This is an optimization exercise on Yosys and OpenROAD, whose aim is small area, not a production implementation. Function was checked by simulation only, so behaviour that the tests miss may differ from the original. Some runs may be left out. An edit can pass the tests and still lose a function that they never use. No activity file was given, so power comes from the tool's default toggle rates.

Run 1, met2 routing:
Drawn at 1 px/um.
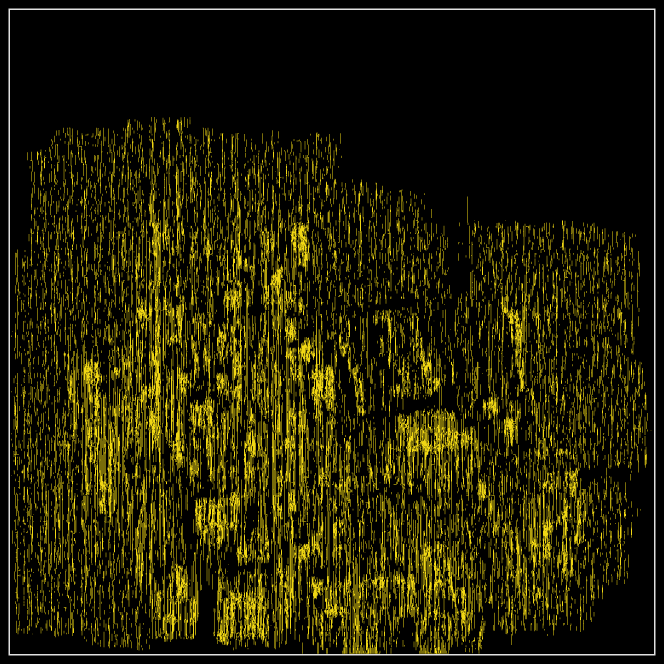
Run 1, wiring by layer:
Drawn at 1 px/um.
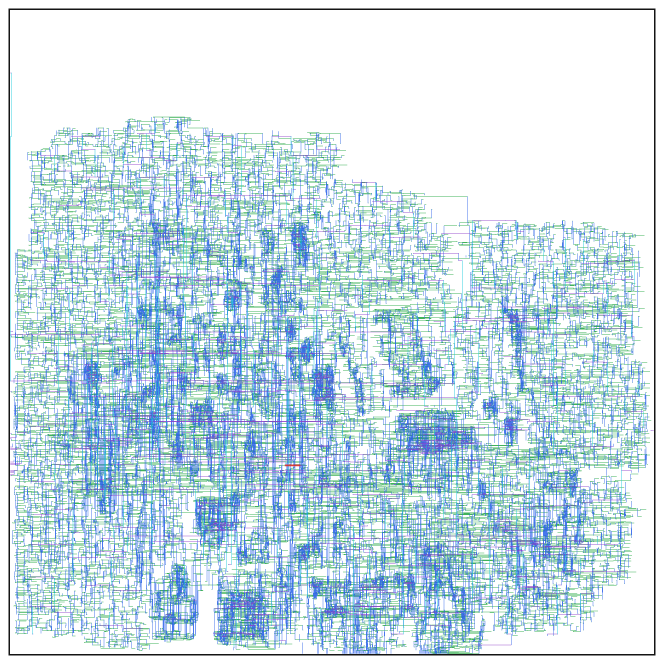
Run 1, routing view:
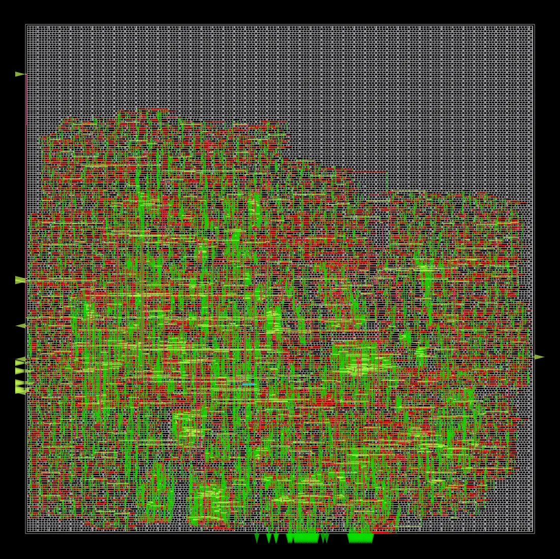
Run 1, clock network drawn from the DEF:
Drawn at 1 px/um.
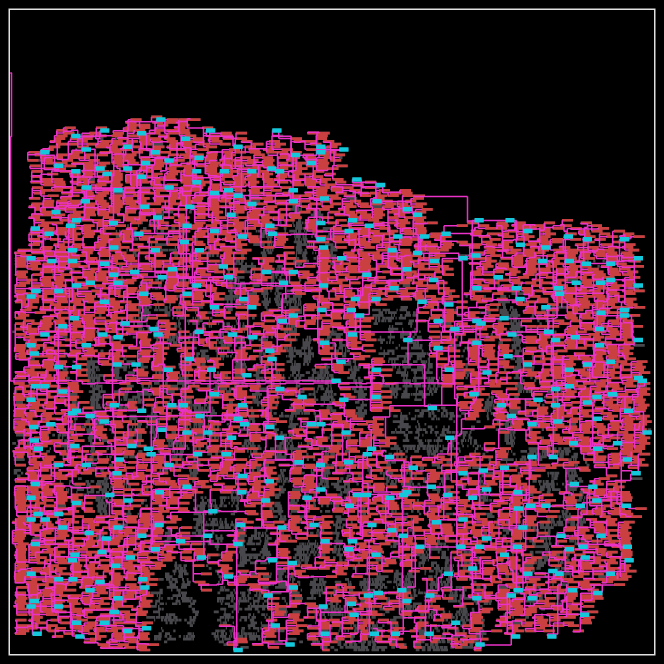
--- flow/config.mk ---
export PLATFORM = sky130hd
export DESIGN_NAME = IKAOPM
export DESIGN_NICKNAME = IKAOPM
export VERILOG_FILES = /design/flow/design.v
export SDC_FILE = /design/flow/constraint.sdc
export NUM_CORES = 4
export LEC_CHECK = 0
export CAP_MARGIN = 20
export CORE_MARGIN = 2
export CORE_UTILIZATION = 40
export PLACE_DENSITY = 0.6
export SLEW_MARGIN = 20
--- flow/constraint.sdc ---
create_clock -name core_clock -period 10.0 [get_ports {i_EMUCLK}]
set_input_delay 2.0000 -clock core_clock [delete_from_list [all_inputs] [get_ports {i_EMUCLK}]]
set_output_delay 2.0000 -clock core_clock [all_outputs]
set_load 0.01 [all_outputs]
--- flow/design.v ---
module primitive_srlatch (
    input   wire            i_S,
    input   wire            i_R,
    output  reg             o_Q
);
always @(*) begin
    case({i_S, i_R})
        2'b00: o_Q = o_Q;
        2'b01: o_Q = 1'b0;
        2'b10: o_Q = 1'b1;
        2'b11: o_Q = 1'b0;  
    endcase
end
endmodule
module primitive_dlatch #(parameter WIDTH = 8 ) (
    input   wire                    i_EN,
    input   wire    [WIDTH-1:0]     i_D,
    output  reg     [WIDTH-1:0]     o_Q
);
always @(*) begin
    if(i_EN) o_Q = i_D;
    else o_Q = o_Q;
end
endmodule
module primitive_syncsrlatch (
    input   wire            i_EMUCLK,
    input   wire            i_RST_n,
    input   wire            i_S,
    input   wire            i_R,
    output  reg             o_Q
);
always @(posedge i_EMUCLK) begin
    if(!i_RST_n) o_Q <= 1'b0;
    else begin
        case({i_S, i_R})
            2'b00: o_Q <= o_Q;
            2'b01: o_Q <= 1'b0;
            2'b10: o_Q <= 1'b1;
            2'b11: o_Q <= 1'b0;  
        endcase
    end
end
endmodule
module primitive_syncdlatch #(parameter WIDTH = 8 ) (
    input   wire                    i_EMUCLK,
    input   wire                    i_RST_n,
    input   wire                    i_EN,
    input   wire    [WIDTH-1:0]     i_D,
    output  reg     [WIDTH-1:0]     o_Q
);
always @(posedge i_EMUCLK) begin
    if(!i_RST_n) o_Q <= {WIDTH{1'b0}};
    else begin
        if(i_EN) o_Q <= i_D;
        else o_Q <= o_Q;
    end
end
endmodule
module primitive_counter #(parameter WIDTH = 4 ) (
    input   wire                    i_EMUCLK,
    input   wire                    i_PCEN_n,
    input   wire                    i_NCEN_n,
    input   wire                    i_CNT,
    input   wire                    i_LD,
    input   wire                    i_RST,
    input   wire    [WIDTH-1:0]     i_D,
    output  wire    [WIDTH-1:0]     o_Q,
    output  wire                    o_CO
);
localparam COUNTER_MAX = (2**WIDTH) - 1;
reg     [WIDTH-1:0]     counter;
reg                     counter_full;
always @(posedge i_EMUCLK) begin
    if(!i_PCEN_n) begin
        if(i_RST) counter <= {WIDTH{1'b0}};
        else begin
            if(i_LD) counter <= i_D;
            else begin
                if(i_CNT) begin
                    counter <= (counter == COUNTER_MAX) ? {WIDTH{1'b0}} : counter + {{(WIDTH - 1){1'b0}}, 1'b1};
                end
            end
        end
    end
    if(!i_NCEN_n) begin
        counter_full <= counter == COUNTER_MAX;
    end
end
assign  o_CO = counter_full & i_CNT;
assign  o_Q = counter;
endmodule
module primitive_sr #(parameter WIDTH = 1, parameter LENGTH = 32, parameter TAP = 32 ) (
    input   wire                    i_EMUCLK,
    input   wire                    i_CEN_n, 
    input   wire    [WIDTH-1:0]     i_D,
    output  wire    [WIDTH-1:0]     o_Q_TAP,
    output  wire    [WIDTH-1:0]     o_Q_LAST
);
reg     [WIDTH-1:0]     sr[0:LENGTH-1];
always @(posedge i_EMUCLK) begin
    if(!i_CEN_n) begin
        sr[0] <= i_D;
    end
end
genvar stage;
generate
for(stage = 0; stage < LENGTH-1; stage = stage + 1) begin : primitive_sr
    always @(posedge i_EMUCLK) if(!i_CEN_n) begin
        sr[stage + 1] <= sr[stage];
    end
end
endgenerate
assign  o_Q_LAST = sr[LENGTH-1];
assign  o_Q_TAP = (TAP == 0) ? i_D : sr[TAP-1];
endmodule
module primitive_sr_bram #(parameter WIDTH = 1, parameter LENGTH = 32, parameter TAP = 32 ) (
    input   wire                    i_EMUCLK,
    input   wire                    i_CEN_n,
    input   wire                    i_CNTRRST,
    input   wire                    i_WR,
    input   wire    [WIDTH-1:0]     i_D,
    output  reg     [WIDTH-1:0]     o_Q_TAP
);
function integer length_bin (input integer length); 
    integer iter;
begin
    iter = 0;
    while(2**iter < length) begin
        iter = iter + 1;
    end
    length_bin = iter;
end
endfunction
localparam  LENGTH_BIN = length_bin(LENGTH);
localparam  WRCNTR_INIT = 0;
localparam  RDCNTR_INIT = {LENGTH - (TAP - 1)};
reg     [LENGTH_BIN-1:0]    wrcntr;
reg     [LENGTH_BIN-1:0]    rdcntr;
always @(posedge i_EMUCLK) if(!i_CEN_n) begin
    if(i_CNTRRST) begin
        wrcntr <= WRCNTR_INIT[LENGTH_BIN-1:0];
        rdcntr <= RDCNTR_INIT[LENGTH_BIN-1:0];
    end
    else begin
        wrcntr <= (wrcntr < LENGTH - 1) ? wrcntr + {{(LENGTH_BIN - 1){1'b0}}, 1'b1} : {LENGTH_BIN{1'b0}};  
        rdcntr <= (rdcntr < LENGTH - 1) ? rdcntr + {{(LENGTH_BIN - 1){1'b0}}, 1'b1} : {LENGTH_BIN{1'b0}};
    end
end
reg     [WIDTH-1:0]     sr_bram[0:LENGTH-1];
always @(posedge i_EMUCLK) if(!i_CEN_n) begin
    if(i_WR) sr_bram[wrcntr] <= i_D;
end
always @(posedge i_EMUCLK) if(!i_CEN_n) begin
    o_Q_TAP <= sr_bram[rdcntr];
end
endmodule
module IKAOPM_timinggen #(parameter FULLY_SYNCHRONOUS = 1, parameter FAST_RESET = 0) (
    input   wire            i_EMUCLK,  
    input   wire            i_IC_n,
    output  wire            o_MRST_n,  
    input   wire            i_phiM_PCEN_n,  
    output  wire            o_phi1,  
    output  wire            o_phi1_PCEN_n,  
    output  wire            o_phi1_NCEN_n,  
    output  reg             o_SH1,
    output  reg             o_SH2,
    output  reg             o_CYCLE_01,
    output  reg             o_CYCLE_31,
    output  reg             o_CYCLE_12_28,
    output  reg             o_CYCLE_05_21,
    output  reg             o_CYCLE_BYTE,
    output  reg             o_CYCLE_05,
    output  reg             o_CYCLE_10,
    output  reg             o_CYCLE_03,
    output  reg             o_CYCLE_00_16,
    output  reg             o_CYCLE_01_TO_16,
    output  reg             o_CYCLE_04_12_20_28,
    output  reg             o_CYCLE_12,
    output  reg             o_CYCLE_15_31,
    output  reg             o_CYCLE_29,
    output  reg             o_CYCLE_06_22
);
wire            phi1ncen_n = o_phi1_NCEN_n;
wire            mrst_n = o_MRST_n;
reg             ic_n_negedge;  
reg             synced_mrst_n;  
wire            phi1_init;
generate
if(FAST_RESET == 0) begin : FAST_RESET_0_clock_and_global_rst
    assign  o_MRST_n = synced_mrst_n;
    assign  phi1_init = ic_n_negedge;
end
else begin : FAST_RESET_1_clock_and_global_rst
    assign  o_MRST_n = synced_mrst_n & i_IC_n;
    assign  phi1_init = ic_n_negedge | ~i_IC_n;
end
endgenerate
generate
if(FULLY_SYNCHRONOUS == 0) begin : FULLY_SYNCHRONOUS_0_reset_syncchain
    reg     [1:0]   ic_n_internal;
    always @(posedge i_EMUCLK) if(!i_phiM_PCEN_n) begin 
        ic_n_internal[0] <= i_IC_n; 
        ic_n_internal[1] <= ic_n_internal[0];  
    end
    always @(posedge i_EMUCLK) if(!i_phiM_PCEN_n) begin
        ic_n_negedge <= ~ic_n_internal[0] & ic_n_internal[1];
    end
    always @(posedge i_EMUCLK) if(!phi1ncen_n) begin
        synced_mrst_n <= ic_n_internal[0];
    end
end
else begin : FULLY_SYNCHRONOUS_1_reset_syncchain
    reg     [3:0]   ic_n_internal;
    always @(posedge i_EMUCLK) if(!i_phiM_PCEN_n) begin 
        ic_n_internal[0] <= i_IC_n; 
        ic_n_internal[3:1] <= ic_n_internal[2:0];  
    end
    always @(posedge i_EMUCLK) if(!i_phiM_PCEN_n) begin
        ic_n_negedge <= ~ic_n_internal[2] & ic_n_internal[3];
    end
    always @(posedge i_EMUCLK) if(!phi1ncen_n) begin
        synced_mrst_n <= ic_n_internal[2];
    end
end
endgenerate
reg             phi1p, phi1n;
generate
if(FAST_RESET == 0) begin : FAST_RESET_0_phi1gen
    always @(posedge i_EMUCLK) if(!i_phiM_PCEN_n) begin
        if(phi1_init)   begin phi1p <= 1'b1;   phi1n <= 1'b1;  end  
        else            begin phi1p <= ~phi1p; phi1n <= phi1p; end  
    end
end
else begin : FAST_RESET_1_phi1gen
    always @(posedge i_EMUCLK) if(!(i_phiM_PCEN_n & i_IC_n)) begin
        if(phi1_init)   begin phi1p <= 1'b1;   phi1n <= 1'b1;  end  
        else            begin phi1p <= ~phi1p; phi1n <= phi1p; end  
    end
end
endgenerate
assign  o_phi1 = phi1p;
generate
if(FAST_RESET == 0) begin : FAST_RESET_0_cenout
    assign  o_phi1_PCEN_n = phi1p | i_phiM_PCEN_n;  
    assign  o_phi1_NCEN_n = phi1n | i_phiM_PCEN_n;
end
else begin : FAST_RESET_1_cenout
    assign  o_phi1_PCEN_n = (phi1p | i_phiM_PCEN_n) & i_IC_n;  
    assign  o_phi1_NCEN_n = (phi1n | i_phiM_PCEN_n) & i_IC_n;
end
endgenerate
reg     [4:0]   timinggen_cntr;
always @(posedge i_EMUCLK) if(!phi1ncen_n) begin
    if(!mrst_n) begin
        timinggen_cntr <= 5'h0;
    end
    else begin
        if(timinggen_cntr == 5'h1F) timinggen_cntr <= 5'h0;
        else                        timinggen_cntr <= timinggen_cntr + 5'h1;
    end
end
always @(posedge i_EMUCLK) if(!phi1ncen_n) begin
    o_CYCLE_01          <= timinggen_cntr == 5'd0;
    o_CYCLE_31          <= timinggen_cntr == 5'd30;
    o_CYCLE_12_28 <= (timinggen_cntr == 5'd11) | (timinggen_cntr == 5'd27);
    o_CYCLE_05_21 <= (timinggen_cntr == 5'd4) | (timinggen_cntr == 5'd20);
    o_CYCLE_BYTE  <= (timinggen_cntr[3:1] == 3'b111) |
                     (timinggen_cntr[3:1] == 3'b010) |
                     (timinggen_cntr[3:2] == 2'b00);
    o_CYCLE_05          <= timinggen_cntr == 5'd4;
    o_CYCLE_10          <= timinggen_cntr == 5'd9;
    o_CYCLE_03          <= timinggen_cntr == 5'd2;
    o_CYCLE_00_16       <= (timinggen_cntr == 5'd31) | (timinggen_cntr == 5'd15);
    o_CYCLE_01_TO_16    <= ~timinggen_cntr[4];
    o_CYCLE_04_12_20_28 <= (timinggen_cntr == 5'd3) | (timinggen_cntr == 5'd11) | (timinggen_cntr == 5'd19) | (timinggen_cntr == 5'd27);
    o_CYCLE_29          <= timinggen_cntr == 5'd28;
    o_CYCLE_06_22       <= (timinggen_cntr == 5'd05) | (timinggen_cntr == 5'd21);
    o_CYCLE_12          <= timinggen_cntr == 5'd11;
    o_CYCLE_15_31       <= (timinggen_cntr == 5'd14) | (timinggen_cntr == 5'd30);
end
wire            sh1 = timinggen_cntr[4:3] == 2'b01;  
wire            sh2 = timinggen_cntr[4:3] == 2'b11;  
reg     [4:0]   sh1_sr, sh2_sr;
always @(posedge i_EMUCLK) if(!phi1ncen_n) begin
    sh1_sr[0] <= sh1;
    sh2_sr[0] <= sh2;
    sh1_sr[4:1] <= sh1_sr[3:0];
    sh2_sr[4:1] <= sh2_sr[3:0];
    o_SH1 <= sh1_sr[4] & mrst_n;
    o_SH2 <= sh2_sr[4] & mrst_n;
end
endmodule
module IKAOPM_reg #(parameter USE_BRAM_FOR_D32REG = 0, parameter FULLY_SYNCHRONOUS = 1) (
    input   wire            i_EMUCLK,  
    input   wire            i_MRST_n,
    input   wire            i_phi1_PCEN_n,  
    input   wire            i_phi1_NCEN_n,  
    input   wire            i_CYCLE_01,
    input   wire            i_CYCLE_31,
    input   wire            i_CS_n,
    input   wire            i_RD_n,
    input   wire            i_WR_n,
    input   wire            i_A0,
    input   wire    [7:0]   i_D,
    output  wire    [7:0]   o_D,   
    output  wire            o_D_OE,   
    input   wire            i_TIMERA_OVFL,
    input   wire            i_TIMERA_FLAG,
    input   wire            i_TIMERB_FLAG,
    output  reg     [7:0]   o_TEST,      
    output  reg             o_CT1,
    output  reg             o_CT2,
    output  reg             o_NE,        
    output  reg     [4:0]   o_NFRQ,      
    output  reg     [7:0]   o_CLKA1,         
    output  reg     [1:0]   o_CLKA2,         
    output  reg     [7:0]   o_CLKB,          
    output  wire            o_TIMERA_FRST,   
    output  wire            o_TIMERB_FRST,   
    output  reg             o_TIMERA_RUN,    
    output  reg             o_TIMERB_RUN,    
    output  reg             o_TIMERA_IRQ_EN, 
    output  reg             o_TIMERB_IRQ_EN, 
    output  reg     [7:0]   o_LFRQ,      
    output  reg     [6:0]   o_PMD,       
    output  reg     [6:0]   o_AMD,       
    output  reg     [1:0]   o_W,         
    output  wire            o_LFRQ_UPDATE,
    output  wire    [6:0]   o_KC, 
    output  wire    [5:0]   o_KF, 
    output  wire    [2:0]   o_PMS,
    output  wire    [1:0]   o_DT2,
    output  wire    [2:0]   o_DT1,
    output  wire    [3:0]   o_MUL,
    output  wire            o_KON,
    output  wire    [1:0]   o_KS,
    output  wire    [4:0]   o_AR,
    output  wire    [4:0]   o_D1R,
    output  wire    [4:0]   o_D2R,
    output  wire    [3:0]   o_RR,
    output  wire    [3:0]   o_D1L,
    output  wire    [6:0]   o_TL,
    output  wire    [1:0]   o_AMS,
    output  wire    [2:0]   o_ALG,
    output  wire    [2:0]   o_FL,
    output  wire    [1:0]   o_RL,
    input   wire            i_REG_LFO_CLK,
    input   wire            i_REG_PHASE_CH6_C2,
    input   wire            i_REG_ATTENLEVEL_CH8_C2,
    input   wire    [13:0]  i_REG_OPDATA
);
wire            phi1pcen_n = i_phi1_PCEN_n;
wire            phi1ncen_n = i_phi1_NCEN_n;
wire            mrst_n = i_MRST_n;
reg             cycle_02;
always @(posedge i_EMUCLK) if(!phi1ncen_n) begin
    cycle_02 <= i_CYCLE_01;
end
wire    [7:0]   dbus_inlatch_temp;
wire            dreg_rq_inlatch, areg_rq_inlatch;
reg             dreg_rq_synced0, dreg_rq_synced1, dreg_rq_synced2;
reg             areg_rq_synced0, areg_rq_synced1, areg_rq_synced2;
wire            data_ld = dreg_rq_synced2;
wire            addr_ld = areg_rq_synced2;
always @(posedge i_EMUCLK) begin
    if(!phi1ncen_n) begin
        if(!mrst_n) begin
            dreg_rq_synced0 <= 1'b0;
            dreg_rq_synced2 <= 1'b0;
            areg_rq_synced0 <= 1'b0;
            areg_rq_synced2 <= 1'b0;
        end
        else begin
            dreg_rq_synced0 <= dreg_rq_inlatch;
            dreg_rq_synced2 <= dreg_rq_synced1;
            areg_rq_synced0 <= areg_rq_inlatch;
            areg_rq_synced2 <= areg_rq_synced1;
        end
    end
    if(!phi1pcen_n) begin
        if(!mrst_n) begin
            dreg_rq_synced1 <= 1'b0;
            areg_rq_synced1 <= 1'b0;
        end
        else begin
            dreg_rq_synced1 <= dreg_rq_synced0;
            areg_rq_synced1 <= areg_rq_synced0;
        end
    end
end
reg     [7:0]   dbus_inlatch; 
always @(posedge i_EMUCLK) begin
    if(!phi1ncen_n) begin
        if(!i_MRST_n) begin
            dbus_inlatch <= 8'h00;
        end
        else begin
            if(areg_rq_synced1 | dreg_rq_synced1) dbus_inlatch <= dbus_inlatch_temp;
        end
    end
end
generate
if(FULLY_SYNCHRONOUS == 0) begin : FULLY_SYNCHRONOUS_0_busctrl
    wire            dbus_inlatch_temp_en = ~|{i_CS_n, i_WR_n};
    wire            dreg_req_inlatch_set = ~(|{i_CS_n, i_WR_n, ~i_A0, ~mrst_n} | dreg_rq_synced1);
    wire            dreg_req_inlatch_rst = dreg_rq_synced1 | ~mrst_n;
    wire            areg_req_inlatch_set = ~(|{i_CS_n, i_WR_n,  i_A0, ~mrst_n} | areg_rq_synced1);
    wire            areg_req_inlatch_rst = areg_rq_synced1 | ~mrst_n;
    primitive_dlatch #(.WIDTH(8)) u_dbus_inlatch_temp (
        .i_EN(dbus_inlatch_temp_en), .i_D(i_D), .o_Q(dbus_inlatch_temp)
    );
    primitive_srlatch u_dreg_req_inlatch (
        .i_S(dreg_req_inlatch_set), .i_R(dreg_req_inlatch_rst), .o_Q(dreg_rq_inlatch)
    );
    primitive_srlatch u_areg_req_inlatch (
        .i_S(areg_req_inlatch_set), .i_R(areg_req_inlatch_rst), .o_Q(areg_rq_inlatch)
    );
end
else begin : FULLY_SYNCHRONOUS_1_busctrl
    reg     [7:0]   din_syncchain[0:1];
    reg     [1:0]   cs_n_syncchain, rd_n_syncchain, wr_n_syncchain, a0_syncchain;
    always @(posedge i_EMUCLK) begin
        din_syncchain[0] <= i_D;
        din_syncchain[1] <= din_syncchain[0];
        cs_n_syncchain[0] <= i_CS_n;
        cs_n_syncchain[1] <= cs_n_syncchain[0];
        wr_n_syncchain[0] <= i_WR_n;
        wr_n_syncchain[1] <= wr_n_syncchain[0];
        a0_syncchain[0] <= i_A0;
        a0_syncchain[1] <= a0_syncchain[0];
    end
    wire            cs_n = cs_n_syncchain[1];
    wire            wr_n = wr_n_syncchain[1];
    wire            a0 = a0_syncchain[1];
    wire    [7:0]   din = din_syncchain[1];
    wire            dbus_inlatch_temp_en = ~|{cs_n, wr_n};
    wire            dreg_req_inlatch_set = ~(|{cs_n, wr_n, ~a0, ~mrst_n} | dreg_rq_synced1);
    wire            dreg_req_inlatch_rst = dreg_rq_synced1 | ~mrst_n;
    wire            areg_req_inlatch_set = ~(|{cs_n, wr_n, a0, ~mrst_n} | areg_rq_synced1);
    wire            areg_req_inlatch_rst = areg_rq_synced1 | ~mrst_n;
    primitive_syncdlatch #(.WIDTH(8)) u_dbus_inlatch_temp (
        .i_EMUCLK(i_EMUCLK), .i_RST_n(i_MRST_n),
        .i_EN(dbus_inlatch_temp_en), .i_D(din), .o_Q(dbus_inlatch_temp)
    );
    primitive_syncsrlatch u_dreg_req_inlatch (
        .i_EMUCLK(i_EMUCLK), .i_RST_n(i_MRST_n),
        .i_S(dreg_req_inlatch_set), .i_R(dreg_req_inlatch_rst), .o_Q(dreg_rq_inlatch)
    );
    primitive_syncsrlatch u_areg_req_inlatch (
        .i_EMUCLK(i_EMUCLK), .i_RST_n(i_MRST_n),
        .i_S(areg_req_inlatch_set), .i_R(areg_req_inlatch_rst), .o_Q(areg_rq_inlatch)
    );
end
endgenerate
wire            reg10_en, reg11_en, reg12_en, reg14_en;  
wire            reg01_en;  
wire            reg0f_en;  
wire            reg19_en;  
wire            reg18_en;  
wire            reg1b_en;  
wire            reg08_en;  
assign  o_LFRQ_UPDATE = reg18_en;  
reg_submdl_loreg_decoder #(.TARGET_ADDR(8'h10)) u_reg10 (
    .i_EMUCLK(i_EMUCLK), .i_phi1_NCEN_n(phi1ncen_n),
    .i_ADDR(dbus_inlatch), .i_ADDR_LD(addr_ld), .i_DATA_LD(data_ld), .o_REG_LD(reg10_en)
);
reg_submdl_loreg_decoder #(.TARGET_ADDR(8'h11)) u_reg11 (
    .i_EMUCLK(i_EMUCLK), .i_phi1_NCEN_n(phi1ncen_n),
    .i_ADDR(dbus_inlatch), .i_ADDR_LD(addr_ld), .i_DATA_LD(data_ld), .o_REG_LD(reg11_en)
);
reg_submdl_loreg_decoder #(.TARGET_ADDR(8'h12)) u_reg12 (
    .i_EMUCLK(i_EMUCLK), .i_phi1_NCEN_n(phi1ncen_n),
    .i_ADDR(dbus_inlatch), .i_ADDR_LD(addr_ld), .i_DATA_LD(data_ld), .o_REG_LD(reg12_en)
);
reg_submdl_loreg_decoder #(.TARGET_ADDR(8'h14)) u_reg14 (
    .i_EMUCLK(i_EMUCLK), .i_phi1_NCEN_n(phi1ncen_n),
    .i_ADDR(dbus_inlatch), .i_ADDR_LD(addr_ld), .i_DATA_LD(data_ld), .o_REG_LD(reg14_en)
);
reg_submdl_loreg_decoder #(.TARGET_ADDR(8'h01)) u_reg01 (
    .i_EMUCLK(i_EMUCLK), .i_phi1_NCEN_n(phi1ncen_n),
    .i_ADDR(dbus_inlatch), .i_ADDR_LD(addr_ld), .i_DATA_LD(data_ld), .o_REG_LD(reg01_en)
);
reg_submdl_loreg_decoder #(.TARGET_ADDR(8'h0f)) u_reg0f (
    .i_EMUCLK(i_EMUCLK), .i_phi1_NCEN_n(phi1ncen_n),
    .i_ADDR(dbus_inlatch), .i_ADDR_LD(addr_ld), .i_DATA_LD(data_ld), .o_REG_LD(reg0f_en)
);
reg_submdl_loreg_decoder #(.TARGET_ADDR(8'h19)) u_reg19 (
    .i_EMUCLK(i_EMUCLK), .i_phi1_NCEN_n(phi1ncen_n),
    .i_ADDR(dbus_inlatch), .i_ADDR_LD(addr_ld), .i_DATA_LD(data_ld), .o_REG_LD(reg19_en)
);
reg_submdl_loreg_decoder #(.TARGET_ADDR(8'h18)) u_reg18 (
    .i_EMUCLK(i_EMUCLK), .i_phi1_NCEN_n(phi1ncen_n),
    .i_ADDR(dbus_inlatch), .i_ADDR_LD(addr_ld), .i_DATA_LD(data_ld), .o_REG_LD(reg18_en)
);
reg_submdl_loreg_decoder #(.TARGET_ADDR(8'h1B)) u_reg1b (
    .i_EMUCLK(i_EMUCLK), .i_phi1_NCEN_n(phi1ncen_n),
    .i_ADDR(dbus_inlatch), .i_ADDR_LD(addr_ld), .i_DATA_LD(data_ld), .o_REG_LD(reg1b_en)
);
reg_submdl_loreg_decoder #(.TARGET_ADDR(8'h08)) u_reg08 (
    .i_EMUCLK(i_EMUCLK), .i_phi1_NCEN_n(phi1ncen_n),
    .i_ADDR(dbus_inlatch), .i_ADDR_LD(addr_ld), .i_DATA_LD(data_ld), .o_REG_LD(reg08_en)
);
wire            hireg_addrreg_en = (addr_ld & (dbus_inlatch[7:5] != 3'b000));  
reg     [7:0]   hireg_addr;
always @(posedge i_EMUCLK or negedge mrst_n) begin
    if(!mrst_n) begin
        hireg_addr <= 8'hFF;
    end
    else begin
        if(!phi1pcen_n) begin
            if(hireg_addrreg_en) hireg_addr <= dbus_inlatch;
        end
    end
end
reg             hireg_addr_valid;
always @(posedge i_EMUCLK) begin
    if(!phi1ncen_n) begin
        if(!mrst_n) hireg_addr_valid <= 1'b0;
        else hireg_addr_valid <= hireg_addrreg_en | (hireg_addr_valid & ~addr_ld);
    end
end
wire            hireg_datareg_en = data_ld & hireg_addr_valid;
reg     [7:0]   hireg_data;
always @(posedge i_EMUCLK or negedge mrst_n) begin
    if(!mrst_n) begin
        hireg_data <= 8'hFF;
    end
    else begin
        if(!phi1ncen_n) begin
            if(hireg_datareg_en) hireg_data <= dbus_inlatch;
        end
    end
end
reg             hireg_data_valid;
always @(posedge i_EMUCLK) begin
    if(!phi1pcen_n) begin
        if(!mrst_n) hireg_data_valid <= 1'b0;
        else hireg_data_valid <= hireg_datareg_en | (hireg_data_valid & ~addr_ld);
    end
end
wire    [4:0]   hireg_addrcntr;
primitive_counter #(.WIDTH(5)) u_hireg_addrcntr (
    .i_EMUCLK(i_EMUCLK), .i_PCEN_n(phi1pcen_n), .i_NCEN_n(phi1ncen_n),
    .i_CNT(1'b1), .i_LD(1'b0), .i_RST(i_CYCLE_31 | ~mrst_n),
    .i_D(5'd0), .o_Q(hireg_addrcntr), .o_CO()
);
reg             reg38_3f_en;  
reg             reg30_37_en;  
reg             reg28_2f_en;  
reg             reg20_27_en;  
reg             rege0_ff_en;  
reg             regc0_df_en;  
reg             rega0_bf_en;  
reg             reg80_9f_en;  
reg             reg60_7f_en;  
reg             reg40_5f_en;  
always @(posedge i_EMUCLK) begin
    if(!phi1ncen_n) begin
        reg38_3f_en <= (hireg_addr[7:3] == 5'b00111) & (hireg_addr[2:0] == hireg_addrcntr[2:0]) & hireg_data_valid;
        reg30_37_en <= (hireg_addr[7:3] == 5'b00110) & (hireg_addr[2:0] == hireg_addrcntr[2:0]) & hireg_data_valid;
        reg28_2f_en <= (hireg_addr[7:3] == 5'b00101) & (hireg_addr[2:0] == hireg_addrcntr[2:0]) & hireg_data_valid;
        reg20_27_en <= (hireg_addr[7:3] == 5'b00100) & (hireg_addr[2:0] == hireg_addrcntr[2:0]) & hireg_data_valid;
        rege0_ff_en <= (hireg_addr[7:5] == 3'b111)   & (hireg_addr[4:0] == hireg_addrcntr)      & hireg_data_valid;
        regc0_df_en <= (hireg_addr[7:5] == 3'b110)   & (hireg_addr[4:0] == hireg_addrcntr)      & hireg_data_valid;
        rega0_bf_en <= (hireg_addr[7:5] == 3'b101)   & (hireg_addr[4:0] == hireg_addrcntr)      & hireg_data_valid;
        reg80_9f_en <= (hireg_addr[7:5] == 3'b100)   & (hireg_addr[4:0] == hireg_addrcntr)      & hireg_data_valid;
        reg60_7f_en <= (hireg_addr[7:5] == 3'b011)   & (hireg_addr[4:0] == hireg_addrcntr)      & hireg_data_valid;
        reg40_5f_en <= (hireg_addr[7:5] == 3'b010)   & (hireg_addr[4:0] == hireg_addrcntr)      & hireg_data_valid;
    end
end
reg     [1:0]   ct_reg;  
always @(posedge i_EMUCLK) if(!phi1ncen_n) begin
    o_CT1 <= o_TEST[3] ? i_REG_LFO_CLK : ct_reg[0];   
    o_CT2 <= ct_reg[1];
end
reg             csm_reg;
reg     [6:0]   kon_temp_reg;
assign  o_TIMERA_FRST = (reg14_en & dbus_inlatch[4]) | ~mrst_n;
assign  o_TIMERB_FRST = (reg14_en & dbus_inlatch[5]) | ~mrst_n;
always @(posedge i_EMUCLK) begin
    if(!phi1pcen_n) begin  
        if(!mrst_n) begin
            o_TEST          <= 8'h0;
            ct_reg          <= 2'b00;
            o_NE            <= 1'b0;
            o_NFRQ          <= 5'h00;
            o_CLKA1         <= 8'h0;
            o_CLKA2         <= 2'h0;
            o_CLKB          <= 8'h0;
            o_TIMERA_RUN    <= 1'b0;
            o_TIMERB_RUN    <= 1'b0;
            o_TIMERA_IRQ_EN <= 1'b0;
            o_TIMERB_IRQ_EN <= 1'b0;
            o_LFRQ          <= 8'h00;
            o_PMD           <= 7'h00;
            o_AMD           <= 7'h00;
            o_W             <= 2'd0;
            csm_reg         <= 1'b0;
            kon_temp_reg    <= 7'b0000_000;
        end
        else begin
            o_TEST          <= reg01_en ? dbus_inlatch      : o_TEST;
            ct_reg          <= reg1b_en ? dbus_inlatch[7:6] : ct_reg;
            o_NE            <= reg0f_en ? dbus_inlatch[7]   : o_NE;
            o_NFRQ          <= reg0f_en ? dbus_inlatch[4:0] : o_NFRQ;
            o_CLKA1         <= reg10_en ? dbus_inlatch      : o_CLKA1;
            o_CLKA2         <= reg11_en ? dbus_inlatch[1:0] : o_CLKA2;
            o_CLKB          <= reg12_en ? dbus_inlatch      : o_CLKB;
            o_TIMERA_RUN    <= reg14_en ? dbus_inlatch[0]   : o_TIMERA_RUN;
            o_TIMERB_RUN    <= reg14_en ? dbus_inlatch[1]   : o_TIMERB_RUN;
            o_TIMERA_IRQ_EN <= reg14_en ? dbus_inlatch[2]   : o_TIMERA_IRQ_EN;
            o_TIMERB_IRQ_EN <= reg14_en ? dbus_inlatch[3]   : o_TIMERB_IRQ_EN;
            o_LFRQ          <= reg18_en ? dbus_inlatch      : o_LFRQ;
            o_PMD           <= reg19_en ? (dbus_inlatch[7] == 1'b1) ? dbus_inlatch[6:0] : o_PMD :
                                          o_PMD;
            o_AMD           <= reg19_en ? (dbus_inlatch[7] == 1'b0) ? dbus_inlatch[6:0] : o_AMD :
                                          o_AMD;
            o_W             <= reg1b_en ? dbus_inlatch[1:0] : o_W;
            csm_reg         <= reg14_en ? dbus_inlatch[7]   : csm_reg;
            kon_temp_reg    <= reg08_en ? dbus_inlatch[6:0] : kon_temp_reg;
        end
    end
end
reg             ch_equal, force_kon;
always @(posedge i_EMUCLK) begin
    if(!phi1ncen_n) begin
        ch_equal <= hireg_addrcntr == {2'b00, kon_temp_reg[2:0]};  
        if(!mrst_n) force_kon <= 1'b0;
        else begin if(cycle_02) force_kon <= i_TIMERA_OVFL & csm_reg; end
    end
end
reg             kon_m1, kon_m2, kon_c1, kon_c2;
reg     [7:0]   kon_sr_0_7, kon_sr_8_15, kon_sr_16_23, kon_sr_24_31;
always @(posedge i_EMUCLK) begin
    if(!phi1ncen_n) begin
        kon_m1 <= kon_temp_reg[3]; kon_m2 <= kon_temp_reg[5];
        kon_c1 <= kon_temp_reg[4]; kon_c2 <= kon_temp_reg[6];
        kon_sr_0_7[0] <= ch_equal ? kon_m1 : (kon_sr_24_31[7] & mrst_n);
        kon_sr_0_7[7:1] <= kon_sr_0_7[6:0];
        kon_sr_8_15[0] <= ch_equal ? kon_c2 : kon_sr_0_7[7];
        kon_sr_8_15[7:1] <= kon_sr_8_15[6:0];
        kon_sr_16_23[0] <= ch_equal ? kon_c1 : kon_sr_8_15[7];
        kon_sr_16_23[7:1] <= kon_sr_16_23[6:0];
        kon_sr_24_31[0] <= ch_equal ? kon_m2 : kon_sr_16_23[7];
        kon_sr_24_31[7:1] <= kon_sr_24_31[6:0];
    end
end
assign  o_KON = kon_sr_24_31[5] | force_kon;
wire    [2:0]   pms_out;     
wire    [1:0]   ams_out;     
wire    [5:0]   kf_out;      
wire    [6:0]   kc_out;      
wire    [2:0]   fl_out;      
wire    [2:0]   alg_out;     
wire    [1:0]   rl_out;      
wire    [2:0]   pms_in  = !mrst_n ? 3'd0  : reg38_3f_en ? hireg_data[6:4] : pms_out;
wire    [1:0]   ams_in  = !mrst_n ? 2'd0  : reg38_3f_en ? hireg_data[1:0] : ams_out;
wire    [5:0]   kf_in   = !mrst_n ? 6'd0  : reg30_37_en ? hireg_data[7:2] : kf_out;
wire    [6:0]   kc_in   = !mrst_n ? 7'd0  : reg28_2f_en ? hireg_data[6:0] : kc_out;
wire    [2:0]   fl_in   = !mrst_n ? 3'd0  : reg20_27_en ? hireg_data[5:3] : fl_out;
wire    [2:0]   alg_in  = !mrst_n ? 3'd0  : reg20_27_en ? hireg_data[2:0] : alg_out;
wire    [1:0]   rl_in   = !mrst_n ? 2'b00 : reg20_27_en ? hireg_data[7:6] : rl_out;
primitive_sr #(.WIDTH(3), .LENGTH(8), .TAP(0)) u_pms_reg 
(.i_EMUCLK(i_EMUCLK), .i_CEN_n(phi1ncen_n), .i_D(pms_in), .o_Q_TAP(o_PMS), .o_Q_LAST(pms_out));
primitive_sr #(.WIDTH(2), .LENGTH(8), .TAP(8)) u_ams_reg 
(.i_EMUCLK(i_EMUCLK), .i_CEN_n(phi1ncen_n), .i_D(ams_in), .o_Q_TAP(), .o_Q_LAST(ams_out));
primitive_sr #(.WIDTH(6), .LENGTH(8), .TAP(1)) u_kf_reg 
(.i_EMUCLK(i_EMUCLK), .i_CEN_n(phi1ncen_n), .i_D(kf_in), .o_Q_TAP(o_KF), .o_Q_LAST(kf_out));
primitive_sr #(.WIDTH(7), .LENGTH(8), .TAP(1)) u_kc_reg 
(.i_EMUCLK(i_EMUCLK), .i_CEN_n(phi1ncen_n), .i_D(kc_in), .o_Q_TAP(o_KC), .o_Q_LAST(kc_out));
primitive_sr #(.WIDTH(3), .LENGTH(8), .TAP(7)) u_fl_reg 
(.i_EMUCLK(i_EMUCLK), .i_CEN_n(phi1ncen_n), .i_D(fl_in), .o_Q_TAP(o_FL), .o_Q_LAST(fl_out));
primitive_sr #(.WIDTH(3), .LENGTH(8), .TAP(4)) u_alg_reg 
(.i_EMUCLK(i_EMUCLK), .i_CEN_n(phi1ncen_n), .i_D(alg_in), .o_Q_TAP(o_ALG), .o_Q_LAST(alg_out));
primitive_sr #(.WIDTH(2), .LENGTH(8), .TAP(5)) u_rl_reg 
(.i_EMUCLK(i_EMUCLK), .i_CEN_n(phi1ncen_n), .i_D(rl_in), .o_Q_TAP(o_RL), .o_Q_LAST(rl_out));
wire    [1:0]   dt2_out;     
wire    [2:0]   dt1_out;     
wire    [3:0]   mul_out;     
wire    [4:0]   ar_out;      
wire    [4:0]   d2r_out;     
wire    [4:0]   d1r_out;     
wire    [3:0]   rr_out;      
wire    [3:0]   d1l_out;     
wire            amen_out;    
wire    [1:0]   ks_out;      
wire    [6:0]   tl_out;      
generate
if(USE_BRAM_FOR_D32REG == 0) begin: d32reg_mode_sr
    wire    [1:0]   dt2_in  = !mrst_n ? 2'd0 : regc0_df_en ? hireg_data[7:6] : dt2_out;
    wire    [2:0]   dt1_in  = !mrst_n ? 3'd0 : reg40_5f_en ? hireg_data[6:4] : dt1_out;
    wire    [3:0]   mul_in  = !mrst_n ? 4'd0 : reg40_5f_en ? hireg_data[3:0] : mul_out;
    wire    [4:0]   ar_in   = !mrst_n ? 5'd0 : reg80_9f_en ? hireg_data[4:0] : ar_out;
    wire    [4:0]   d1r_in  = !mrst_n ? 5'd0 : rega0_bf_en ? hireg_data[4:0] : d1r_out;
    wire    [4:0]   d2r_in  = !mrst_n ? 5'd0 : regc0_df_en ? hireg_data[4:0] : d2r_out;
    wire    [3:0]   rr_in   = !mrst_n ? 4'd0 : rege0_ff_en ? hireg_data[3:0] : rr_out;
    wire    [3:0]   d1l_in  = !mrst_n ? 4'd0 : rege0_ff_en ? hireg_data[7:4] : d1l_out;
    wire            amen_in = !mrst_n ? 1'b0 : rega0_bf_en ? hireg_data[7]   : amen_out;
    wire    [1:0]   ks_in   = !mrst_n ? 2'd0 : reg80_9f_en ? hireg_data[7:6] : ks_out; 
    wire    [6:0]   tl_in   = !mrst_n ? 7'd0 : reg60_7f_en ? hireg_data[6:0] : tl_out; 
    primitive_sr #(.WIDTH(2), .LENGTH(32), .TAP(27)) u_dt2_reg 
    (.i_EMUCLK(i_EMUCLK), .i_CEN_n(phi1ncen_n), .i_D(dt2_in), .o_Q_TAP(o_DT2), .o_Q_LAST(dt2_out));
    primitive_sr #(.WIDTH(3), .LENGTH(32), .TAP(32)) u_dt1_reg 
    (.i_EMUCLK(i_EMUCLK), .i_CEN_n(phi1ncen_n), .i_D(dt1_in), .o_Q_TAP(o_DT1), .o_Q_LAST(dt1_out));
    primitive_sr #(.WIDTH(4), .LENGTH(32), .TAP(32)) u_mul_reg 
    (.i_EMUCLK(i_EMUCLK), .i_CEN_n(phi1ncen_n), .i_D(mul_in), .o_Q_TAP(o_MUL), .o_Q_LAST(mul_out));
    primitive_sr #(.WIDTH(5), .LENGTH(32), .TAP(32)) u_ar_reg 
    (.i_EMUCLK(i_EMUCLK), .i_CEN_n(phi1ncen_n), .i_D(ar_in), .o_Q_TAP(o_AR), .o_Q_LAST(ar_out));
    primitive_sr #(.WIDTH(5), .LENGTH(32), .TAP(32)) u_d1r_reg 
    (.i_EMUCLK(i_EMUCLK), .i_CEN_n(phi1ncen_n), .i_D(d1r_in), .o_Q_TAP(o_D1R), .o_Q_LAST(d1r_out));
    primitive_sr #(.WIDTH(5), .LENGTH(32), .TAP(32)) u_d2r_reg 
    (.i_EMUCLK(i_EMUCLK), .i_CEN_n(phi1ncen_n), .i_D(d2r_in), .o_Q_TAP(o_D2R), .o_Q_LAST(d2r_out));
    primitive_sr #(.WIDTH(4), .LENGTH(32), .TAP(32)) u_rr_reg 
    (.i_EMUCLK(i_EMUCLK), .i_CEN_n(phi1ncen_n), .i_D(rr_in), .o_Q_TAP(o_RR), .o_Q_LAST(rr_out));
    primitive_sr #(.WIDTH(4), .LENGTH(32), .TAP(32)) u_d1l_reg 
    (.i_EMUCLK(i_EMUCLK), .i_CEN_n(phi1ncen_n), .i_D(d1l_in), .o_Q_TAP(o_D1L), .o_Q_LAST(d1l_out));
    primitive_sr #(.WIDTH(1), .LENGTH(32), .TAP(32)) u_amen_reg 
    (.i_EMUCLK(i_EMUCLK), .i_CEN_n(phi1ncen_n), .i_D(amen_in), .o_Q_TAP(), .o_Q_LAST(amen_out));
    primitive_sr #(.WIDTH(2), .LENGTH(32), .TAP(32)) u_ks_reg 
    (.i_EMUCLK(i_EMUCLK), .i_CEN_n(phi1ncen_n), .i_D(ks_in), .o_Q_TAP(o_KS), .o_Q_LAST(ks_out));
    primitive_sr #(.WIDTH(7), .LENGTH(32), .TAP(32)) u_tl_reg 
    (.i_EMUCLK(i_EMUCLK), .i_CEN_n(phi1ncen_n), .i_D(tl_in), .o_Q_TAP(o_TL), .o_Q_LAST(tl_out));
    assign  o_AMS = ams_out & {2{amen_out}};
end
else begin: d32reg_mode_bram
    wire    [1:0]   dt2_in  = !mrst_n ? 2'd0 : regc0_df_en ? hireg_data[7:6] : dt2_out;
    wire    [2:0]   dt1_in  = !mrst_n ? 3'd0 : hireg_data[6:4];
    wire    [3:0]   mul_in  = !mrst_n ? 4'd0 : hireg_data[3:0];
    wire    [4:0]   ar_in   = !mrst_n ? 5'd0 : hireg_data[4:0];
    wire    [4:0]   d1r_in  = !mrst_n ? 5'd0 : hireg_data[4:0];
    wire    [4:0]   d2r_in  = !mrst_n ? 5'd0 : hireg_data[4:0];
    wire    [3:0]   rr_in   = !mrst_n ? 4'd0 : hireg_data[3:0];
    wire    [3:0]   d1l_in  = !mrst_n ? 4'd0 : hireg_data[7:4];
    wire            amen_in = !mrst_n ? 1'b0 : hireg_data[7]  ;
    wire    [1:0]   ks_in   = !mrst_n ? 2'd0 : hireg_data[7:6];
    wire    [6:0]   tl_in   = !mrst_n ? 7'd0 : hireg_data[6:0];
    wire            d32reg_cntr_rst = i_CYCLE_31 | ~mrst_n;
    primitive_sr #(.WIDTH(2), .LENGTH(32), .TAP(27)) u_dt2_reg 
    (.i_EMUCLK(i_EMUCLK), .i_CEN_n(phi1ncen_n), .i_D(dt2_in), .o_Q_TAP(o_DT2), .o_Q_LAST(dt2_out));
    primitive_sr_bram #(.WIDTH(3), .LENGTH(32), .TAP(32)) u_dt1_reg 
    (.i_EMUCLK(i_EMUCLK), .i_CEN_n(phi1ncen_n), .i_CNTRRST(d32reg_cntr_rst), .i_WR(reg40_5f_en), .i_D(dt1_in), .o_Q_TAP(o_DT1));
    primitive_sr_bram #(.WIDTH(4), .LENGTH(32), .TAP(32)) u_mul_reg 
    (.i_EMUCLK(i_EMUCLK), .i_CEN_n(phi1ncen_n), .i_CNTRRST(d32reg_cntr_rst), .i_WR(reg40_5f_en), .i_D(mul_in), .o_Q_TAP(o_MUL));
    primitive_sr_bram #(.WIDTH(5), .LENGTH(32), .TAP(32)) u_ar_reg 
    (.i_EMUCLK(i_EMUCLK), .i_CEN_n(phi1ncen_n), .i_CNTRRST(d32reg_cntr_rst), .i_WR(reg80_9f_en), .i_D(ar_in), .o_Q_TAP(o_AR));
    primitive_sr_bram #(.WIDTH(5), .LENGTH(32), .TAP(32)) u_d1r_reg 
    (.i_EMUCLK(i_EMUCLK), .i_CEN_n(phi1ncen_n), .i_CNTRRST(d32reg_cntr_rst), .i_WR(rega0_bf_en), .i_D(d1r_in), .o_Q_TAP(o_D1R));
    primitive_sr_bram #(.WIDTH(5), .LENGTH(32), .TAP(32)) u_d2r_reg 
    (.i_EMUCLK(i_EMUCLK), .i_CEN_n(phi1ncen_n), .i_CNTRRST(d32reg_cntr_rst), .i_WR(regc0_df_en), .i_D(d2r_in), .o_Q_TAP(o_D2R));
    primitive_sr_bram #(.WIDTH(4), .LENGTH(32), .TAP(32)) u_rr_reg 
    (.i_EMUCLK(i_EMUCLK), .i_CEN_n(phi1ncen_n), .i_CNTRRST(d32reg_cntr_rst), .i_WR(rege0_ff_en), .i_D(rr_in), .o_Q_TAP(o_RR));
    primitive_sr_bram #(.WIDTH(4), .LENGTH(32), .TAP(32)) u_d1l_reg 
    (.i_EMUCLK(i_EMUCLK), .i_CEN_n(phi1ncen_n), .i_CNTRRST(d32reg_cntr_rst), .i_WR(rege0_ff_en), .i_D(d1l_in), .o_Q_TAP(o_D1L));
    primitive_sr_bram #(.WIDTH(1), .LENGTH(32), .TAP(32)) u_amen_reg 
    (.i_EMUCLK(i_EMUCLK), .i_CEN_n(phi1ncen_n), .i_CNTRRST(d32reg_cntr_rst), .i_WR(rega0_bf_en), .i_D(amen_in), .o_Q_TAP());
    primitive_sr_bram #(.WIDTH(2), .LENGTH(32), .TAP(32)) u_ks_reg 
    (.i_EMUCLK(i_EMUCLK), .i_CEN_n(phi1ncen_n), .i_CNTRRST(d32reg_cntr_rst), .i_WR(reg80_9f_en), .i_D(ks_in), .o_Q_TAP(o_KS));
    primitive_sr_bram #(.WIDTH(7), .LENGTH(32), .TAP(32)) u_tl_reg 
    (.i_EMUCLK(i_EMUCLK), .i_CEN_n(phi1ncen_n), .i_CNTRRST(d32reg_cntr_rst), .i_WR(reg60_7f_en), .i_D(tl_in), .o_Q_TAP(o_TL));
end
endgenerate
reg             busycntr_cnt;
wire            busycntr_ovfl;
primitive_counter #(.WIDTH(5)) u_busycntr (
    .i_EMUCLK(i_EMUCLK), .i_PCEN_n(phi1pcen_n), .i_NCEN_n(phi1ncen_n),
    .i_CNT(busycntr_cnt), .i_LD(1'b0), .i_RST(~mrst_n),
    .i_D(5'd0), .o_Q(), .o_CO(busycntr_ovfl)
);
reg             write_busy;
always @(posedge i_EMUCLK) begin
    if(!phi1pcen_n) write_busy <= (write_busy & ~(~mrst_n | busycntr_ovfl)) | data_ld;
    if(!phi1ncen_n) busycntr_cnt <= write_busy;
end
wire        [7:0]   internal_data = o_TEST[7] ? {i_REG_PHASE_CH6_C2, i_REG_ATTENLEVEL_CH8_C2, i_REG_OPDATA[13:8]} : i_REG_OPDATA[7:0];
assign  o_D = o_TEST[6] ? internal_data : {write_busy, 5'b00000, i_TIMERB_FLAG, i_TIMERA_FLAG};
assign  o_D_OE = ~|{~mrst_n, i_A0, i_RD_n, i_CS_n};
endmodule
module reg_submdl_loreg_decoder #(parameter TARGET_ADDR = 8'h00 ) (
    input   wire            i_EMUCLK,  
    input   wire            i_phi1_NCEN_n,  
    input   wire    [7:0]   i_ADDR,
    input   wire            i_ADDR_LD,
    input   wire            i_DATA_LD,
    output  wire            o_REG_LD
);
reg             loreg_addr_valid;
always @(posedge i_EMUCLK) begin
    if(!i_phi1_NCEN_n) begin
        loreg_addr_valid <= ((TARGET_ADDR == i_ADDR) & i_ADDR_LD) | (loreg_addr_valid & ~i_ADDR_LD);
    end
end
assign  o_REG_LD = loreg_addr_valid & i_DATA_LD;
endmodule
module IKAOPM_noise (
    input   wire            i_EMUCLK,  
    input   wire            i_MRST_n,
    input   wire            i_phi1_PCEN_n,  
    input   wire            i_phi1_NCEN_n,  
    input   wire            i_CYCLE_12,
    input   wire            i_CYCLE_15_31,
    input   wire    [4:0]   i_NFRQ,
    input   wire            i_NOISE_ATTENLEVEL,
    output  wire    [13:0]  o_ACC_NOISE,
    output  wire            o_LFO_NOISE
);
wire            phi1pcen_n = i_phi1_PCEN_n;
wire            phi1ncen_n = i_phi1_NCEN_n;
wire            mrst_n = i_MRST_n;
wire    [4:0]   noise_freqgen_value;
reg             noise_update, noise_update_z;
always @(posedge i_EMUCLK) if(!phi1ncen_n) begin
    noise_update <= (noise_freqgen_value == ~i_NFRQ);
    noise_update_z <= noise_update;
end
primitive_counter #(.WIDTH(5)) u_noise_freqgen (
    .i_EMUCLK(i_EMUCLK), .i_PCEN_n(phi1pcen_n), .i_NCEN_n(phi1ncen_n),
    .i_CNT(i_CYCLE_15_31), .i_LD(1'b0), .i_RST(~mrst_n | (noise_update & i_CYCLE_15_31)),
    .i_D(5'd0), .o_Q(noise_freqgen_value), .o_CO()
);
reg     [15:0]  noise_lfsr;
reg             xor_flag;
wire            xor_fdbk = (xor_flag ^ noise_lfsr[2]) | (noise_lfsr == 16'h0000 && xor_flag == 1'b0);
always @(posedge i_EMUCLK) if(!phi1ncen_n) begin
    noise_lfsr[15] <= !mrst_n ? 1'b0 : 
                                noise_update_z ? xor_fdbk : noise_lfsr[0];
    noise_lfsr[14:0] <= noise_lfsr[15:1];
    xor_flag  <= !mrst_n ? noise_lfsr[0] :
                           noise_update_z ? noise_lfsr[0] : xor_flag;
end
wire            noise_serial = noise_lfsr[1];
assign  o_LFO_NOISE = noise_serial;
reg             is_attenlevel_max;  
always @(posedge i_EMUCLK) if(!phi1ncen_n) begin
    is_attenlevel_max <= i_CYCLE_12 ? 1'b1 : (i_NOISE_ATTENLEVEL & is_attenlevel_max);
end
reg             noise_sign_z, noise_sign_zz;
reg     [8:0]   noise_sipo_sr;
reg             noise_mute;
reg             noise_sign;
reg             noise_redundant_bit;
reg     [8:0]   noise_parallel;
always @(posedge i_EMUCLK) begin
    if(!phi1ncen_n) begin
        noise_sign_z <= noise_sign;
        noise_sign_zz <= noise_sign_z;
        noise_sipo_sr[0] <= noise_sign_zz ^ ~i_NOISE_ATTENLEVEL;
        noise_sipo_sr[8:1] <= noise_sipo_sr[7:0];
    end
    if(!phi1pcen_n) begin
        if(i_CYCLE_12) begin
            noise_mute <= is_attenlevel_max;  
            noise_sign <= noise_serial;  
            noise_redundant_bit <= noise_sign_z;  
            noise_parallel <= noise_sipo_sr;  
        end
    end    
end
assign  o_ACC_NOISE = noise_mute ? 14'd0 : {{2{noise_redundant_bit}},
                                             noise_parallel,
                                            {3{noise_redundant_bit}}};
endmodule
module IKAOPM_lfo (
    input   wire            i_EMUCLK,  
    input   wire            i_MRST_n,
    input   wire            i_phi1_PCEN_n,  
    input   wire            i_phi1_NCEN_n,  
    input   wire            i_CYCLE_12_28,
    input   wire            i_CYCLE_05_21,
    input   wire            i_CYCLE_BYTE,
    input   wire    [7:0]   i_LFRQ,  
    input   wire    [6:0]   i_AMD,   
    input   wire    [6:0]   i_PMD,   
    input   wire    [1:0]   i_W,     
    input   wire            i_TEST_D1,  
    input   wire            i_TEST_D2,
    input   wire            i_TEST_D3,
    input   wire            i_LFRQ_UPDATE,
    input   wire            i_LFO_NOISE,
    output  wire    [7:0]   o_LFP,
    output  wire    [7:0]   o_LFA,
    output  wire            o_REG_LFO_CLK
);
wire            phi1pcen_n = i_phi1_PCEN_n;
wire            phi1ncen_n = i_phi1_NCEN_n;
wire            mrst_n = i_MRST_n;
reg             cycle_06_22, cycle_13_29, cycle_14_30, cycle_15_31;
always @(posedge i_EMUCLK) if(!phi1ncen_n) begin
    cycle_06_22 <= i_CYCLE_05_21;
    cycle_13_29 <= i_CYCLE_12_28;
    cycle_14_30 <= cycle_13_29;
    cycle_15_31 <= cycle_14_30;
end
wire    [3:0]   prescaler_value;
wire            prescaler_cout;
primitive_counter #(.WIDTH(4)) u_lfo_prescaler (
    .i_EMUCLK(i_EMUCLK), .i_PCEN_n(phi1pcen_n), .i_NCEN_n(phi1ncen_n),
    .i_CNT(i_CYCLE_12_28), .i_LD(1'b0), .i_RST(~mrst_n),
    .i_D(4'd0), .o_Q(prescaler_value), .o_CO(prescaler_cout)
);
reg             prescaler_cycle_2, prescaler_cout_z;
always @(posedge i_EMUCLK) begin
    if(!phi1ncen_n) prescaler_cycle_2 <= prescaler_value == 4'd2;
    if(!phi1ncen_n) prescaler_cout_z <= prescaler_cout;
end
reg     [14:0]  lfolut_dout;
always @(posedge i_EMUCLK) if(!phi1ncen_n) begin
    case(i_LFRQ[7:4])
        4'hF: lfolut_dout <= 15'h7FFF;
        4'hE: lfolut_dout <= 15'h7FFE;
        4'hD: lfolut_dout <= 15'h7FFC;
        4'hC: lfolut_dout <= 15'h7FF8;
        4'hB: lfolut_dout <= 15'h7FF0;
        4'hA: lfolut_dout <= 15'h7FE0;
        4'h9: lfolut_dout <= 15'h7FC0;
        4'h8: lfolut_dout <= 15'h7F80;
        4'h7: lfolut_dout <= 15'h7F00;
        4'h6: lfolut_dout <= 15'h7E00;
        4'h5: lfolut_dout <= 15'h7C00;
        4'h4: lfolut_dout <= 15'h7800;
        4'h3: lfolut_dout <= 15'h7000;
        4'h2: lfolut_dout <= 15'h6000;
        4'h1: lfolut_dout <= 15'h4000;
        4'h0: lfolut_dout <= 15'h1000;
    endcase
end
reg             locntr_cnt;
always @(posedge i_EMUCLK) if(!phi1ncen_n) begin
    locntr_cnt <= prescaler_cout_z | i_TEST_D3;  
end
wire            locntr_cout;
reg             locntr_cout_z, freq_update;
reg             locntr_ld;
always @(posedge i_EMUCLK) if(!phi1ncen_n) begin
    locntr_cout_z <= locntr_cout;
    freq_update <= i_LFRQ_UPDATE;
    locntr_ld <= (locntr_cout_z | freq_update);
end
primitive_counter #(.WIDTH(15)) u_lfo_locntr (
    .i_EMUCLK(i_EMUCLK), .i_PCEN_n(phi1pcen_n), .i_NCEN_n(phi1ncen_n),
    .i_CNT(locntr_cnt), .i_LD(locntr_ld), .i_RST(~mrst_n),
    .i_D(lfolut_dout), .o_Q(), .o_CO(locntr_cout)
);
reg             locntr_cout_step1, locntr_cout_step2;
always @(posedge i_EMUCLK) begin
    if(!phi1pcen_n) begin
        if(!mrst_n) begin
            locntr_cout_step1 <= 1'b0;
            locntr_cout_step2 <= 1'b0;
        end
        else begin
            if(cycle_15_31) locntr_cout_step1 <= locntr_cout_z;
            if(i_CYCLE_05_21) locntr_cout_step2 <= locntr_cout_step1;  
        end
    end
end
reg             hicntr_cnt;
wire            hicntr_decode_en = (cycle_13_29 & locntr_cout_step2);  
always @(posedge i_EMUCLK) if(!phi1ncen_n) begin
    hicntr_cnt <= hicntr_decode_en;
end
wire    [3:0]  hicntr_value;
primitive_counter #(.WIDTH(4)) u_lfo_hicntr (
    .i_EMUCLK(i_EMUCLK), .i_PCEN_n(phi1pcen_n), .i_NCEN_n(phi1ncen_n),
    .i_CNT(hicntr_cnt), .i_LD(1'b0), .i_RST(~mrst_n),
    .i_D(4'd0), .o_Q(hicntr_value), .o_CO()
);
reg             hicntr_complete;  
always @(posedge i_EMUCLK) if(!phi1ncen_n) begin
    if(hicntr_decode_en) begin  
        casez(hicntr_value)
            4'b???0: hicntr_complete <= i_LFRQ[3];
            4'b??01: hicntr_complete <= i_LFRQ[2];
            4'b?011: hicntr_complete <= i_LFRQ[1];
            4'b0111: hicntr_complete <= i_LFRQ[0];
            default: hicntr_complete <= 1'b0;
        endcase
    end
    else hicntr_complete <= 1'b0;  
end
reg             lfo_clk;
assign  o_REG_LFO_CLK = lfo_clk;
always @(posedge i_EMUCLK) if(!phi1ncen_n) begin
    lfo_clk <= |{locntr_cout, hicntr_complete, i_TEST_D2};
end
reg             lfo_clk_latched;  
always @(posedge i_EMUCLK) if(!phi1ncen_n) begin
    if(cycle_14_30) lfo_clk_latched <= |{locntr_cout, hicntr_complete, i_TEST_D2};
end
reg     [1:0]   wfsel;
wire            wfsel_noise = (wfsel == 2'd3);
wire            wfsel_tri   = (wfsel == 2'd2);
always @(posedge i_EMUCLK) if(!phi1ncen_n) begin
    wfsel <= i_W;
end
reg             tst_bit1_latched;
always @(posedge i_EMUCLK) if(!phi1ncen_n) begin
    tst_bit1_latched <= i_TEST_D1;
end
reg     [15:0]  phase_acc;  
wire            phase_acc_lsb = phase_acc[0];
wire    [1:0]   phase_acc_fa;
reg             phase_acc_fa_prev_carry;
always @(posedge i_EMUCLK or negedge mrst_n) begin  
    if(!mrst_n) phase_acc_fa_prev_carry <= 1'b0;
    else begin
        if(!phi1ncen_n) phase_acc_fa_prev_carry <= phase_acc_fa[1];  
    end
end
wire            phase_acc_fa_a   =  &{cycle_15_31, lfo_clk, ~wfsel_noise} &
                                    wfsel_tri;
wire            phase_acc_fa_b   =  mrst_n &
                                   ~tst_bit1_latched &
                                    phase_acc_lsb &
                                   ~(lfo_clk_latched & wfsel_noise);
wire            phase_acc_fa_cin = ~(|{cycle_15_31, ~phase_acc_fa_prev_carry, wfsel_noise} &
                                     ~&{cycle_15_31, lfo_clk, ~wfsel_noise});
assign  phase_acc_fa = phase_acc_fa_a + phase_acc_fa_b + phase_acc_fa_cin;
reg             noise_input_z, noise_stream;
always @(posedge i_EMUCLK) if(!phi1ncen_n) begin
    noise_input_z <= i_LFO_NOISE;
    noise_stream <= lfo_clk_latched & noise_input_z;  
end
wire            phase_acc_input = phase_acc_fa[0] | (wfsel_noise & noise_stream);
always @(posedge i_EMUCLK or negedge mrst_n) begin  
    if(!mrst_n) phase_acc <= 16'h0;
    else begin
        if(!phi1ncen_n) begin
            phase_acc[15] <= phase_acc_input;
            phase_acc[14:0] <= phase_acc[15:1];
        end
    end
end
wire    [3:0]   multiplier_bitselcntr_value;
primitive_counter #(.WIDTH(4)) u_lfo_multiplier_bitselcntr (
    .i_EMUCLK(i_EMUCLK), .i_PCEN_n(phi1pcen_n), .i_NCEN_n(phi1ncen_n),
    .i_CNT(cycle_14_30), .i_LD(1'b0), .i_RST(~mrst_n | (prescaler_cycle_2 & i_CYCLE_12_28)),
    .i_D(4'd0), .o_Q(multiplier_bitselcntr_value), .o_CO()
);
reg     [2:0]   multiplier_bitsel;
always @(posedge i_EMUCLK) if(!phi1ncen_n) begin
    multiplier_bitsel <= multiplier_bitselcntr_value[2:0];  
end
wire            a_np_sel = ~multiplier_bitselcntr_value[3];  
wire            multiplier_bitselcntr_cycle_0_8 = multiplier_bitselcntr_value == 4'd0 | multiplier_bitselcntr_value == 4'd8;
wire            multiplier_bitsel_0 = multiplier_bitsel == 3'd0;
wire            multiplier_bitsel_7 = multiplier_bitsel == 3'd7;
reg             wf_tri_sign, wf_saw_sign;
always @(posedge i_EMUCLK) if(!phi1pcen_n) begin
    if(!mrst_n) begin
        wf_tri_sign <= 1'b0;
        wf_saw_sign <= 1'b0;
    end
    else if(cycle_15_31 & multiplier_bitselcntr_cycle_0_8) begin
        wf_tri_sign <= phase_acc[8];
        wf_saw_sign <= phase_acc[7];
    end
end
reg             a_np_sel_latched;
always @(posedge i_EMUCLK) if(!phi1ncen_n) begin
    a_np_sel_latched <= a_np_sel;
end
wire            noise_value_stream = a_np_sel_latched ? phase_acc_fa_b ^ 1'b1         : (phase_acc_fa_b ^ wf_saw_sign);
wire            tri_value_stream   = a_np_sel_latched ? phase_acc_fa_b ^ ~wf_tri_sign : (phase_acc_fa_b ^ wf_saw_sign);
wire            sq_value_stream    = a_np_sel_latched ?         ~wf_saw_sign          :          cycle_06_22          ;
wire            saw_value_stream   = a_np_sel_latched ? phase_acc_fa_b ^ 1'b1         : (phase_acc_fa_b ^ wf_saw_sign);
reg             base_value_input;
always @(*) begin
    if(i_CYCLE_BYTE) begin
        case(wfsel)
            2'd3: base_value_input = noise_value_stream;
            2'd2: base_value_input = tri_value_stream;  
            2'd1: base_value_input = sq_value_stream;
            2'd0: base_value_input = saw_value_stream;
        endcase
    end
    else base_value_input = 1'b0;
end
reg     [6:0]   base_value_sr;
always @(posedge i_EMUCLK or negedge mrst_n) begin
    if(!mrst_n) base_value_sr <= 7'h00;
    else begin
        if(!phi1ncen_n) begin
            base_value_sr[6] <= base_value_input;
            base_value_sr[5:0] <= base_value_sr[6:1];
        end
    end
end
reg     [6:0]   ap_muxed;
always @(posedge i_EMUCLK) if(!phi1ncen_n) begin
    ap_muxed <= a_np_sel ? i_AMD : i_PMD;
end
reg             multiplier_fa_b;
always @(*) begin
    case(multiplier_bitsel)
        3'b000: multiplier_fa_b = base_value_sr[0] & ap_muxed[6];
        3'b001: multiplier_fa_b = base_value_sr[1] & ap_muxed[5];
        3'b010: multiplier_fa_b = base_value_sr[2] & ap_muxed[4];
        3'b011: multiplier_fa_b = base_value_sr[3] & ap_muxed[3];
        3'b100: multiplier_fa_b = base_value_sr[4] & ap_muxed[2];
        3'b101: multiplier_fa_b = base_value_sr[5] & ap_muxed[1];
        3'b110: multiplier_fa_b = base_value_sr[6] & ap_muxed[0];
        3'b111: multiplier_fa_b = 1'b0;
    endcase 
end
wire    [1:0]   multiplier_fa;
reg     [15:0]  multiplier_sr;
always @(posedge i_EMUCLK or negedge mrst_n) begin
    if(!mrst_n) multiplier_sr <= 16'h0;  
    else begin
        if(!phi1ncen_n) begin
            multiplier_sr[15] <= multiplier_fa[0];
            multiplier_sr[14:0] <= multiplier_sr[15:1];
        end
    end
end
reg             multiplier_prev_carry;
always @(posedge i_EMUCLK or negedge mrst_n) begin
    if(!mrst_n) multiplier_prev_carry <= 1'b0;  
    else begin
        if(!phi1ncen_n) multiplier_prev_carry <= multiplier_fa[1];
    end
end
wire            multiplier_fa_a = ~(~multiplier_sr[0] | multiplier_bitsel_0);
wire            multiplier_fa_cin = multiplier_prev_carry & ~cycle_15_31;
assign  multiplier_fa = multiplier_fa_a + multiplier_fa_b + multiplier_fa_cin;
wire            lfa_reg_ld = &{cycle_15_31, multiplier_bitsel_7, a_np_sel};
wire            lfp_reg_ld = &{cycle_15_31, multiplier_bitsel_7, ~a_np_sel};
reg     [7:0]   lfa_reg, lfp_reg;
assign  o_LFA = lfa_reg;
assign  o_LFP = lfp_reg;
wire            pmd_zero = i_PMD == 7'h00;
wire            lfp_sign_ctrl = wfsel_tri ? wf_tri_sign : wf_saw_sign;  
always @(posedge i_EMUCLK) begin
    if(!phi1ncen_n) begin
        if(!mrst_n) lfa_reg <= 8'd0; 
        else begin
            if(lfa_reg_ld) lfa_reg <= multiplier_sr[15:8];
        end
    end
    if(!phi1pcen_n) begin
        if(!mrst_n) lfp_reg <= 8'd0;
        else begin
            if(lfp_reg_ld) lfp_reg <= (pmd_zero == 1'b1) ? 8'h00 : {~(multiplier_sr[15] ^ ~lfp_sign_ctrl), multiplier_sr[14:8]};
        end
    end
end
endmodule
module IKAOPM_pg #(parameter USE_BRAM_FOR_PHASEREG = 0) (
    input   wire            i_EMUCLK,  
    input   wire            i_MRST_n,
    input   wire            i_phi1_PCEN_n,  
    input   wire            i_phi1_NCEN_n,  
    input   wire            i_CYCLE_05,  
    input   wire            i_CYCLE_10,
    input   wire    [6:0]   i_KC,  
    input   wire    [5:0]   i_KF,  
    input   wire    [2:0]   i_PMS,  
    input   wire    [1:0]   i_DT2,  
    input   wire    [2:0]   i_DT1,  
    input   wire    [3:0]   i_MUL,
    input   wire            i_TEST_D3,  
    input   wire    [7:0]   i_LFP,
    input   wire            i_PG_PHASE_RST,  
    output  wire    [4:0]   o_EG_PDELTA_SHIFT_AMOUNT,  
    output  wire    [9:0]   o_OP_PHASEDATA,  
    output  wire            o_REG_PHASE_CH6_C2  
);
wire            phi1ncen_n = i_phi1_NCEN_n;
wire            mrst_n = i_MRST_n;
wire    [2:0]   cyc0c_ex_lfp_weight0 = (i_PMS == 3'd7) ? i_LFP[6:4]        : {1'b0, i_LFP[6:5]};
wire    [2:0]   cyc0c_ex_lfp_weight1 = (i_PMS == 3'd7) ? {2'b00, i_LFP[6]} : 3'b000;
wire            cyc0c_ex_lfp_weight2 = (i_PMS == 3'd7) ? ((i_LFP[6] & i_LFP[5]) | (i_LFP[5] & i_LFP[4])) : 
                                       (i_PMS == 3'd6) ? (i_LFP[6] & i_LFP[5]) : 1'b0;
wire    [3:0]   cyc0c_ex_lfp_weightsum = cyc0c_ex_lfp_weight0 + cyc0c_ex_lfp_weight1 + cyc0c_ex_lfp_weight2;
reg     [2:0]   cyc0r_pms_level;
reg     [7:0]   cyc0r_ex_lfp;
reg             cyc0r_ex_lfp_sign;
always @(posedge i_EMUCLK) if(!phi1ncen_n) begin
    cyc0r_pms_level <= i_PMS;
    if(i_PMS == 3'd7) cyc0r_ex_lfp <= {cyc0c_ex_lfp_weightsum,      i_LFP[3:0]};
    else              cyc0r_ex_lfp <= {cyc0c_ex_lfp_weightsum[2:0], i_LFP[4:0]};
    cyc0r_ex_lfp_sign <= (i_PMS > 3'd0) & i_LFP[7];
end
reg     [12:0]  cyc1c_lfp_deviance;
always @(*) begin
    case(cyc0r_pms_level)
        3'd0: cyc1c_lfp_deviance = 13'b0;
        3'd1: cyc1c_lfp_deviance = {11'b0, cyc0r_ex_lfp[6:5]      };
        3'd2: cyc1c_lfp_deviance = {10'b0, cyc0r_ex_lfp[6:4]      };
        3'd3: cyc1c_lfp_deviance = {9'b0,  cyc0r_ex_lfp[6:3]      };
        3'd4: cyc1c_lfp_deviance = {8'b0,  cyc0r_ex_lfp[6:2]      };
        3'd5: cyc1c_lfp_deviance = {7'b0,  cyc0r_ex_lfp[6:1]      };
        3'd6: cyc1c_lfp_deviance = {4'b0,  cyc0r_ex_lfp[7:0], 1'b0};
        3'd7: cyc1c_lfp_deviance = {3'b0,  cyc0r_ex_lfp[7:0], 2'b0};
    endcase
end
wire    [6:0]   cyc1c_frac_adder      = i_KF      + (cyc1c_lfp_deviance[5:0]  ^ {6{cyc0r_ex_lfp_sign}}) + cyc0r_ex_lfp_sign; 
wire    [7:0]   cyc1c_int_adder       = i_KC      + (cyc1c_lfp_deviance[12:6] ^ {7{cyc0r_ex_lfp_sign}}) + cyc1c_frac_adder[6];
wire    [2:0]   cyc1c_notegroup_adder = i_KC[1:0] + (cyc1c_lfp_deviance[7:6]  ^ {2{cyc0r_ex_lfp_sign}}) + cyc1c_frac_adder[6];
reg     [12:0]  cyc1r_modded_pitchval;  
reg             cyc1r_modded_pitchval_ovfl;
reg             cyc1r_notegroup_nopitchmod;  
reg             cyc1r_notegroup_ovfl;  
reg             cyc1r_lfp_sign;
always @(posedge i_EMUCLK) if(!phi1ncen_n) begin
    cyc1r_modded_pitchval      <= {cyc1c_int_adder[6:0], cyc1c_frac_adder[5:0]};
    cyc1r_modded_pitchval_ovfl <= cyc1c_int_adder[7];
    cyc1r_notegroup_nopitchmod <= (cyc1c_lfp_deviance[7:6] ^ {2{cyc0r_ex_lfp_sign}}) == 2'b00;
    cyc1r_notegroup_ovfl <= cyc1c_notegroup_adder[2];
    cyc1r_lfp_sign <= cyc0r_ex_lfp_sign; 
end
reg     [7:0]   cyc2c_int_adder;
always @(*) begin
    case({(cyc1r_modded_pitchval[7:6] == 2'd3), cyc1r_notegroup_nopitchmod, cyc1r_notegroup_ovfl, cyc1r_lfp_sign})
        4'b0_0_0_0: cyc2c_int_adder = cyc1r_modded_pitchval[12:6]        ; 
        4'b0_0_0_1: cyc2c_int_adder = cyc1r_modded_pitchval[12:6] + 7'h7F; 
        4'b0_0_1_0: cyc2c_int_adder = cyc1r_modded_pitchval[12:6] + 7'h01; 
        4'b0_0_1_1: cyc2c_int_adder = cyc1r_modded_pitchval[12:6]        ; 
        4'b0_1_0_0: cyc2c_int_adder = cyc1r_modded_pitchval[12:6]        ; 
        4'b0_1_0_1: cyc2c_int_adder = cyc1r_modded_pitchval[12:6]        ; 
        4'b0_1_1_0: cyc2c_int_adder = cyc1r_modded_pitchval[12:6] + 7'h01; 
        4'b0_1_1_1: cyc2c_int_adder = cyc1r_modded_pitchval[12:6]        ; 
        4'b1_0_0_0: cyc2c_int_adder = cyc1r_modded_pitchval[12:6] + 7'h01; 
        4'b1_0_0_1: cyc2c_int_adder = cyc1r_modded_pitchval[12:6] + 7'h7F; 
        4'b1_0_1_0: cyc2c_int_adder = cyc1r_modded_pitchval[12:6] + 7'h01; 
        4'b1_0_1_1: cyc2c_int_adder = cyc1r_modded_pitchval[12:6]        ; 
        4'b1_1_0_0: cyc2c_int_adder = cyc1r_modded_pitchval[12:6] + 7'h01; 
        4'b1_1_0_1: cyc2c_int_adder = cyc1r_modded_pitchval[12:6]        ; 
        4'b1_1_1_0: cyc2c_int_adder = cyc1r_modded_pitchval[12:6] + 7'h01; 
        4'b1_1_1_1: cyc2c_int_adder = cyc1r_modded_pitchval[12:6]        ; 
    endcase
end
reg     [12:0]  cyc2r_rearranged_pitchval;
reg             cyc2r_rearranged_pitchval_ovfl;
reg             cyc2r_modded_pitchval_ovfl;
reg             cyc2r_int_sub1;
reg             cyc2r_lfp_sign;
always @(posedge i_EMUCLK) if(!phi1ncen_n) begin
    cyc2r_rearranged_pitchval <= {cyc2c_int_adder[6:0], cyc1r_modded_pitchval[5:0]};
    cyc2r_rearranged_pitchval_ovfl <= cyc2c_int_adder[7];
    cyc2r_int_sub1 <= ~(cyc1r_notegroup_nopitchmod | cyc1r_notegroup_ovfl | ~cyc1r_lfp_sign);
    cyc2r_modded_pitchval_ovfl <= cyc1r_modded_pitchval_ovfl;
    cyc2r_lfp_sign <= cyc1r_lfp_sign;
end
reg     [12:0]  cyc3r_saturated_pitchval;
reg     [1:0]   cyc3r_dt2;  
always @(posedge i_EMUCLK) if(!phi1ncen_n) begin
    casez({cyc2r_lfp_sign, cyc2r_modded_pitchval_ovfl, cyc2r_int_sub1, cyc2r_rearranged_pitchval_ovfl})
        4'b0000: cyc3r_saturated_pitchval <= cyc2r_rearranged_pitchval;
        4'b00?1: cyc3r_saturated_pitchval <= 13'b111_1110_111111;  
        4'b01?0: cyc3r_saturated_pitchval <= 13'b111_1110_111111;
        4'b01?1: cyc3r_saturated_pitchval <= 13'b111_1110_111111;
        4'b0010: cyc3r_saturated_pitchval <= 13'b000_0000_000000;  
        4'b1000: cyc3r_saturated_pitchval <= 13'b000_0000_000000;  
        4'b1001: cyc3r_saturated_pitchval <= 13'b000_0000_000000;
        4'b1010: cyc3r_saturated_pitchval <= 13'b000_0000_000000;
        4'b1011: cyc3r_saturated_pitchval <= 13'b000_0000_000000;
        4'b1100: cyc3r_saturated_pitchval <= cyc2r_rearranged_pitchval;
        4'b1101: cyc3r_saturated_pitchval <= cyc2r_rearranged_pitchval;
        4'b1110: cyc3r_saturated_pitchval <= 13'b000_0000_000000;
        4'b1111: cyc3r_saturated_pitchval <= cyc2r_rearranged_pitchval;
    endcase
    cyc3r_dt2 <= i_DT2;
end
reg     [6:0]   cyc4r_frac_detuned_pitchval;  
reg     [6:0]   cyc4r_int_pitchval;
reg     [1:0]   cyc4r_dt2;
always @(posedge i_EMUCLK) if(!phi1ncen_n) begin
    case(cyc3r_dt2)
        2'd0: cyc4r_frac_detuned_pitchval <= cyc3r_saturated_pitchval[5:0] + 6'd0  + 1'd0;
        2'd1: cyc4r_frac_detuned_pitchval <= cyc3r_saturated_pitchval[5:0] + 6'd0  + 1'd0;
        2'd2: cyc4r_frac_detuned_pitchval <= cyc3r_saturated_pitchval[5:0] + 6'd52 + 1'd0;  
        2'd3: cyc4r_frac_detuned_pitchval <= cyc3r_saturated_pitchval[5:0] + 6'd32 + 1'd0;  
    endcase
    cyc4r_int_pitchval <= cyc3r_saturated_pitchval[12:6];
    cyc4r_dt2 <= cyc3r_dt2;
end
reg     [5:0]   cyc5r_frac_detuned_pitchval;  
reg     [7:0]   cyc5r_int_detuned_pitchval;  
always @(posedge i_EMUCLK) if(!phi1ncen_n) begin
    casez({cyc4r_dt2, cyc4r_frac_detuned_pitchval[6], cyc4r_int_pitchval[1:0]})
        5'b00_0_00: cyc5r_int_detuned_pitchval <= cyc4r_int_pitchval + 7'd0;
        5'b00_0_01: cyc5r_int_detuned_pitchval <= cyc4r_int_pitchval + 7'd0;
        5'b00_0_10: cyc5r_int_detuned_pitchval <= cyc4r_int_pitchval + 7'd0;
        5'b00_0_11: cyc5r_int_detuned_pitchval <= cyc4r_int_pitchval + 7'd0;
        5'b00_1_00: cyc5r_int_detuned_pitchval <= cyc4r_int_pitchval + 7'd0 + 7'd1;
        5'b00_1_01: cyc5r_int_detuned_pitchval <= cyc4r_int_pitchval + 7'd0 + 7'd1;
        5'b00_1_10: cyc5r_int_detuned_pitchval <= cyc4r_int_pitchval + 7'd0 + 7'd2;
        5'b00_1_11: cyc5r_int_detuned_pitchval <= cyc4r_int_pitchval + 7'd0 + 7'd2;
        5'b01_0_00: cyc5r_int_detuned_pitchval <= cyc4r_int_pitchval + 7'd8;
        5'b01_0_01: cyc5r_int_detuned_pitchval <= cyc4r_int_pitchval + 7'd8;
        5'b01_0_10: cyc5r_int_detuned_pitchval <= cyc4r_int_pitchval + 7'd8;
        5'b01_0_11: cyc5r_int_detuned_pitchval <= cyc4r_int_pitchval + 7'd8;
        5'b01_1_00: cyc5r_int_detuned_pitchval <= cyc4r_int_pitchval + 7'd8 + 7'd1;
        5'b01_1_01: cyc5r_int_detuned_pitchval <= cyc4r_int_pitchval + 7'd8 + 7'd1;
        5'b01_1_10: cyc5r_int_detuned_pitchval <= cyc4r_int_pitchval + 7'd8 + 7'd2;
        5'b01_1_11: cyc5r_int_detuned_pitchval <= cyc4r_int_pitchval + 7'd8 + 7'd2;
        5'b10_0_00: cyc5r_int_detuned_pitchval <= cyc4r_int_pitchval + 7'd9;
        5'b10_0_01: cyc5r_int_detuned_pitchval <= cyc4r_int_pitchval + 7'd9;
        5'b10_0_10: cyc5r_int_detuned_pitchval <= cyc4r_int_pitchval + 7'd9 + 7'd1;
        5'b10_0_11: cyc5r_int_detuned_pitchval <= cyc4r_int_pitchval + 7'd9 + 7'd1;
        5'b10_1_00: cyc5r_int_detuned_pitchval <= cyc4r_int_pitchval + 7'd9 + 7'd1;
        5'b10_1_01: cyc5r_int_detuned_pitchval <= cyc4r_int_pitchval + 7'd9 + 7'd2;
        5'b10_1_10: cyc5r_int_detuned_pitchval <= cyc4r_int_pitchval + 7'd9 + 7'd2;
        5'b10_1_11: cyc5r_int_detuned_pitchval <= cyc4r_int_pitchval + 7'd9 + 7'd2;
        5'b11_0_00: cyc5r_int_detuned_pitchval <= cyc4r_int_pitchval + 7'd12;
        5'b11_0_01: cyc5r_int_detuned_pitchval <= cyc4r_int_pitchval + 7'd12;
        5'b11_0_10: cyc5r_int_detuned_pitchval <= cyc4r_int_pitchval + 7'd12;
        5'b11_0_11: cyc5r_int_detuned_pitchval <= cyc4r_int_pitchval + 7'd12;
        5'b11_1_00: cyc5r_int_detuned_pitchval <= cyc4r_int_pitchval + 7'd12 + 7'd1;
        5'b11_1_01: cyc5r_int_detuned_pitchval <= cyc4r_int_pitchval + 7'd12 + 7'd1;
        5'b11_1_10: cyc5r_int_detuned_pitchval <= cyc4r_int_pitchval + 7'd12 + 7'd2;
        5'b11_1_11: cyc5r_int_detuned_pitchval <= cyc4r_int_pitchval + 7'd12 + 7'd2;
    endcase
    cyc5r_frac_detuned_pitchval <= cyc4r_frac_detuned_pitchval[5:0];  
end
wire   [12:0]  cyc6c_final_pitchval = (cyc5r_int_detuned_pitchval[7] == 1'b1) ? 13'b111_1110_111111 : {cyc5r_int_detuned_pitchval[6:0], cyc5r_frac_detuned_pitchval};
reg     [4:0]   cyc6r_pdelta_shift_amount;
wire    [11:0]  cyc6r_pdelta_base;
wire    [3:0]   cyc6r_pdelta_increment_multiplicand;
reg     [3:0]   cyc6r_pdelta_increment_multiplier;
wire            cyc6r_pdelta_calcmode;
pg_submdl_fnumrom u_cyc6r_fnumrom (
    .i_EMUCLK(i_EMUCLK), .i_CEN_n(phi1ncen_n), .i_ADDR(cyc6c_final_pitchval[9:4]),
    .o_DATA({cyc6r_pdelta_base, cyc6r_pdelta_increment_multiplicand[0], cyc6r_pdelta_increment_multiplicand[3:1], cyc6r_pdelta_calcmode})
);
always @(posedge i_EMUCLK) if(!phi1ncen_n) begin
    cyc6r_pdelta_shift_amount <= cyc6c_final_pitchval[12:8];
    cyc6r_pdelta_increment_multiplier <= cyc6c_final_pitchval[3:0];
end
reg     [4:0]   cyc7r_pdelta_shift_amount;
reg     [11:0]  cyc7r_pdelta_base;
reg     [6:0]   cyc7r_multiplied_increment;
assign  o_EG_PDELTA_SHIFT_AMOUNT = cyc7r_pdelta_shift_amount;
always @(posedge i_EMUCLK) if(!phi1ncen_n) begin
    cyc7r_pdelta_shift_amount <= cyc6r_pdelta_shift_amount;
    cyc7r_pdelta_base <= cyc6r_pdelta_base;
    if(cyc6r_pdelta_calcmode) begin
        cyc7r_multiplied_increment <= ({{1'b1, cyc6r_pdelta_increment_multiplicand} >> 0} & {5{cyc6r_pdelta_increment_multiplier[3]}}) +
                                        ({{1'b1, cyc6r_pdelta_increment_multiplicand} >> 1} & {5{cyc6r_pdelta_increment_multiplier[2]}}) +
                                        ({{1'b1, cyc6r_pdelta_increment_multiplicand} >> 2} & {5{cyc6r_pdelta_increment_multiplier[1]}}) +
                                        ({{1'b1, cyc6r_pdelta_increment_multiplicand} >> 3} & {5{cyc6r_pdelta_increment_multiplier[0]}});
    end
    else begin
        cyc7r_multiplied_increment <= ({{1'b1, cyc6r_pdelta_increment_multiplicand[3:1], 1'b1} >> 0} & {5{cyc6r_pdelta_increment_multiplier[3]}}) +
                                        ({{1'b1, cyc6r_pdelta_increment_multiplicand[3:1], 1'b1} >> 1} & {5{cyc6r_pdelta_increment_multiplier[2]}}) +
                                        ({{1'b1, cyc6r_pdelta_increment_multiplicand[3:1], 1'b1} >> 3} & {5{cyc6r_pdelta_increment_multiplier[0]}}) +
                                        (5'd4 & {5{&{cyc6r_pdelta_increment_multiplier[3:2], ~cyc6r_pdelta_increment_multiplicand[0]}}}) + 
                                        (5'd1 & {5{cyc6r_pdelta_increment_multiplier[3]}}) + 
                                        (5'd8 & {5{cyc6r_pdelta_increment_multiplier[1]}}) + 
                                        (5'd2 & {5{cyc6r_pdelta_increment_multiplier[0]}});
    end
end
reg     [4:0]   cyc8r_pdelta_shift_amount;
reg     [11:0]  cyc8r_pdelta_base;
reg     [2:0]   cyc8r_dt1;
reg     [3:0]   cyc8r_mul;
always @(posedge i_EMUCLK) if(!phi1ncen_n) begin
    cyc8r_pdelta_shift_amount <= cyc7r_pdelta_shift_amount;
    cyc8r_pdelta_base <= cyc7r_pdelta_base + {6'b0, cyc7r_multiplied_increment[6:1]};
    cyc8r_dt1 <= i_DT1;
    cyc8r_mul <= i_MUL;
end
reg     [4:0]   cyc9c_dt1_intensity;  
always @(*) begin
    case(cyc8r_dt1[1:0])
        2'd0: cyc9c_dt1_intensity = {1'b0, cyc8r_pdelta_shift_amount[4:2]} + 4'd0  + 1'd1;  
        2'd1: cyc9c_dt1_intensity = {1'b0, cyc8r_pdelta_shift_amount[4:2]} + 4'd8  + 1'd1;
        2'd2: cyc9c_dt1_intensity = {1'b0, cyc8r_pdelta_shift_amount[4:2]} + 4'd10 + 1'd1;
        2'd3: cyc9c_dt1_intensity = {1'b0, cyc8r_pdelta_shift_amount[4:2]} + 4'd11 + 1'd1;
    endcase
end
wire    [1:0]   cyc9c_dt1_base_sel = (cyc8r_pdelta_shift_amount >= 5'd28) ? 2'd0 : cyc8r_pdelta_shift_amount[1:0];  
reg     [4:0]   cyc9c_dt1_base;
always @(*) begin
    case({cyc9c_dt1_intensity[0], cyc9c_dt1_base_sel})
        3'b0_00: cyc9c_dt1_base = 5'b10000;  
        3'b0_01: cyc9c_dt1_base = 5'b10001;  
        3'b0_10: cyc9c_dt1_base = 5'b10011;  
        3'b0_11: cyc9c_dt1_base = 5'b10100;  
        3'b1_00: cyc9c_dt1_base = 5'b10110;  
        3'b1_01: cyc9c_dt1_base = 5'b11000;  
        3'b1_10: cyc9c_dt1_base = 5'b11011;  
        3'b1_11: cyc9c_dt1_base = 5'b11101;  
    endcase
end
wire    [19:0]  cyc40r_phase_sr_out;  
reg     [19:0]  cyc9r_previous_phase;
reg     [16:0]  cyc9r_shifted_pdelta;
reg     [16:0]  cyc9r_pdelta_detuning_value;
reg     [3:0]   cyc9r_mul;
always @(posedge i_EMUCLK) if(!phi1ncen_n) begin
    case(cyc8r_pdelta_shift_amount[4:2])
        3'd0: cyc9r_shifted_pdelta <= {7'b0000000, cyc8r_pdelta_base[11:2]};  
        3'd1: cyc9r_shifted_pdelta <= {6'b000000, cyc8r_pdelta_base[11:1] };  
        3'd2: cyc9r_shifted_pdelta <= {5'b00000, cyc8r_pdelta_base        };  
        3'd3: cyc9r_shifted_pdelta <= {4'b0000, cyc8r_pdelta_base, 1'b0   };  
        3'd4: cyc9r_shifted_pdelta <= {3'b000, cyc8r_pdelta_base, 2'b00   };  
        3'd5: cyc9r_shifted_pdelta <= {2'b00, cyc8r_pdelta_base, 3'b000   };  
        3'd6: cyc9r_shifted_pdelta <= {1'b0, cyc8r_pdelta_base, 4'b0000   };  
        3'd7: cyc9r_shifted_pdelta <= {     cyc8r_pdelta_base, 5'b00000   };  
    endcase
    case(cyc9c_dt1_intensity[4:1])
        4'b0101: cyc9r_pdelta_detuning_value <= (cyc8r_dt1[2] == 1'b0) ? {16'd0, cyc9c_dt1_base[4]}   : ~{16'd0, cyc9c_dt1_base[4]}   + 1'd1;  
        4'b0110: cyc9r_pdelta_detuning_value <= (cyc8r_dt1[2] == 1'b0) ? {15'd0, cyc9c_dt1_base[4:3]} : ~{15'd0, cyc9c_dt1_base[4:3]} + 1'd1;  
        4'b0111: cyc9r_pdelta_detuning_value <= (cyc8r_dt1[2] == 1'b0) ? {14'd0, cyc9c_dt1_base[4:2]} : ~{14'd0, cyc9c_dt1_base[4:2]} + 1'd1;  
        4'b1000: cyc9r_pdelta_detuning_value <= (cyc8r_dt1[2] == 1'b0) ? {13'd0, cyc9c_dt1_base[4:1]} : ~{13'd0, cyc9c_dt1_base[4:1]} + 1'd1;  
        4'b1001: cyc9r_pdelta_detuning_value <= (cyc8r_dt1[2] == 1'b0) ? {12'd0, cyc9c_dt1_base}      : ~{12'd0, cyc9c_dt1_base}      + 1'd1;  
        default: cyc9r_pdelta_detuning_value <= 17'd0;                                                                                     
    endcase
    cyc9r_mul <= cyc8r_mul;
    cyc9r_previous_phase <= mrst_n ? cyc40r_phase_sr_out : 20'd0;  
end
reg     [19:0]  cyc10r_previous_phase;
reg     [16:0]  cyc10r_detuned_pdelta;  
reg     [3:0]   cyc10r_mul;
reg             cyc10r_phase_rst;
always @(posedge i_EMUCLK) if(!phi1ncen_n) begin
    cyc10r_detuned_pdelta <= cyc9r_shifted_pdelta + cyc9r_pdelta_detuning_value;
    cyc10r_mul <= cyc9r_mul;
    cyc10r_previous_phase <= cyc9r_previous_phase;
    cyc10r_phase_rst <= i_PG_PHASE_RST;
end
reg     [19:0]  cyc11r_previous_phase;
reg     [16:0]  cyc11r_detuned_pdelta;
reg     [3:0]   cyc11r_mul;
reg             cyc11r_phase_rst;
always @(posedge i_EMUCLK) if(!phi1ncen_n) begin
    cyc11r_detuned_pdelta <= cyc10r_detuned_pdelta;
    cyc11r_mul <= cyc10r_mul;
    cyc11r_previous_phase <= cyc10r_previous_phase;
    cyc11r_phase_rst <= cyc10r_phase_rst;
end
reg     [19:0]  cyc12r_previous_phase;
reg     [19:0]  cyc12r_multiplied_pdelta;  
reg             cyc12r_phase_rst;
always @(posedge i_EMUCLK) if(!phi1ncen_n) begin
    if(cyc11r_mul == 4'b0) cyc12r_multiplied_pdelta <= {4'b0000, cyc11r_detuned_pdelta[16:1]};  
    else begin
        cyc12r_multiplied_pdelta <= cyc11r_detuned_pdelta * cyc11r_mul;
    end
    cyc12r_previous_phase <= cyc11r_previous_phase;
    cyc12r_phase_rst <= cyc11r_phase_rst;
end
reg     [19:0]  cyc13r_previous_phase;
reg     [19:0]  cyc13r_multiplied_pdelta;  
reg             cyc13r_phase_rst;
always @(posedge i_EMUCLK) if(!phi1ncen_n) begin
    cyc13r_multiplied_pdelta <= cyc12r_multiplied_pdelta[19:0];
    cyc13r_previous_phase <= cyc12r_previous_phase;
    cyc13r_phase_rst <= cyc12r_phase_rst;
end
reg     [19:0]  cyc14r_previous_phase;
reg     [19:0]  cyc14r_final_pdelta; 
reg             cyc14r_phase_rst;
always @(posedge i_EMUCLK) if(!phi1ncen_n) begin
    cyc14r_final_pdelta <= (cyc13r_phase_rst) ? 20'd0 : cyc13r_multiplied_pdelta;
    cyc14r_previous_phase <= cyc13r_previous_phase;
    cyc14r_phase_rst <= cyc13r_phase_rst;
end
reg     [19:0]  cyc15r_previous_phase;
reg     [19:0]  cyc15r_final_pdelta; 
reg             cyc15r_phase_rst;
always @(posedge i_EMUCLK) if(!phi1ncen_n) begin
    cyc15r_final_pdelta <= cyc14r_final_pdelta;
    cyc15r_previous_phase <= cyc14r_previous_phase;
    cyc15r_phase_rst <= cyc14r_phase_rst;
end
reg     [19:0]  cyc16r_final_pdelta; 
reg     [19:0]  cyc16r_previous_phase;
always @(posedge i_EMUCLK) if(!phi1ncen_n) begin
    cyc16r_final_pdelta <= cyc15r_final_pdelta;
    cyc16r_previous_phase <= (cyc15r_phase_rst | i_TEST_D3) ? 20'd0 : cyc15r_previous_phase;
end
reg     [19:0]  cyc17r_current_phase;  
always @(posedge i_EMUCLK) if(!phi1ncen_n) begin
    cyc17r_current_phase <= cyc16r_previous_phase + cyc16r_final_pdelta;
end
reg     [19:0]  cyc18r_current_phase;
always @(posedge i_EMUCLK) if(!phi1ncen_n) begin
    cyc18r_current_phase <= mrst_n ? cyc17r_current_phase : 20'd0;  
end
generate
if(USE_BRAM_FOR_PHASEREG == 0) begin: phasesr_mode_sr
    primitive_sr #(.WIDTH(20), .LENGTH(22), .TAP(22)) u_cyc19r_cyc40r_phase_sr
    (.i_EMUCLK(i_EMUCLK), .i_CEN_n(phi1ncen_n), .i_D(cyc18r_current_phase), .o_Q_TAP(), .o_Q_LAST(cyc40r_phase_sr_out));
end
else begin: phasesr_mode_bram
    primitive_sr_bram #(.WIDTH(20), .LENGTH(32), .TAP(22)) u_cyc19r_cyc40r_phase_sr
    (.i_EMUCLK(i_EMUCLK), .i_CEN_n(phi1ncen_n), .i_CNTRRST(i_CYCLE_10 | ~mrst_n), .i_WR(1'b1), .i_D(cyc18r_current_phase), .o_Q_TAP(cyc40r_phase_sr_out));
end
endgenerate
assign  o_OP_PHASEDATA = cyc40r_phase_sr_out[19:10];
reg     [8:0]   phase_ch6_c2;
assign  o_REG_PHASE_CH6_C2 = phase_ch6_c2[0];
always @(posedge i_EMUCLK) if(!phi1ncen_n) begin
    if(i_CYCLE_05) phase_ch6_c2 <= cyc15r_previous_phase[8:0];
    else begin 
        phase_ch6_c2[7:0] <= phase_ch6_c2[8:1];
        phase_ch6_c2[8] <= 1'b0;
    end
end
endmodule
module pg_submdl_fnumrom (
    input   wire            i_EMUCLK,  
    input   wire            i_CEN_n,  
    input   wire    [5:0]   i_ADDR,
    output  reg     [16:0]  o_DATA
);
always @(posedge i_EMUCLK) if(!i_CEN_n) begin
    case(i_ADDR)
        6'h00: o_DATA <= 17'b010100_010011_1001_1;
        6'h01: o_DATA <= 17'b010100_100110_1001_1;
        6'h02: o_DATA <= 17'b010100_111001_1001_1;
        6'h03: o_DATA <= 17'b010101_001100_0010_1;
        6'h04: o_DATA <= 17'b010101_100000_0010_1;
        6'h05: o_DATA <= 17'b010101_110100_0010_1;
        6'h06: o_DATA <= 17'b010110_001000_1010_1;
        6'h07: o_DATA <= 17'b010110_011101_0010_1;
        6'h08: o_DATA <= 17'b010110_110010_1010_1;
        6'h09: o_DATA <= 17'b010111_000111_1010_1;
        6'h0A: o_DATA <= 17'b010111_011101_0011_1;
        6'h0B: o_DATA <= 17'b010111_110011_0011_1;
        6'h0C: o_DATA <= 17'b000000_000000_0000_0;
        6'h0D: o_DATA <= 17'b000000_000000_0000_0;
        6'h0E: o_DATA <= 17'b000000_000000_0000_0;
        6'h0F: o_DATA <= 17'b000000_000000_0000_0;
        6'h10: o_DATA <= 17'b011000_001001_0011_1;
        6'h11: o_DATA <= 17'b011000_011111_0011_1;
        6'h12: o_DATA <= 17'b011000_110110_1011_1;
        6'h13: o_DATA <= 17'b011001_001101_1011_1;
        6'h14: o_DATA <= 17'b011001_100101_1011_1;
        6'h15: o_DATA <= 17'b011001_111100_0100_1;
        6'h16: o_DATA <= 17'b011010_010101_0100_1;
        6'h17: o_DATA <= 17'b011010_101101_0100_1;
        6'h18: o_DATA <= 17'b011011_000110_1100_1;
        6'h19: o_DATA <= 17'b011011_011111_1100_1;
        6'h1A: o_DATA <= 17'b011011_111001_0101_1;
        6'h1B: o_DATA <= 17'b011100_010011_0101_1;
        6'h1C: o_DATA <= 17'b000000_000000_0000_0;
        6'h1D: o_DATA <= 17'b000000_000000_0000_0;
        6'h1E: o_DATA <= 17'b000000_000000_0000_0;
        6'h1F: o_DATA <= 17'b000000_000000_0000_0;
        6'h20: o_DATA <= 17'b011100_101101_0101_1;
        6'h21: o_DATA <= 17'b011101_001000_1101_1;
        6'h22: o_DATA <= 17'b011101_100011_1101_1;
        6'h23: o_DATA <= 17'b011101_111110_0110_1;
        6'h24: o_DATA <= 17'b011110_011010_0110_1;
        6'h25: o_DATA <= 17'b011110_110111_0110_1;
        6'h26: o_DATA <= 17'b011111_010011_1110_1;
        6'h27: o_DATA <= 17'b011111_110000_0111_1;
        6'h28: o_DATA <= 17'b100000_001110_0111_1;
        6'h29: o_DATA <= 17'b100000_101100_0111_1;
        6'h2A: o_DATA <= 17'b100001_001010_1111_1;
        6'h2B: o_DATA <= 17'b100001_101001_1111_1;
        6'h2C: o_DATA <= 17'b000000_000000_0000_0;
        6'h2D: o_DATA <= 17'b000000_000000_0000_0;
        6'h2E: o_DATA <= 17'b000000_000000_0000_0;
        6'h2F: o_DATA <= 17'b000000_000000_0000_0;
        6'h30: o_DATA <= 17'b100010_001001_1111_1;
        6'h31: o_DATA <= 17'b100010_101000_1111_0;
        6'h32: o_DATA <= 17'b100011_001001_1111_0;
        6'h33: o_DATA <= 17'b100011_101001_1111_0;
        6'h34: o_DATA <= 17'b100100_001011_1111_0;
        6'h35: o_DATA <= 17'b100100_101100_1111_0;
        6'h36: o_DATA <= 17'b100101_001110_0111_0;
        6'h37: o_DATA <= 17'b100101_110001_0111_0;
        6'h38: o_DATA <= 17'b100110_010100_0111_0;
        6'h39: o_DATA <= 17'b100110_111000_0111_0;
        6'h3A: o_DATA <= 17'b100111_011100_0111_0;
        6'h3B: o_DATA <= 17'b101000_000001_0111_0;
        6'h3C: o_DATA <= 17'b000000_000000_0000_0;
        6'h3D: o_DATA <= 17'b000000_000000_0000_0;
        6'h3E: o_DATA <= 17'b000000_000000_0000_0;
        6'h3F: o_DATA <= 17'b000000_000000_0000_0;
    endcase
end
endmodule
module IKAOPM_eg (
    input   wire            i_EMUCLK,  
    input   wire            i_MRST_n,
    input   wire            i_phi1_PCEN_n,  
    input   wire            i_phi1_NCEN_n,  
    input   wire            i_CYCLE_03,
    input   wire            i_CYCLE_31,
    input   wire            i_CYCLE_00_16,
    input   wire            i_CYCLE_01_TO_16,
    input   wire            i_KON,  
    input   wire    [1:0]   i_KS,   
    input   wire    [4:0]   i_AR,   
    input   wire    [4:0]   i_D1R,  
    input   wire    [4:0]   i_D2R,  
    input   wire    [3:0]   i_RR,   
    input   wire    [3:0]   i_D1L,  
    input   wire    [6:0]   i_TL,   
    input   wire    [1:0]   i_AMS,  
    input   wire    [7:0]   i_LFA,  
    input   wire            i_TEST_D0,  
    input   wire            i_TEST_D5,
    input   wire    [4:0]   i_EG_PDELTA_SHIFT_AMOUNT,
    output  wire            o_PG_PHASE_RST,
    output  wire    [9:0]   o_OP_ATTENLEVEL,  
    output  wire            o_NOISE_ATTENLEVEL,  
    output  wire            o_REG_ATTENLEVEL_CH8_C2  
);
wire            phi1pcen_n = i_phi1_PCEN_n;
wire            phi1ncen_n = i_phi1_NCEN_n;
wire            mrst_n = i_MRST_n;
reg             cycle_01_17;
always @(posedge i_EMUCLK) if(!phi1ncen_n) begin
    cycle_01_17 <= i_CYCLE_00_16;
end
reg             samplecntr_rst;
wire    [1:0]   samplecntr_q;
reg             third_sample;
always @(posedge i_EMUCLK) if(!phi1ncen_n) begin
    samplecntr_rst <= samplecntr_q[1];
    third_sample <= samplecntr_q[1] | i_TEST_D0;
end
primitive_counter #(.WIDTH(2)) u_samplecntr (
    .i_EMUCLK(i_EMUCLK), .i_PCEN_n(phi1pcen_n), .i_NCEN_n(phi1ncen_n),
    .i_CNT(i_CYCLE_31), .i_LD(1'b0), .i_RST((samplecntr_rst & i_CYCLE_31) | ~mrst_n),
    .i_D(2'd0), .o_Q(samplecntr_q), .o_CO()
);
reg             mrst_z;
reg     [1:0]   timecntr_adder;
reg     [14:0]  timecntr_sr;  
reg             onebit_det, mrst_dlyd;
reg     [3:0]   conseczerobitcntr;
always @(posedge i_EMUCLK) if(!phi1ncen_n) begin
    timecntr_adder <= mrst_n ? (((third_sample & i_CYCLE_01_TO_16) & (cycle_01_17 | timecntr_adder[1])) + timecntr_sr[0]) :
                                2'd0;
    timecntr_sr[14] <= timecntr_adder[0];
    timecntr_sr[13:0] <= timecntr_sr[14:1];
    mrst_z <= ~mrst_n;  
    if(mrst_z | cycle_01_17) begin
        onebit_det <= 1'b0;
        conseczerobitcntr <= 4'd1;  
    end
    else begin
        if(!onebit_det) begin
            if(timecntr_adder[0]) begin
                onebit_det <= 1'b1;
                conseczerobitcntr <= conseczerobitcntr;
            end
            else begin
                onebit_det <= 1'b0;
                conseczerobitcntr <= (conseczerobitcntr == 4'd14) ? 4'd0 : conseczerobitcntr + 4'd1;  
            end
        end
    end
end
reg     [1:0]   envcntr;
reg     [3:0]   attenrate;
always @(posedge i_EMUCLK) if(!phi1pcen_n) begin  
    if(third_sample & ~i_CYCLE_01_TO_16 & cycle_01_17) begin
        envcntr <= timecntr_sr[2:1];
        attenrate <= conseczerobitcntr;
    end
end
reg     [3:0]   cyc6r_cyc9r_kon_current_dlyline;  
reg     [27:0]  cyc10r_cyc37r_kon_previous;  
reg     [3:0]   cyc6r_cyc9r_kon_previous;  
wire            cyc9r_kon_current = cyc6r_cyc9r_kon_current_dlyline[3];  
wire            cyc9r_kon_detected = ~cyc6r_cyc9r_kon_previous[3] & cyc9r_kon_current;  
assign  o_PG_PHASE_RST = cyc9r_kon_detected;
always @(posedge i_EMUCLK) if(!phi1ncen_n) begin
    cyc6r_cyc9r_kon_current_dlyline[0] <= i_KON;
    cyc6r_cyc9r_kon_current_dlyline[3:1] <= cyc6r_cyc9r_kon_current_dlyline[2:0];
    cyc10r_cyc37r_kon_previous[0] <= cyc6r_cyc9r_kon_current_dlyline[3];
    cyc10r_cyc37r_kon_previous[27:1] <= cyc10r_cyc37r_kon_previous[26:0];
    cyc6r_cyc9r_kon_previous[0] <= cyc10r_cyc37r_kon_previous[27];
    cyc6r_cyc9r_kon_previous[3:1] <= cyc6r_cyc9r_kon_previous[2:0];
end
localparam ATTACK = 2'd0;
localparam FIRST_DECAY = 2'd1;
localparam SECOND_DECAY = 2'd2;
localparam RELEASE = 2'd3;
wire            cyc10c_first_decay_end;
wire            cyc10c_prevatten_min;
wire            cyc10c_prevatten_max;
reg     [1:0]   cyc6r_cyc9r_envstate_previous[0:3];  
reg     [1:0]   cyc10r_envstate_current;  
wire    [1:0]   cyc37r_envstate_previous;  
wire    [1:0]   cyc9r_envstate_previous = cyc6r_cyc9r_envstate_previous[3];
always @(posedge i_EMUCLK) if(!phi1ncen_n) begin
    cyc6r_cyc9r_envstate_previous[0] <= (~cyc10r_cyc37r_kon_previous[27] & i_KON) ? ATTACK : cyc37r_envstate_previous;
    cyc6r_cyc9r_envstate_previous[1] <= cyc6r_cyc9r_envstate_previous[0];
    cyc6r_cyc9r_envstate_previous[2] <= cyc6r_cyc9r_envstate_previous[1];
    cyc6r_cyc9r_envstate_previous[3] <= cyc6r_cyc9r_envstate_previous[2];
end
primitive_sr #(.WIDTH(2), .LENGTH(27), .TAP(27)) u_cyc11r_cyc37r_envstate_sr
(.i_EMUCLK(i_EMUCLK), .i_CEN_n(phi1ncen_n), .i_D(cyc10r_envstate_current), .o_Q_TAP(), .o_Q_LAST(cyc37r_envstate_previous));
always @(posedge i_EMUCLK) if(!phi1ncen_n) begin
    if(!mrst_n) begin
        cyc10r_envstate_current <= RELEASE;
    end
    else begin
        if(cyc9r_kon_detected) begin
            cyc10r_envstate_current <= ATTACK;  
        end
        else begin
            if(cyc9r_kon_current) begin
                case(cyc9r_envstate_previous)
                    2'd0: begin
                        if(cyc10c_prevatten_min) begin
                            cyc10r_envstate_current <= FIRST_DECAY;  
                        end
                        else begin
                            cyc10r_envstate_current <= ATTACK;  
                        end
                    end
                    2'd1: begin
                        if(cyc10c_prevatten_max) begin
                            cyc10r_envstate_current <= RELEASE;  
                        end
                        else begin
                            if(cyc10c_first_decay_end) begin
                                cyc10r_envstate_current <= SECOND_DECAY;  
                            end
                            else begin
                                cyc10r_envstate_current <= FIRST_DECAY;  
                            end
                        end
                    end 
                    2'd2: begin
                        if(cyc10c_prevatten_max) begin
                            cyc10r_envstate_current <= RELEASE;  
                        end
                        else begin
                            cyc10r_envstate_current <= SECOND_DECAY;  
                        end
                    end
                    2'd3: begin
                        cyc10r_envstate_current <= RELEASE;  
                    end
                endcase                    
            end
            else begin
                cyc10r_envstate_current <= RELEASE;  
            end
        end
    end
end
reg     [4:0]   cyc8c_egparam;
always @(*) begin
    if(!mrst_n) begin
        cyc8c_egparam = 5'd31;
    end
    else begin
        case(cyc6r_cyc9r_envstate_previous[1])
            ATTACK:         cyc8c_egparam = i_AR;
            FIRST_DECAY:    cyc8c_egparam = i_D1R;
            SECOND_DECAY:   cyc8c_egparam = i_D2R;
            RELEASE:        cyc8c_egparam = {i_RR, 1'b1};
        endcase
    end
end
reg     [4:0]   cyc8r_egparam;
reg             cyc8r_egparam_zero;
reg     [3:0]   cyc8r_d1l;
reg     [4:0]   cyc8r_keyscale;
always @(posedge i_EMUCLK) if(!phi1ncen_n) begin
    cyc8r_egparam <= cyc8c_egparam;
    cyc8r_egparam_zero <= cyc8c_egparam == 5'd0;
    cyc8r_d1l <= i_D1L;
    case(i_KS)
        2'd0: cyc8r_keyscale <= (cyc8c_egparam == 5'd0) ? 5'd0 : {3'b000, i_EG_PDELTA_SHIFT_AMOUNT[4:3]};
        2'd1: cyc8r_keyscale <= {2'b00, i_EG_PDELTA_SHIFT_AMOUNT[4:2]};
        2'd2: cyc8r_keyscale <= {1'b0, i_EG_PDELTA_SHIFT_AMOUNT[4:1]};
        2'd3: cyc8r_keyscale <= i_EG_PDELTA_SHIFT_AMOUNT;
    endcase
end
wire    [6:0]   cyc9c_egparam_scaled_adder = {cyc8r_egparam, 1'b0} + {1'b0, cyc8r_keyscale};
wire    [9:0]   cyc40r_attenlevel_previous;  
reg             cyc9r_egparam_zero;
reg     [5:0]   cyc9r_egparam_scaled;
reg             cyc9r_egparam_scaled_fullrate;
reg     [3:0]   cyc9r_d1l;
reg             cyc9r_third_sample;
reg     [1:0]   cyc9r_envcntr;
reg     [3:0]   cyc9r_attenrate;
reg     [9:0]   cyc9r_attenlevel_previous;
always @(posedge i_EMUCLK) if(!phi1ncen_n) begin
    cyc9r_egparam_zero <= cyc8r_egparam_zero;
    cyc9r_egparam_scaled <= cyc9c_egparam_scaled_adder[6] ? 6'd63 : cyc9c_egparam_scaled_adder[5:0];  
    cyc9r_egparam_scaled_fullrate <= cyc9c_egparam_scaled_adder[5:1] == 5'b11111;  
    cyc9r_d1l <= cyc8r_d1l;
    cyc9r_third_sample <= third_sample;
    cyc9r_envcntr <= envcntr;
    cyc9r_attenrate <= attenrate;
    cyc9r_attenlevel_previous <= cyc40r_attenlevel_previous;
end
reg             cyc10c_envdeltaweight_intensity;  
always @(*) begin
    case({cyc9r_egparam_scaled[1:0], cyc9r_envcntr})
        4'b00_00: cyc10c_envdeltaweight_intensity = 1'b0;
        4'b00_01: cyc10c_envdeltaweight_intensity = 1'b0;
        4'b00_10: cyc10c_envdeltaweight_intensity = 1'b0;
        4'b00_11: cyc10c_envdeltaweight_intensity = 1'b0;
        4'b01_00: cyc10c_envdeltaweight_intensity = 1'b1;
        4'b01_01: cyc10c_envdeltaweight_intensity = 1'b0;
        4'b01_10: cyc10c_envdeltaweight_intensity = 1'b0;
        4'b01_11: cyc10c_envdeltaweight_intensity = 1'b0;
        4'b10_00: cyc10c_envdeltaweight_intensity = 1'b1;
        4'b10_01: cyc10c_envdeltaweight_intensity = 1'b0;
        4'b10_10: cyc10c_envdeltaweight_intensity = 1'b1;
        4'b10_11: cyc10c_envdeltaweight_intensity = 1'b0;
        4'b11_00: cyc10c_envdeltaweight_intensity = 1'b1;
        4'b11_01: cyc10c_envdeltaweight_intensity = 1'b1;
        4'b11_10: cyc10c_envdeltaweight_intensity = 1'b1;
        4'b11_11: cyc10c_envdeltaweight_intensity = 1'b0;
    endcase
end
wire    [5:0]   cyc10c_egparam_rateapplied = cyc9r_egparam_scaled + {cyc9r_attenrate, 2'b00};  
assign  cyc10c_first_decay_end =  cyc9r_attenlevel_previous[9:4] == {(cyc9r_d1l == 4'd15), cyc9r_d1l, 1'b0};  
assign  cyc10c_prevatten_min = cyc9r_attenlevel_previous == 10'd0;
assign  cyc10c_prevatten_max = cyc9r_attenlevel_previous >= 10'd1008;  
reg     [3:0]   cyc10r_envdeltaweight;  
always @(posedge i_EMUCLK) if(!phi1ncen_n) begin
    if(cyc9r_third_sample) begin
        if     (cyc9r_egparam_scaled[5:2] == 4'b1111) cyc10r_envdeltaweight <= cyc10c_envdeltaweight_intensity ? 4'b1000 : 4'b1000;
        else if(cyc9r_egparam_scaled[5:2] == 4'b1110) cyc10r_envdeltaweight <= cyc10c_envdeltaweight_intensity ? 4'b1000 : 4'b0100;
        else if(cyc9r_egparam_scaled[5:2] == 4'b1101) cyc10r_envdeltaweight <= cyc10c_envdeltaweight_intensity ? 4'b0100 : 4'b0010;
        else if(cyc9r_egparam_scaled[5:2] == 4'b1100) cyc10r_envdeltaweight <= cyc10c_envdeltaweight_intensity ? 4'b0010 : 4'b0001;
        else begin
            if(cyc9r_egparam_zero) begin
                cyc10r_envdeltaweight <= 4'b0000;
            end
            else begin
                if(cyc9r_egparam_scaled != 6'd0 & 
                    |{cyc10c_egparam_rateapplied == 6'd59, cyc10c_egparam_rateapplied == 6'd57,
                        cyc10c_egparam_rateapplied == 6'd55, cyc10c_egparam_rateapplied == 6'd54,
                        cyc10c_egparam_rateapplied == 6'd51, cyc10c_egparam_rateapplied == 6'd50,
                        cyc10c_egparam_rateapplied == 6'd49, cyc10c_egparam_rateapplied == 6'd48}) begin
                    cyc10r_envdeltaweight <= 4'b0001;
                end
                else begin
                    cyc10r_envdeltaweight <= 4'b0000;
                end
            end
        end
    end
    else begin
        cyc10r_envdeltaweight <= 4'b0000;
    end
end
reg             cyc10r_atten_inc;  
reg             cyc10r_atten_dec;  
reg             cyc10r_fix_prevatten_max;  
reg             cyc10r_enable_prevatten;  
always @(posedge i_EMUCLK) if(!phi1ncen_n) begin
    if(!mrst_n) begin
        cyc10r_atten_inc <= 1'b0;
        cyc10r_atten_dec <= 1'b0;
    end
    else begin
        cyc10r_atten_inc     <= ( cyc9r_envstate_previous == FIRST_DECAY &
                                ~cyc9r_kon_detected &
                                ~cyc10c_first_decay_end &
                                ~cyc10c_prevatten_max ) |
                                ((cyc9r_envstate_previous == SECOND_DECAY | cyc9r_envstate_previous == RELEASE) &
                                ~cyc9r_kon_detected &
                                ~cyc10c_prevatten_max );
        cyc10r_atten_dec      <= ( cyc9r_envstate_previous == ATTACK &
                                cyc9r_kon_current &
                                ~cyc10c_prevatten_min &
                                ~cyc9r_egparam_scaled_fullrate );
    end
    cyc10r_fix_prevatten_max <= ( cyc9r_envstate_previous != ATTACK ) & ~cyc9r_kon_detected & cyc10c_prevatten_max;
    cyc10r_enable_prevatten  <= (~cyc9r_kon_detected &
                                    cyc9r_egparam_scaled_fullrate) |
                                    ~cyc9r_egparam_scaled_fullrate;
end
reg     [9:0]   cyc10r_attenlevel_previous;
always @(posedge i_EMUCLK) if(!phi1ncen_n) begin
    cyc10r_attenlevel_previous <= cyc9r_attenlevel_previous;
end
reg     [9:0]   cyc11r_attenlevel_previous_gated;  
reg     [9:0]   cyc11r_attenlevel_weighted_delta;
always @(posedge i_EMUCLK) if(!phi1ncen_n) begin
    if(cyc10r_fix_prevatten_max | ~mrst_n) cyc11r_attenlevel_previous_gated <= 10'd1023;
    else begin
        if(cyc10r_enable_prevatten) cyc11r_attenlevel_previous_gated <= cyc10r_attenlevel_previous;
        else                        cyc11r_attenlevel_previous_gated <= 10'd0;
    end
    case({cyc10r_atten_dec, cyc10r_atten_inc})
        2'b00: cyc11r_attenlevel_weighted_delta <= 10'd0;
        2'b01: cyc11r_attenlevel_weighted_delta <= {6'b000000, cyc10r_envdeltaweight};
        2'b10: begin
            case(cyc10r_envdeltaweight)
                4'b0001: cyc11r_attenlevel_weighted_delta <= {4'b1111, ~cyc10r_attenlevel_previous[9:5], ~cyc10r_attenlevel_previous[3]};
                4'b0010: cyc11r_attenlevel_weighted_delta <= {3'b111, ~cyc10r_attenlevel_previous[9:5], ~cyc10r_attenlevel_previous[3], ~cyc10r_attenlevel_previous[1]};
                4'b0100: cyc11r_attenlevel_weighted_delta <= {2'b11, ~cyc10r_attenlevel_previous[9:5], ~cyc10r_attenlevel_previous[3], {2{~cyc10r_attenlevel_previous[2]}}};
                4'b1000: cyc11r_attenlevel_weighted_delta <= {1'b1, ~cyc10r_attenlevel_previous[9:5], {4{~cyc10r_attenlevel_previous[4]}}};
                default: cyc11r_attenlevel_weighted_delta <= 10'd0;
            endcase
        end
        2'b11: cyc11r_attenlevel_weighted_delta <= 10'd1023;
    endcase
end
reg     [9:0]   cyc12r_attenlevel_current;
always @(posedge i_EMUCLK) if(!phi1ncen_n) begin
    cyc12r_attenlevel_current <= cyc11r_attenlevel_previous_gated + cyc11r_attenlevel_weighted_delta;  
end
primitive_sr #(.WIDTH(10), .LENGTH(28), .TAP(28)) u_cyc13r_cyc40r_attenlevel_sr
(.i_EMUCLK(i_EMUCLK), .i_CEN_n(phi1ncen_n), .i_D(cyc12r_attenlevel_current), .o_Q_TAP(), .o_Q_LAST(cyc40r_attenlevel_previous));
reg     [9:0]   cyc40r_lfa_shifted;
reg             cyc40r_force_no_atten;
reg     [6:0]   cyc40r_tl;
always @(posedge i_EMUCLK) if(!phi1ncen_n) begin
    case(i_AMS)
        2'd0: cyc40r_lfa_shifted <= {10'd0};
        2'd1: cyc40r_lfa_shifted <= {2'b00, i_LFA};
        2'd2: cyc40r_lfa_shifted <= {1'b0, i_LFA, 1'b0};
        2'd3: cyc40r_lfa_shifted <= {i_LFA, 2'b00};
    endcase
    cyc40r_force_no_atten <= i_TEST_D5;
    cyc40r_tl <= i_TL;
end
wire    [10:0]  cyc41c_attenlevel_mod_adder = cyc40r_attenlevel_previous + cyc40r_lfa_shifted;
reg     [9:0]   cyc41r_attenlevel_mod;
reg             cyc41r_force_no_atten;
reg     [6:0]   cyc41r_tl;
always @(posedge i_EMUCLK) if(!phi1ncen_n) begin
    cyc41r_attenlevel_mod <= cyc41c_attenlevel_mod_adder[10] ? 10'd1023 : cyc41c_attenlevel_mod_adder[9:0];  
    cyc41r_force_no_atten <= cyc40r_force_no_atten;
    cyc41r_tl <= cyc40r_tl;
end
wire    [10:0]  cyc42c_attenlevel_tl_adder = cyc41r_attenlevel_mod + {cyc41r_tl, 3'b000};  
reg     [9:0]   cyc42r_attenlevel_tl;
reg             cyc42r_force_no_atten;
always @(posedge i_EMUCLK) if(!phi1ncen_n) begin
    cyc42r_attenlevel_tl <= cyc42c_attenlevel_tl_adder[10] ? 10'd1023 : cyc42c_attenlevel_tl_adder[9:0];  
    cyc42r_force_no_atten <= cyc41r_force_no_atten;
end
reg     [9:0]   cyc43r_attenlevel_final;
always @(posedge i_EMUCLK) if(!phi1ncen_n) begin
    cyc43r_attenlevel_final <= cyc42r_force_no_atten ? 10'd0 : cyc42r_attenlevel_tl;  
end
assign  o_OP_ATTENLEVEL = cyc43r_attenlevel_final;
reg     [9:0]   noise_attenlevel;
assign  o_NOISE_ATTENLEVEL = noise_attenlevel[9];
assign  o_REG_ATTENLEVEL_CH8_C2 = noise_attenlevel[9];
always @(posedge i_EMUCLK) if(!phi1ncen_n) begin
    if(i_CYCLE_03) noise_attenlevel <= cyc43r_attenlevel_final;
    else begin 
        noise_attenlevel[9:1] <= noise_attenlevel[8:0];
        noise_attenlevel[0] <= 1'b1;
    end
end
endmodule
module IKAOPM_op (
    input   wire            i_EMUCLK,  
    input   wire            i_MRST_n,
    input   wire            i_phi1_PCEN_n,  
    input   wire            i_phi1_NCEN_n,  
    input   wire            i_CYCLE_03,
    input   wire            i_CYCLE_12,
    input   wire            i_CYCLE_04_12_20_28,
    input   wire    [2:0]   i_ALG,
    input   wire    [2:0]   i_FL,
    input   wire            i_TEST_D4,  
    input   wire    [9:0]   i_OP_PHASEDATA,
    input   wire    [9:0]   i_OP_ATTENLEVEL,
    output  wire            o_ACC_SNDADD,
    output  wire    [13:0]  o_ACC_OPDATA
);
wire            phi1pcen_n = i_phi1_PCEN_n;
wire            phi1ncen_n = i_phi1_NCEN_n;
wire            mrst_n = i_MRST_n;
wire    [1:0]   algst_cntr;
primitive_counter #(.WIDTH(2)) u_op_algst_cntr (
    .i_EMUCLK(i_EMUCLK), .i_PCEN_n(phi1pcen_n), .i_NCEN_n(phi1ncen_n),
    .i_CNT(i_CYCLE_04_12_20_28), .i_LD(1'b0), .i_RST(i_CYCLE_12 | ~mrst_n),
    .i_D(2'd0), .o_Q(algst_cntr), .o_CO()
);
reg     [9:0]   cyc56r_phasemod_value;  
wire    [10:0]  cyc41c_modded_phase_adder = !mrst_n ? 10'd0 : i_OP_PHASEDATA + cyc56r_phasemod_value;
reg     [7:0]   cyc41r_logsinrom_phase;
reg             cyc41r_level_fp_sign;
always @(posedge i_EMUCLK) if(!phi1ncen_n) begin
    cyc41r_logsinrom_phase <= cyc41c_modded_phase_adder[8] ?  cyc41c_modded_phase_adder[7:0] : 
                                                             ~cyc41c_modded_phase_adder[7:0];
    cyc41r_level_fp_sign <= cyc41c_modded_phase_adder[9];  
end
wire    [45:0]  cyc42r_logsinrom_out;
op_submdl_logsinrom u_cyc42r_logsinrom (
    .i_EMUCLK(i_EMUCLK), .i_CEN_n(phi1ncen_n), .i_ADDR(cyc41r_logsinrom_phase[5:1]), .o_DATA(cyc42r_logsinrom_out)
);
reg             cyc42r_logsinrom_phase_odd;
reg     [1:0]   cyc42r_logsinrom_bitsel;
reg             cyc42r_level_fp_sign;
always @(posedge i_EMUCLK) if(!phi1ncen_n) begin
    cyc42r_logsinrom_phase_odd <= cyc41r_logsinrom_phase[0];
    cyc42r_logsinrom_bitsel <= cyc41r_logsinrom_phase[7:6];
    cyc42r_level_fp_sign <= cyc41r_level_fp_sign;
end
wire    [45:0]  ls = cyc42r_logsinrom_out;  
wire            odd = cyc42r_logsinrom_phase_odd;  
reg     [10:0]  cyc43c_logsinrom_addend0, cyc43c_logsinrom_addend1;
always @(*) begin
    case(cyc42r_logsinrom_bitsel)
        2'd0: cyc43c_logsinrom_addend0 = {  1'b0,   1'b0,   1'b0,   1'b0,   1'b0,   1'b0, ls[29], ls[25], ls[18], ls[14],  ls[3]};
        2'd1: cyc43c_logsinrom_addend0 = {  1'b0,   1'b0,   1'b0,   1'b0, ls[37], ls[34], ls[28], ls[24], ls[17], ls[13],  ls[2]};
        2'd2: cyc43c_logsinrom_addend0 = {  1'b0,   1'b0, ls[43], ls[41], ls[36], ls[33], ls[27], ls[23], ls[16], ls[12],  ls[1]};
        2'd3: cyc43c_logsinrom_addend0 = {ls[45], ls[44], ls[42], ls[40], ls[35], ls[32], ls[26], ls[22], ls[15], ls[11],  ls[0]};
    endcase
    case(cyc42r_logsinrom_bitsel)
        2'd0: cyc43c_logsinrom_addend1 = {  1'b0,   1'b0,   1'b0,   1'b0,   1'b0,   1'b0,   1'b0,   1'b0,   1'b0,   1'b0,  ls[7]} & {2'b00, {9{odd}}};
        2'd1: cyc43c_logsinrom_addend1 = {  1'b0,   1'b0,   1'b0,   1'b0,   1'b0,   1'b0,   1'b0,   1'b0,   1'b0, ls[10],  ls[6]} & {2'b00, {9{odd}}};
        2'd2: cyc43c_logsinrom_addend1 = {  1'b0,   1'b0,   1'b0,   1'b0,   1'b0,   1'b0,   1'b0,   1'b0, ls[20],  ls[9],  ls[5]} & {2'b00, {9{odd}}};
        2'd3: cyc43c_logsinrom_addend1 = {  1'b0,   1'b0, ls[39], ls[39], ls[38], ls[31], ls[30], ls[21], ls[19],  ls[8],  ls[4]} & {2'b00, {9{odd}}};
    endcase 
end
reg     [11:0]  cyc43r_logsin_raw;
reg             cyc43r_level_fp_sign;
always @(posedge i_EMUCLK) if(!phi1ncen_n) begin
    cyc43r_logsin_raw <= cyc43c_logsinrom_addend0 + cyc43c_logsinrom_addend1;
    cyc43r_level_fp_sign <= cyc42r_level_fp_sign;
end
reg     [12:0]  cyc44r_logsin_attenuated;
reg             cyc44r_level_fp_sign;
always @(posedge i_EMUCLK) if(!phi1ncen_n) begin
    cyc44r_logsin_attenuated <= cyc43r_logsin_raw + {i_OP_ATTENLEVEL, 2'b00};
    cyc44r_level_fp_sign <= cyc43r_level_fp_sign;
end
reg     [11:0]  cyc45r_logsin_saturated;
reg             cyc45r_level_fp_sign;
always @(posedge i_EMUCLK) if(!phi1ncen_n) begin
    cyc45r_logsin_saturated <= cyc44r_logsin_attenuated[12] ? 12'd4095 : cyc44r_logsin_attenuated[11:0];  
    cyc45r_level_fp_sign <= cyc44r_level_fp_sign;
end
wire    [44:0]  cyc46r_exprom_out;
op_submdl_exprom u_cyc46r_exprom (
    .i_EMUCLK(i_EMUCLK), .i_CEN_n(phi1ncen_n), .i_ADDR(cyc45r_logsin_saturated[5:1]), .o_DATA(cyc46r_exprom_out)
);
reg             cyc46r_logsin_even;
reg     [1:0]   cyc46r_exprom_bitsel;
reg     [3:0]   cyc46r_level_fp_exp;
reg             cyc46r_level_fp_sign;
always @(posedge i_EMUCLK) if(!phi1ncen_n) begin
    cyc46r_logsin_even <= ~cyc45r_logsin_saturated[0];  
    cyc46r_exprom_bitsel <= cyc45r_logsin_saturated[7:6];
    cyc46r_level_fp_exp <= ~cyc45r_logsin_saturated[11:8];  
    cyc46r_level_fp_sign <= cyc45r_level_fp_sign;
end
wire    [44:0]  e = cyc46r_exprom_out;  
wire            even = cyc46r_logsin_even;  
reg     [9:0]  cyc47c_exprom_addend0, cyc47c_exprom_addend1;
always @(*) begin
    case(cyc46r_exprom_bitsel)
        2'd0: cyc47c_exprom_addend0 = {  1'b1,  e[43],  e[40],  e[36],  e[32],  e[28],  e[24],  e[18],  e[14],   e[3]};
        2'd1: cyc47c_exprom_addend0 = { e[44],  e[42],  e[39],  e[35],  e[31],  e[27],  e[23],  e[17],  e[13],   e[2]};
        2'd2: cyc47c_exprom_addend0 = {  1'b0,  e[41],  e[38],  e[34],  e[30],  e[26],  e[22],  e[16],  e[12],   e[1]};
        2'd3: cyc47c_exprom_addend0 = {  1'b0,   1'b0,  e[37],  e[33],  e[29],  e[25],  e[21],  e[15],  e[11],   e[0]};
    endcase
    case(cyc46r_exprom_bitsel)
        2'd0: cyc47c_exprom_addend1 = {  1'b0,   1'b0,   1'b0,   1'b0,   1'b0,   1'b0,   1'b0,   1'b1,  e[10],   e[7]} & {7'b0000000, {3{even}}};
        2'd1: cyc47c_exprom_addend1 = {  1'b0,   1'b0,   1'b0,   1'b0,   1'b0,   1'b0,   1'b0,   1'b1,   1'b0,   e[6]} & {7'b0000000, {3{even}}};
        2'd2: cyc47c_exprom_addend1 = {  1'b0,   1'b0,   1'b0,   1'b0,   1'b0,   1'b0,   1'b0,  e[19],   e[9],   e[5]} & {7'b0000000, {3{even}}};
        2'd3: cyc47c_exprom_addend1 = {  1'b0,   1'b0,   1'b0,   1'b0,   1'b0,   1'b0,   1'b0,  e[20],   e[8],   e[4]} & {7'b0000000, {3{even}}};
    endcase 
end
reg     [9:0]   cyc47r_level_fp_mant;
reg     [3:0]   cyc47r_level_fp_exp;
reg             cyc47r_level_fp_sign;
reg             cyc47r_level_negate;
always @(posedge i_EMUCLK) if(!phi1ncen_n) begin
    cyc47r_level_fp_mant <= cyc47c_exprom_addend0 + cyc47c_exprom_addend1;  
    cyc47r_level_fp_exp <= cyc46r_level_fp_exp;
    cyc47r_level_fp_sign <= cyc46r_level_fp_sign;
    cyc47r_level_negate <= i_TEST_D4;
end
reg     [12:0]  cyc48c_shifter0, cyc48c_shifter1;
always @(*) begin
    case(cyc47r_level_fp_exp[1:0])
        2'b00: cyc48c_shifter0 = {3'b000, 1'b1, cyc47r_level_fp_mant[9:1]};
        2'b01: cyc48c_shifter0 = {2'b00, 1'b1, cyc47r_level_fp_mant      };
        2'b10: cyc48c_shifter0 = {1'b0, 1'b1, cyc47r_level_fp_mant, 1'b0 };
        2'b11: cyc48c_shifter0 = {     1'b1, cyc47r_level_fp_mant, 2'b00 };
    endcase
    case(cyc47r_level_fp_exp[3:2])
        2'b00: cyc48c_shifter1 = {12'b0, cyc48c_shifter0[12]  };
        2'b01: cyc48c_shifter1 = { 8'b0, cyc48c_shifter0[12:8]};
        2'b10: cyc48c_shifter1 = { 4'b0, cyc48c_shifter0[12:4]};
        2'b11: cyc48c_shifter1 = cyc48c_shifter0;
    endcase
end
reg             cyc48r_level_negate;
reg             cyc48r_level_sign;
reg     [12:0]  cyc48r_level_magnitude;
always @(posedge i_EMUCLK) if(!phi1ncen_n) begin
    cyc48r_level_negate <= cyc47r_level_negate;
    cyc48r_level_sign <= cyc47r_level_fp_sign;
    cyc48r_level_magnitude <= cyc48c_shifter1;
end
reg     [13:0]  cyc49r_level_signed;
always @(posedge i_EMUCLK) if(!phi1ncen_n) begin
    cyc49r_level_signed <= cyc48r_level_sign ? (~{cyc48r_level_negate, cyc48r_level_magnitude} + 14'd1) : 
                                                 {cyc48r_level_negate, cyc48r_level_magnitude};
end
reg     [13:0]  cyc50r_level_signed;
always @(posedge i_EMUCLK) if(!phi1ncen_n) begin
    cyc50r_level_signed <= cyc49r_level_signed;
end
reg     [13:0]  cyc51r_level_signed;
always @(posedge i_EMUCLK) if(!phi1ncen_n) begin
    cyc51r_level_signed <= cyc50r_level_signed;
end
reg     [1:0]   cyc52r_algst;
reg     [2:0]   cyc52r_algtype;
reg     [13:0]  cyc52r_level_signed;
always @(posedge i_EMUCLK) if(!phi1ncen_n) begin
    cyc52r_algst <= algst_cntr;  
    cyc52r_algtype <= i_ALG;  
    cyc52r_level_signed <= cyc51r_level_signed;
end
assign  o_ACC_OPDATA = cyc52r_level_signed;  
reg             cyc53c_accumulation_en;
assign  o_ACC_SNDADD = cyc53c_accumulation_en;
always @(*) begin
    case(cyc52r_algst)
        2'd0: cyc53c_accumulation_en = cyc52r_algtype == 3'd7;  
        2'd1: cyc53c_accumulation_en = cyc52r_algtype == 3'd7 || cyc52r_algtype == 3'd6 || cyc52r_algtype == 3'd5;  
        2'd2: cyc53c_accumulation_en = cyc52r_algtype == 3'd7 || cyc52r_algtype == 3'd6 || cyc52r_algtype == 3'd5 || cyc52r_algtype == 3'd4;  
        2'd3: cyc53c_accumulation_en = 1'b1;  
    endcase
end
reg     [1:0]   cyc53r_algst;
reg     [2:0]   cyc53r_algtype;
reg     [13:0]  cyc53r_OP_current;
always @(posedge i_EMUCLK) if(!phi1ncen_n) begin
    cyc53r_algst <= cyc52r_algst;
    cyc53r_algtype <= cyc52r_algtype;
    cyc53r_OP_current <= cyc52r_level_signed;
end
reg             cyc53r_M1_z_ld, cyc53r_M1_zz_ld;  
reg             cyc53r_C1_z_ld;  
always @(posedge i_EMUCLK) if(!phi1ncen_n) begin
    cyc53r_M1_z_ld <= cyc52r_algst == 2'd0;
    cyc53r_M1_zz_ld <= cyc52r_algst == 2'd0;
    cyc53r_C1_z_ld <= cyc52r_algst == 2'd2;
end
wire    [13:0]  cyc53r_M1_z_reg_out, cyc53r_M1_zz_reg_out, cyc53r_C1_z_reg_out;
wire    [13:0]  cyc46c_M1_z_reg_in  = !mrst_n ? 14'd0 : 
                                                cyc53r_M1_z_ld ? cyc53r_OP_current: cyc53r_M1_z_reg_out;
wire    [13:0]  cyc46c_M1_zz_reg_in = !mrst_n ? 14'd0 : 
                                                cyc53r_M1_zz_ld ? cyc53r_M1_z_reg_out : cyc53r_M1_zz_reg_out;
wire    [13:0]  cyc46c_C1_z_reg_in  = !mrst_n ? 14'd0 : 
                                                cyc53r_C1_z_ld ? cyc53r_OP_current : cyc53r_C1_z_reg_out;
primitive_sr #(.WIDTH(14), .LENGTH(8), .TAP(8)) u_cyc46r_cyc53r_M1_z
(.i_EMUCLK(i_EMUCLK), .i_CEN_n(phi1ncen_n), .i_D(cyc46c_M1_z_reg_in), .o_Q_TAP(), .o_Q_LAST(cyc53r_M1_z_reg_out));
primitive_sr #(.WIDTH(14), .LENGTH(8), .TAP(8)) u_cyc46r_cyc53r_M1_zz
(.i_EMUCLK(i_EMUCLK), .i_CEN_n(phi1ncen_n), .i_D(cyc46c_M1_zz_reg_in), .o_Q_TAP(), .o_Q_LAST(cyc53r_M1_zz_reg_out));
primitive_sr #(.WIDTH(14), .LENGTH(8), .TAP(8)) u_cyc46r_cyc53r_C1_z
(.i_EMUCLK(i_EMUCLK), .i_CEN_n(phi1ncen_n), .i_D(cyc46c_C1_z_reg_in), .o_Q_TAP(), .o_Q_LAST(cyc53r_C1_z_reg_out));
reg             cyc53r_self_fdbk_en;
always @(posedge i_EMUCLK) if(!phi1ncen_n) begin
    cyc53r_self_fdbk_en <= cyc52r_algst == 2'd2;
end
wire    [13:0]  M1    = cyc53r_OP_current;
wire    [13:0]  M2    = cyc53r_OP_current;
wire    [13:0]  M1_z  = cyc53r_M1_z_reg_out;
wire    [13:0]  M1_zz = cyc53r_M1_zz_reg_out;
wire    [13:0]  C1_z  = cyc53r_C1_z_reg_out;
reg     [13:0]  cyc54r_op_addend0, cyc54r_op_addend1;
reg             cyc54r_self_fdbk_en;
always @(posedge i_EMUCLK) if(!phi1ncen_n) begin
    case({cyc53r_algtype, cyc53r_algst})
        5'b000_10: begin cyc54r_op_addend0 <= M1_z ; cyc54r_op_addend1 <= M1_zz; end  
        5'b000_11: begin cyc54r_op_addend0 <= 14'd0; cyc54r_op_addend1 <= C1_z ; end  
        5'b000_00: begin cyc54r_op_addend0 <= M1   ; cyc54r_op_addend1 <= 14'd0; end  
        5'b000_01: begin cyc54r_op_addend0 <= M2   ; cyc54r_op_addend1 <= 14'd0; end  
        5'b001_10: begin cyc54r_op_addend0 <= M1_z ; cyc54r_op_addend1 <= M1_zz; end  
        5'b001_11: begin cyc54r_op_addend0 <= M1_z ; cyc54r_op_addend1 <= C1_z ; end  
        5'b001_00: begin cyc54r_op_addend0 <= 14'd0; cyc54r_op_addend1 <= 14'd0; end  
        5'b001_01: begin cyc54r_op_addend0 <= M2   ; cyc54r_op_addend1 <= 14'd0; end  
        5'b010_10: begin cyc54r_op_addend0 <= M1_z ; cyc54r_op_addend1 <= M1_zz; end  
        5'b010_11: begin cyc54r_op_addend0 <= 14'd0; cyc54r_op_addend1 <= C1_z ; end  
        5'b010_00: begin cyc54r_op_addend0 <= 14'd0; cyc54r_op_addend1 <= 14'd0; end  
        5'b010_01: begin cyc54r_op_addend0 <= M1_z ; cyc54r_op_addend1 <= M2   ; end  
        5'b011_10: begin cyc54r_op_addend0 <= M1_z ; cyc54r_op_addend1 <= M1_zz; end  
        5'b011_11: begin cyc54r_op_addend0 <= 14'd0; cyc54r_op_addend1 <= 14'd0; end  
        5'b011_00: begin cyc54r_op_addend0 <= M1   ; cyc54r_op_addend1 <= 14'd0; end  
        5'b011_01: begin cyc54r_op_addend0 <= M2   ; cyc54r_op_addend1 <= C1_z ; end  
        5'b100_10: begin cyc54r_op_addend0 <= M1_z ; cyc54r_op_addend1 <= M1_zz; end  
        5'b100_11: begin cyc54r_op_addend0 <= 14'd0; cyc54r_op_addend1 <= 14'd0; end  
        5'b100_00: begin cyc54r_op_addend0 <= M1   ; cyc54r_op_addend1 <= 14'd0; end  
        5'b100_01: begin cyc54r_op_addend0 <= M2   ; cyc54r_op_addend1 <= 14'd0; end  
        5'b101_10: begin cyc54r_op_addend0 <= M1_z ; cyc54r_op_addend1 <= M1_zz; end  
        5'b101_11: begin cyc54r_op_addend0 <= M1_z ; cyc54r_op_addend1 <= 14'd0; end  
        5'b101_00: begin cyc54r_op_addend0 <= M1   ; cyc54r_op_addend1 <= 14'd0; end  
        5'b101_01: begin cyc54r_op_addend0 <= M1_z ; cyc54r_op_addend1 <= 14'd0; end  
        5'b110_10: begin cyc54r_op_addend0 <= M1_z ; cyc54r_op_addend1 <= M1_zz; end  
        5'b110_11: begin cyc54r_op_addend0 <= 14'd0; cyc54r_op_addend1 <= 14'd0; end  
        5'b110_00: begin cyc54r_op_addend0 <= M1   ; cyc54r_op_addend1 <= 14'd0; end  
        5'b110_01: begin cyc54r_op_addend0 <= 14'd0; cyc54r_op_addend1 <= 14'd0; end  
        5'b111_10: begin cyc54r_op_addend0 <= M1_z ; cyc54r_op_addend1 <= M1_zz; end  
        5'b111_11: begin cyc54r_op_addend0 <= 14'd0; cyc54r_op_addend1 <= 14'd0; end  
        5'b111_00: begin cyc54r_op_addend0 <= 14'd0; cyc54r_op_addend1 <= 14'd0; end  
        5'b111_01: begin cyc54r_op_addend0 <= 14'd0; cyc54r_op_addend1 <= 14'd0; end  
    endcase
    cyc54r_self_fdbk_en <= cyc53r_self_fdbk_en;
end
reg             cyc55r_self_fdbk_en;
reg     [2:0]   cyc55r_fl;
reg     [14:0]  cyc55r_op_sum;
always @(posedge i_EMUCLK) if(!phi1ncen_n) begin
    cyc55r_self_fdbk_en <= cyc54r_self_fdbk_en;
    cyc55r_fl <= cyc54r_self_fdbk_en ? i_FL : 3'd0;
    cyc55r_op_sum <= {cyc54r_op_addend0[13], cyc54r_op_addend0} + {cyc54r_op_addend1[13], cyc54r_op_addend1};  
end
always @(posedge i_EMUCLK) if(!phi1ncen_n) begin
    if(cyc55r_self_fdbk_en) begin
        case(cyc55r_fl)
            3'd0: cyc56r_phasemod_value <= 10'd0;
            3'd1: cyc56r_phasemod_value <= {{4{cyc55r_op_sum[14]}}, cyc55r_op_sum[14:9]};
            3'd2: cyc56r_phasemod_value <= {{3{cyc55r_op_sum[14]}}, cyc55r_op_sum[14:8]};
            3'd3: cyc56r_phasemod_value <= {{2{cyc55r_op_sum[14]}}, cyc55r_op_sum[14:7]};
            3'd4: cyc56r_phasemod_value <= {{1{cyc55r_op_sum[14]}}, cyc55r_op_sum[14:6]};
            3'd5: cyc56r_phasemod_value <= cyc55r_op_sum[14:5];
            3'd6: cyc56r_phasemod_value <= cyc55r_op_sum[13:4];
            3'd7: cyc56r_phasemod_value <= cyc55r_op_sum[12:3];
        endcase
    end
    else cyc56r_phasemod_value <= cyc55r_op_sum[10:1];
end
endmodule
module op_submdl_logsinrom (
    input   wire            i_EMUCLK,  
    input   wire            i_CEN_n,  
    input   wire    [4:0]   i_ADDR,
    output  reg     [45:0]  o_DATA
);
always @(posedge i_EMUCLK) if(!i_CEN_n) begin
    case(i_ADDR)
        5'd0 : o_DATA <= 46'b000110000010010001000100_0010101010101001010010;
        5'd1 : o_DATA <= 46'b000110000011010000010000_0010010001001101000001;
        5'd2 : o_DATA <= 46'b000110000011010000010011_0010001011001101100000;
        5'd3 : o_DATA <= 46'b000111000001000000000011_0010110001001101110010;
        5'd4 : o_DATA <= 46'b000111000001000000110000_0010111010001101101001;
        5'd5 : o_DATA <= 46'b000111000001010000100110_0010000000101101111010;
        5'd6 : o_DATA <= 46'b000111000001010000110110_0010010011001101011010;
        5'd7 : o_DATA <= 46'b000111000001110000010101_0010111000101111111100;
        5'd8 : o_DATA <= 46'b000111000011100000000111_0010101110001101110111;
        5'd9 : o_DATA <= 46'b000111000011100001010011_1000011101011010100110;
        5'd10: o_DATA <= 46'b000111000011110001100001_1000111100001001111010;
        5'd11: o_DATA <= 46'b000111000011110001110011_1001101011001001110111;
        5'd12: o_DATA <= 46'b010010000101000001000101_1001001000111010110111;
        5'd13: o_DATA <= 46'b010010000101010001000100_1001110001111100101010;
        5'd14: o_DATA <= 46'b010010000101010001010110_1101111110100101000110;
        5'd15: o_DATA <= 46'b010010001110000000100001_1001010110101101111001;
        5'd16: o_DATA <= 46'b010010001110010000100010_1011100101001011101111;
        5'd17: o_DATA <= 46'b010010001110110000011101_1010000001011010110001;
        5'd18: o_DATA <= 46'b010011001100100000011110_1010000010111010111111;
        5'd19: o_DATA <= 46'b010011001100110000101101_1110101110110110000001;
        5'd20: o_DATA <= 46'b010011001110100001101011_1011001010001101110001;
        5'd21: o_DATA <= 46'b010011001110110101101011_0101111001010100001111;
        5'd22: o_DATA <= 46'b011100001000000101011100_0101010101010110010111;
        5'd23: o_DATA <= 46'b011100001000010101011111_0111110101010010111011;
        5'd24: o_DATA <= 46'b011100001011010110100010_1100001000010000011001;
        5'd25: o_DATA <= 46'b011101001001100110010001_1110100100010010010010;
        5'd26: o_DATA <= 46'b011101001011101010010110_0101000000110100100011;
        5'd27: o_DATA <= 46'b101000001001101010110101_1101100001110010011010;
        5'd28: o_DATA <= 46'b101000001011111111110010_0111010100010000111001;
        5'd29: o_DATA <= 46'b101001011111010011001000_1100111001010110100000;
        5'd30: o_DATA <= 46'b101101011101001111101101_1110000100110010100001;
        5'd31: o_DATA <= 46'b111001101111000111101110_0111100001110110100111;
    endcase
end
endmodule
module op_submdl_exprom (
    input   wire            i_EMUCLK,  
    input   wire            i_CEN_n,  
    input   wire    [4:0]   i_ADDR,
    output  reg     [44:0]  o_DATA
);
always @(posedge i_EMUCLK) if(!i_CEN_n) begin
    case(i_ADDR)
        5'd0 : o_DATA <= 45'b110111111000111111010001_011000000100110011101;
        5'd1 : o_DATA <= 45'b110111111000110100111110_000001100001110110011;
        5'd2 : o_DATA <= 45'b110111111000000111101101_011101110100111011010;
        5'd3 : o_DATA <= 45'b110111111000000111000011_011100000010101010110;
        5'd4 : o_DATA <= 45'b110111111000000100001100_010100000010101011011;
        5'd5 : o_DATA <= 45'b110111010010101010111011_011000111100111011101;
        5'd6 : o_DATA <= 45'b110110010110111011110100_111001011000011000000;
        5'd7 : o_DATA <= 45'b110110010110111001001011_010001001100111011110;
        5'd8 : o_DATA <= 45'b110110010110011010001101_011000101000111011010;
        5'd9 : o_DATA <= 45'b110110010110000011100110_011110010100111010100;
        5'd10: o_DATA <= 45'b110110000111000101111001_010110110100110010101;
        5'd11: o_DATA <= 45'b110100001111100110011110_011111110000110011011;
        5'd12: o_DATA <= 45'b110100001111100110000001_001111001101110111101;
        5'd13: o_DATA <= 45'b110100001001111101101111_010110101010101010001;
        5'd14: o_DATA <= 45'b110100001001111101100000_010110001100110010011;
        5'd15: o_DATA <= 45'b110100001001011010110101_011001110000111010101;
        5'd16: o_DATA <= 45'b110100001001011000011010_001001010101110110111;
        5'd17: o_DATA <= 45'b110100001001001001010100_000000111001110110001;
        5'd18: o_DATA <= 45'b110100000001100011101011_000000011101110110011;
        5'd19: o_DATA <= 45'b110100000001100000101100_001011100001111110101;
        5'd20: o_DATA <= 45'b110100000000100100010011_011011000100110010101;
        5'd21: o_DATA <= 45'b011101000100010111011101_000010101001110110101;
        5'd22: o_DATA <= 45'b011001100110011111110010_000010001101111110011;
        5'd23: o_DATA <= 45'b011001100110011100100111_001001100001110110001;
        5'd24: o_DATA <= 45'b001011101110111110101001_001000000001110101010;
        5'd25: o_DATA <= 45'b001011101110101111000110_000000101101110111000;
        5'd26: o_DATA <= 45'b001011101110101001011001_010001001000110011010;
        5'd27: o_DATA <= 45'b001011101110100000110110_010011000100110010000;
        5'd28: o_DATA <= 45'b001011101110000010110000_001010101001110110001;
        5'd29: o_DATA <= 45'b001011101010010001001111_001010001101110111011;
        5'd30: o_DATA <= 45'b001011101010010001000010_011001000100100000000;
        5'd31: o_DATA <= 45'b001011100010110010001100_000000101001110110000;
    endcase
end
endmodule
module IKAOPM_acc (
    input   wire            i_EMUCLK,  
    input   wire            i_MRST_n,
    input   wire            i_phi1_PCEN_n,  
    input   wire            i_phi1_NCEN_n,  
    input   wire            i_CYCLE_12,
    input   wire            i_CYCLE_29,
    input   wire            i_CYCLE_00_16,
    input   wire            i_CYCLE_06_22,
    input   wire            i_CYCLE_01_TO_16,
    input   wire            i_NE,
    input   wire    [1:0]   i_RL,
    input   wire            i_ACC_SNDADD,
    input   wire    [13:0]  i_ACC_OPDATA,
    input   wire    [13:0]  i_ACC_NOISE,
    output  reg             o_SO,
    output  reg             o_EMU_R_SAMPLE, o_EMU_L_SAMPLE,
    output  reg signed      [15:0]  o_EMU_R_EX, o_EMU_L_EX,
    output  reg signed      [15:0]  o_EMU_R, o_EMU_L
);
wire            phi1ncen_n = i_phi1_NCEN_n;
wire            mrst_n = i_MRST_n;
reg             cycle_13, cycle_01_17, cycle_02_to_17;
always @(posedge i_EMUCLK) if(!phi1ncen_n) begin
    cycle_13 <= i_CYCLE_12;
    cycle_01_17 <= i_CYCLE_00_16;
    cycle_02_to_17 <= i_CYCLE_01_TO_16;
end
reg     [13:0]  sound_inlatch;
reg             r_add, l_add;
always @(posedge i_EMUCLK) if(!phi1ncen_n) begin
    sound_inlatch <= (i_NE & i_CYCLE_12) ? i_ACC_NOISE : i_ACC_OPDATA;
    r_add <= i_ACC_SNDADD & i_RL[1];
    l_add <= i_ACC_SNDADD & i_RL[0];
end
reg     [17:0]  r_accumulator, l_accumulator;
always @(posedge i_EMUCLK) if(!phi1ncen_n) begin
    if(!mrst_n) begin
        r_accumulator <= 18'd0;  
        l_accumulator <= 18'd0;
    end
    else begin
        if(cycle_13)   r_accumulator <= r_add ? {{4{sound_inlatch[13]}}, sound_inlatch}                 : 17'd0;          
        else           r_accumulator <= r_add ? {{4{sound_inlatch[13]}}, sound_inlatch} + r_accumulator : r_accumulator;  
        if(i_CYCLE_29) l_accumulator <= l_add ? {{4{sound_inlatch[13]}}, sound_inlatch}                 : 17'd0;          
        else           l_accumulator <= l_add ? {{4{sound_inlatch[13]}}, sound_inlatch} + l_accumulator : l_accumulator;  
    end
end
reg     [15:0]  mcyc14_r_piso, mcyc30_l_piso;
reg     [2:0]   mcyc14_r_saturation_ctrl, mcyc30_l_saturation_ctrl;
always @(posedge i_EMUCLK) if(!phi1ncen_n) begin
    if(cycle_13) begin
        mcyc14_r_piso <= {~r_accumulator[17], r_accumulator[14:0]};  
        mcyc14_r_saturation_ctrl <= r_accumulator[17:15];
    end
    else begin
        mcyc14_r_piso[14:0] <= mcyc14_r_piso[15:1];  
    end
    if(i_CYCLE_29) begin
        mcyc30_l_piso <= {~l_accumulator[17], l_accumulator[14:0]};  
        mcyc30_l_saturation_ctrl <= l_accumulator[17:15];
    end
    else begin
        mcyc30_l_piso[14:0] <= mcyc30_l_piso[15:1];  
    end
end
localparam  SAMPLE_STROBE_LENGTH = 1;  
reg     [SAMPLE_STROBE_LENGTH+1:0]   r_sample_det, l_sample_det;
always @(posedge i_EMUCLK) begin
    if(!i_MRST_n) begin
        r_sample_det[0] <= 1'b0;
        l_sample_det[0] <= 1'b0;
    end
    else begin
        r_sample_det[0] <= cycle_13;
        l_sample_det[0] <= i_CYCLE_29;
    end
    r_sample_det[SAMPLE_STROBE_LENGTH+1:1] <= r_sample_det[SAMPLE_STROBE_LENGTH:0];
    l_sample_det[SAMPLE_STROBE_LENGTH+1:1] <= l_sample_det[SAMPLE_STROBE_LENGTH:0];
    o_EMU_R_SAMPLE <= {|{r_sample_det[SAMPLE_STROBE_LENGTH+1:2]}, r_sample_det[1]} == 2'b10;
    o_EMU_L_SAMPLE <= {|{l_sample_det[SAMPLE_STROBE_LENGTH+1:2]}, l_sample_det[1]} == 2'b10;
end
reg signed  [15:0]  r_parallel, l_parallel, r_parallel_extended, l_parallel_extended;  
reg         [2:0]   r_parallel_saturation_ctrl, l_parallel_saturation_ctrl;  
always @(posedge i_EMUCLK) if(!phi1ncen_n) begin
    if(!i_MRST_n) begin
        r_parallel_saturation_ctrl <= 3'b000;
        r_parallel_extended <= 16'sd0;
        r_parallel <= 16'sd0;
        l_parallel_saturation_ctrl <= 3'b000;
        l_parallel_extended <= 16'sd0;
        l_parallel <= 16'sd0;
    end
    else begin
        if(cycle_13) begin
            r_parallel_saturation_ctrl <= r_accumulator[17:15];
            r_parallel_extended <= {r_accumulator[17], r_accumulator[14:0]};  
            casez(r_accumulator[14:9] ^ {6{r_accumulator[17]}})
                6'b000000: r_parallel <= {r_accumulator[17], r_accumulator[14:6], r_accumulator[5:0]};  
                6'b000001: r_parallel <= {r_accumulator[17], r_accumulator[14:6], r_accumulator[17] ? r_accumulator[5:0] | 6'b000001 : r_accumulator[5:0] & 6'b111110};
                6'b00001?: r_parallel <= {r_accumulator[17], r_accumulator[14:6], r_accumulator[17] ? r_accumulator[5:0] | 6'b000011 : r_accumulator[5:0] & 6'b111100};
                6'b0001??: r_parallel <= {r_accumulator[17], r_accumulator[14:6], r_accumulator[17] ? r_accumulator[5:0] | 6'b000111 : r_accumulator[5:0] & 6'b111000};
                6'b001???: r_parallel <= {r_accumulator[17], r_accumulator[14:6], r_accumulator[17] ? r_accumulator[5:0] | 6'b001111 : r_accumulator[5:0] & 6'b110000};
                6'b01????: r_parallel <= {r_accumulator[17], r_accumulator[14:6], r_accumulator[17] ? r_accumulator[5:0] | 6'b011111 : r_accumulator[5:0] & 6'b100000};
                6'b1?????: r_parallel <= {r_accumulator[17], r_accumulator[14:6], r_accumulator[17] ? r_accumulator[5:0] | 6'b111111 : r_accumulator[5:0] & 6'b000000};  
                default:   r_parallel <= {r_accumulator[17], r_accumulator[14:6], r_accumulator[5:0]};
            endcase
        end
        if(i_CYCLE_29) begin
            l_parallel_saturation_ctrl <= l_accumulator[17:15];
            l_parallel_extended <= {l_accumulator[17], l_accumulator[14:0]};  
            casez(l_accumulator[14:9] ^ {6{l_accumulator[17]}})
                6'b000000: l_parallel <= {l_accumulator[17], l_accumulator[14:6], l_accumulator[5:0]};  
                6'b000001: l_parallel <= {l_accumulator[17], l_accumulator[14:6], l_accumulator[17] ? l_accumulator[5:0] | 6'b000001 : l_accumulator[5:0] & 6'b111110};
                6'b00001?: l_parallel <= {l_accumulator[17], l_accumulator[14:6], l_accumulator[17] ? l_accumulator[5:0] | 6'b000011 : l_accumulator[5:0] & 6'b111100};
                6'b0001??: l_parallel <= {l_accumulator[17], l_accumulator[14:6], l_accumulator[17] ? l_accumulator[5:0] | 6'b000111 : l_accumulator[5:0] & 6'b111000};
                6'b001???: l_parallel <= {l_accumulator[17], l_accumulator[14:6], l_accumulator[17] ? l_accumulator[5:0] | 6'b001111 : l_accumulator[5:0] & 6'b110000};
                6'b01????: l_parallel <= {l_accumulator[17], l_accumulator[14:6], l_accumulator[17] ? l_accumulator[5:0] | 6'b011111 : l_accumulator[5:0] & 6'b100000};
                6'b1?????: l_parallel <= {l_accumulator[17], l_accumulator[14:6], l_accumulator[17] ? l_accumulator[5:0] | 6'b111111 : l_accumulator[5:0] & 6'b000000};  
                default:   l_parallel <= {l_accumulator[17], l_accumulator[14:6], l_accumulator[5:0]};
            endcase
        end
    end
end
always @(posedge i_EMUCLK) begin
    if(!i_MRST_n) begin
        o_EMU_R <= 16'sd0;
        o_EMU_R_EX <= 16'sd0;
        o_EMU_L <= 16'sd0;
        o_EMU_L_EX <= 16'sd0;
    end
    else begin
        case(r_parallel_saturation_ctrl)
            3'b000: begin o_EMU_R <= r_parallel; o_EMU_R_EX <= r_parallel_extended; end
            3'b001: begin o_EMU_R <= 16'h7FFF;   o_EMU_R_EX <= 16'h7FFF; end  
            3'b010: begin o_EMU_R <= 16'h7FFF;   o_EMU_R_EX <= 16'h7FFF; end
            3'b011: begin o_EMU_R <= 16'h7FFF;   o_EMU_R_EX <= 16'h7FFF; end
            3'b100: begin o_EMU_R <= 16'h8000;   o_EMU_R_EX <= 16'h8000; end  
            3'b101: begin o_EMU_R <= 16'h8000;   o_EMU_R_EX <= 16'h8000; end
            3'b110: begin o_EMU_R <= 16'h8000;   o_EMU_R_EX <= 16'h8000; end
            3'b111: begin o_EMU_R <= r_parallel; o_EMU_R_EX <= r_parallel_extended; end
        endcase
        case(l_parallel_saturation_ctrl)
            3'b000: begin o_EMU_L <= l_parallel; o_EMU_L_EX <= l_parallel_extended; end
            3'b001: begin o_EMU_L <= 16'h7FFF;   o_EMU_L_EX <= 16'h7FFF; end  
            3'b010: begin o_EMU_L <= 16'h7FFF;   o_EMU_L_EX <= 16'h7FFF; end
            3'b011: begin o_EMU_L <= 16'h7FFF;   o_EMU_L_EX <= 16'h7FFF; end
            3'b100: begin o_EMU_L <= 16'h8000;   o_EMU_L_EX <= 16'h8000; end  
            3'b101: begin o_EMU_L <= 16'h8000;   o_EMU_L_EX <= 16'h8000; end
            3'b110: begin o_EMU_L <= 16'h8000;   o_EMU_L_EX <= 16'h8000; end
            3'b111: begin o_EMU_L <= l_parallel; o_EMU_L_EX <= l_parallel_extended; end
        endcase
    end
end
reg             mcyc15_r_stream, mcyc31_l_stream;
always @(posedge i_EMUCLK) if(!phi1ncen_n) begin
    case(mcyc14_r_saturation_ctrl)
        3'b000: mcyc15_r_stream <= mcyc14_r_piso[0];
        3'b001: mcyc15_r_stream <= 1'b1;  
        3'b010: mcyc15_r_stream <= 1'b1;
        3'b011: mcyc15_r_stream <= 1'b1;
        3'b100: mcyc15_r_stream <= 1'b0;  
        3'b101: mcyc15_r_stream <= 1'b0;
        3'b110: mcyc15_r_stream <= 1'b0;
        3'b111: mcyc15_r_stream <= mcyc14_r_piso[0];
    endcase
    case(mcyc30_l_saturation_ctrl)
        3'b000: mcyc31_l_stream <= mcyc30_l_piso[0];
        3'b001: mcyc31_l_stream <= 1'b1;  
        3'b010: mcyc31_l_stream <= 1'b1;
        3'b011: mcyc31_l_stream <= 1'b1;
        3'b100: mcyc31_l_stream <= 1'b0;  
        3'b101: mcyc31_l_stream <= 1'b0;
        3'b110: mcyc31_l_stream <= 1'b0;
        3'b111: mcyc31_l_stream <= mcyc30_l_piso[0];
    endcase
end
reg             mcyc16_r_stream_z, mcyc17_r_stream_zz, mcyc18_r_stream_zzz;
reg             mcyc00_l_stream_z, mcyc01_l_stream_zz, mcyc02_l_stream_zzz;
always @(posedge i_EMUCLK) if(!phi1ncen_n) begin
    mcyc16_r_stream_z <= mcyc15_r_stream;
    mcyc00_l_stream_z <= mcyc31_l_stream;
    mcyc17_r_stream_zz <= mcyc16_r_stream_z;
    mcyc01_l_stream_zz <= mcyc00_l_stream_z;
    mcyc18_r_stream_zzz <= mcyc17_r_stream_zz;
    mcyc02_l_stream_zzz <= mcyc01_l_stream_zz;
end
wire            sound_data_lookaround_register_input_stream = cycle_02_to_17 ? mcyc02_l_stream_zzz : mcyc18_r_stream_zzz;
reg     [20:0]  sound_data_lookaround_register;
reg     [6:0]   sound_data_bit_15_9;
always @(posedge i_EMUCLK) if(!phi1ncen_n) begin
    sound_data_lookaround_register[20] <= sound_data_lookaround_register_input_stream;  
    sound_data_lookaround_register[19:0] <= sound_data_lookaround_register[20:1];
    if(cycle_01_17) sound_data_bit_15_9 <= {sound_data_lookaround_register_input_stream, sound_data_lookaround_register[20:15]};
end
reg     [3:0]   outmux_sel_cntr;
always @(posedge i_EMUCLK) if(!phi1ncen_n) begin
    if(i_CYCLE_06_22) outmux_sel_cntr <= 4'd1;
    else outmux_sel_cntr <= (outmux_sel_cntr == 4'd15) ? 4'd0 : outmux_sel_cntr + 4'd1;
end
wire    [5:0]   sound_data_magnitude = sound_data_bit_15_9[6] ? sound_data_bit_15_9[5:0] : ~sound_data_bit_15_9[5:0];
reg             sound_data_sign;
reg     [2:0]   sound_data_shift_amount;
reg     [4:0]   sound_data_output_tap;
always @(posedge i_EMUCLK) if(!phi1ncen_n) begin
    if(i_CYCLE_06_22) begin
        sound_data_sign <= sound_data_bit_15_9[6];
        casez(sound_data_magnitude)
            6'b000000: begin sound_data_output_tap <= 5'd0; sound_data_shift_amount <= 3'd1; end  
            6'b000001: begin sound_data_output_tap <= 5'd1; sound_data_shift_amount <= 3'd2; end
            6'b00001?: begin sound_data_output_tap <= 5'd2; sound_data_shift_amount <= 3'd3; end
            6'b0001??: begin sound_data_output_tap <= 5'd3; sound_data_shift_amount <= 3'd4; end
            6'b001???: begin sound_data_output_tap <= 5'd4; sound_data_shift_amount <= 3'd5; end
            6'b01????: begin sound_data_output_tap <= 5'd5; sound_data_shift_amount <= 3'd6; end
            6'b1?????: begin sound_data_output_tap <= 5'd6; sound_data_shift_amount <= 3'd7; end  
            default:   begin sound_data_output_tap <= 5'd0; sound_data_shift_amount <= 3'd1; end
        endcase
    end
end
reg             floating_sound_data;
always @(posedge i_EMUCLK) if(!phi1ncen_n) begin
    if(outmux_sel_cntr >= 4'd1 && outmux_sel_cntr < 4'd10)  floating_sound_data <= sound_data_lookaround_register[sound_data_output_tap];
    else if(outmux_sel_cntr == 4'd10)                       floating_sound_data <= sound_data_sign;
    else if(outmux_sel_cntr == 4'd11)                       floating_sound_data <= sound_data_shift_amount[0];
    else if(outmux_sel_cntr == 4'd12)                       floating_sound_data <= sound_data_shift_amount[1];
    else if(outmux_sel_cntr == 4'd13)                       floating_sound_data <= sound_data_shift_amount[2];
    else                                                    floating_sound_data <= sound_data_lookaround_register[sound_data_output_tap];
    o_SO <= floating_sound_data;
end
endmodule
module IKAOPM_timer (
    input   wire            i_EMUCLK,  
    input   wire            i_MRST_n,
    input   wire            i_phi1_PCEN_n,  
    input   wire            i_phi1_NCEN_n,  
    input   wire            i_CYCLE_31,
    input   wire    [7:0]   i_CLKA1,
    input   wire    [1:0]   i_CLKA2,
    input   wire    [7:0]   i_CLKB,
    input   wire            i_TIMERA_RUN,
    input   wire            i_TIMERB_RUN,
    input   wire            i_TIMERA_IRQ_EN,
    input   wire            i_TIMERB_IRQ_EN,
    input   wire            i_TIMERA_FRST,
    input   wire            i_TIMERB_FRST,
    input   wire            i_TEST_D2,  
    output  wire            o_TIMERA_OVFL,
    output  reg             o_TIMERA_FLAG,
    output  reg             o_TIMERB_FLAG,
    output  reg             o_IRQ_n
);
wire            phi1pcen_n = i_phi1_PCEN_n;
wire            phi1ncen_n = i_phi1_NCEN_n;
wire            mrst_n = i_MRST_n;
reg             timera_cnt, timera_ld, timera_rst, timera_ovfl_z;
wire            timera_ovfl;
always @(posedge i_EMUCLK) if(!phi1ncen_n) begin
    timera_cnt <= (i_CYCLE_31 & i_TIMERA_RUN) | i_TEST_D2;
    timera_ld  <= (i_TIMERA_RUN & timera_rst) | timera_ovfl_z;  
    timera_rst <= ~i_TIMERA_RUN;
    timera_ovfl_z <= timera_ovfl;
end
primitive_counter #(.WIDTH(10)) u_timera (
    .i_EMUCLK(i_EMUCLK), .i_PCEN_n(phi1pcen_n), .i_NCEN_n(phi1ncen_n),
    .i_CNT(timera_cnt), .i_LD(timera_ld), .i_RST(~mrst_n | timera_rst),
    .i_D({i_CLKA1, i_CLKA2}), .o_Q(), .o_CO(timera_ovfl)
);
assign  o_TIMERA_OVFL = timera_ld;  
reg             timerb_prescaler_cnt, timerb_prescaler_ovfl_z;
wire            timerb_prescaler_ovfl;
always @(posedge i_EMUCLK) if(!phi1ncen_n) begin
    timerb_prescaler_ovfl_z <= timerb_prescaler_ovfl;  
    timerb_prescaler_cnt <= i_CYCLE_31;
end
primitive_counter #(.WIDTH(4)) u_timerb_prescaler (
    .i_EMUCLK(i_EMUCLK), .i_PCEN_n(phi1pcen_n), .i_NCEN_n(phi1ncen_n),
    .i_CNT(timerb_prescaler_cnt), .i_LD(1'b0), .i_RST(~mrst_n),
    .i_D(4'd0), .o_Q(), .o_CO(timerb_prescaler_ovfl)
);
reg             timerb_cnt, timerb_ld, timerb_rst, timerb_ovfl_z;
wire            timerb_ovfl;
always @(posedge i_EMUCLK) if(!phi1ncen_n) begin
    timerb_cnt <= (timerb_prescaler_ovfl_z & i_TIMERB_RUN) | i_TEST_D2;
    timerb_ld  <= (i_TIMERB_RUN & timerb_rst) | timerb_ovfl_z;  
    timerb_rst <= ~i_TIMERB_RUN;
    timerb_ovfl_z <= timerb_ovfl;
end
primitive_counter #(.WIDTH(8)) u_timerb (
    .i_EMUCLK(i_EMUCLK), .i_PCEN_n(phi1pcen_n), .i_NCEN_n(phi1ncen_n),
    .i_CNT(timerb_cnt), .i_LD(timerb_ld), .i_RST(~mrst_n | timerb_rst),
    .i_D(i_CLKB), .o_Q(), .o_CO(timerb_ovfl)
);
always @(posedge i_EMUCLK) if(!phi1ncen_n) begin
    if(~mrst_n || i_TIMERA_FRST) begin
        o_TIMERA_FLAG <= 1'b0;
    end
    else begin
        if(i_TIMERA_IRQ_EN) o_TIMERA_FLAG <= timera_ovfl_z | o_TIMERA_FLAG;
        else o_TIMERA_FLAG <= 1'b0;
    end
    if(~mrst_n || i_TIMERB_FRST) begin
        o_TIMERB_FLAG <= 1'b0;
    end
    else begin
        if(i_TIMERB_IRQ_EN) o_TIMERB_FLAG <= timerb_ovfl_z | o_TIMERB_FLAG;
        else o_TIMERB_FLAG <= 1'b0;
    end
    o_IRQ_n <= ~(o_TIMERA_FLAG | o_TIMERB_FLAG);
end
endmodule
module IKAOPM #(parameter FULLY_SYNCHRONOUS = 1, parameter FAST_RESET = 0) (
    input   wire            i_EMUCLK,  
    input   wire            i_phiM_PCEN_n,  
    input   wire            i_IC_n,    
    output  wire            o_phi1,
    input   wire            i_CS_n,
    input   wire            i_RD_n,
    input   wire            i_WR_n,
    input   wire            i_A0,
    input   wire    [7:0]   i_D,
    output  wire    [7:0]   o_D,
    output  wire            o_D_OE,
    output  wire            o_CT2,  
    output  wire            o_CT1,  
    output  wire            o_IRQ_n,
    output  wire            o_SH1,
    output  wire            o_SH2,
    output  wire            o_SO,
    output  wire            o_EMU_R_SAMPLE, o_EMU_L_SAMPLE,
    output  wire signed     [15:0]  o_EMU_R_EX, o_EMU_L_EX,
    output  wire signed     [15:0]  o_EMU_R, o_EMU_L
);
wire            phi1pcen_n, phi1ncen_n;
wire            mrst_n;
wire            cycle_31, cycle_01;                      
wire            cycle_12_28, cycle_05_21, cycle_byte;    
wire            cycle_05, cycle_10;                      
wire            cycle_03, cycle_00_16, cycle_01_to_16;   
wire            cycle_04_12_20_28;                       
wire            cycle_29, cycle_06_22;                   
wire            cycle_12, cycle_15_31;                   
wire    [4:0]   nfrq;
wire            lfo_noise;
wire            noise_attenlevel;
wire    [7:0]   lfrq;
wire    [6:0]   pmd, amd;
wire    [1:0]   w;
wire            lfrq_update;
wire    [7:0]   lfa, lfp;
wire    [6:0]   kc;
wire    [5:0]   kf;
wire    [2:0]   pms;
wire    [1:0]   dt2;
wire    [2:0]   dt1;
wire    [3:0]   mul;
wire    [4:0]   pdelta_shamt;
wire            phase_rst;
wire            kon;
wire    [1:0]   ks;
wire    [4:0]   ar;
wire    [4:0]   d1r;
wire    [4:0]   d2r;
wire    [3:0]   rr;
wire    [3:0]   d1l;
wire    [6:0]   tl;
wire    [1:0]   ams;
wire    [9:0]   op_attenlevel, op_phasedata;
wire    [2:0]   alg, fl;
wire            ne;
wire    [1:0]   rl;
wire            acc_snd_add;
wire    [13:0]  acc_noise;
wire    [13:0]  acc_opdata;
wire    [7:0]   clka1, clkb;
wire    [1:0]   clka2;
wire    [5:0]   timerctrl;
wire            timera_flag, timerb_flag, timera_ovfl;
wire    [7:0]   test;
wire            reg_phase_ch6_c2, reg_attenlevel_ch8_c2, reg_lfo_clk;
IKAOPM_timinggen #(
    .FULLY_SYNCHRONOUS          (FULLY_SYNCHRONOUS          ),
    .FAST_RESET                 (FAST_RESET                 )
) TIMINGGEN (
    .i_EMUCLK                   (i_EMUCLK                   ),
    .i_IC_n                     (i_IC_n                     ),
    .o_MRST_n                   (mrst_n                     ),
    .i_phiM_PCEN_n              (i_phiM_PCEN_n              ),
    .o_phi1                     (o_phi1                     ),
    .o_phi1_PCEN_n              (phi1pcen_n                 ),
    .o_phi1_NCEN_n              (phi1ncen_n                 ),
    .o_SH1                      (o_SH1                      ),
    .o_SH2                      (o_SH2                      ),
    .o_CYCLE_01                 (cycle_01                   ),
    .o_CYCLE_31                 (cycle_31                   ),
    .o_CYCLE_12_28              (cycle_12_28                ),
    .o_CYCLE_05_21              (cycle_05_21                ),
    .o_CYCLE_BYTE               (cycle_byte                 ),
    .o_CYCLE_05                 (cycle_05                   ),
    .o_CYCLE_10                 (cycle_10                   ),
    .o_CYCLE_03                 (cycle_03                   ),
    .o_CYCLE_00_16              (cycle_00_16                ),
    .o_CYCLE_01_TO_16           (cycle_01_to_16             ),
    .o_CYCLE_04_12_20_28        (cycle_04_12_20_28          ),
    .o_CYCLE_12                 (cycle_12                   ),
    .o_CYCLE_15_31              (cycle_15_31                ),
    .o_CYCLE_29                 (cycle_29                   ),
    .o_CYCLE_06_22              (cycle_06_22                )
);
IKAOPM_reg #(
    .USE_BRAM_FOR_D32REG        (0                          ),
    .FULLY_SYNCHRONOUS          (FULLY_SYNCHRONOUS          )
) REG (
    .i_EMUCLK                   (i_EMUCLK                   ),
    .i_MRST_n                   (mrst_n                     ),
    .i_phi1_PCEN_n              (phi1pcen_n                 ),
    .i_phi1_NCEN_n              (phi1ncen_n                 ),
    .i_CYCLE_01                 (cycle_01                   ),
    .i_CYCLE_31                 (cycle_31                   ),
    .i_CS_n                     (i_CS_n                     ),
    .i_RD_n                     (i_RD_n                     ),
    .i_WR_n                     (i_WR_n                     ),
    .i_A0                       (i_A0                       ),
    .i_D                        (i_D                        ),
    .o_D                        (o_D                        ),
    .o_D_OE                     (o_D_OE                     ),
    .i_TIMERA_OVFL              (timera_ovfl                ),
    .i_TIMERA_FLAG              (timera_flag                ),
    .i_TIMERB_FLAG              (timerb_flag                ),
    .o_TEST                     (test                       ),
    .o_CT1                      (o_CT1                      ),
    .o_CT2                      (o_CT2                      ),
    .o_NE                       (ne                         ),
    .o_NFRQ                     (nfrq                       ),
    .o_CLKA1                    (clka1                      ),
    .o_CLKA2                    (clka2                      ),
    .o_CLKB                     (clkb                       ),       
    .o_TIMERA_RUN               (timerctrl[0]               ),
    .o_TIMERB_RUN               (timerctrl[1]               ),
    .o_TIMERA_IRQ_EN            (timerctrl[2]               ),
    .o_TIMERB_IRQ_EN            (timerctrl[3]               ),
    .o_TIMERA_FRST              (timerctrl[4]               ),
    .o_TIMERB_FRST              (timerctrl[5]               ),
    .o_LFRQ                     (lfrq                       ),
    .o_PMD                      (pmd                        ),
    .o_AMD                      (amd                        ),
    .o_W                        (w                          ),
    .o_LFRQ_UPDATE              (lfrq_update                ),
    .o_KC                       (kc                         ),
    .o_KF                       (kf                         ),
    .o_PMS                      (pms                        ),
    .o_DT2                      (dt2                        ),
    .o_DT1                      (dt1                        ),
    .o_MUL                      (mul                        ),
    .o_KON                      (kon                        ),
    .o_KS                       (ks                         ),
    .o_AR                       (ar                         ),
    .o_D1R                      (d1r                        ),
    .o_D2R                      (d2r                        ),
    .o_RR                       (rr                         ),
    .o_D1L                      (d1l                        ),
    .o_TL                       (tl                         ),
    .o_AMS                      (ams                        ),
    .o_ALG                      (alg                        ),
    .o_FL                       (fl                         ),
    .o_RL                       (rl                         ),
    .i_REG_LFO_CLK              (reg_lfo_clk                ),
    .i_REG_PHASE_CH6_C2         (reg_phase_ch6_c2           ),
    .i_REG_ATTENLEVEL_CH8_C2    (reg_attenlevel_ch8_c2      ),
    .i_REG_OPDATA               (acc_opdata                 )
);
IKAOPM_noise NOISE (
    .i_EMUCLK                   (i_EMUCLK                   ),
    .i_MRST_n                   (mrst_n                     ),
    .i_phi1_PCEN_n              (phi1pcen_n                 ),
    .i_phi1_NCEN_n              (phi1ncen_n                 ),
    .i_CYCLE_12                 (cycle_12                   ),
    .i_CYCLE_15_31              (cycle_15_31                ),
    .i_NFRQ                     (nfrq                       ),
    .i_NOISE_ATTENLEVEL         (noise_attenlevel           ),
    .o_ACC_NOISE                (acc_noise                  ),
    .o_LFO_NOISE                (lfo_noise                  )
);
IKAOPM_lfo LFO (
    .i_EMUCLK                   (i_EMUCLK                   ),
    .i_MRST_n                   (mrst_n                     ),
    .i_phi1_PCEN_n              (phi1pcen_n                 ),
    .i_phi1_NCEN_n              (phi1ncen_n                 ),
    .i_CYCLE_12_28              (cycle_12_28                ),
    .i_CYCLE_05_21              (cycle_05_21                ),
    .i_CYCLE_BYTE               (cycle_byte                 ),
    .i_LFRQ                     (lfrq                       ),
    .i_PMD                      (pmd                        ),
    .i_AMD                      (amd                        ),
    .i_W                        (w                          ),
    .i_TEST_D1                  (test[1]                    ),
    .i_TEST_D2                  (test[2]                    ),
    .i_TEST_D3                  (test[3]                    ),
    .i_LFRQ_UPDATE              (lfrq_update                ),
    .i_LFO_NOISE                (lfo_noise                  ),
    .o_LFA                      (lfa                        ),
    .o_LFP                      (lfp                        ),
    .o_REG_LFO_CLK              (reg_lfo_clk                )
);
IKAOPM_pg #(
    .USE_BRAM_FOR_PHASEREG      (0                          )
) PG (
    .i_EMUCLK                   (i_EMUCLK                   ),
    .i_MRST_n                   (mrst_n                     ),
    .i_phi1_PCEN_n              (phi1pcen_n                 ),
    .i_phi1_NCEN_n              (phi1ncen_n                 ),
    .i_CYCLE_05                 (cycle_05                   ),
    .i_CYCLE_10                 (cycle_10                   ),
    .i_KC                       (kc                         ),
    .i_KF                       (kf                         ),
    .i_PMS                      (pms                        ),
    .i_DT2                      (dt2                        ),
    .i_DT1                      (dt1                        ),
    .i_MUL                      (mul                        ),
    .i_TEST_D3                  (test[3]                    ),
    .i_LFP                      (lfp                        ),
    .i_PG_PHASE_RST             (phase_rst                  ),
    .o_EG_PDELTA_SHIFT_AMOUNT   (pdelta_shamt               ),
    .o_OP_PHASEDATA             (op_phasedata               ),
    .o_REG_PHASE_CH6_C2         (reg_phase_ch6_c2           )
);
IKAOPM_eg EG (
    .i_EMUCLK                   (i_EMUCLK                   ),
    .i_MRST_n                   (mrst_n                     ),
    .i_phi1_PCEN_n              (phi1pcen_n                 ),
    .i_phi1_NCEN_n              (phi1ncen_n                 ),
    .i_CYCLE_03                 (cycle_03                   ),
    .i_CYCLE_31                 (cycle_31                   ),
    .i_CYCLE_00_16              (cycle_00_16                ),
    .i_CYCLE_01_TO_16           (cycle_01_to_16             ),
    .i_KON                      (kon                        ),
    .i_KS                       (ks                         ),
    .i_AR                       (ar                         ),
    .i_D1R                      (d1r                        ),
    .i_D2R                      (d2r                        ),
    .i_RR                       (rr                         ),
    .i_D1L                      (d1l                        ),
    .i_TL                       (tl                         ),
    .i_AMS                      (ams                        ),
    .i_LFA                      (lfa                        ),
    .i_TEST_D0                  (test[0]                    ),
    .i_TEST_D5                  (test[5]                    ),
    .i_EG_PDELTA_SHIFT_AMOUNT   (pdelta_shamt               ),
    .o_PG_PHASE_RST             (phase_rst                  ),
    .o_OP_ATTENLEVEL            (op_attenlevel              ),
    .o_NOISE_ATTENLEVEL         (noise_attenlevel           ),
    .o_REG_ATTENLEVEL_CH8_C2    (reg_attenlevel_ch8_c2      )
);
IKAOPM_op OP (
    .i_EMUCLK                   (i_EMUCLK                   ),
    .i_MRST_n                   (mrst_n                     ),
    .i_phi1_PCEN_n              (phi1pcen_n                 ),
    .i_phi1_NCEN_n              (phi1ncen_n                 ),
    .i_CYCLE_03                 (cycle_03                   ),
    .i_CYCLE_12                 (cycle_12                   ),
    .i_CYCLE_04_12_20_28        (cycle_04_12_20_28          ),
    .i_ALG                      (alg                        ),
    .i_FL                       (fl                         ),
    .i_TEST_D4                  (test[4]                    ),
    .i_OP_PHASEDATA             (op_phasedata               ),
    .i_OP_ATTENLEVEL            (op_attenlevel              ),
    .o_ACC_SNDADD               (acc_snd_add                ),
    .o_ACC_OPDATA               (acc_opdata                 )
);
IKAOPM_acc ACC (
    .i_EMUCLK                   (i_EMUCLK                   ),
    .i_MRST_n                   (mrst_n                     ),
    .i_phi1_PCEN_n              (phi1pcen_n                 ),
    .i_phi1_NCEN_n              (phi1ncen_n                 ),
    .i_CYCLE_12                 (cycle_12                   ),
    .i_CYCLE_29                 (cycle_29                   ),
    .i_CYCLE_00_16              (cycle_00_16                ),
    .i_CYCLE_06_22              (cycle_06_22                ),
    .i_CYCLE_01_TO_16           (cycle_01_to_16             ),
    .i_NE                       (ne                         ),
    .i_RL                       (rl                         ),
    .i_ACC_SNDADD               (acc_snd_add                ),
    .i_ACC_OPDATA               (acc_opdata                 ),
    .i_ACC_NOISE                (acc_noise                  ),
    .o_SO                       (o_SO                       ),
    .o_EMU_R_SAMPLE             (o_EMU_R_SAMPLE             ),
    .o_EMU_R_EX                 (o_EMU_R_EX                 ),
    .o_EMU_R                    (o_EMU_R                    ),
    .o_EMU_L_SAMPLE             (o_EMU_L_SAMPLE             ),
    .o_EMU_L_EX                 (o_EMU_L_EX                 ),
    .o_EMU_L                    (o_EMU_L                    )
);
IKAOPM_timer TIMER (
    .i_EMUCLK                   (i_EMUCLK                   ),
    .i_MRST_n                   (mrst_n                     ),
    .i_phi1_PCEN_n              (phi1pcen_n                 ),
    .i_phi1_NCEN_n              (phi1ncen_n                 ),
    .i_CYCLE_31                 (cycle_31                   ),
    .i_CLKA1                    (clka1                      ),
    .i_CLKA2                    (clka2                      ),
    .i_CLKB                     (clkb                       ),
    .i_TIMERA_RUN               (timerctrl[0]               ),
    .i_TIMERB_RUN               (timerctrl[1]               ),
    .i_TIMERA_IRQ_EN            (timerctrl[2]               ),
    .i_TIMERB_IRQ_EN            (timerctrl[3]               ),
    .i_TIMERA_FRST              (timerctrl[4]               ),
    .i_TIMERB_FRST              (timerctrl[5]               ),
    .i_TEST_D2                  (test[2]                    ),
    .o_TIMERA_OVFL              (timera_ovfl                ),
    .o_TIMERA_FLAG              (timera_flag                ),
    .o_TIMERB_FLAG              (timerb_flag                ),
    .o_IRQ_n                    (o_IRQ_n                    )
);
endmodule 
--- flow/run.sh ---
#!/bin/bash
# synth_recipe.tcl (not shown) runs the flow's synth.tcl, then flattens the netlist and writes it again
# the make line also repeats each setting of config.mk as NAME=value (left out here)
make -C /OpenROAD-flow-scripts/flow DESIGN_CONFIG=/design/flow/config.mk WORK_HOME=/design/flow/orfs CLKGATE_MAP_FILE= SYNTH_SCRIPT=/design/flow/synth_recipe.tcl finish
==> summary.txt, run 1 <==
STA
  – Achievable clock frequency: ~190 MHz
  – Final worst-path cycle share: 0.528
  – Number of setup violations in the final report: 0
  – Final hold vios: 0
  – RSZ-0062 raised after global routing: no
  – Slew headroom: 0.241
  – Worst Tran Pin Value: 1.14 ns
  – Fin crit period: between 5 and 6 ns
  – Max Slew Vio Count: 0

Placement
  – GP Congestion: 0.852
  – Final HPWL DP: 174000 um
  – Pre-CTS setup slack: 4.44 ns
  – Port Buffers: 96

Cells and area
  – Area of the multi-input gates: 28600 um2
  – Fillers: 34700
  – Fin nets: ~9900
  – Final Core Density: 0.453
  – Sequential Area: 133000 um2
  – Layout cell share with drive strength beyond 1: 0.0921
  – Top reg by flops: PG.phasesr_mode_sr.u_cyc19r_cyc40r_phase_sr.sr
  – Synth-to-Final Area Change: 12.9%
  – Biggest regs: PG.phasesr_mode_sr.u_cyc19r_cyc40r_phase_sr.sr x440, EG.u_cyc13r_cyc40r_attenlevel_sr.sr x280, REG.d32reg_mode_sr.u_tl_reg.sr x224

Synthesis
  – Synthesized area per cell: 17.7 um2
  – Seq/Total Area, Yosys: 0.812
  – Synth Cell Area: 164000 um2
  – Synth unique cells: 103
  – Synth Instances: 9248
  – Net Count, Synth: 9639
  – Ys async rst share: 0.0128
  – Post-synth EDFFs: roughly 4300
  – Yosys warnings: 68
  – Post-synthesis register bit count: 4467
  – Top FF cell, synth: edfxtp_1

Global routing
  – Number of global-route vias before repair: 74700
  – GR Util met1: 0.203
  – GRT met3 Usage: 0.0212
  – First-pass GRT wire length: 441000 um
  – Gr ovfl total: 0
  – Top Usage Layer GRT: met1
  – Initial antenna violation count: 12

Drt
  – Met2 routed WL: 126000 um
  – TritonRoute pass-1 iters: 8
  – Uppermost layer routed: met5
  – Antenna-violating nets left: 0
  – Avg Vias per Cell: 4.97
  – DR iter-0 viols: 7539

Pwr
  – Switching power: 7.94 mW
  – Share of power burned in registers: 0.558
  – Leakage: about 63 nW
  – VDD IR max: ~160 uV
  – Comb pwr share: 0.031
  – Internal power: 30.4 mW

Clock network
  – CTS tree: yes
  – Post-CTS Setup Bufs: 0
  – H-tree depth: 5
  – Hold-fix buffers, CTS: 0
  – CTS clk-pin slew, worst paths: about 0.060 ns
  – Root buf cell: clkbuf_16
  – Post-CTS resize count: 0
  – Clk buf depth: 4
  – Clock sinks: 4467
  – Cts bufs inserted: between 400 and 500

Floorplanning
  – Die footprint: 415000 um2
  – Die X: 644 um
  – Initial Util: 0.401
  – FP Rows: 235
  – Top-Level Pins: 97

Critical path
  – CP Max Fanout: 2
  – CP Cell Sequence: clkdlybuf4s50_1 > nor4_1 > clkdlybuf4s50_1
  – Worst Path Required: 8.00 ns
  – Worst EP arrival: roughly 3.3 ns
  – Crit-path most repeated cell: clkdlybuf4s50_1
  – Critical path's largest stage delay: between 0.5 and 0.6 ns
  – CP top delay family: buffers and inverters
  – Type of the worst setup path: primary input to output port
  – Flop-to-flop setup slack: around 5.4 ns
  – Nature of the critical path endpoint: output port
  – CP max stage cell: clkdlybuf4s50_1

Hold path
  – Worst min-delay path category: flop to async pin

Status
  – Run status: complete, no violations

Run
  – Max capacitance violation total: 0
-- 'met2 routing' (at the start) --
The layer carries 126 mm of wire. 8729 nets have wire on it. The longest straight run is 141 um.
grt met2 use: 0.197
DRT Wirelength: 286000 um
via count: 76200

-- 'wiring by layer' (at the start) --
Key: blue = metal 2 [wire length 126 mm]; green = metal 1 [wire length 137 mm]; red = metal 5 [wire length 13.8 um]; cyan = metal 4 [wire length 8460 um]; purple = metal 3 [wire length 14300 um]
Total GRT Usage: 0.134
WL/cell: 18.7 um

-- 'routing view' (at the start) --
met3 WL: 14300 um
WL met1: 137000 um

-- 'clock network drawn from the DEF' (at the start) --
Key: magenta = clock wires [length 50.3 mm]; cyan = clock drivers [count 418]; red = flip-flops [count 4467]
There are 419 routed clock nets.
Clk power: 15.8 mW
Clk pwr share: 0.411
Clock Skew: 0.0670 ns

## run 1: power by group through the flow
stage,sequential [mW],combinational (mW),clock (mW)
after floorplan,21.9,0.885,0
after global placement,21.8,1.14,0
after detailed placement,21.8,1.17,0
after CTS,21.4,1.18,16.2
after global routing,21.5,1.31,17.0
final,21.4,1.17,15.8
## run 1: per-stage QoR
step / total power [mW] / hold slack (ns) / instance area (um2) / std cells
6_report: 38.4 / 0.278 / 185000 / 15300
5_1_grt: 39.7 / 0.285 / 185000 / 15300
4_1_cts: 38.8 / 0.280 / 185000 / 15300
3_5_place_dp: 23.0 / 0.265 / 171000 / 14500
3_3_place_gp: 22.9 / 0.268 / 171000 / 14500
2_1_floorplan: 22.7 / 0.310 / 164000 / 9248
## run 1: cell type report
| class | instances | area share |
|---|---|---|
| Clock inverter | 247 | 0.0145 |
| Timing Repair Buffer | 162 | 0.00940 |
| Clock buffer | 528 | 0.0598 |
| Antenna cell | 3 | 0.0000406 |
| Multi-Input combinational cell | 4204 | 0.155 |
| Tap cell | 5451 | 0.0369 |
| Inverter | 266 | 0.00551 |
| Sequential cell | 4467 | 0.719 |
## run 1: synthesized netlist by cell type (12+ instances only)
cell	instances	share of area
a211oi_1	25	0.0011
a21boi_0	12	0.00055
a21o_1	87	0.0040
a21oi_1	389	0.012
a222oi_1	27	0.0016
a22o_1	24	0.0013
a22oi_1	29	0.0013
a31oi_1	45	0.0017
and2_1	214	0.0082
and3_1	41	0.0016
buf_1	50	0.0011
buf_4	23	0.0011
clkbuf_1	227	0.0052
dfrtp_1	41	0.0063
dfstp_2	16	0.0026
dfxtp_1	84	0.010
edfxtp_1	4326	0.79
fa_1	62	0.0076
ha_1	314	0.024
inv_1	260	0.0060
mux2_2	108	0.0074
mux2i_1	186	0.011
mux4_2	27	0.0037
nand2_1	580	0.013
nand2b_1	93	0.0036
nand3_1	85	0.0026
nand3b_1	15	0.00069
nor2_1	628	0.014
nor2b_1	109	0.0042
nor3_1	73	0.0022
nor3b_1	23	0.0011
nor4_1	22	0.00084
o211ai_1	29	0.0013
o21a_1	55	0.0025
o21ai_0	270	0.0082
o21ai_1	16	0.00049
o21bai_1	24	0.0011
o221ai_1	17	0.00091
o22ai_1	42	0.0016
o31ai_1	17	0.00078
or2_2	42	0.0016
or3_1	16	0.00061
xnor2_1	172	0.0092
xor2_1	113	0.0060
## run 1: cell usage in the layout (no fill, tap or decap), types with 23 or more instances in the layout
cell,count
a211oi_1,25
a21o_1,87
a21oi_1,388
a222oi_1,27
a22o_1,24
a22oi_1,29
a31oi_1,45
and2_1,214
and3_1,41
buf_4,44
bufinv_16,40
clkbuf_1,95
clkbuf_16,421
clkdlybuf4s50_1,96
clkinv_1,77
clkinv_2,83
dfrtp_1,41
dfxtp_1,84
edfxtp_1,4326
fa_1,62
ha_1,314
inv_1,258
mux2_2,108
mux2i_1,186
mux4_2,27
nand2_1,580
nand2b_1,93
nand3_1,85
nor2_1,627
nor2b_1,108
nor3_1,73
nor3b_1,23
o211ai_1,29
o21a_1,55
o21ai_0,270
o21bai_1,24
o22ai_1,42
or2_2,41
xnor2_1,172
xor2_1,113
## run 1: logic make-up after synthesis
group | Yosys count | synth area share
flops | 4467 | 0.812
fa+ha+maj | 377 | 0.0316
xor+xnor | 287 | 0.0154
compound gates | 1230 | 0.0475
mux | 321 | 0.0225
simple gates | 1989 | 0.0572
buf+inv | 577 | 0.0140
## run 1: path summary, 6_finish.rpt
path,start,end,cells past startpoint
setup / recovery,i_CS_n,o_D_OE,3
hold / removal,TIMINGGEN.synced_mrst_n$_DFFE_PP_,LFO.phase_acc[15]$_DFFE_PN0P_,1
setup reg to reg,PG.cyc0r_pms_level[1]$_DFFE_PP_,PG.cyc1r_modded_pitchval[12]$_DFFE_PP_,18
hold reg to reg,TIMINGGEN.synced_mrst_n$_DFFE_PP_,LFO.phase_acc[15]$_DFFE_PN0P_,1
max in group asynchronous,TIMINGGEN.synced_mrst_n$_DFFE_PP_,LFO.phase_acc[12]$_DFFE_PN0P_,3
min in group core_clock,ACC.l_sample_det[0]$_SDFF_PN0_,ACC.l_sample_det[1]$_DFF_P_,0
Run 1, cell density map:
Drawn at 0.5 px/um. 32 x 32 tiles, from black (low) to pale yellow (high), 0 to 100% covered.
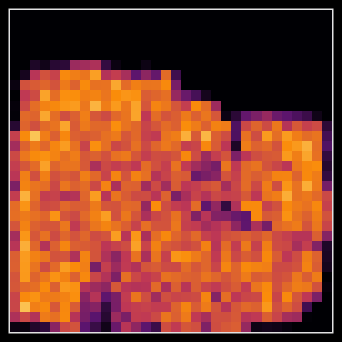

--- run 2 (diff from run 1) ---
--- a/flow/config.mk
+++ b/flow/config.mk
@@ -8,5 +8,8 @@
 export CAP_MARGIN = 20
 export CORE_MARGIN = 2
-export CORE_UTILIZATION = 40
-export PLACE_DENSITY = 0.6
+export CORE_UTILIZATION = 65
+export CTS_BUF_LIST = sky130_fd_sc_hd__clkbuf_16
+export CTS_CLUSTER_DIAMETER = 50
+export CTS_CLUSTER_SIZE = 30
+export PLACE_DENSITY = 0.75
 export SLEW_MARGIN = 20
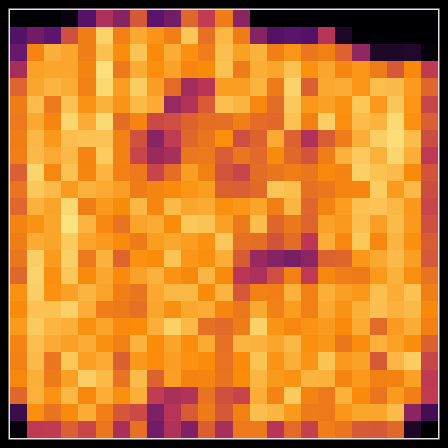
Run 2: cell density map
25 x 25 tiles, from black (low) to pale yellow (high), 0 to 100% covered.
3.5% of the tiles are nearly empty. The emptiest ninth of the die: upper right. 49% of the tiles are over 75% full. The fullest tile reaches 94%. The mean over all tiles is 69%.
Final Core Density: 0.724
CORE AREA: 251000 um2
Initial Util: 0.653

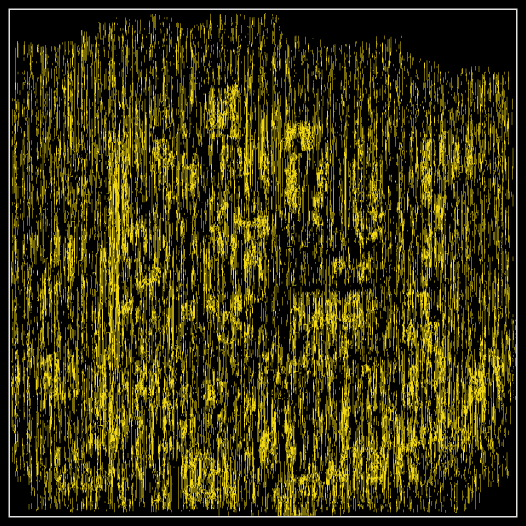
Run 2: met2 routing
Drawn at 1 px/um.
8700 nets have wire on it. The layer holds 48% of the routed length. The longest straight run is 119 um. The wires run mostly vertical.
via count: 76700
grt met2 use: 0.356
DRT Wirelength: 287000 um

==> summary.txt, run 2 <==
Status
  – Run status: complete, no violations

Floorplanning
  – Die X: between 500 and 600 um
  – FP Rows: about 180
  – Die span in y: 506 um
  – Die footprint: 256000 um2
  – Top-Level Pins: 97

Drt
  – DR iter-0 viols: ~8600
  – WL/cell: approximately 22 um
  – Avg Vias per Cell: 5.86
  – Antenna-violating nets left: 0
  – TritonRoute pass-1 iters: 8
  – Residual DRC count: 0

Cells and area
  – Area of the multi-input gates: 28600 um2
  – Top reg by flops: PG.phasesr_mode_sr.u_cyc19r_cyc40r_phase_sr.sr
  – Synth-to-Final Area Change: 10.9%
  – Commonest non-fill, non-tap cell in the layout: edfxtp_1
  – Layout cell share with drive strength beyond 1: 0.0956
  – Sequential Area: ~130000 um2
  – Fin nets: a little under 10000
  – Most frequent cells in the layout: 4326 x edfxtp_1, 624 x nor2_1, 580 x nand2_1, 388 x a21oi_1, 366 x clkbuf_16
  – Fillers: 14600
  – Max FFs per register: between 400 and 500
  – Non-filler instance count after layout: 13100
  – Biggest regs: PG.phasesr_mode_sr.u_cyc19r_cyc40r_phase_sr.sr x440, EG.u_cyc13r_cyc40r_attenlevel_sr.sr x280, REG.d32reg_mode_sr.u_tl_reg.sr x224

Placement
  – Port Buffers: 96
  – GP Congestion: roughly 0.86
  – Number of cells after detailed placement: 12400
  – Final HPWL DP: 166000 um

STA
  – Slew headroom: 0.176
  – Clock Skew: 0.0946 ns
  – Number of setup violations in the final report: 0
  – Final worst-path cycle share: 0.533
  – Max Slew Vio Count: 0
  – Final hold vios: 0
  – Hold Worst Slack: between 0.3 and 0.4 ns
  – Fin crit period: between 5 and 6 ns
  – Final TNS setup: 0 ns
  – RSZ-0062 raised after global routing: no
  – Achievable clock frequency: 188 MHz
  – Worst Tran Pin Value: 1.24 ns

Synthesis
  – Top cell type's share of synthesized area: 0.793
  – Post-synthesis register bit count: ~4500
  – Synth Cell Area: 164000 um2
  – Synth Instances: ~9000
  – Ys async rst share: 0.0128
  – Yosys warnings: 68
  – Top-count cell post-synth: edfxtp_1
  – Synthesized area per cell: 17.7 um2
  – Post-synth EDFFs: 4326
  – Top FF cell, synth: edfxtp_1
  – Seq/Total Area, Yosys: 0.812
  – Synth unique cells: slightly above 100
  – Area leader, netlist: edfxtp_1
  – Net Count, Synth: 9639
  – Commonest cells in the synthesized netlist: 4326 x edfxtp_1, 628 x nor2_1, 580 x nand2_1
  – Area contributors post-synth: edfxtp_1 79%, ha_1 2.4%, nor2_1 1.4%, nand2_1 1.3%, a21oi_1 1.2%

Global routing
  – Number of global-route vias before repair: 75500
  – First-pass GRT wire length: between 400000 and 500000 um
  – Largest net degree at the start of global routing: approximately 210
  – Initial antenna violation count: 4
  – Gr ovfl total: 0

Critical path
  – Crit-path most repeated cell: clkdlybuf4s50_1
  – CP Max Fanout: 2
  – CP startpoint kind: primary input
  – CP Cell Sequence: clkdlybuf4s50_1 > nor4_1 > clkdlybuf4s50_1
  – Nature of the critical path endpoint: output port
  – R2r endpoint: PG.cyc1r_modded_pitchval[12]$_DFFE_PP_
  – RR Startpoint: PG.cyc0r_pms_level[0]$_DFFE_PP_
  – Type of the worst setup path: primary input to output port
  – CP max stage cell: clkdlybuf4s50_1
  – Critical path's largest stage delay: a little under 0.6 ns
  – FF-to-FF path depth: 18
  – Worst Path Required: 8.00 ns
  – Flop-to-flop setup slack: 5.35 ns
  – Worst EP arrival: 3.33 ns

Clock network
  – Post-CTS Setup Bufs: 0
  – CTS clk-pin slew, worst paths: 0.08 ns
  – CTS tree: yes
  – Post-CTS resize count: 0
  – Hold-fix buffers, CTS: 0
  – Clk latency of the worst-skew pair: 1.00 ns
  – Clk buf depth: 4

Hold path
  – Endpoint, Worst Hold: ACC.l_sample_det[1]$_DFF_P_
  – Hold Path Origin: ACC.l_sample_det[0]$_SDFF_PN0_
  – Worst min-delay path category: flop to flop
  – Hold path depth: 0

Run
  – Max capacitance violation total: 0

Pwr
  – PwrDens: about 210 nW/um2
  – Leakage: between 60 and 70 nW
  – VDD IR max: 217 uV
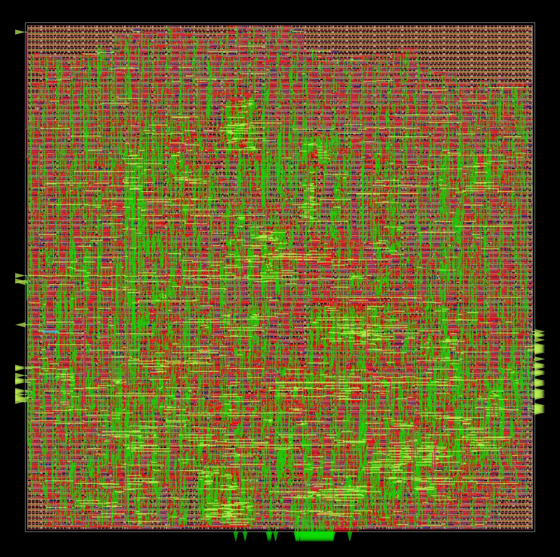
Run 2: routing view
uppermost layer routed: met5
Total GRT Usage: 0.223
met2 routed WL: 139000 um

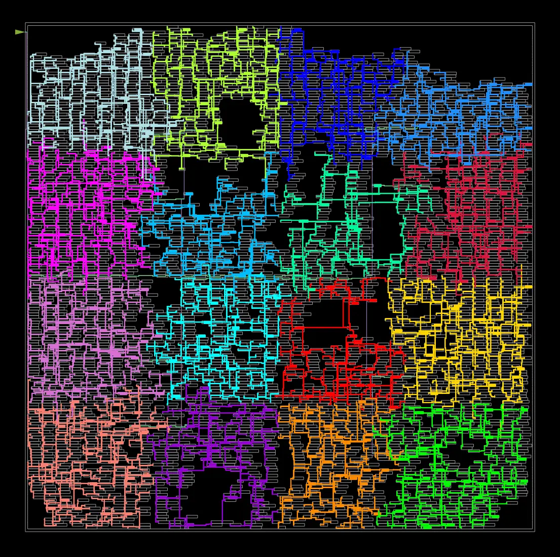
Run 2: clock tree branches
cts bufs inserted: 363
root buf cell: clkbuf_16
sequential cell count: 4467
clock sinks: 4467
H-tree depth: 5

## run 2: cell families after synthesis
family                     after synthesis  share of synthesized area
AOI/OAI and AO/OA                     1230                     0.0475
DFF                                   4467                      0.812
and+or+nand+nor                       1989                     0.0572
muxes                                  321                     0.0225
buffers and inverters                  577                     0.0140
adders and majority gates              377                     0.0316
xor gates and xnor gates               287                     0.0154
## run 2: worst max-delay path, delay by kind of cell
kind / cells / cell delay, ns
buf+inv: 2 / 1.03
simple gates: 1 / 0.30
## run 2: area by class of cell
type	count	area share
Clock inverter	286	0.0225
Sequential cell	4467	0.732
Antenna cell	4	0.0000551
Inverter	266	0.00562
Clock buffer	366	0.0504
Tap cell	3348	0.0230
Multi-Input combinational cell	4204	0.157
Timing Repair Buffer	153	0.00920
## run 2: how the worst max path moves through the flow
stage / end / cells past startpoint / start
after floorplan: NOISE.xor_flag$_DFFE_PP_ / 5 / i_phiM_PCEN_n
after global placement: flop / 5 / i_phiM_PCEN_n
after detailed placement: PG.cyc15r_previous_phase[17]$_DFFE_PP_ / 5 / i_phiM_PCEN_n
after CTS: o_D_OE / 3 / i_CS_n
after global routing: o_D_OE / 3 / i_CS_n
final: o_D_OE / 3 / i_CS_n
## run 2: per-layer routing
layer	track usage	share of wire	wire length, um	vias up
met5	0	0.000045	13	-
met4	0.0555	0.022	6390	2
met3	0.0346	0.061	17400	482
met2	0.356	0.48	139000	2457
met1	0.329	0.43	124000	38400
li1	-	-	-	35300
## run 2: metrics by stage
| stage | power [mW] | setup WS, ns | instance area, um2 |
|---|---|---|---|
| final | 38.0 | 4.67 | 182000 |
| after global routing | 39.1 | 4.63 | 182000 |
| after CTS | 38.3 | 4.67 | 182000 |
| after detailed placement | 22.9 | 4.42 | 168000 |
| after global placement | 22.9 | 4.54 | 168000 |
| after floorplan | 22.7 | -2.72 | 164000 |
## run 2: report_power, final
group	switching, mW	leakage, nW	internal [mW]	total, mW
clock network	7.76	6.40	7.69	15.5
registers	0.324	41.5	21.1	21.4
logic	0.761	14.4	0.410	1.17
total	8.85	62.3	29.2	38.0
Run 2, clock network drawn from the DEF:
Drawn at 1 px/um.
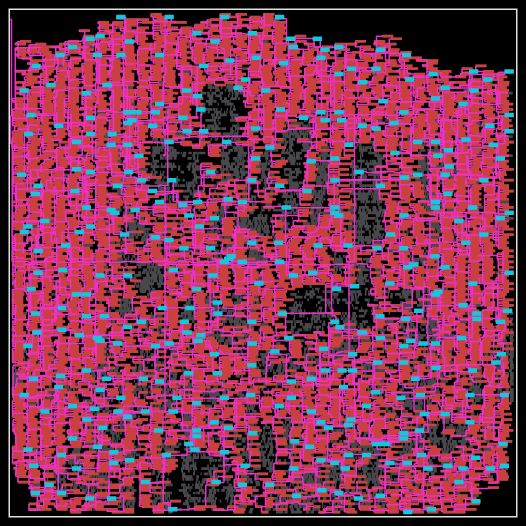

--- run 3 (diff from run 2) ---
--- a/flow/config.mk
+++ b/flow/config.mk
@@ -9,7 +9,7 @@
 export CORE_MARGIN = 2
 export CORE_UTILIZATION = 65
-export CTS_BUF_LIST = sky130_fd_sc_hd__clkbuf_16
-export CTS_CLUSTER_DIAMETER = 50
-export CTS_CLUSTER_SIZE = 30
+export CTS_BUF_LIST = sky130_fd_sc_hd__clkbuf_8
+export CTS_CLUSTER_DIAMETER = 40
+export CTS_CLUSTER_SIZE = 18
 export PLACE_DENSITY = 0.75
 export SLEW_MARGIN = 20
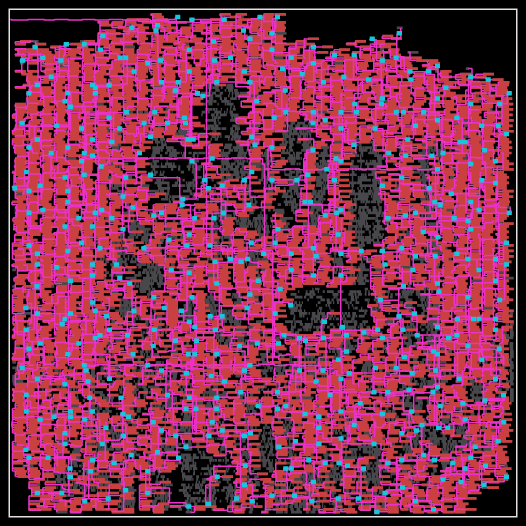
Run 3: clock network drawn from the DEF
Drawn at 1 px/um.
Key: red = flip-flops [count 4467]; cyan = clock drivers [count 485]; magenta = clock wires [length 46.5 mm]
There are 486 routed clock nets. Position of the flops: all over the die.
Clock Skew: 0.0832 ns
clk latency of the worst-skew pair: 1.11 ns
Clk power: 13.4 mW
Clk pwr share: 0.373

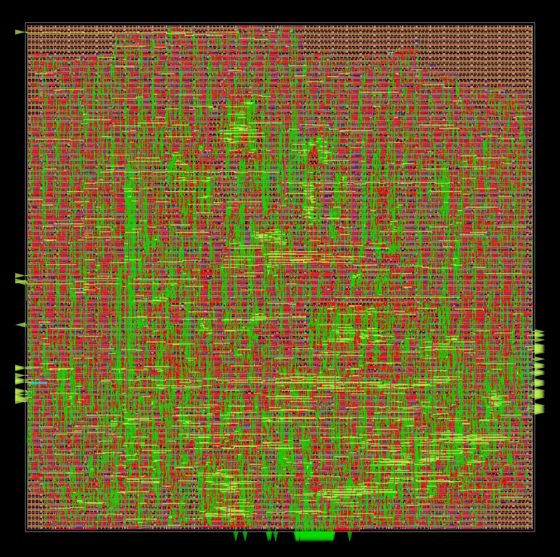
Run 3: routing view
met3 WL: 16000 um
via count: 76800

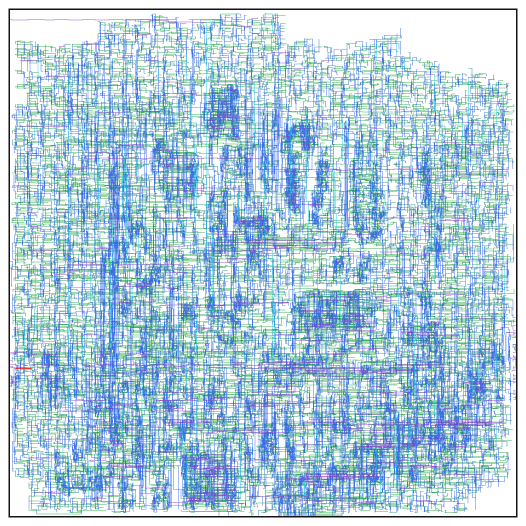
Run 3: wiring by layer
Drawn at 1 px/um.
Key: red = metal 5 [wire length 13.8 um]; cyan = metal 4 [wire length 6910 um]; purple = metal 3 [wire length 16000 um]; green = metal 1 [wire length 124 mm]; blue = metal 2 [wire length 130 mm]
DRT Wirelength: 277000 um
Total GRT Usage: 0.214
WL/cell: 20.8 um

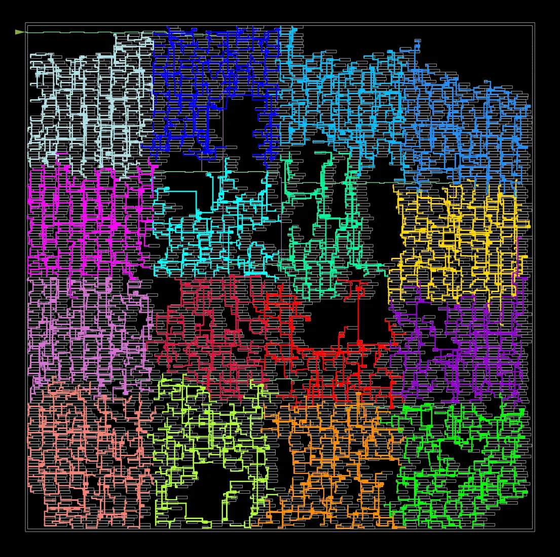
Run 3: clock tree branches
cts bufs inserted: 485
root buf cell: clkbuf_8

==> summary.txt, run 3 <==
Critical path
  – Worst EP arrival: 3.30 ns
  – Worst Path Required: 8.00 ns
  – CP startpoint kind: primary input
  – CP Max Fanout: 2
  – Nature of the critical path endpoint: output port
  – Flop-to-flop setup slack: about 5.4 ns

STA
  – Final worst-path cycle share: 0.530
  – Number of setup violations in the final report: 0
  – Slew headroom: 0.273
  – Achievable clock frequency: ~190 MHz
  – Final TNS setup: 0 ns
  – Max Slew Vio Count: 0
  – RSZ-0062 raised after global routing: no
  – Final hold vios: 0
  – Worst Tran Pin Value: 1.09 ns
  – Fin crit period: ~5.3 ns

Synthesis
  – Net Count, Synth: 9639
  – Top-count cell post-synth: edfxtp_1
  – Area leader, netlist: edfxtp_1
  – Post-synth EDFFs: about 4300
  – Synth Instances: just over 9000
  – Ys async rst share: 0.0128
  – Synth unique cells: 103
  – Yosys warnings: between 60 and 70
  – Post-synthesis register bit count: roughly 4500

Cells and area
  – Top reg by flops: PG.phasesr_mode_sr.u_cyc19r_cyc40r_phase_sr.sr
  – Non-filler instance count after layout: between 10000 and 15000
  – Final Core Density: 0.717
  – Fin nets: 9968
  – Most frequent cells in the layout: 4326 x edfxtp_1, 624 x nor2_1, 580 x nand2_1, 499 x clkbuf_8, 388 x a21oi_1
  – Max FFs per register: 440
  – Biggest regs: PG.phasesr_mode_sr.u_cyc19r_cyc40r_phase_sr.sr x440, EG.u_cyc13r_cyc40r_attenlevel_sr.sr x280, REG.d32reg_mode_sr.u_tl_reg.sr x224

Floorplanning
  – FP Rows: 184
  – Die span in y: 506 um
  – Initial Util: 0.653
  – CORE AREA: 251000 um2
  – Top-Level Pins: slightly below 100
  – Die X: 506 um
  – Die footprint: 256000 um2

Drt
  – DR iter-0 viols: 8621
  – Antenna-violating nets left: 0
  – TritonRoute pass-1 iters: 9
  – Residual DRC count: 0
  – Avg Vias per Cell: between 5 and 6

Clock network
  – Post-CTS resize count: 0
  – Hold-fix buffers, CTS: 0
  – CTS tree: yes
  – H-tree depth: 5
  – CTS clk-pin slew, worst paths: 0.10 ns
  – Clock sinks: approximately 4500
  – Clk buf depth: 4

Global routing
  – Number of global-route vias before repair: around 75000
  – Gr ovfl total: 0
  – First-pass GRT wire length: 427000 um
  – Initial antenna violation count: 7

Pwr
  – Share of power burned in registers: 0.595
  – Leakage: a little over 60 nW
  – Switching power: slightly above 8 mW
  – Sw frac: 0.226
  – Comb pwr share: 0.032
  – PwrDens: between 150 and 200 nW/um2
  – VDD IR max: 208 uV
  – Internal power: 27.8 mW

Placement
  – Number of cells after detailed placement: 12400
  – Port Buffers: 96
  – Final HPWL DP: about 170000 um

Status
  – Run status: complete, no violations

Hold path
  – Worst min-delay path category: flop to flop

Run
  – Max capacitance violation total: 0
==> run 3: cell count changes in the layout (fill, tap and decap cells not counted), sizes merged <==
cell / before / now
bufinv: 11 / 48
clkbuf: 366 / 499
clkinv: 108 / 142
clkinvlp: 15 / 41
diode: 4 / 3
inv: 418 / 434
==> run 3: path summary, 6_finish.rpt <==
| check | start | endpoint | cells past startpoint |
|---|---|---|---|
| worst max-delay path | i_CS_n | o_D_OE | 3 |
| worst min-delay path | REG.FULLY_SYNCHRONOUS_1_busctrl.cs_n_syncchain[0]$_DFF_P_ | REG.FULLY_SYNCHRONOUS_1_busctrl.cs_n_syncchain[1]$_DFF_P_ | 0 |
| worst max register to register | PG.cyc0r_pms_level[0]$_DFFE_PP_ | PG.cyc1r_modded_pitchval[12]$_DFFE_PP_ | 18 |
| worst min register to register | REG.FULLY_SYNCHRONOUS_1_busctrl.cs_n_syncchain[0]$_DFF_P_ | REG.FULLY_SYNCHRONOUS_1_busctrl.cs_n_syncchain[1]$_DFF_P_ | 0 |
| max in group asynchronous | TIMINGGEN.synced_mrst_n$_DFFE_PP_ | REG.hireg_data[6]$_DFFE_PN1P_ | 3 |
| min in group asynchronous | TIMINGGEN.synced_mrst_n$_DFFE_PP_ | LFO.phase_acc[3]$_DFFE_PN0P_ | 1 |
==> run 3: kinds of logic after synthesis <==
kind of cell | Yosys count | share of synthesized area
muxes | 321 | 0.0225
buffers and inverters | 577 | 0.0140
DFF | 4467 | 0.812
xor gates and xnor gates | 287 | 0.0154
and+or+nand+nor | 1989 | 0.0572
AOI/OAI and AO/OA | 1230 | 0.0475
adders and majority gates | 377 | 0.0316
==> run 3: critical path, cell delays in order <==
cell and delay, ns:
clkdlybuf4s50_1 0.42, nor4_1 0.29, clkdlybuf4s50_1 0.59
==> run 3: layer usage <==
layer | global-route usage | vias up | part of all wire
met5 | 0 | - | 0.000047
met4 | 0.0618 | 2 | 0.025
met3 | 0.0327 | 540 | 0.058
met2 | 0.330 | 2352 | 0.47
met1 | 0.325 | 38300 | 0.45
li1 | - | 35600 | -
==> run 3: stage by stage <==
step | setup WS, ns | cell area (um2)
final | 4.70 | 180000
after global routing | 4.66 | 180000
after CTS | 4.69 | 180000
after detailed placement | 4.42 | 168000
after global placement | 4.54 | 168000
after floorplan | -2.72 | 164000
==> run 3: power by group through the flow <==
stage / clock, mW / combinational (mW) / sequential, mW
6_report: 13.4 / 1.17 / 21.4
4_1_cts: 13.7 / 1.16 / 21.4
5_1_grt: 14.4 / 1.30 / 21.4
2_1_floorplan: 0 / 0.885 / 21.9
3_5_place_dp: 0 / 1.16 / 21.8
3_3_place_gp: 0 / 1.12 / 21.8
==> run 3: area by class of cell <==
type | count | area, um2
multi-input combinational | 4204 | 28600
clock inverter | 399 | 4460
fill | 14800 | 71100
antenna | 3 | 7.51
clock buffer | 499 | 6870
timing repair buffer | 153 | 1670
sequential | 4467 | 133000
inverter | 266 | 1020
tap | 3348 | 4190
Run 3, met2 routing:
Drawn at 1 px/um.
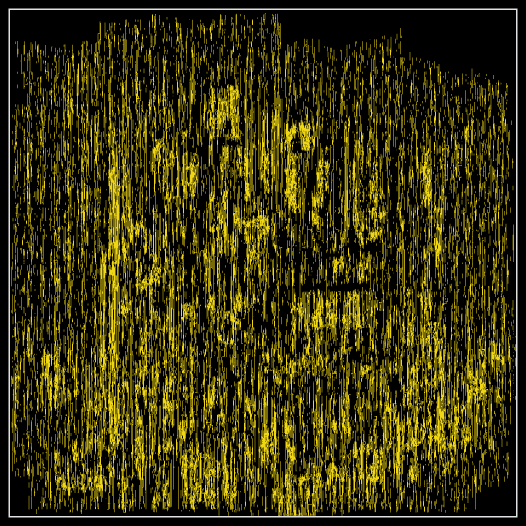

--- run 4: outline of the changes from run 3 ---
flow/design.v: 2928 -> 2743 lines; modules unchanged: 13
  IKAOPM_timinggen: edited, 136 -> 130 lines
  IKAOPM_lfo: edited, 286 -> 269 lines
  IKAOPM_pg: edited, 356 -> 362 lines
  pg_submdl_fnumrom: edited, 75 -> 9 lines
  IKAOPM_op: edited, 277 -> 270 lines
  op_submdl_logsinrom: edited, 43 -> 13 lines
  op_submdl_exprom: edited, 43 -> 13 lines
  IKAOPM_acc: edited, 230 -> 195 lines
==> module op_submdl_exprom as of run 4 <==
module op_submdl_exprom (
    input   wire            i_EMUCLK,  
    input   wire            i_CEN_n,  
    input   wire    [4:0]   i_ADDR,
    output  reg     [44:0]  o_DATA
);
reg     [4:0]   addr_r;
always @(posedge i_EMUCLK) if(!i_CEN_n) addr_r <= i_ADDR;
localparam [1439:0] ROM_DATA = 1440'h2e2c8c029d8175221322400ba913ca37765dc160553b12ee8364c4c817752ca24668bbaf180b7705ddf52403aa666727261d8b333f9046fcdd117742a76ba01226d8995d0182c2e1fae80c7580eecf4249500e763a12c344abb7d096b5670eae84fb02c664f427dbd6aaa3a1f30279bbdd0f99e7f0cdec38bcada657658399e53a9b2cd1ac51dad96e4b44cef6cb77a72c30374aaed8f3bbbf0218a055bdf81c3702ab6fc0f6bba76b7e34f818767bf1fa2c099d;
always @(*) begin
    o_DATA = ROM_DATA[addr_r*45 +: 45];
end
endmodule
==> module IKAOPM_acc as of run 4 <==
module IKAOPM_acc (
    input   wire            i_EMUCLK,  
    input   wire            i_MRST_n,
    input   wire            i_phi1_PCEN_n,  
    input   wire            i_phi1_NCEN_n,  
    input   wire            i_CYCLE_12,
    input   wire            i_CYCLE_29,
    input   wire            i_CYCLE_00_16,
    input   wire            i_CYCLE_06_22,
    input   wire            i_CYCLE_01_TO_16,
    input   wire            i_NE,
    input   wire    [1:0]   i_RL,
    input   wire            i_ACC_SNDADD,
    input   wire    [13:0]  i_ACC_OPDATA,
    input   wire    [13:0]  i_ACC_NOISE,
    output  reg             o_SO,
    output  reg             o_EMU_R_SAMPLE, o_EMU_L_SAMPLE,
    output  reg signed      [15:0]  o_EMU_R_EX, o_EMU_L_EX,
    output  wire signed     [15:0]  o_EMU_R, o_EMU_L
);
wire            phi1ncen_n = i_phi1_NCEN_n;
wire            mrst_n = i_MRST_n;
reg             cycle_13, cycle_01_17, cycle_02_to_17;
always @(posedge i_EMUCLK) if(!phi1ncen_n) begin
    cycle_13 <= i_CYCLE_12;
    cycle_01_17 <= i_CYCLE_00_16;
    cycle_02_to_17 <= i_CYCLE_01_TO_16;
end
reg     [13:0]  sound_inlatch;
reg             r_add, l_add;
always @(posedge i_EMUCLK) if(!phi1ncen_n) begin
    sound_inlatch <= (i_NE & i_CYCLE_12) ? i_ACC_NOISE : i_ACC_OPDATA;
    r_add <= i_ACC_SNDADD & i_RL[1];
    l_add <= i_ACC_SNDADD & i_RL[0];
end
reg     [17:0]  r_accumulator, l_accumulator;
always @(posedge i_EMUCLK) if(!phi1ncen_n) begin
    if(!mrst_n) begin
        r_accumulator <= 18'd0;  
        l_accumulator <= 18'd0;
    end
    else begin
        if(cycle_13)   r_accumulator <= r_add ? {{4{sound_inlatch[13]}}, sound_inlatch}                 : 17'd0;          
        else           r_accumulator <= r_add ? {{4{sound_inlatch[13]}}, sound_inlatch} + r_accumulator : r_accumulator;  
        if(i_CYCLE_29) l_accumulator <= l_add ? {{4{sound_inlatch[13]}}, sound_inlatch}                 : 17'd0;          
        else           l_accumulator <= l_add ? {{4{sound_inlatch[13]}}, sound_inlatch} + l_accumulator : l_accumulator;  
    end
end
reg     [15:0]  mcyc14_r_piso, mcyc30_l_piso;
reg     [1:0]   mcyc14_r_saturation_ctrl, mcyc30_l_saturation_ctrl;  
always @(posedge i_EMUCLK) if(!phi1ncen_n) begin
    if(cycle_13) begin
        mcyc14_r_piso <= {~r_accumulator[17], r_accumulator[14:0]};  
        mcyc14_r_saturation_ctrl <= {(r_accumulator[17:15] != 3'b000) & (r_accumulator[17:15] != 3'b111), r_accumulator[17]};
    end
    else begin
        mcyc14_r_piso[14:0] <= mcyc14_r_piso[15:1];  
    end
    if(i_CYCLE_29) begin
        mcyc30_l_piso <= {~l_accumulator[17], l_accumulator[14:0]};  
        mcyc30_l_saturation_ctrl <= {(l_accumulator[17:15] != 3'b000) & (l_accumulator[17:15] != 3'b111), l_accumulator[17]};
    end
    else begin
        mcyc30_l_piso[14:0] <= mcyc30_l_piso[15:1];  
    end
end
localparam  SAMPLE_STROBE_LENGTH = 1;  
reg     [SAMPLE_STROBE_LENGTH+1:0]   r_sample_det, l_sample_det;
always @(posedge i_EMUCLK) begin
    if(!i_MRST_n) begin
        r_sample_det[0] <= 1'b0;
        l_sample_det[0] <= 1'b0;
    end
    else begin
        r_sample_det[0] <= cycle_13;
        l_sample_det[0] <= i_CYCLE_29;
    end
    r_sample_det[SAMPLE_STROBE_LENGTH+1:1] <= r_sample_det[SAMPLE_STROBE_LENGTH:0];
    l_sample_det[SAMPLE_STROBE_LENGTH+1:1] <= l_sample_det[SAMPLE_STROBE_LENGTH:0];
    o_EMU_R_SAMPLE <= {|{r_sample_det[SAMPLE_STROBE_LENGTH+1:2]}, r_sample_det[1]} == 2'b10;
    o_EMU_L_SAMPLE <= {|{l_sample_det[SAMPLE_STROBE_LENGTH+1:2]}, l_sample_det[1]} == 2'b10;
end
reg signed  [15:0]  r_parallel_extended, l_parallel_extended;  
reg                 r_parallel_saturated, l_parallel_saturated;  
always @(posedge i_EMUCLK) if(!phi1ncen_n) begin
    if(!i_MRST_n) begin
        r_parallel_saturated <= 1'b0;
        r_parallel_extended <= 16'sd0;
        l_parallel_saturated <= 1'b0;
        l_parallel_extended <= 16'sd0;
    end
    else begin
        if(cycle_13) begin
            r_parallel_saturated <= (r_accumulator[17:15] != 3'b000) & (r_accumulator[17:15] != 3'b111);
            r_parallel_extended <= {r_accumulator[17], r_accumulator[14:0]};  
        end
        if(i_CYCLE_29) begin
            l_parallel_saturated <= (l_accumulator[17:15] != 3'b000) & (l_accumulator[17:15] != 3'b111);
            l_parallel_extended <= {l_accumulator[17], l_accumulator[14:0]};
        end
    end
end
function [5:0] acc_lowbits;
    input   [15:0]  x;
    reg     [5:0]   mag;
    reg     [5:0]   m;
    begin
        mag = x[14:9] ^ {6{x[15]}};
        casez(mag)
            6'b000000: m = 6'b000000;
            6'b000001: m = 6'b000001;
            6'b00001?: m = 6'b000011;
            6'b0001??: m = 6'b000111;
            6'b001???: m = 6'b001111;
            6'b01????: m = 6'b011111;
            default:   m = 6'b111111;
        endcase
        acc_lowbits = x[15] ? (x[5:0] | m) : (x[5:0] & ~m);
    end
endfunction
reg                 r_out_saturated, l_out_saturated;
always @(posedge i_EMUCLK) begin
    if(!i_MRST_n) begin
        o_EMU_R_EX <= 16'sd0;
        o_EMU_L_EX <= 16'sd0;
        r_out_saturated <= 1'b0;
        l_out_saturated <= 1'b0;
    end
    else begin
        r_out_saturated <= r_parallel_saturated;
        l_out_saturated <= l_parallel_saturated;
        o_EMU_R_EX <= r_parallel_saturated ? (r_parallel_extended[15] ? 16'h8000 : 16'h7FFF) : r_parallel_extended;
        o_EMU_L_EX <= l_parallel_saturated ? (l_parallel_extended[15] ? 16'h8000 : 16'h7FFF) : l_parallel_extended;
    end
end
assign  o_EMU_R = {o_EMU_R_EX[15:6], r_out_saturated ? o_EMU_R_EX[5:0] : acc_lowbits(o_EMU_R_EX)};
assign  o_EMU_L = {o_EMU_L_EX[15:6], l_out_saturated ? o_EMU_L_EX[5:0] : acc_lowbits(o_EMU_L_EX)};
reg             mcyc15_r_stream, mcyc31_l_stream;
always @(posedge i_EMUCLK) if(!phi1ncen_n) begin
    mcyc15_r_stream <= mcyc14_r_saturation_ctrl[1] ? ~mcyc14_r_saturation_ctrl[0] : mcyc14_r_piso[0];
    mcyc31_l_stream <= mcyc30_l_saturation_ctrl[1] ? ~mcyc30_l_saturation_ctrl[0] : mcyc30_l_piso[0];
end
reg             mcyc16_r_stream_z, mcyc17_r_stream_zz, mcyc18_r_stream_zzz;
reg             mcyc00_l_stream_z, mcyc01_l_stream_zz, mcyc02_l_stream_zzz;
always @(posedge i_EMUCLK) if(!phi1ncen_n) begin
    mcyc16_r_stream_z <= mcyc15_r_stream;
    mcyc00_l_stream_z <= mcyc31_l_stream;
    mcyc17_r_stream_zz <= mcyc16_r_stream_z;
    mcyc01_l_stream_zz <= mcyc00_l_stream_z;
    mcyc18_r_stream_zzz <= mcyc17_r_stream_zz;
    mcyc02_l_stream_zzz <= mcyc01_l_stream_zz;
end
wire            sound_data_lookaround_register_input_stream = cycle_02_to_17 ? mcyc02_l_stream_zzz : mcyc18_r_stream_zzz;
reg     [20:0]  sound_data_lookaround_register;
reg     [6:0]   sound_data_bit_15_9;
always @(posedge i_EMUCLK) if(!phi1ncen_n) begin
    sound_data_lookaround_register[20] <= sound_data_lookaround_register_input_stream;  
    sound_data_lookaround_register[19:0] <= sound_data_lookaround_register[20:1];
    if(cycle_01_17) sound_data_bit_15_9 <= {sound_data_lookaround_register_input_stream, sound_data_lookaround_register[20:15]};
end
reg     [3:0]   outmux_sel_cntr;
always @(posedge i_EMUCLK) if(!phi1ncen_n) begin
    if(i_CYCLE_06_22) outmux_sel_cntr <= 4'd1;
    else outmux_sel_cntr <= (outmux_sel_cntr == 4'd15) ? 4'd0 : outmux_sel_cntr + 4'd1;
end
wire    [5:0]   sound_data_magnitude = sound_data_bit_15_9[6] ? sound_data_bit_15_9[5:0] : ~sound_data_bit_15_9[5:0];
reg             sound_data_sign;
reg     [2:0]   sound_data_shift_amount;
reg     [4:0]   sound_data_output_tap;
always @(posedge i_EMUCLK) if(!phi1ncen_n) begin
    if(i_CYCLE_06_22) begin
        sound_data_sign <= sound_data_bit_15_9[6];
        casez(sound_data_magnitude)
            6'b000000: begin sound_data_output_tap <= 5'd0; sound_data_shift_amount <= 3'd1; end  
            6'b000001: begin sound_data_output_tap <= 5'd1; sound_data_shift_amount <= 3'd2; end
            6'b00001?: begin sound_data_output_tap <= 5'd2; sound_data_shift_amount <= 3'd3; end
            6'b0001??: begin sound_data_output_tap <= 5'd3; sound_data_shift_amount <= 3'd4; end
            6'b001???: begin sound_data_output_tap <= 5'd4; sound_data_shift_amount <= 3'd5; end
            6'b01????: begin sound_data_output_tap <= 5'd5; sound_data_shift_amount <= 3'd6; end
            6'b1?????: begin sound_data_output_tap <= 5'd6; sound_data_shift_amount <= 3'd7; end  
            default:   begin sound_data_output_tap <= 5'd0; sound_data_shift_amount <= 3'd1; end
        endcase
    end
end
reg             floating_sound_data;
always @(posedge i_EMUCLK) if(!phi1ncen_n) begin
    if(outmux_sel_cntr >= 4'd1 && outmux_sel_cntr < 4'd10)  floating_sound_data <= sound_data_lookaround_register[sound_data_output_tap];
    else if(outmux_sel_cntr == 4'd10)                       floating_sound_data <= sound_data_sign;
    else if(outmux_sel_cntr == 4'd11)                       floating_sound_data <= sound_data_shift_amount[0];
    else if(outmux_sel_cntr == 4'd12)                       floating_sound_data <= sound_data_shift_amount[1];
    else if(outmux_sel_cntr == 4'd13)                       floating_sound_data <= sound_data_shift_amount[2];
    else                                                    floating_sound_data <= sound_data_lookaround_register[sound_data_output_tap];
    o_SO <= floating_sound_data;
end
endmodule
==> module op_submdl_logsinrom as of run 4 <==
module op_submdl_logsinrom (
    input   wire            i_EMUCLK,  
    input   wire            i_CEN_n,  
    input   wire    [4:0]   i_ADDR,
    output  reg     [45:0]  o_DATA
);
reg     [4:0]   addr_r;
always @(posedge i_EMUCLK) if(!i_CEN_n) addr_r <= i_ADDR;
localparam [1471:0] ROM_DATA = 1472'he6f1ee78769ed74fb784ca1a5f4c8ce568282ffc9d4439a09ab5d87269d2ea5940d23749991e91249c2d68b0841970855f7d52edc20571555974ced6b5e543d33a1aeca3714ccc2debb60533207a82ebf48ec1da05ac523908ae52ef48e02195ade521515b7e9464854449c7ca921411648eb71c3c739ac9dc70f1863c27a1c3853875a9870e01cae3771c1c152e2ff07050d89335a1c1426202de87040c0ba3691c10032c4dc860d04c8b360183410244d04609110aaa52;
always @(*) begin
    o_DATA = ROM_DATA[addr_r*46 +: 46];
end
endmodule
==> module pg_submdl_fnumrom as of run 4 <==
module pg_submdl_fnumrom (
    input   wire    [5:0]   i_ADDR,
    output  reg     [16:0]  o_DATA
);
localparam [1087:0] ROM_DATA = 1088'ha0174ee3a6e1d328e97174a73a4b3d217e8e9f464fa2a3d113f00000000000000000869fc257e0b1f01cf7f07be9f5eddaf34d77e6bb1edd236e5ab000000000000000007135b7cadb7f2d8d96ad4b4aa59f12ccb764dbb1b5d87cec127000000000000000005f33aee9d71eab65559d2ac4555d0aac0554c2a9ccd49a6a273;
always @(*) begin
    o_DATA = ROM_DATA[i_ADDR*17 +: 17];
end
endmodule
--- a/flow/config.mk
+++ b/flow/config.mk
@@ -9,7 +9,7 @@
 export CORE_MARGIN = 2
 export CORE_UTILIZATION = 65
-export CTS_BUF_LIST = sky130_fd_sc_hd__clkbuf_8
-export CTS_CLUSTER_DIAMETER = 40
-export CTS_CLUSTER_SIZE = 18
+export CTS_BUF_LIST = sky130_fd_sc_hd__clkbuf_16
+export CTS_CLUSTER_DIAMETER = 100
+export CTS_CLUSTER_SIZE = 26
 export PLACE_DENSITY = 0.75
 export SLEW_MARGIN = 20
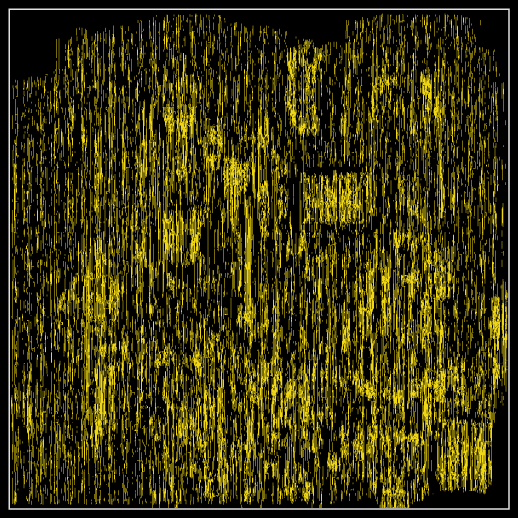
Run 4: met2 routing
Drawn at 1 px/um.
The layer holds 47% of the routed length. The longest straight run is 163 um. The wires run mostly vertical. The layer carries 127 mm of wire.
grt met2 use: 0.335
DRT Wirelength: 270000 um
via count: 73200

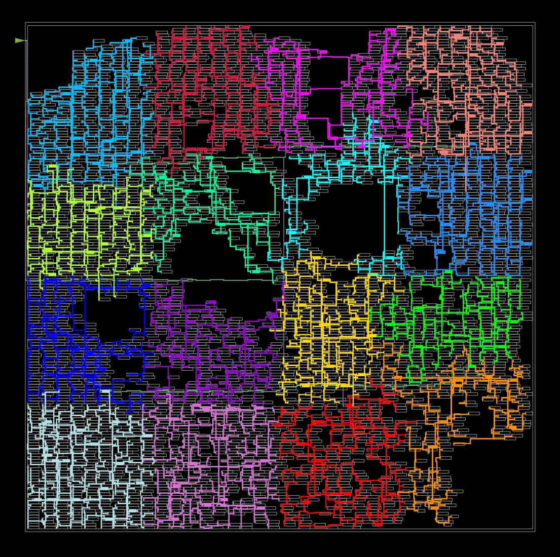
Run 4: clock tree branches
clock sinks: 4310
sequential cell count: 4310
H-tree depth: 4
root buf cell: clkbuf_16

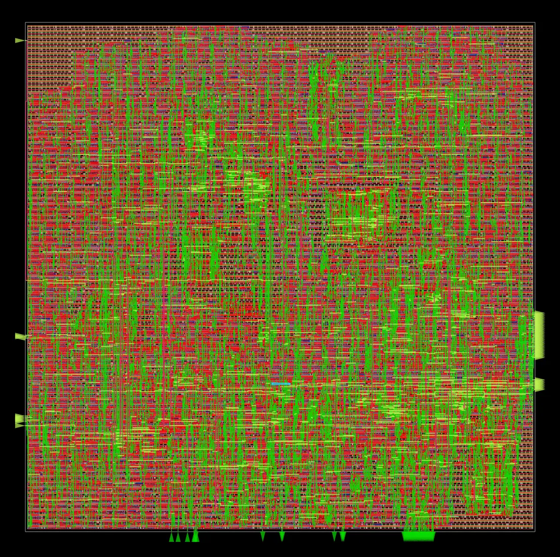
Run 4: routing view
WL/cell: 21.7 um
met3 WL: 12700 um
WL met1: 122000 um
Total GRT Usage: 0.215
met2 routed WL: 127000 um

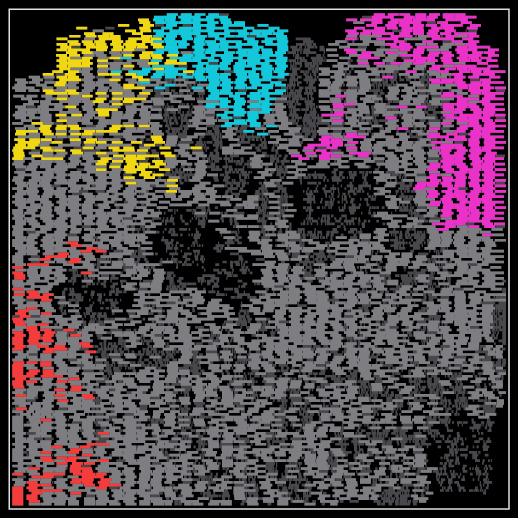
Run 4: where the registers sit
Drawn at 1 px/um. Other sequential cells in the stronger gray, the rest of the logic in the fainter gray.
Key: yellow = `REG.d32reg_mode_sr.u_tl_reg.sr` [flops 224, where upper left]; cyan = `EG.u_cyc13r_cyc40r_attenlevel_sr.sr` [flops 280, where top center]; magenta = `PG.phasesr_mode_sr.u_cyc19r_cyc40r_phase_sr.sr` [flops 440, where upper right]; red = `REG.d32reg_mode_sr.u_d1r_reg.sr` [flops 160]
Final Core Density: 0.695
Seq area share: 0.761
Seq power: 20.6 mW
Sequential Area: 128000 um2

==> summary.txt, run 4 <==
Run
  – Max capacitance violation total: 0

Synthesis
  – Commonest cells in the synthesized netlist: 4179 x edfxtp_1, 681 x nand2_1, 502 x nor2_1
  – Main combinational cell family by area after synthesis: simple AND/OR/NAND/NOR gates
  – Synth Cell Area: 159000 um2
  – Synth Instances: 9103
  – Top cell type's share of synthesized area: 0.791
  – Yosys warnings: 68
  – Ys async rst share: 0.0132
  – Net Count, Synth: around 9500
  – Simple-gate share of the synthesized area: 0.0600
  – Synth unique cells: 102
  – Post-synth EDFFs: 4179
  – Compound-Gate Fraction of Synth Area: 0.0523
  – Top-count cell post-synth: edfxtp_1
  – Seq/Total Area, Yosys: 0.809
  – Area contributors post-synth: edfxtp_1 79%, ha_1 2.4%, nand2_1 1.6%, a21oi_1 1.4%, nor2_1 1.2%
  – Post-synthesis register bit count: 4310
  – Post-Synth XOR/XNOR Area: 0.0154
  – Adder-cell area share of the yosys netlist: 0.0315
  – Top FF cell, synth: edfxtp_1
  – Area leader, netlist: edfxtp_1
  – Mux cell area share after synthesis: 0.0170
  – Synthesized area per cell: 17.4 um2

STA
  – Final worst-path cycle share: 0.656
  – Achievable clock frequency: between 150 and 200 MHz
  – Number of setup violations in the final report: 0
  – Worst Tran Pin Value: approximately 1.2 ns
  – Final WS setup: 3.44 ns
  – Clock Skew: 0.0523 ns
  – RSZ-0062 raised after global routing: no
  – Fin crit period: 6.56 ns
  – Final TNS setup: 0 ns
  – Slew headroom: 0.220
  – Final hold vios: 0
  – Max Slew Vio Count: 0
  – Hold Worst Slack: 0.336 ns

Critical path
  – CP startpoint: PG.cyc7r_fnumrom_addr[1]$_DFFE_PP_
  – CP Max Fanout: 12
  – Worst EP arrival: 7.15 ns
  – Nature of the critical path endpoint: flop
  – CP startpoint kind: flop
  – RR Startpoint: PG.cyc7r_fnumrom_addr[1]$_DFFE_PP_
  – Worst Path Required: 10.59 ns
  – FF-to-FF path depth: 27
  – Type of the worst setup path: flop to flop

Cells and area
  – Synth-to-Final Area Change: 6.34%
  – Non-filler instance count after layout: 12500
  – Biggest regs: PG.phasesr_mode_sr.u_cyc19r_cyc40r_phase_sr.sr x440, EG.u_cyc13r_cyc40r_attenlevel_sr.sr x280, REG.d32reg_mode_sr.u_tl_reg.sr x224
  – Top reg by flops: PG.phasesr_mode_sr.u_cyc19r_cyc40r_phase_sr.sr
  – Fin nets: 9534
  – Max FFs per register: 440
  – Commonest non-fill, non-tap cell in the layout: edfxtp_1
  – Layout cell share with drive strength beyond 1: 0.0535
  – Most frequent cells in the layout: 4179 x edfxtp_1, 681 x nand2_1, 499 x nor2_1, 444 x a21oi_1, 346 x inv_1

Hold path
  – Hold path depth: 0
  – Worst min-delay path category: flop to flop
  – Hold Path Origin: REG.FULLY_SYNCHRONOUS_1_busctrl.wr_n_syncchain[0]$_DFF_P_

Pwr
  – Internal power: 24.3 mW
  – Leakage: 57.2 nW
  – Share of power burned in registers: 0.676
  – Switching power: 6.25 mW
  – Comb pwr share: 0.037
  – PwrDens: ~180 nW/um2
  – VDD IR max: roughly 200 uV
  – Clk pwr share: 0.287
  – Final Power: roughly 30 mW
  – Sw frac: 0.205

Clock network
  – Clk latency of the worst-skew pair: 0.87 ns
  – CTS tree: yes
  – Hold-fix buffers, CTS: 0
  – Post-CTS resize count: 0
  – Post-CTS Setup Bufs: 0
  – Cts bufs inserted: 187
  – CTS clk-pin slew, worst paths: 0.10 ns
  – Clk buf depth: 3

Floorplanning
  – CORE AREA: 243000 um2
  – Initial Util: 0.653
  – Top-Level Pins: 97
  – Die footprint: around 250000 um2
  – FP Rows: 181
  – Die X: approximately 500 um
  – Die span in y: 498 um

Global routing
  – First-pass GRT wire length: 412000 um
  – Largest net degree at the start of global routing: 255
  – GR Util met1: 0.325
  – Gr ovfl total: 0
  – Number of global-route vias before repair: 70500
  – Top Usage Layer GRT: met2
  – Initial antenna violation count: 3
  – GRT met3 Usage: 0.0265

Drt
  – DR iter-0 viols: a little under 8000
  – Avg Vias per Cell: around 6
  – Antenna-violating nets left: 0
  – Residual DRC count: 0
  – TritonRoute pass-1 iters: 14

Placement
  – GP Congestion: between 0.8 and 0.9
  – Port Buffers: between 90 and 100
  – Pre-CTS setup slack: 3.48 ns
  – Final HPWL DP: 166000 um
  – Number of cells after detailed placement: around 12000

Status
  – Run status: complete, no violations
## run 4: cell types whose count changed after synthesis, sizes merged, moves of 13 or more
| cell | change |
|---|---|
| nor3 | +17 |
| ha | -13 |
| a31oi | +13 |
| edfxtp | -147 |
| inv | +25 |
| nand2b | +23 |
| o21a | -16 |
| a211oi | +13 |
| a21oi | +55 |
| xor2 | -18 |
| nand2 | +102 |
| nor2 | -126 |
| mux2i | -63 |
| a221oi | +14 |
## run 4: final timing paths
kind / end / slack (ns)
max in group asynchronous: LFO.phase_acc[3]$_DFFE_PN0P_ / 8.40
worst min register to register: REG.FULLY_SYNCHRONOUS_1_busctrl.wr_n_syncchain[1]$_DFF_P_ / 0.34
min in group asynchronous: REG.hireg_addr[6]$_DFFE_PN1P_ / 0.66
worst min-delay path: REG.FULLY_SYNCHRONOUS_1_busctrl.wr_n_syncchain[1]$_DFF_P_ / 0.34
worst max register to register: PG.cyc8r_pdelta_base[10]$_DFFE_PP_ / 3.44
worst max-delay path: PG.cyc8r_pdelta_base[10]$_DFFE_PP_ / 3.44
## run 4: area by class of cell
class	instances	area [um2]
flip-flops and latches	4310	128000
fillers	15100	74200
multi-input cells	4203	28000
clock buffers	190	4750
well taps	3202	4010
repair buffers	167	1770
inverters	287	1110
clock inverters	91	728
diodes	3	7.51
## run 4: metrics by stage
stage               utilization  area (um2)
finish                    0.695      169000
global route              0.695      169000
CTS                       0.694      169000
detailed placement        0.672      163000
global placement          0.672      163000
floorplan                     -      159000
## run 4: metal layers
| layer | part of all wire | vias to the layer above |
|---|---|---|
| met2 | 0.47 | 1898 |
| met4 | 0.030 | 2 |
| met3 | 0.047 | 401 |
| met1 | 0.45 | 36800 |
| met5 | 0.000059 | - |
| li1 | - | 34200 |
## run 4: kinds of logic after synthesis
logic type	count (synthesis)
flops	4310
simple gates	2006
fa+ha+maj	363
buf+inv	590
xor+xnor	279
compound gates	1319
mux	236
## run 4: critical path, cell delays in order, from the launching register on
cell and delay, ns:
edfxtp_1 0.61, inv_1 0.24, ha_1 0.50, nor2b_1 0.31, a221oi_1 0.08, nor2_1 0.12
a311o_1 0.13, o21ai_0 0.12, or2_2 0.32, fa_1 0.43, fa_1 0.51, inv_1 0.04
ha_1 0.20, inv_1 0.07, fa_1 0.41, inv_1 0.06, mux2_2 0.16, inv_1 0.06
fa_1 0.46, nor2b_1 0.13, o21ai_0 0.11, a21boi_1 0.20, o21ai_0 0.10, nand2b_1 0.12
and3_1 0.25, and2_1 0.16, o21ai_0 0.07, a221o_1 0.31
## run 4: power by group through the flow
stage                     clock network (mW)  logic, mW  registers (mW)
after floorplan                            0      0.864            21.1
after global placement                     0       1.10            21.0
after detailed placement                   0       1.13            21.0
after CTS                               9.00       1.14            20.6
after global routing                    9.52       1.28            20.7
final                                   8.75       1.14            20.6
Run 4, wiring by layer:
Drawn at 1 px/um.
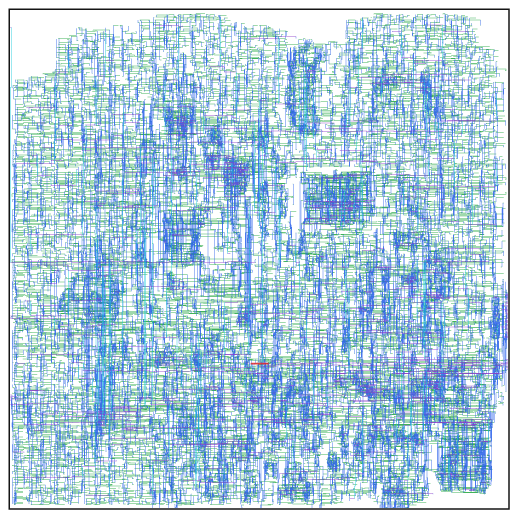

--- run 5 (diff from run 4) ---
--- a/flow/config.mk
+++ b/flow/config.mk
@@ -9,7 +9,7 @@
 export CORE_MARGIN = 2
 export CORE_UTILIZATION = 65
-export CTS_BUF_LIST = sky130_fd_sc_hd__clkbuf_16
-export CTS_CLUSTER_DIAMETER = 100
-export CTS_CLUSTER_SIZE = 26
+export CTS_BUF_LIST = sky130_fd_sc_hd__clkbuf_8
+export CTS_CLUSTER_DIAMETER = 60
+export CTS_CLUSTER_SIZE = 15
 export PLACE_DENSITY = 0.75
 export SLEW_MARGIN = 20
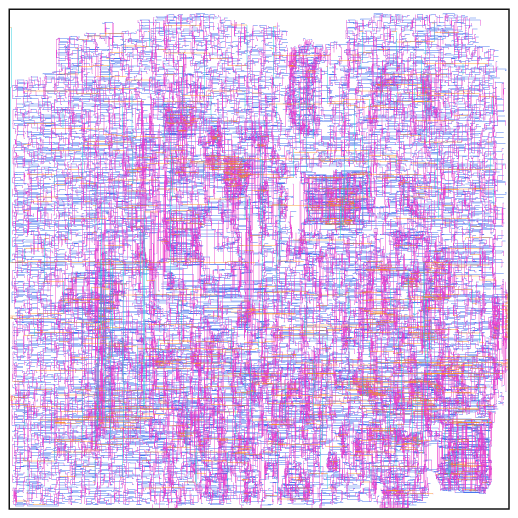
Run 5: wiring by layer
Drawn at 1 px/um.
Key: cyan = metal 4 [wire length 7340 um]; blue = metal 1 [wire length 121 mm]; magenta = metal 2 [wire length 125 mm]; orange = metal 3 [wire length 15100 um]
via count: 74000
Total GRT Usage: 0.215
WL/cell: 21.3 um

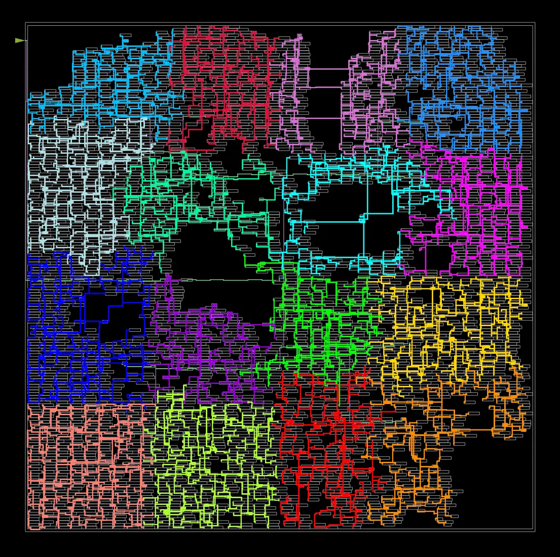
Run 5: clock tree branches
cts bufs inserted: 346
root buf cell: clkbuf_8
H-tree depth: 5

==> summary.txt, run 5 <==
Synthesis
  – Commonest cells in the synthesized netlist: 4179 x edfxtp_1, 681 x nand2_1, 502 x nor2_1
  – Synth Instances: 9103
  – Seq/Total Area, Yosys: 0.809
  – Top cell type's share of synthesized area: 0.791
  – Top-count cell post-synth: edfxtp_1
  – Area leader, netlist: edfxtp_1
  – Yosys warnings: 68
  – Ys async rst share: 0.0132
  – Synthesized area per cell: 17.4 um2
  – Post-synth EDFFs: 4179
  – Area contributors post-synth: edfxtp_1 79%, ha_1 2.4%, nand2_1 1.6%, a21oi_1 1.4%, nor2_1 1.2%
  – Post-synthesis register bit count: 4310
  – Net Count, Synth: 9481
  – Synth Cell Area: 159000 um2
  – Synth unique cells: 102
  – Top FF cell, synth: edfxtp_1

Critical path
  – CP Max Fanout: 12
  – CP startpoint kind: flop
  – R2r endpoint: PG.cyc8r_pdelta_base[10]$_DFFE_PP_
  – Flop-to-flop setup slack: ~3.5 ns
  – Type of the worst setup path: flop to flop
  – Worst Path Required: approximately 11 ns
  – Worst EP arrival: 7.33 ns
  – FF-to-FF path depth: 27
  – RR Startpoint: PG.cyc7r_fnumrom_addr[1]$_DFFE_PP_
  – Nature of the critical path endpoint: flop

STA
  – Max Slew Vio Count: 0
  – Worst Tran Pin Value: 1.10 ns
  – Achievable clock frequency: 154 MHz
  – Slew headroom: 0.267
  – Final hold vios: 0
  – Clock Skew: roughly 0.11 ns
  – Fin crit period: 6.50 ns
  – Final worst-path cycle share: 0.650
  – Number of setup violations in the final report: 0
  – RSZ-0062 raised after global routing: no
  – Final TNS setup: 0 ns

Global routing
  – First-pass GRT wire length: roughly 410000 um
  – Largest net degree at the start of global routing: 255
  – Number of global-route vias before repair: 71700
  – Gr ovfl total: 0
  – Initial antenna violation count: 4

Pwr
  – Sw frac: 0.208
  – Internal power: about 24 mW
  – Final Power: just over 30 mW
  – Share of power burned in registers: 0.680
  – Comb pwr share: 0.038
  – Clk pwr share: 0.283
  – Leakage: between 50 and 60 nW
  – VDD IR max: about 140 uV
  – PwrDens: 180 nW/um2
  – Switching power: between 6 and 7 mW

Placement
  – GP Congestion: a little under 0.9
  – Port Buffers: 96
  – Final HPWL DP: ~170000 um

Clock network
  – Post-CTS Setup Bufs: 0
  – Post-CTS resize count: 0
  – Clk buf depth: 4
  – Hold-fix buffers, CTS: 0
  – Clk latency of the worst-skew pair: 1.16 ns
  – CTS clk-pin slew, worst paths: 0.08 ns
  – Clock sinks: 4310
  – CTS tree: yes

Run
  – Max capacitance violation total: 0

Drt
  – Antenna-violating nets left: 0
  – Residual DRC count: 0
  – DR iter-0 viols: 7085
  – Avg Vias per Cell: ~5.9
  – TritonRoute pass-1 iters: 8

Floorplanning
  – Die footprint: 248000 um2
  – Die span in y: 498 um
  – Die X: between 400 and 500 um
  – CORE AREA: 243000 um2
  – FP Rows: 181
  – Top-Level Pins: a little under 100
  – Initial Util: 0.653

Cells and area
  – Layout cell share with drive strength beyond 1: 0.0700
  – Synth-to-Final Area Change: 6.35%
  – Most frequent cells in the layout: 4179 x edfxtp_1, 681 x nand2_1, 499 x nor2_1, 444 x a21oi_1, 366 x inv_1
  – Commonest non-fill, non-tap cell in the layout: edfxtp_1
  – Max FFs per register: 440
  – Fin nets: 9693
  – Biggest regs: PG.phasesr_mode_sr.u_cyc19r_cyc40r_phase_sr.sr x440, EG.u_cyc13r_cyc40r_attenlevel_sr.sr x280, REG.d32reg_mode_sr.u_tl_reg.sr x224
  – Top reg by flops: PG.phasesr_mode_sr.u_cyc19r_cyc40r_phase_sr.sr

Hold path
  – Worst min-delay path category: flop to flop
  – Hold Path Origin: ACC.l_sample_det[0]$_SDFF_PN0_
  – Hold path depth: 0
  – Endpoint, Worst Hold: ACC.l_sample_det[1]$_DFF_P_

Status
  – Run status: complete, no violations
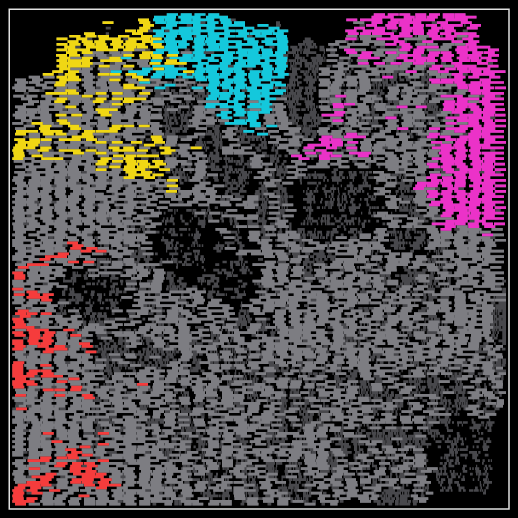
Run 5: where the registers sit
Drawn at 1 px/um. Other sequential cells in the stronger gray, the rest of the logic in the fainter gray.
Key: red = `REG.d32reg_mode_sr.u_d1r_reg.sr` [flops 160]; magenta = `PG.phasesr_mode_sr.u_cyc19r_cyc40r_phase_sr.sr` [flops 440, where upper right]; yellow = `REG.d32reg_mode_sr.u_tl_reg.sr` [flops 224, where upper left]; cyan = `EG.u_cyc13r_cyc40r_attenlevel_sr.sr` [flops 280, where top center]
Another 3206 sequential cells are not colored.
Seq area share: 0.761
Final Core Density: 0.695

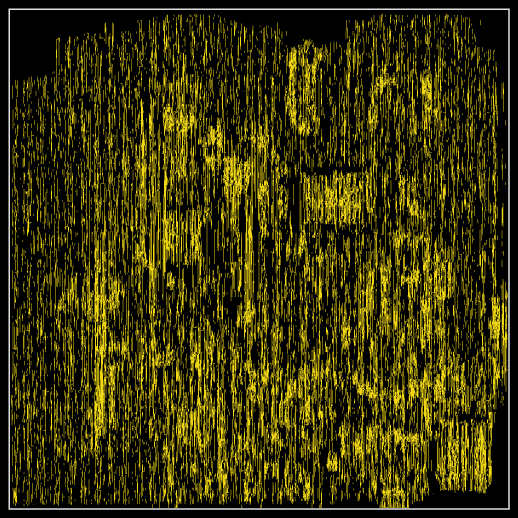
Run 5: met2 routing
Drawn at 1 px/um.
The wires run mostly vertical. 8407 nets have wire on it. The layer holds 47% of the routed length.
DRT Wirelength: 269000 um
grt met2 use: 0.328

## run 5: cell count changes in the layout (fill, tap and decap cells not counted), moves of 3 or more
cell,delta
clkbuf_16,-190
clkbuf_8,+351
clkinv_16,-8
clkinv_2,-3
clkinv_8,-3
clkinvlp_4,+9
diode_2,+6
inv_1,+20
inv_16,-3
inv_6,+7
inv_8,+4
## run 5: cells by family after synthesis
family / count (synthesis) / share of synthesized area
AO/OA/AOI/OAI: 1319 / 0.0523
buffers and inverters: 590 / 0.0147
flip-flops: 4310 / 0.809
XOR/XNOR: 279 / 0.0154
adder cells (fa/ha/maj): 363 / 0.0315
AND/OR/NAND/NOR: 2006 / 0.0600
multiplexers: 236 / 0.0170
## run 5: final cells by class
cell class | instances | area, um2
Sequential cell | 4310 | 128000
Fill cell | 15000 | 74200
Multi-Input combinational cell | 4203 | 28000
Clock buffer | 351 | 4830
Tap cell | 3202 | 4010
Timing Repair Buffer | 167 | 1770
Inverter | 287 | 1110
Clock inverter | 115 | 649
Antenna cell | 9 | 22.5
## run 5: worst max-delay path, cell delays in order (launching register included)
cell,delay [ns]
edfxtp_1,0.62
inv_1,0.24
ha_1,0.51
nor2b_1,0.30
a221oi_1,0.08
nor2_1,0.12
a311o_1,0.12
o21ai_0,0.12
or2_2,0.32
fa_1,0.43
fa_1,0.51
inv_1,0.04
ha_1,0.20
inv_1,0.07
fa_1,0.41
inv_1,0.07
mux2_2,0.16
inv_1,0.06
fa_1,0.46
nor2b_1,0.14
o21ai_0,0.11
a21boi_1,0.20
o21ai_0,0.10
nand2b_1,0.11
and3_1,0.23
and2_1,0.15
o21ai_0,0.07
a221o_1,0.31
## run 5: worst max path at each step
stage / to / slack (ns) / cells after the start / from
CTS: PG.cyc8r_pdelta_base[10]$_DFFE_PP_ / 3.51 / 27 / PG.cyc7r_fnumrom_addr[1]$_DFFE_PP_
floorplan: NOISE.xor_flag$_DFFE_PP_ / -2.42 / 5 / i_phiM_PCEN_n
detailed placement: PG.cyc8r_pdelta_base[10]$_DFFE_PP_ / 3.48 / 27 / PG.cyc7r_fnumrom_addr[1]$_DFFE_PP_
global placement: PG.cyc8r_pdelta_base[10]$_DFFE_PP_ / 3.44 / 27 / PG.cyc7r_fnumrom_addr[1]$_DFFE_PP_
finish: PG.cyc8r_pdelta_base[10]$_DFFE_PP_ / 3.50 / 27 / PG.cyc7r_fnumrom_addr[1]$_DFFE_PP_
global route: PG.cyc8r_pdelta_base[10]$_DFFE_PP_ / 2.99 / 27 / PG.cyc7r_fnumrom_addr[1]$_DFFE_PP_
## run 5: stage by stage
| stage | cells | worst slack [ns] | hold WS (ns) | area, um2 | utilization |
|---|---|---|---|---|---|
| 6_report | 12600 | 3.50 | 0.335 | 169000 | 0.695 |
| 5_1_grt | 12600 | 2.99 | 0.344 | 169000 | 0.695 |
| 4_1_cts | 12600 | 3.51 | 0.340 | 169000 | 0.694 |
| 3_5_place_dp | 12200 | 3.48 | 0.315 | 163000 | 0.672 |
| 3_3_place_gp | 12200 | 3.44 | 0.310 | 163000 | 0.672 |
| 2_1_floorplan | 9103 | -2.42 | 0.310 | 159000 | - |
## run 5: per-layer routing
metal  GRT usage  vias up  share of wire
li1            -    34500              -
met2       0.328     2164           0.47
met3      0.0348      462          0.056
met1       0.326    36900           0.45
met5           0        -              0
met4      0.0643        0          0.027
## run 5: power by group through the flow
| stage | registers (mW) | logic (mW) | clock network, mW |
|---|---|---|---|
| final | 20.6 | 1.14 | 8.57 |
| after global routing | 20.7 | 1.28 | 9.47 |
| after CTS | 20.6 | 1.14 | 8.87 |
| after detailed placement | 21.0 | 1.13 | 0 |
| after global placement | 21.0 | 1.10 | 0 |
| after floorplan | 21.1 | 0.864 | 0 |
Run 5, routing view:
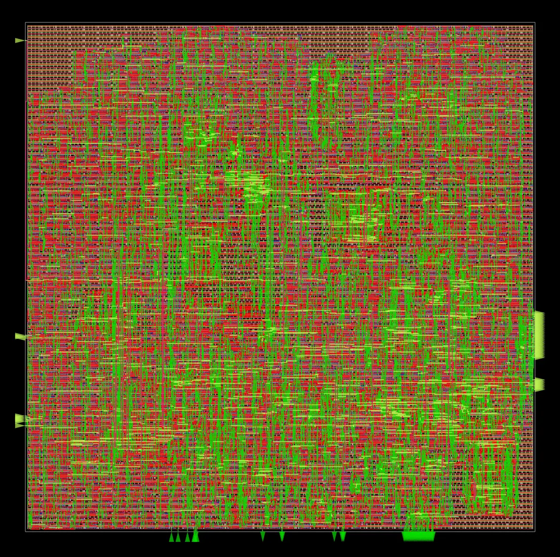

--- run 6: outline of the changes from run 5 ---
flow/design.v: 2743 -> 2767 lines; modules unchanged: 15
  primitive_sr: edited, 24 -> 26 lines
  IKAOPM_reg: edited, 485 -> 500 lines
  IKAOPM_pg: edited, 362 -> 371 lines
  IKAOPM_eg: edited, 374 -> 369 lines
  IKAOPM_op: edited, 270 -> 267 lines
  IKAOPM: edited, 303 -> 309 lines
==> module primitive_sr as of run 6 <==
module primitive_sr #(parameter WIDTH = 1, parameter LENGTH = 32, parameter TAP = 32, parameter TAP2 = 32 ) (
    input   wire                    i_EMUCLK,
    input   wire                    i_CEN_n, 
    input   wire    [WIDTH-1:0]     i_D,
    output  wire    [WIDTH-1:0]     o_Q_TAP,
    output  wire    [WIDTH-1:0]     o_Q_TAP2,
    output  wire    [WIDTH-1:0]     o_Q_LAST
);
reg     [WIDTH-1:0]     sr[0:LENGTH-1];
always @(posedge i_EMUCLK) begin
    if(!i_CEN_n) begin
        sr[0] <= i_D;
    end
end
genvar stage;
generate
for(stage = 0; stage < LENGTH-1; stage = stage + 1) begin : primitive_sr
    always @(posedge i_EMUCLK) if(!i_CEN_n) begin
        sr[stage + 1] <= sr[stage];
    end
end
endgenerate
assign  o_Q_LAST = sr[LENGTH-1];
assign  o_Q_TAP = (TAP == 0) ? i_D : sr[TAP-1];
assign  o_Q_TAP2 = (TAP2 == 0) ? i_D : sr[TAP2-1];
endmodule
--- a/flow/config.mk
+++ b/flow/config.mk
@@ -8,8 +8,8 @@
 export CAP_MARGIN = 20
 export CORE_MARGIN = 2
-export CORE_UTILIZATION = 65
+export CORE_UTILIZATION = 72
 export CTS_BUF_LIST = sky130_fd_sc_hd__clkbuf_8
 export CTS_CLUSTER_DIAMETER = 60
 export CTS_CLUSTER_SIZE = 15
-export PLACE_DENSITY = 0.75
+export PLACE_DENSITY = 0.82
 export SLEW_MARGIN = 20
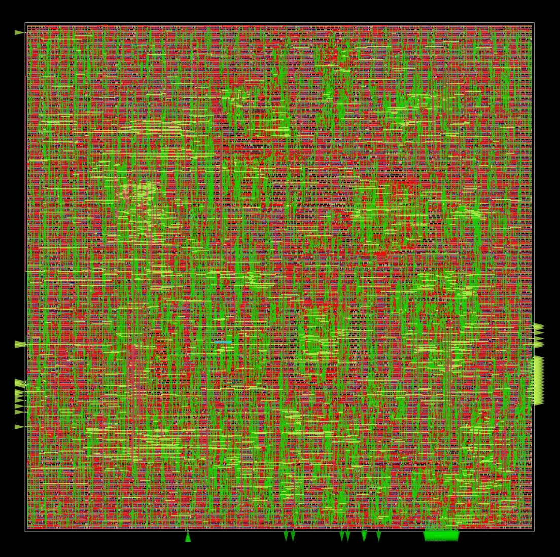
Run 6: routing view
via count: 74900
Total GRT Usage: 0.253
WL met1: 119000 um
WL/cell: 23.0 um
DRT Wirelength: 282000 um

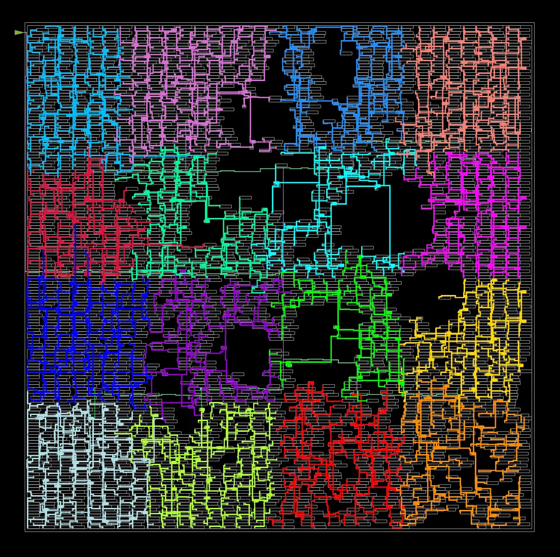
Run 6: clock tree branches
clock sinks: 4242
sequential cell count: 4242
cts bufs inserted: 339

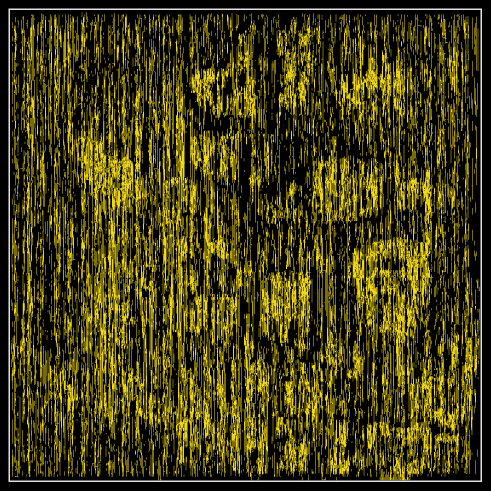
Run 6: met2 routing
Drawn at 1 px/um.
The wires run mostly vertical. The longest straight run is 172 um. The layer holds 48% of the routed length. The layer carries 136 mm of wire. 8458 nets have wire on it.
grt met2 use: 0.403

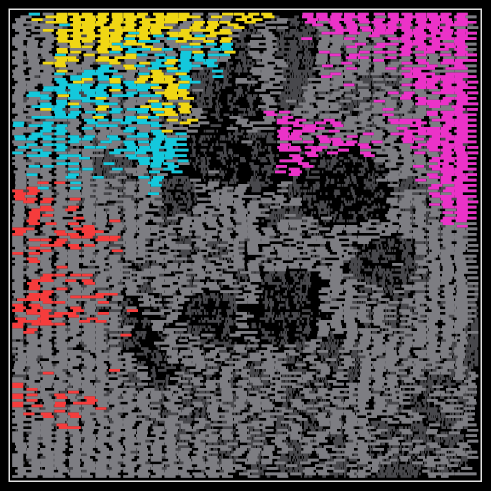
Run 6: where the registers sit
Drawn at 1 px/um. Other sequential cells in the stronger gray, the rest of the logic in the fainter gray.
Key: yellow = `REG.d32reg_mode_sr.u_tl_reg.sr` [flops 224]; red = `REG.d32reg_mode_sr.u_d1r_reg.sr` [flops 160]; cyan = `EG.u_cyc13r_cyc40r_attenlevel_sr.sr` [flops 280, where upper left]; magenta = `PG.phasesr_mode_sr.u_cyc19r_cyc40r_phase_sr.sr` [flops 440, where upper right]
Another 3138 sequential cells are not colored.
Sequential Area: 126000 um2
Seq power: 20.3 mW
Final Core Density: 0.767
Seq area share: 0.760

==> summary.txt, run 6 <==
Status
  – Run status: complete, no violations

Placement
  – Final HPWL DP: 175000 um
  – Placed Instance Area: 161000 um2
  – Pre-CTS setup slack: approximately 2.8 ns
  – Number of cells after detailed placement: 11800

STA
  – RSZ-0062 raised after global routing: no
  – Clock Skew: 0.0916 ns
  – Achievable clock frequency: ~140 MHz
  – Final worst-path cycle share: 0.693
  – Fin crit period: 6.93 ns
  – Final TNS setup: 0 ns
  – Slew headroom: 0.235
  – Hold Worst Slack: 0.300 ns
  – Final WS setup: between 3 and 4 ns
  – Final hold vios: 0

Synthesis
  – Area leader, netlist: edfxtp_1
  – Main combinational cell family by area after synthesis: simple AND/OR/NAND/NOR gates
  – Ys async rst share: 0.0134
  – Synth unique cells: 95
  – Post-synth EDFFs: 4111
  – Area contributors post-synth: edfxtp_1 79%, ha_1 2.4%, nand2_1 1.7%, a21oi_1 1.4%, nor2_1 1.2%
  – Top FF cell, synth: edfxtp_1
  – Top-count cell post-synth: edfxtp_1
  – Yosys warnings: 67
  – Adder-cell area share of the yosys netlist: 0.0319
  – Synth Instances: between 9000 and 10000
  – Net Count, Synth: between 9000 and 10000
  – Mux cell area share after synthesis: 0.0167
  – Compound-Gate Fraction of Synth Area: 0.0542
  – Synth Cell Area: 157000 um2
  – Seq/Total Area, Yosys: 0.806

Global routing
  – First-pass GRT wire length: 428000 um
  – Largest net degree at the start of global routing: 224
  – Gr ovfl total: 0
  – Initial antenna violation count: 8

Cells and area
  – Commonest non-fill, non-tap cell in the layout: edfxtp_1
  – Max FFs per register: 440
  – Most frequent cells in the layout: 4111 x edfxtp_1, 693 x nand2_1, 482 x nor2_1, 438 x a21oi_1, 346 x inv_1
  – Layout cell share with drive strength beyond 1: 0.0689
  – Cell area after layout: 166000 um2
  – Synth-to-Final Area Change: 6.04%
  – Fin nets: 9620
  – Area of the multi-input gates: 28200 um2

Clock network
  – Clk buf depth: 4
  – CTS tree: yes
  – Post-CTS Setup Bufs: 0
  – H-tree depth: 5
  – Post-CTS resize count: 0
  – Root buf cell: clkbuf_8
  – Clk latency of the worst-skew pair: 1.11 ns

Pwr
  – Clk pwr share: 0.281
  – Leakage: between 50 and 60 nW
  – Switching power: 6.31 mW
  – Comb pwr share: 0.041
  – Share of power burned in registers: 0.678
  – Final Power: 29.9 mW
  – Internal power: roughly 24 mW

Critical path
  – Nature of the critical path endpoint: flop
  – Type of the worst setup path: flop to flop
  – Worst EP arrival: 7.69 ns
  – Crit-path most repeated cell: a21oi_1
  – Worst Path Required: 10.76 ns
  – CP top delay family: compound AO/OA/AOI/OAI gates

Drt
  – Antenna-violating nets left: 0
  – Avg Vias per Cell: 6.12
  – DR iter-0 viols: 8294

Floorplanning
  – Die X: 471 um
  – Die footprint: 221000 um2
  – Die span in y: 471 um
  – Initial Util: 0.723
  – FP Rows: 171

Hold path
  – Worst min-delay path category: flop to flop
## run 6: changes by cell type in the layout (fill, tap and decap cells not counted), sizes merged, moves of 13 or more
cell,before,now
inv,382,356
nor3,91,110
a221oi,25,12
nor2,503,484
edfxtp,4179,4111
## run 6: kinds of logic after synthesis
group	count (synthesis)
flops	4242
xor+xnor	277
simple gates	2027
compound gates	1331
buf+inv	574
mux	236
fa+ha+maj	362
## run 6: per-layer routing
metal  routed length [um]  GRT usage
met5                   13          0
met4                 9030     0.0792
met3                16900     0.0330
met2               136000      0.403
met1               119000      0.373
## run 6: final timing paths
check | from | end | depth (start not counted)
worst min-delay path | REG.FULLY_SYNCHRONOUS_1_busctrl.din_syncchain[0][1]$_DFF_P_ | REG.FULLY_SYNCHRONOUS_1_busctrl.din_syncchain[1][1]$_DFF_P_ | 0
worst max register to register | REG.u_pms_reg.sr[0][0]$_DFFE_PP_ | PG.cyc1r_saturated_pitchval[2]$_DFFE_PP_ | 27
worst min register to register | REG.FULLY_SYNCHRONOUS_1_busctrl.din_syncchain[0][1]$_DFF_P_ | REG.FULLY_SYNCHRONOUS_1_busctrl.din_syncchain[1][1]$_DFF_P_ | 0
worst max-delay path | REG.u_pms_reg.sr[0][0]$_DFFE_PP_ | PG.cyc1r_saturated_pitchval[2]$_DFFE_PP_ | 27
max in group asynchronous | TIMINGGEN.synced_mrst_n$_DFFE_PP_ | LFO.multiplier_sr[13]$_DFFE_PN0P_ | 2
min in group asynchronous | TIMINGGEN.synced_mrst_n$_DFFE_PP_ | REG.hireg_addr[3]$_DFFE_PN1P_ | 1
## run 6: layout make-up
| type | instances | share of cell area |
|---|---|---|
| Inverter | 251 | 0.00587 |
| Timing Repair Buffer | 176 | 0.0105 |
| Tap cell | 2854 | 0.0215 |
| Antenna cell | 8 | 0.000120 |
| Clock buffer | 343 | 0.0284 |
| Clock inverter | 131 | 0.00385 |
| Sequential cell | 4242 | 0.760 |
| Multi-Input combinational cell | 4233 | 0.169 |
## run 6: worst reg2reg max path: stages, from the launching register on
cell and delay, ns:
edfxtp_1 0.81, mux2i_1 0.26, a211oi_1 0.10, a21oi_1 0.28, mux2_2 0.41, fa_1 0.42, a21oi_1 0.18, nor2_1 0.06
nor2_1 0.16, nor2b_1 0.07, o21ai_0 0.19, nand2b_1 0.10, fa_1 0.42, inv_1 0.09, fa_1 0.44, inv_1 0.13
nand2_1 0.06, a21o_1 0.29, ha_1 0.32, a21o_1 0.18, a21oi_1 0.23, o21bai_1 0.10, a21oi_1 0.23, nor2b_1 0.07
o21ai_0 0.19, nand2b_1 0.12, o21ai_1 0.54, o21ai_0 0.22
## run 6: power by group through the flow
stage	Sequential (mW)	Combinational, mW	Clock (mW)
after floorplan	20.7	0.918	0
after global placement	20.7	1.18	0
after detailed placement	20.7	1.22	0
after CTS	20.3	1.23	8.60
after global routing	20.4	1.37	9.18
final	20.3	1.23	8.40
Run 6, clock network drawn from the DEF:
Drawn at 1 px/um.
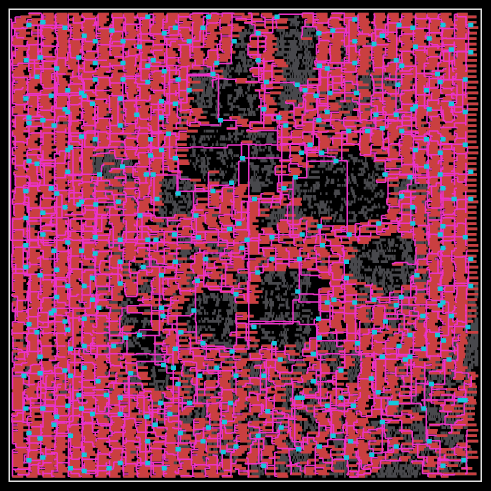

--- run 7: outline of the changes from run 6 ---
flow/design.v: 2767 -> 2769 lines; modules unchanged: 16
  IKAOPM_eg: edited, 369 -> 373 lines
  IKAOPM_op: edited, 267 -> 265 lines
  op_submdl_logsinrom: edited, 13 -> 9 lines
  IKAOPM_acc: edited, 195 -> 197 lines
  IKAOPM: edited, 309 -> 311 lines
==> module op_submdl_logsinrom as of run 7 <==
module op_submdl_logsinrom (
    input   wire    [4:0]   i_ADDR,
    output  reg     [45:0]  o_DATA
);
localparam [1471:0] ROM_DATA = 1472'he6f1ee78769ed74fb784ca1a5f4c8ce568282ffc9d4439a09ab5d87269d2ea5940d23749991e91249c2d68b0841970855f7d52edc20571555974ced6b5e543d33a1aeca3714ccc2debb60533207a82ebf48ec1da05ac523908ae52ef48e02195ade521515b7e9464854449c7ca921411648eb71c3c739ac9dc70f1863c27a1c3853875a9870e01cae3771c1c152e2ff07050d89335a1c1426202de87040c0ba3691c10032c4dc860d04c8b360183410244d04609110aaa52;
always @(*) begin
    o_DATA = ROM_DATA[i_ADDR*46 +: 46];
end
endmodule
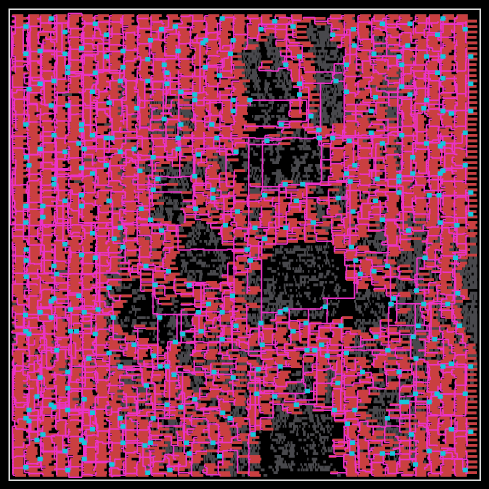
Run 7: clock network drawn from the DEF
Drawn at 1 px/um.
Key: red = flip-flops [count 4222]; magenta = clock wires [length 42.0 mm]; cyan = clock drivers [count 341]
There are 342 routed clock nets.
Clk power: 8.55 mW
Clk pwr share: 0.285
Clock Skew: 0.135 ns
clk latency of the worst-skew pair: 1.12 ns

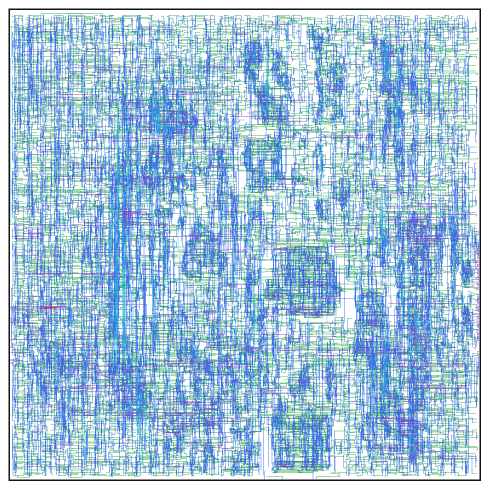
Run 7: wiring by layer
Drawn at 1 px/um.
Key: red = metal 5 [wire length 12.0 um]; cyan = metal 4 [wire length 9880 um]; purple = metal 3 [wire length 16600 um]; green = metal 1 [wire length 119 mm]; blue = metal 2 [wire length 144 mm]
Total GRT Usage: 0.260
DRT Wirelength: 289000 um

==> summary.txt, run 7 <==
STA
  – Final worst-path cycle share: 0.726
  – Final TNS setup: 0 ns
  – Final WS setup: 2.74 ns
  – Slew headroom: 0.246

Cells and area
  – Bufs w/o clock: 187
  – Commonest non-fill, non-tap cell in the layout: edfxtp_1
  – N_diodes: 4
  – Area of the multi-input gates: approximately 28000 um2
  – Multi-input gate count: 4178
  – Fillers: ~11000
  – Clock-cell share of area: 0.0332
  – Final Core Density: 0.771
  – Sequential Area: 126000 um2
  – Non-filler instance count after layout: 12200

Pwr
  – Leakage: 56.7 nW
  – VDD IR max: 202 uV
  – PwrDens: 181 nW/um2

Placement
  – Port Buffers: 96
  – Final HPWL DP: about 180000 um

Synthesis
  – Ys async rst share: 0.0135
  – Seq/Total Area, Yosys: 0.806
  – Area contributors post-synth: edfxtp_1 79%, ha_1 2.5%, nand2_1 1.7%, a21oi_1 1.4%, nor2_1 1.2%
  – Synth Cell Area: 156000 um2

Critical path
  – CP top delay family: compound AO/OA/AOI/OAI gates
  – Critical path's largest stage delay: 0.83 ns
  – Buf/Inv on CP: 3

Hold path
  – Hold path depth: 0

Floorplanning
  – Top-Level Pins: between 90 and 100
  – FP Rows: 170
  – Die span in y: around 470 um
  – Initial Util: 0.725

Status
  – Run status: complete, no violations

Drt
  – Antenna-violating nets left: 0
  – Met3 WL: between 15000 and 20000 um
  – Residual DRC count: 0
  – TritonRoute pass-1 iters: 6
  – DR iter-0 viols: 7968
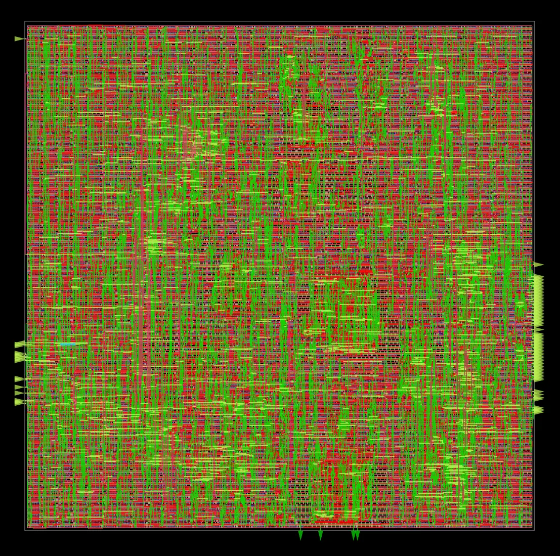
Run 7: routing view
WL/cell: 23.8 um
WL met1: 119000 um

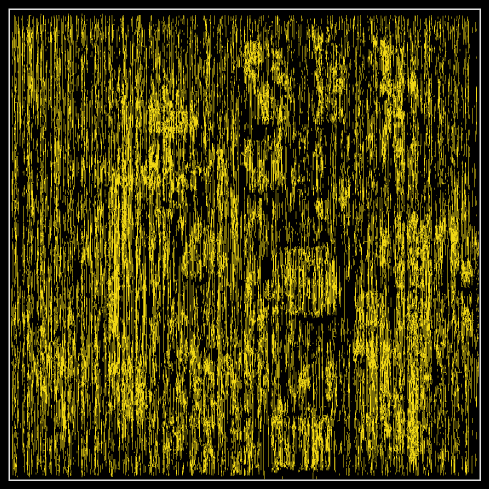
Run 7: met2 routing
Drawn at 1 px/um.
The wires run mostly vertical. 8486 nets have wire on it. The layer holds 50% of the routed length.
grt met2 use: 0.429
via count: 74900

run 7: cell types whose count changed after synthesis, moves of 13 or more:
| cell | delta |
|---|---|
| edfxtp_1 | -21 |
| o21ai_0 | -53 |
| nor2_1 | +22 |
| or2_2 | -16 |
| a22oi_1 | +24 |
| a21o_1 | -13 |
run 7: cell families (layout without fill, tap and decap cells):
group           after synthesis  in the layout  share of synthesized area
compound gates             1287           1287                     0.0525
xor+xnor                    287            287                     0.0162
fa+ha+maj                   383            383                     0.0339
buf+inv                     568            934                     0.0142
flops                      4222           4222                      0.806
mux                         237            237                     0.0170
other cells                   0              4                          0
simple gates               1984           1984                     0.0598
run 7: worst paths after layout:
kind / slack, ns / endpoint / start
worst max-delay path: 2.74 / PG.cyc1r_saturated_pitchval[2]$_DFFE_PP_ / REG.u_pms_reg.sr[0][0]$_DFFE_PP_
worst min-delay path: 0.31 / REG.FULLY_SYNCHRONOUS_1_busctrl.a0_syncchain[1]$_DFF_P_ / REG.FULLY_SYNCHRONOUS_1_busctrl.a0_syncchain[0]$_DFF_P_
worst max register to register: 2.74 / PG.cyc1r_saturated_pitchval[2]$_DFFE_PP_ / REG.u_pms_reg.sr[0][0]$_DFFE_PP_
worst min register to register: 0.31 / REG.FULLY_SYNCHRONOUS_1_busctrl.a0_syncchain[1]$_DFF_P_ / REG.FULLY_SYNCHRONOUS_1_busctrl.a0_syncchain[0]$_DFF_P_
max in group asynchronous: 6.81 / LFO.phase_acc[10]$_DFFE_PN0P_ / TIMINGGEN.synced_mrst_n$_DFFE_PP_
min in group asynchronous: 0.73 / REG.hireg_addr[6]$_DFFE_PN1P_ / TIMINGGEN.synced_mrst_n$_DFFE_PP_

re-timing with driven ports:
In the flow no input, the clock included, has a driving cell. The finished layouts below were timed again as built, in two steps. Step 1 sets driving cells, clkbuf_16 on the clock port and buf_2 on the other inputs (assumed; they add their load-dependent delay and slew). Step 2 also shifts input and output timing later by t, the mid clock arrival at the registers, as if the neighbouring blocks saw the same clock. a / b / c = ideal / step 1 / step 2; a / b = the first two.
run	t, ns	setup slack, ns	worst register clock-pin slew, ns	worst slew at a driven data input, ns	cell pins on the clock port's net
run 1	1.055	4.723 / 4.702 / 4.457	0.07 / 0.07	0.04	1
run 2	1.064	4.673 / 4.651 / 4.294	0.11 / 0.11	0.04	1
run 3	1.173	4.702 / 4.679 / 4.379	0.11 / 0.11	0.04	1
run 4	0.949	3.441 / 3.441 / 3.441	0.11 / 0.11	0.05	1
run 5	1.192	3.496 / 3.496 / 3.496	0.11 / 0.11	0.05	1
run 6	1.139	3.067 / 3.067 / 3.067	0.12 / 0.12	0.05	1
run 7	1.136	2.737 / 2.737 / 2.737	0.12 / 0.12	0.08	1
After both steps every run listed still meets setup and hold. For run 2, which loses most, drivers alone change the setup slack by -0.022 ns; drivers and shift together by -0.379 ns.
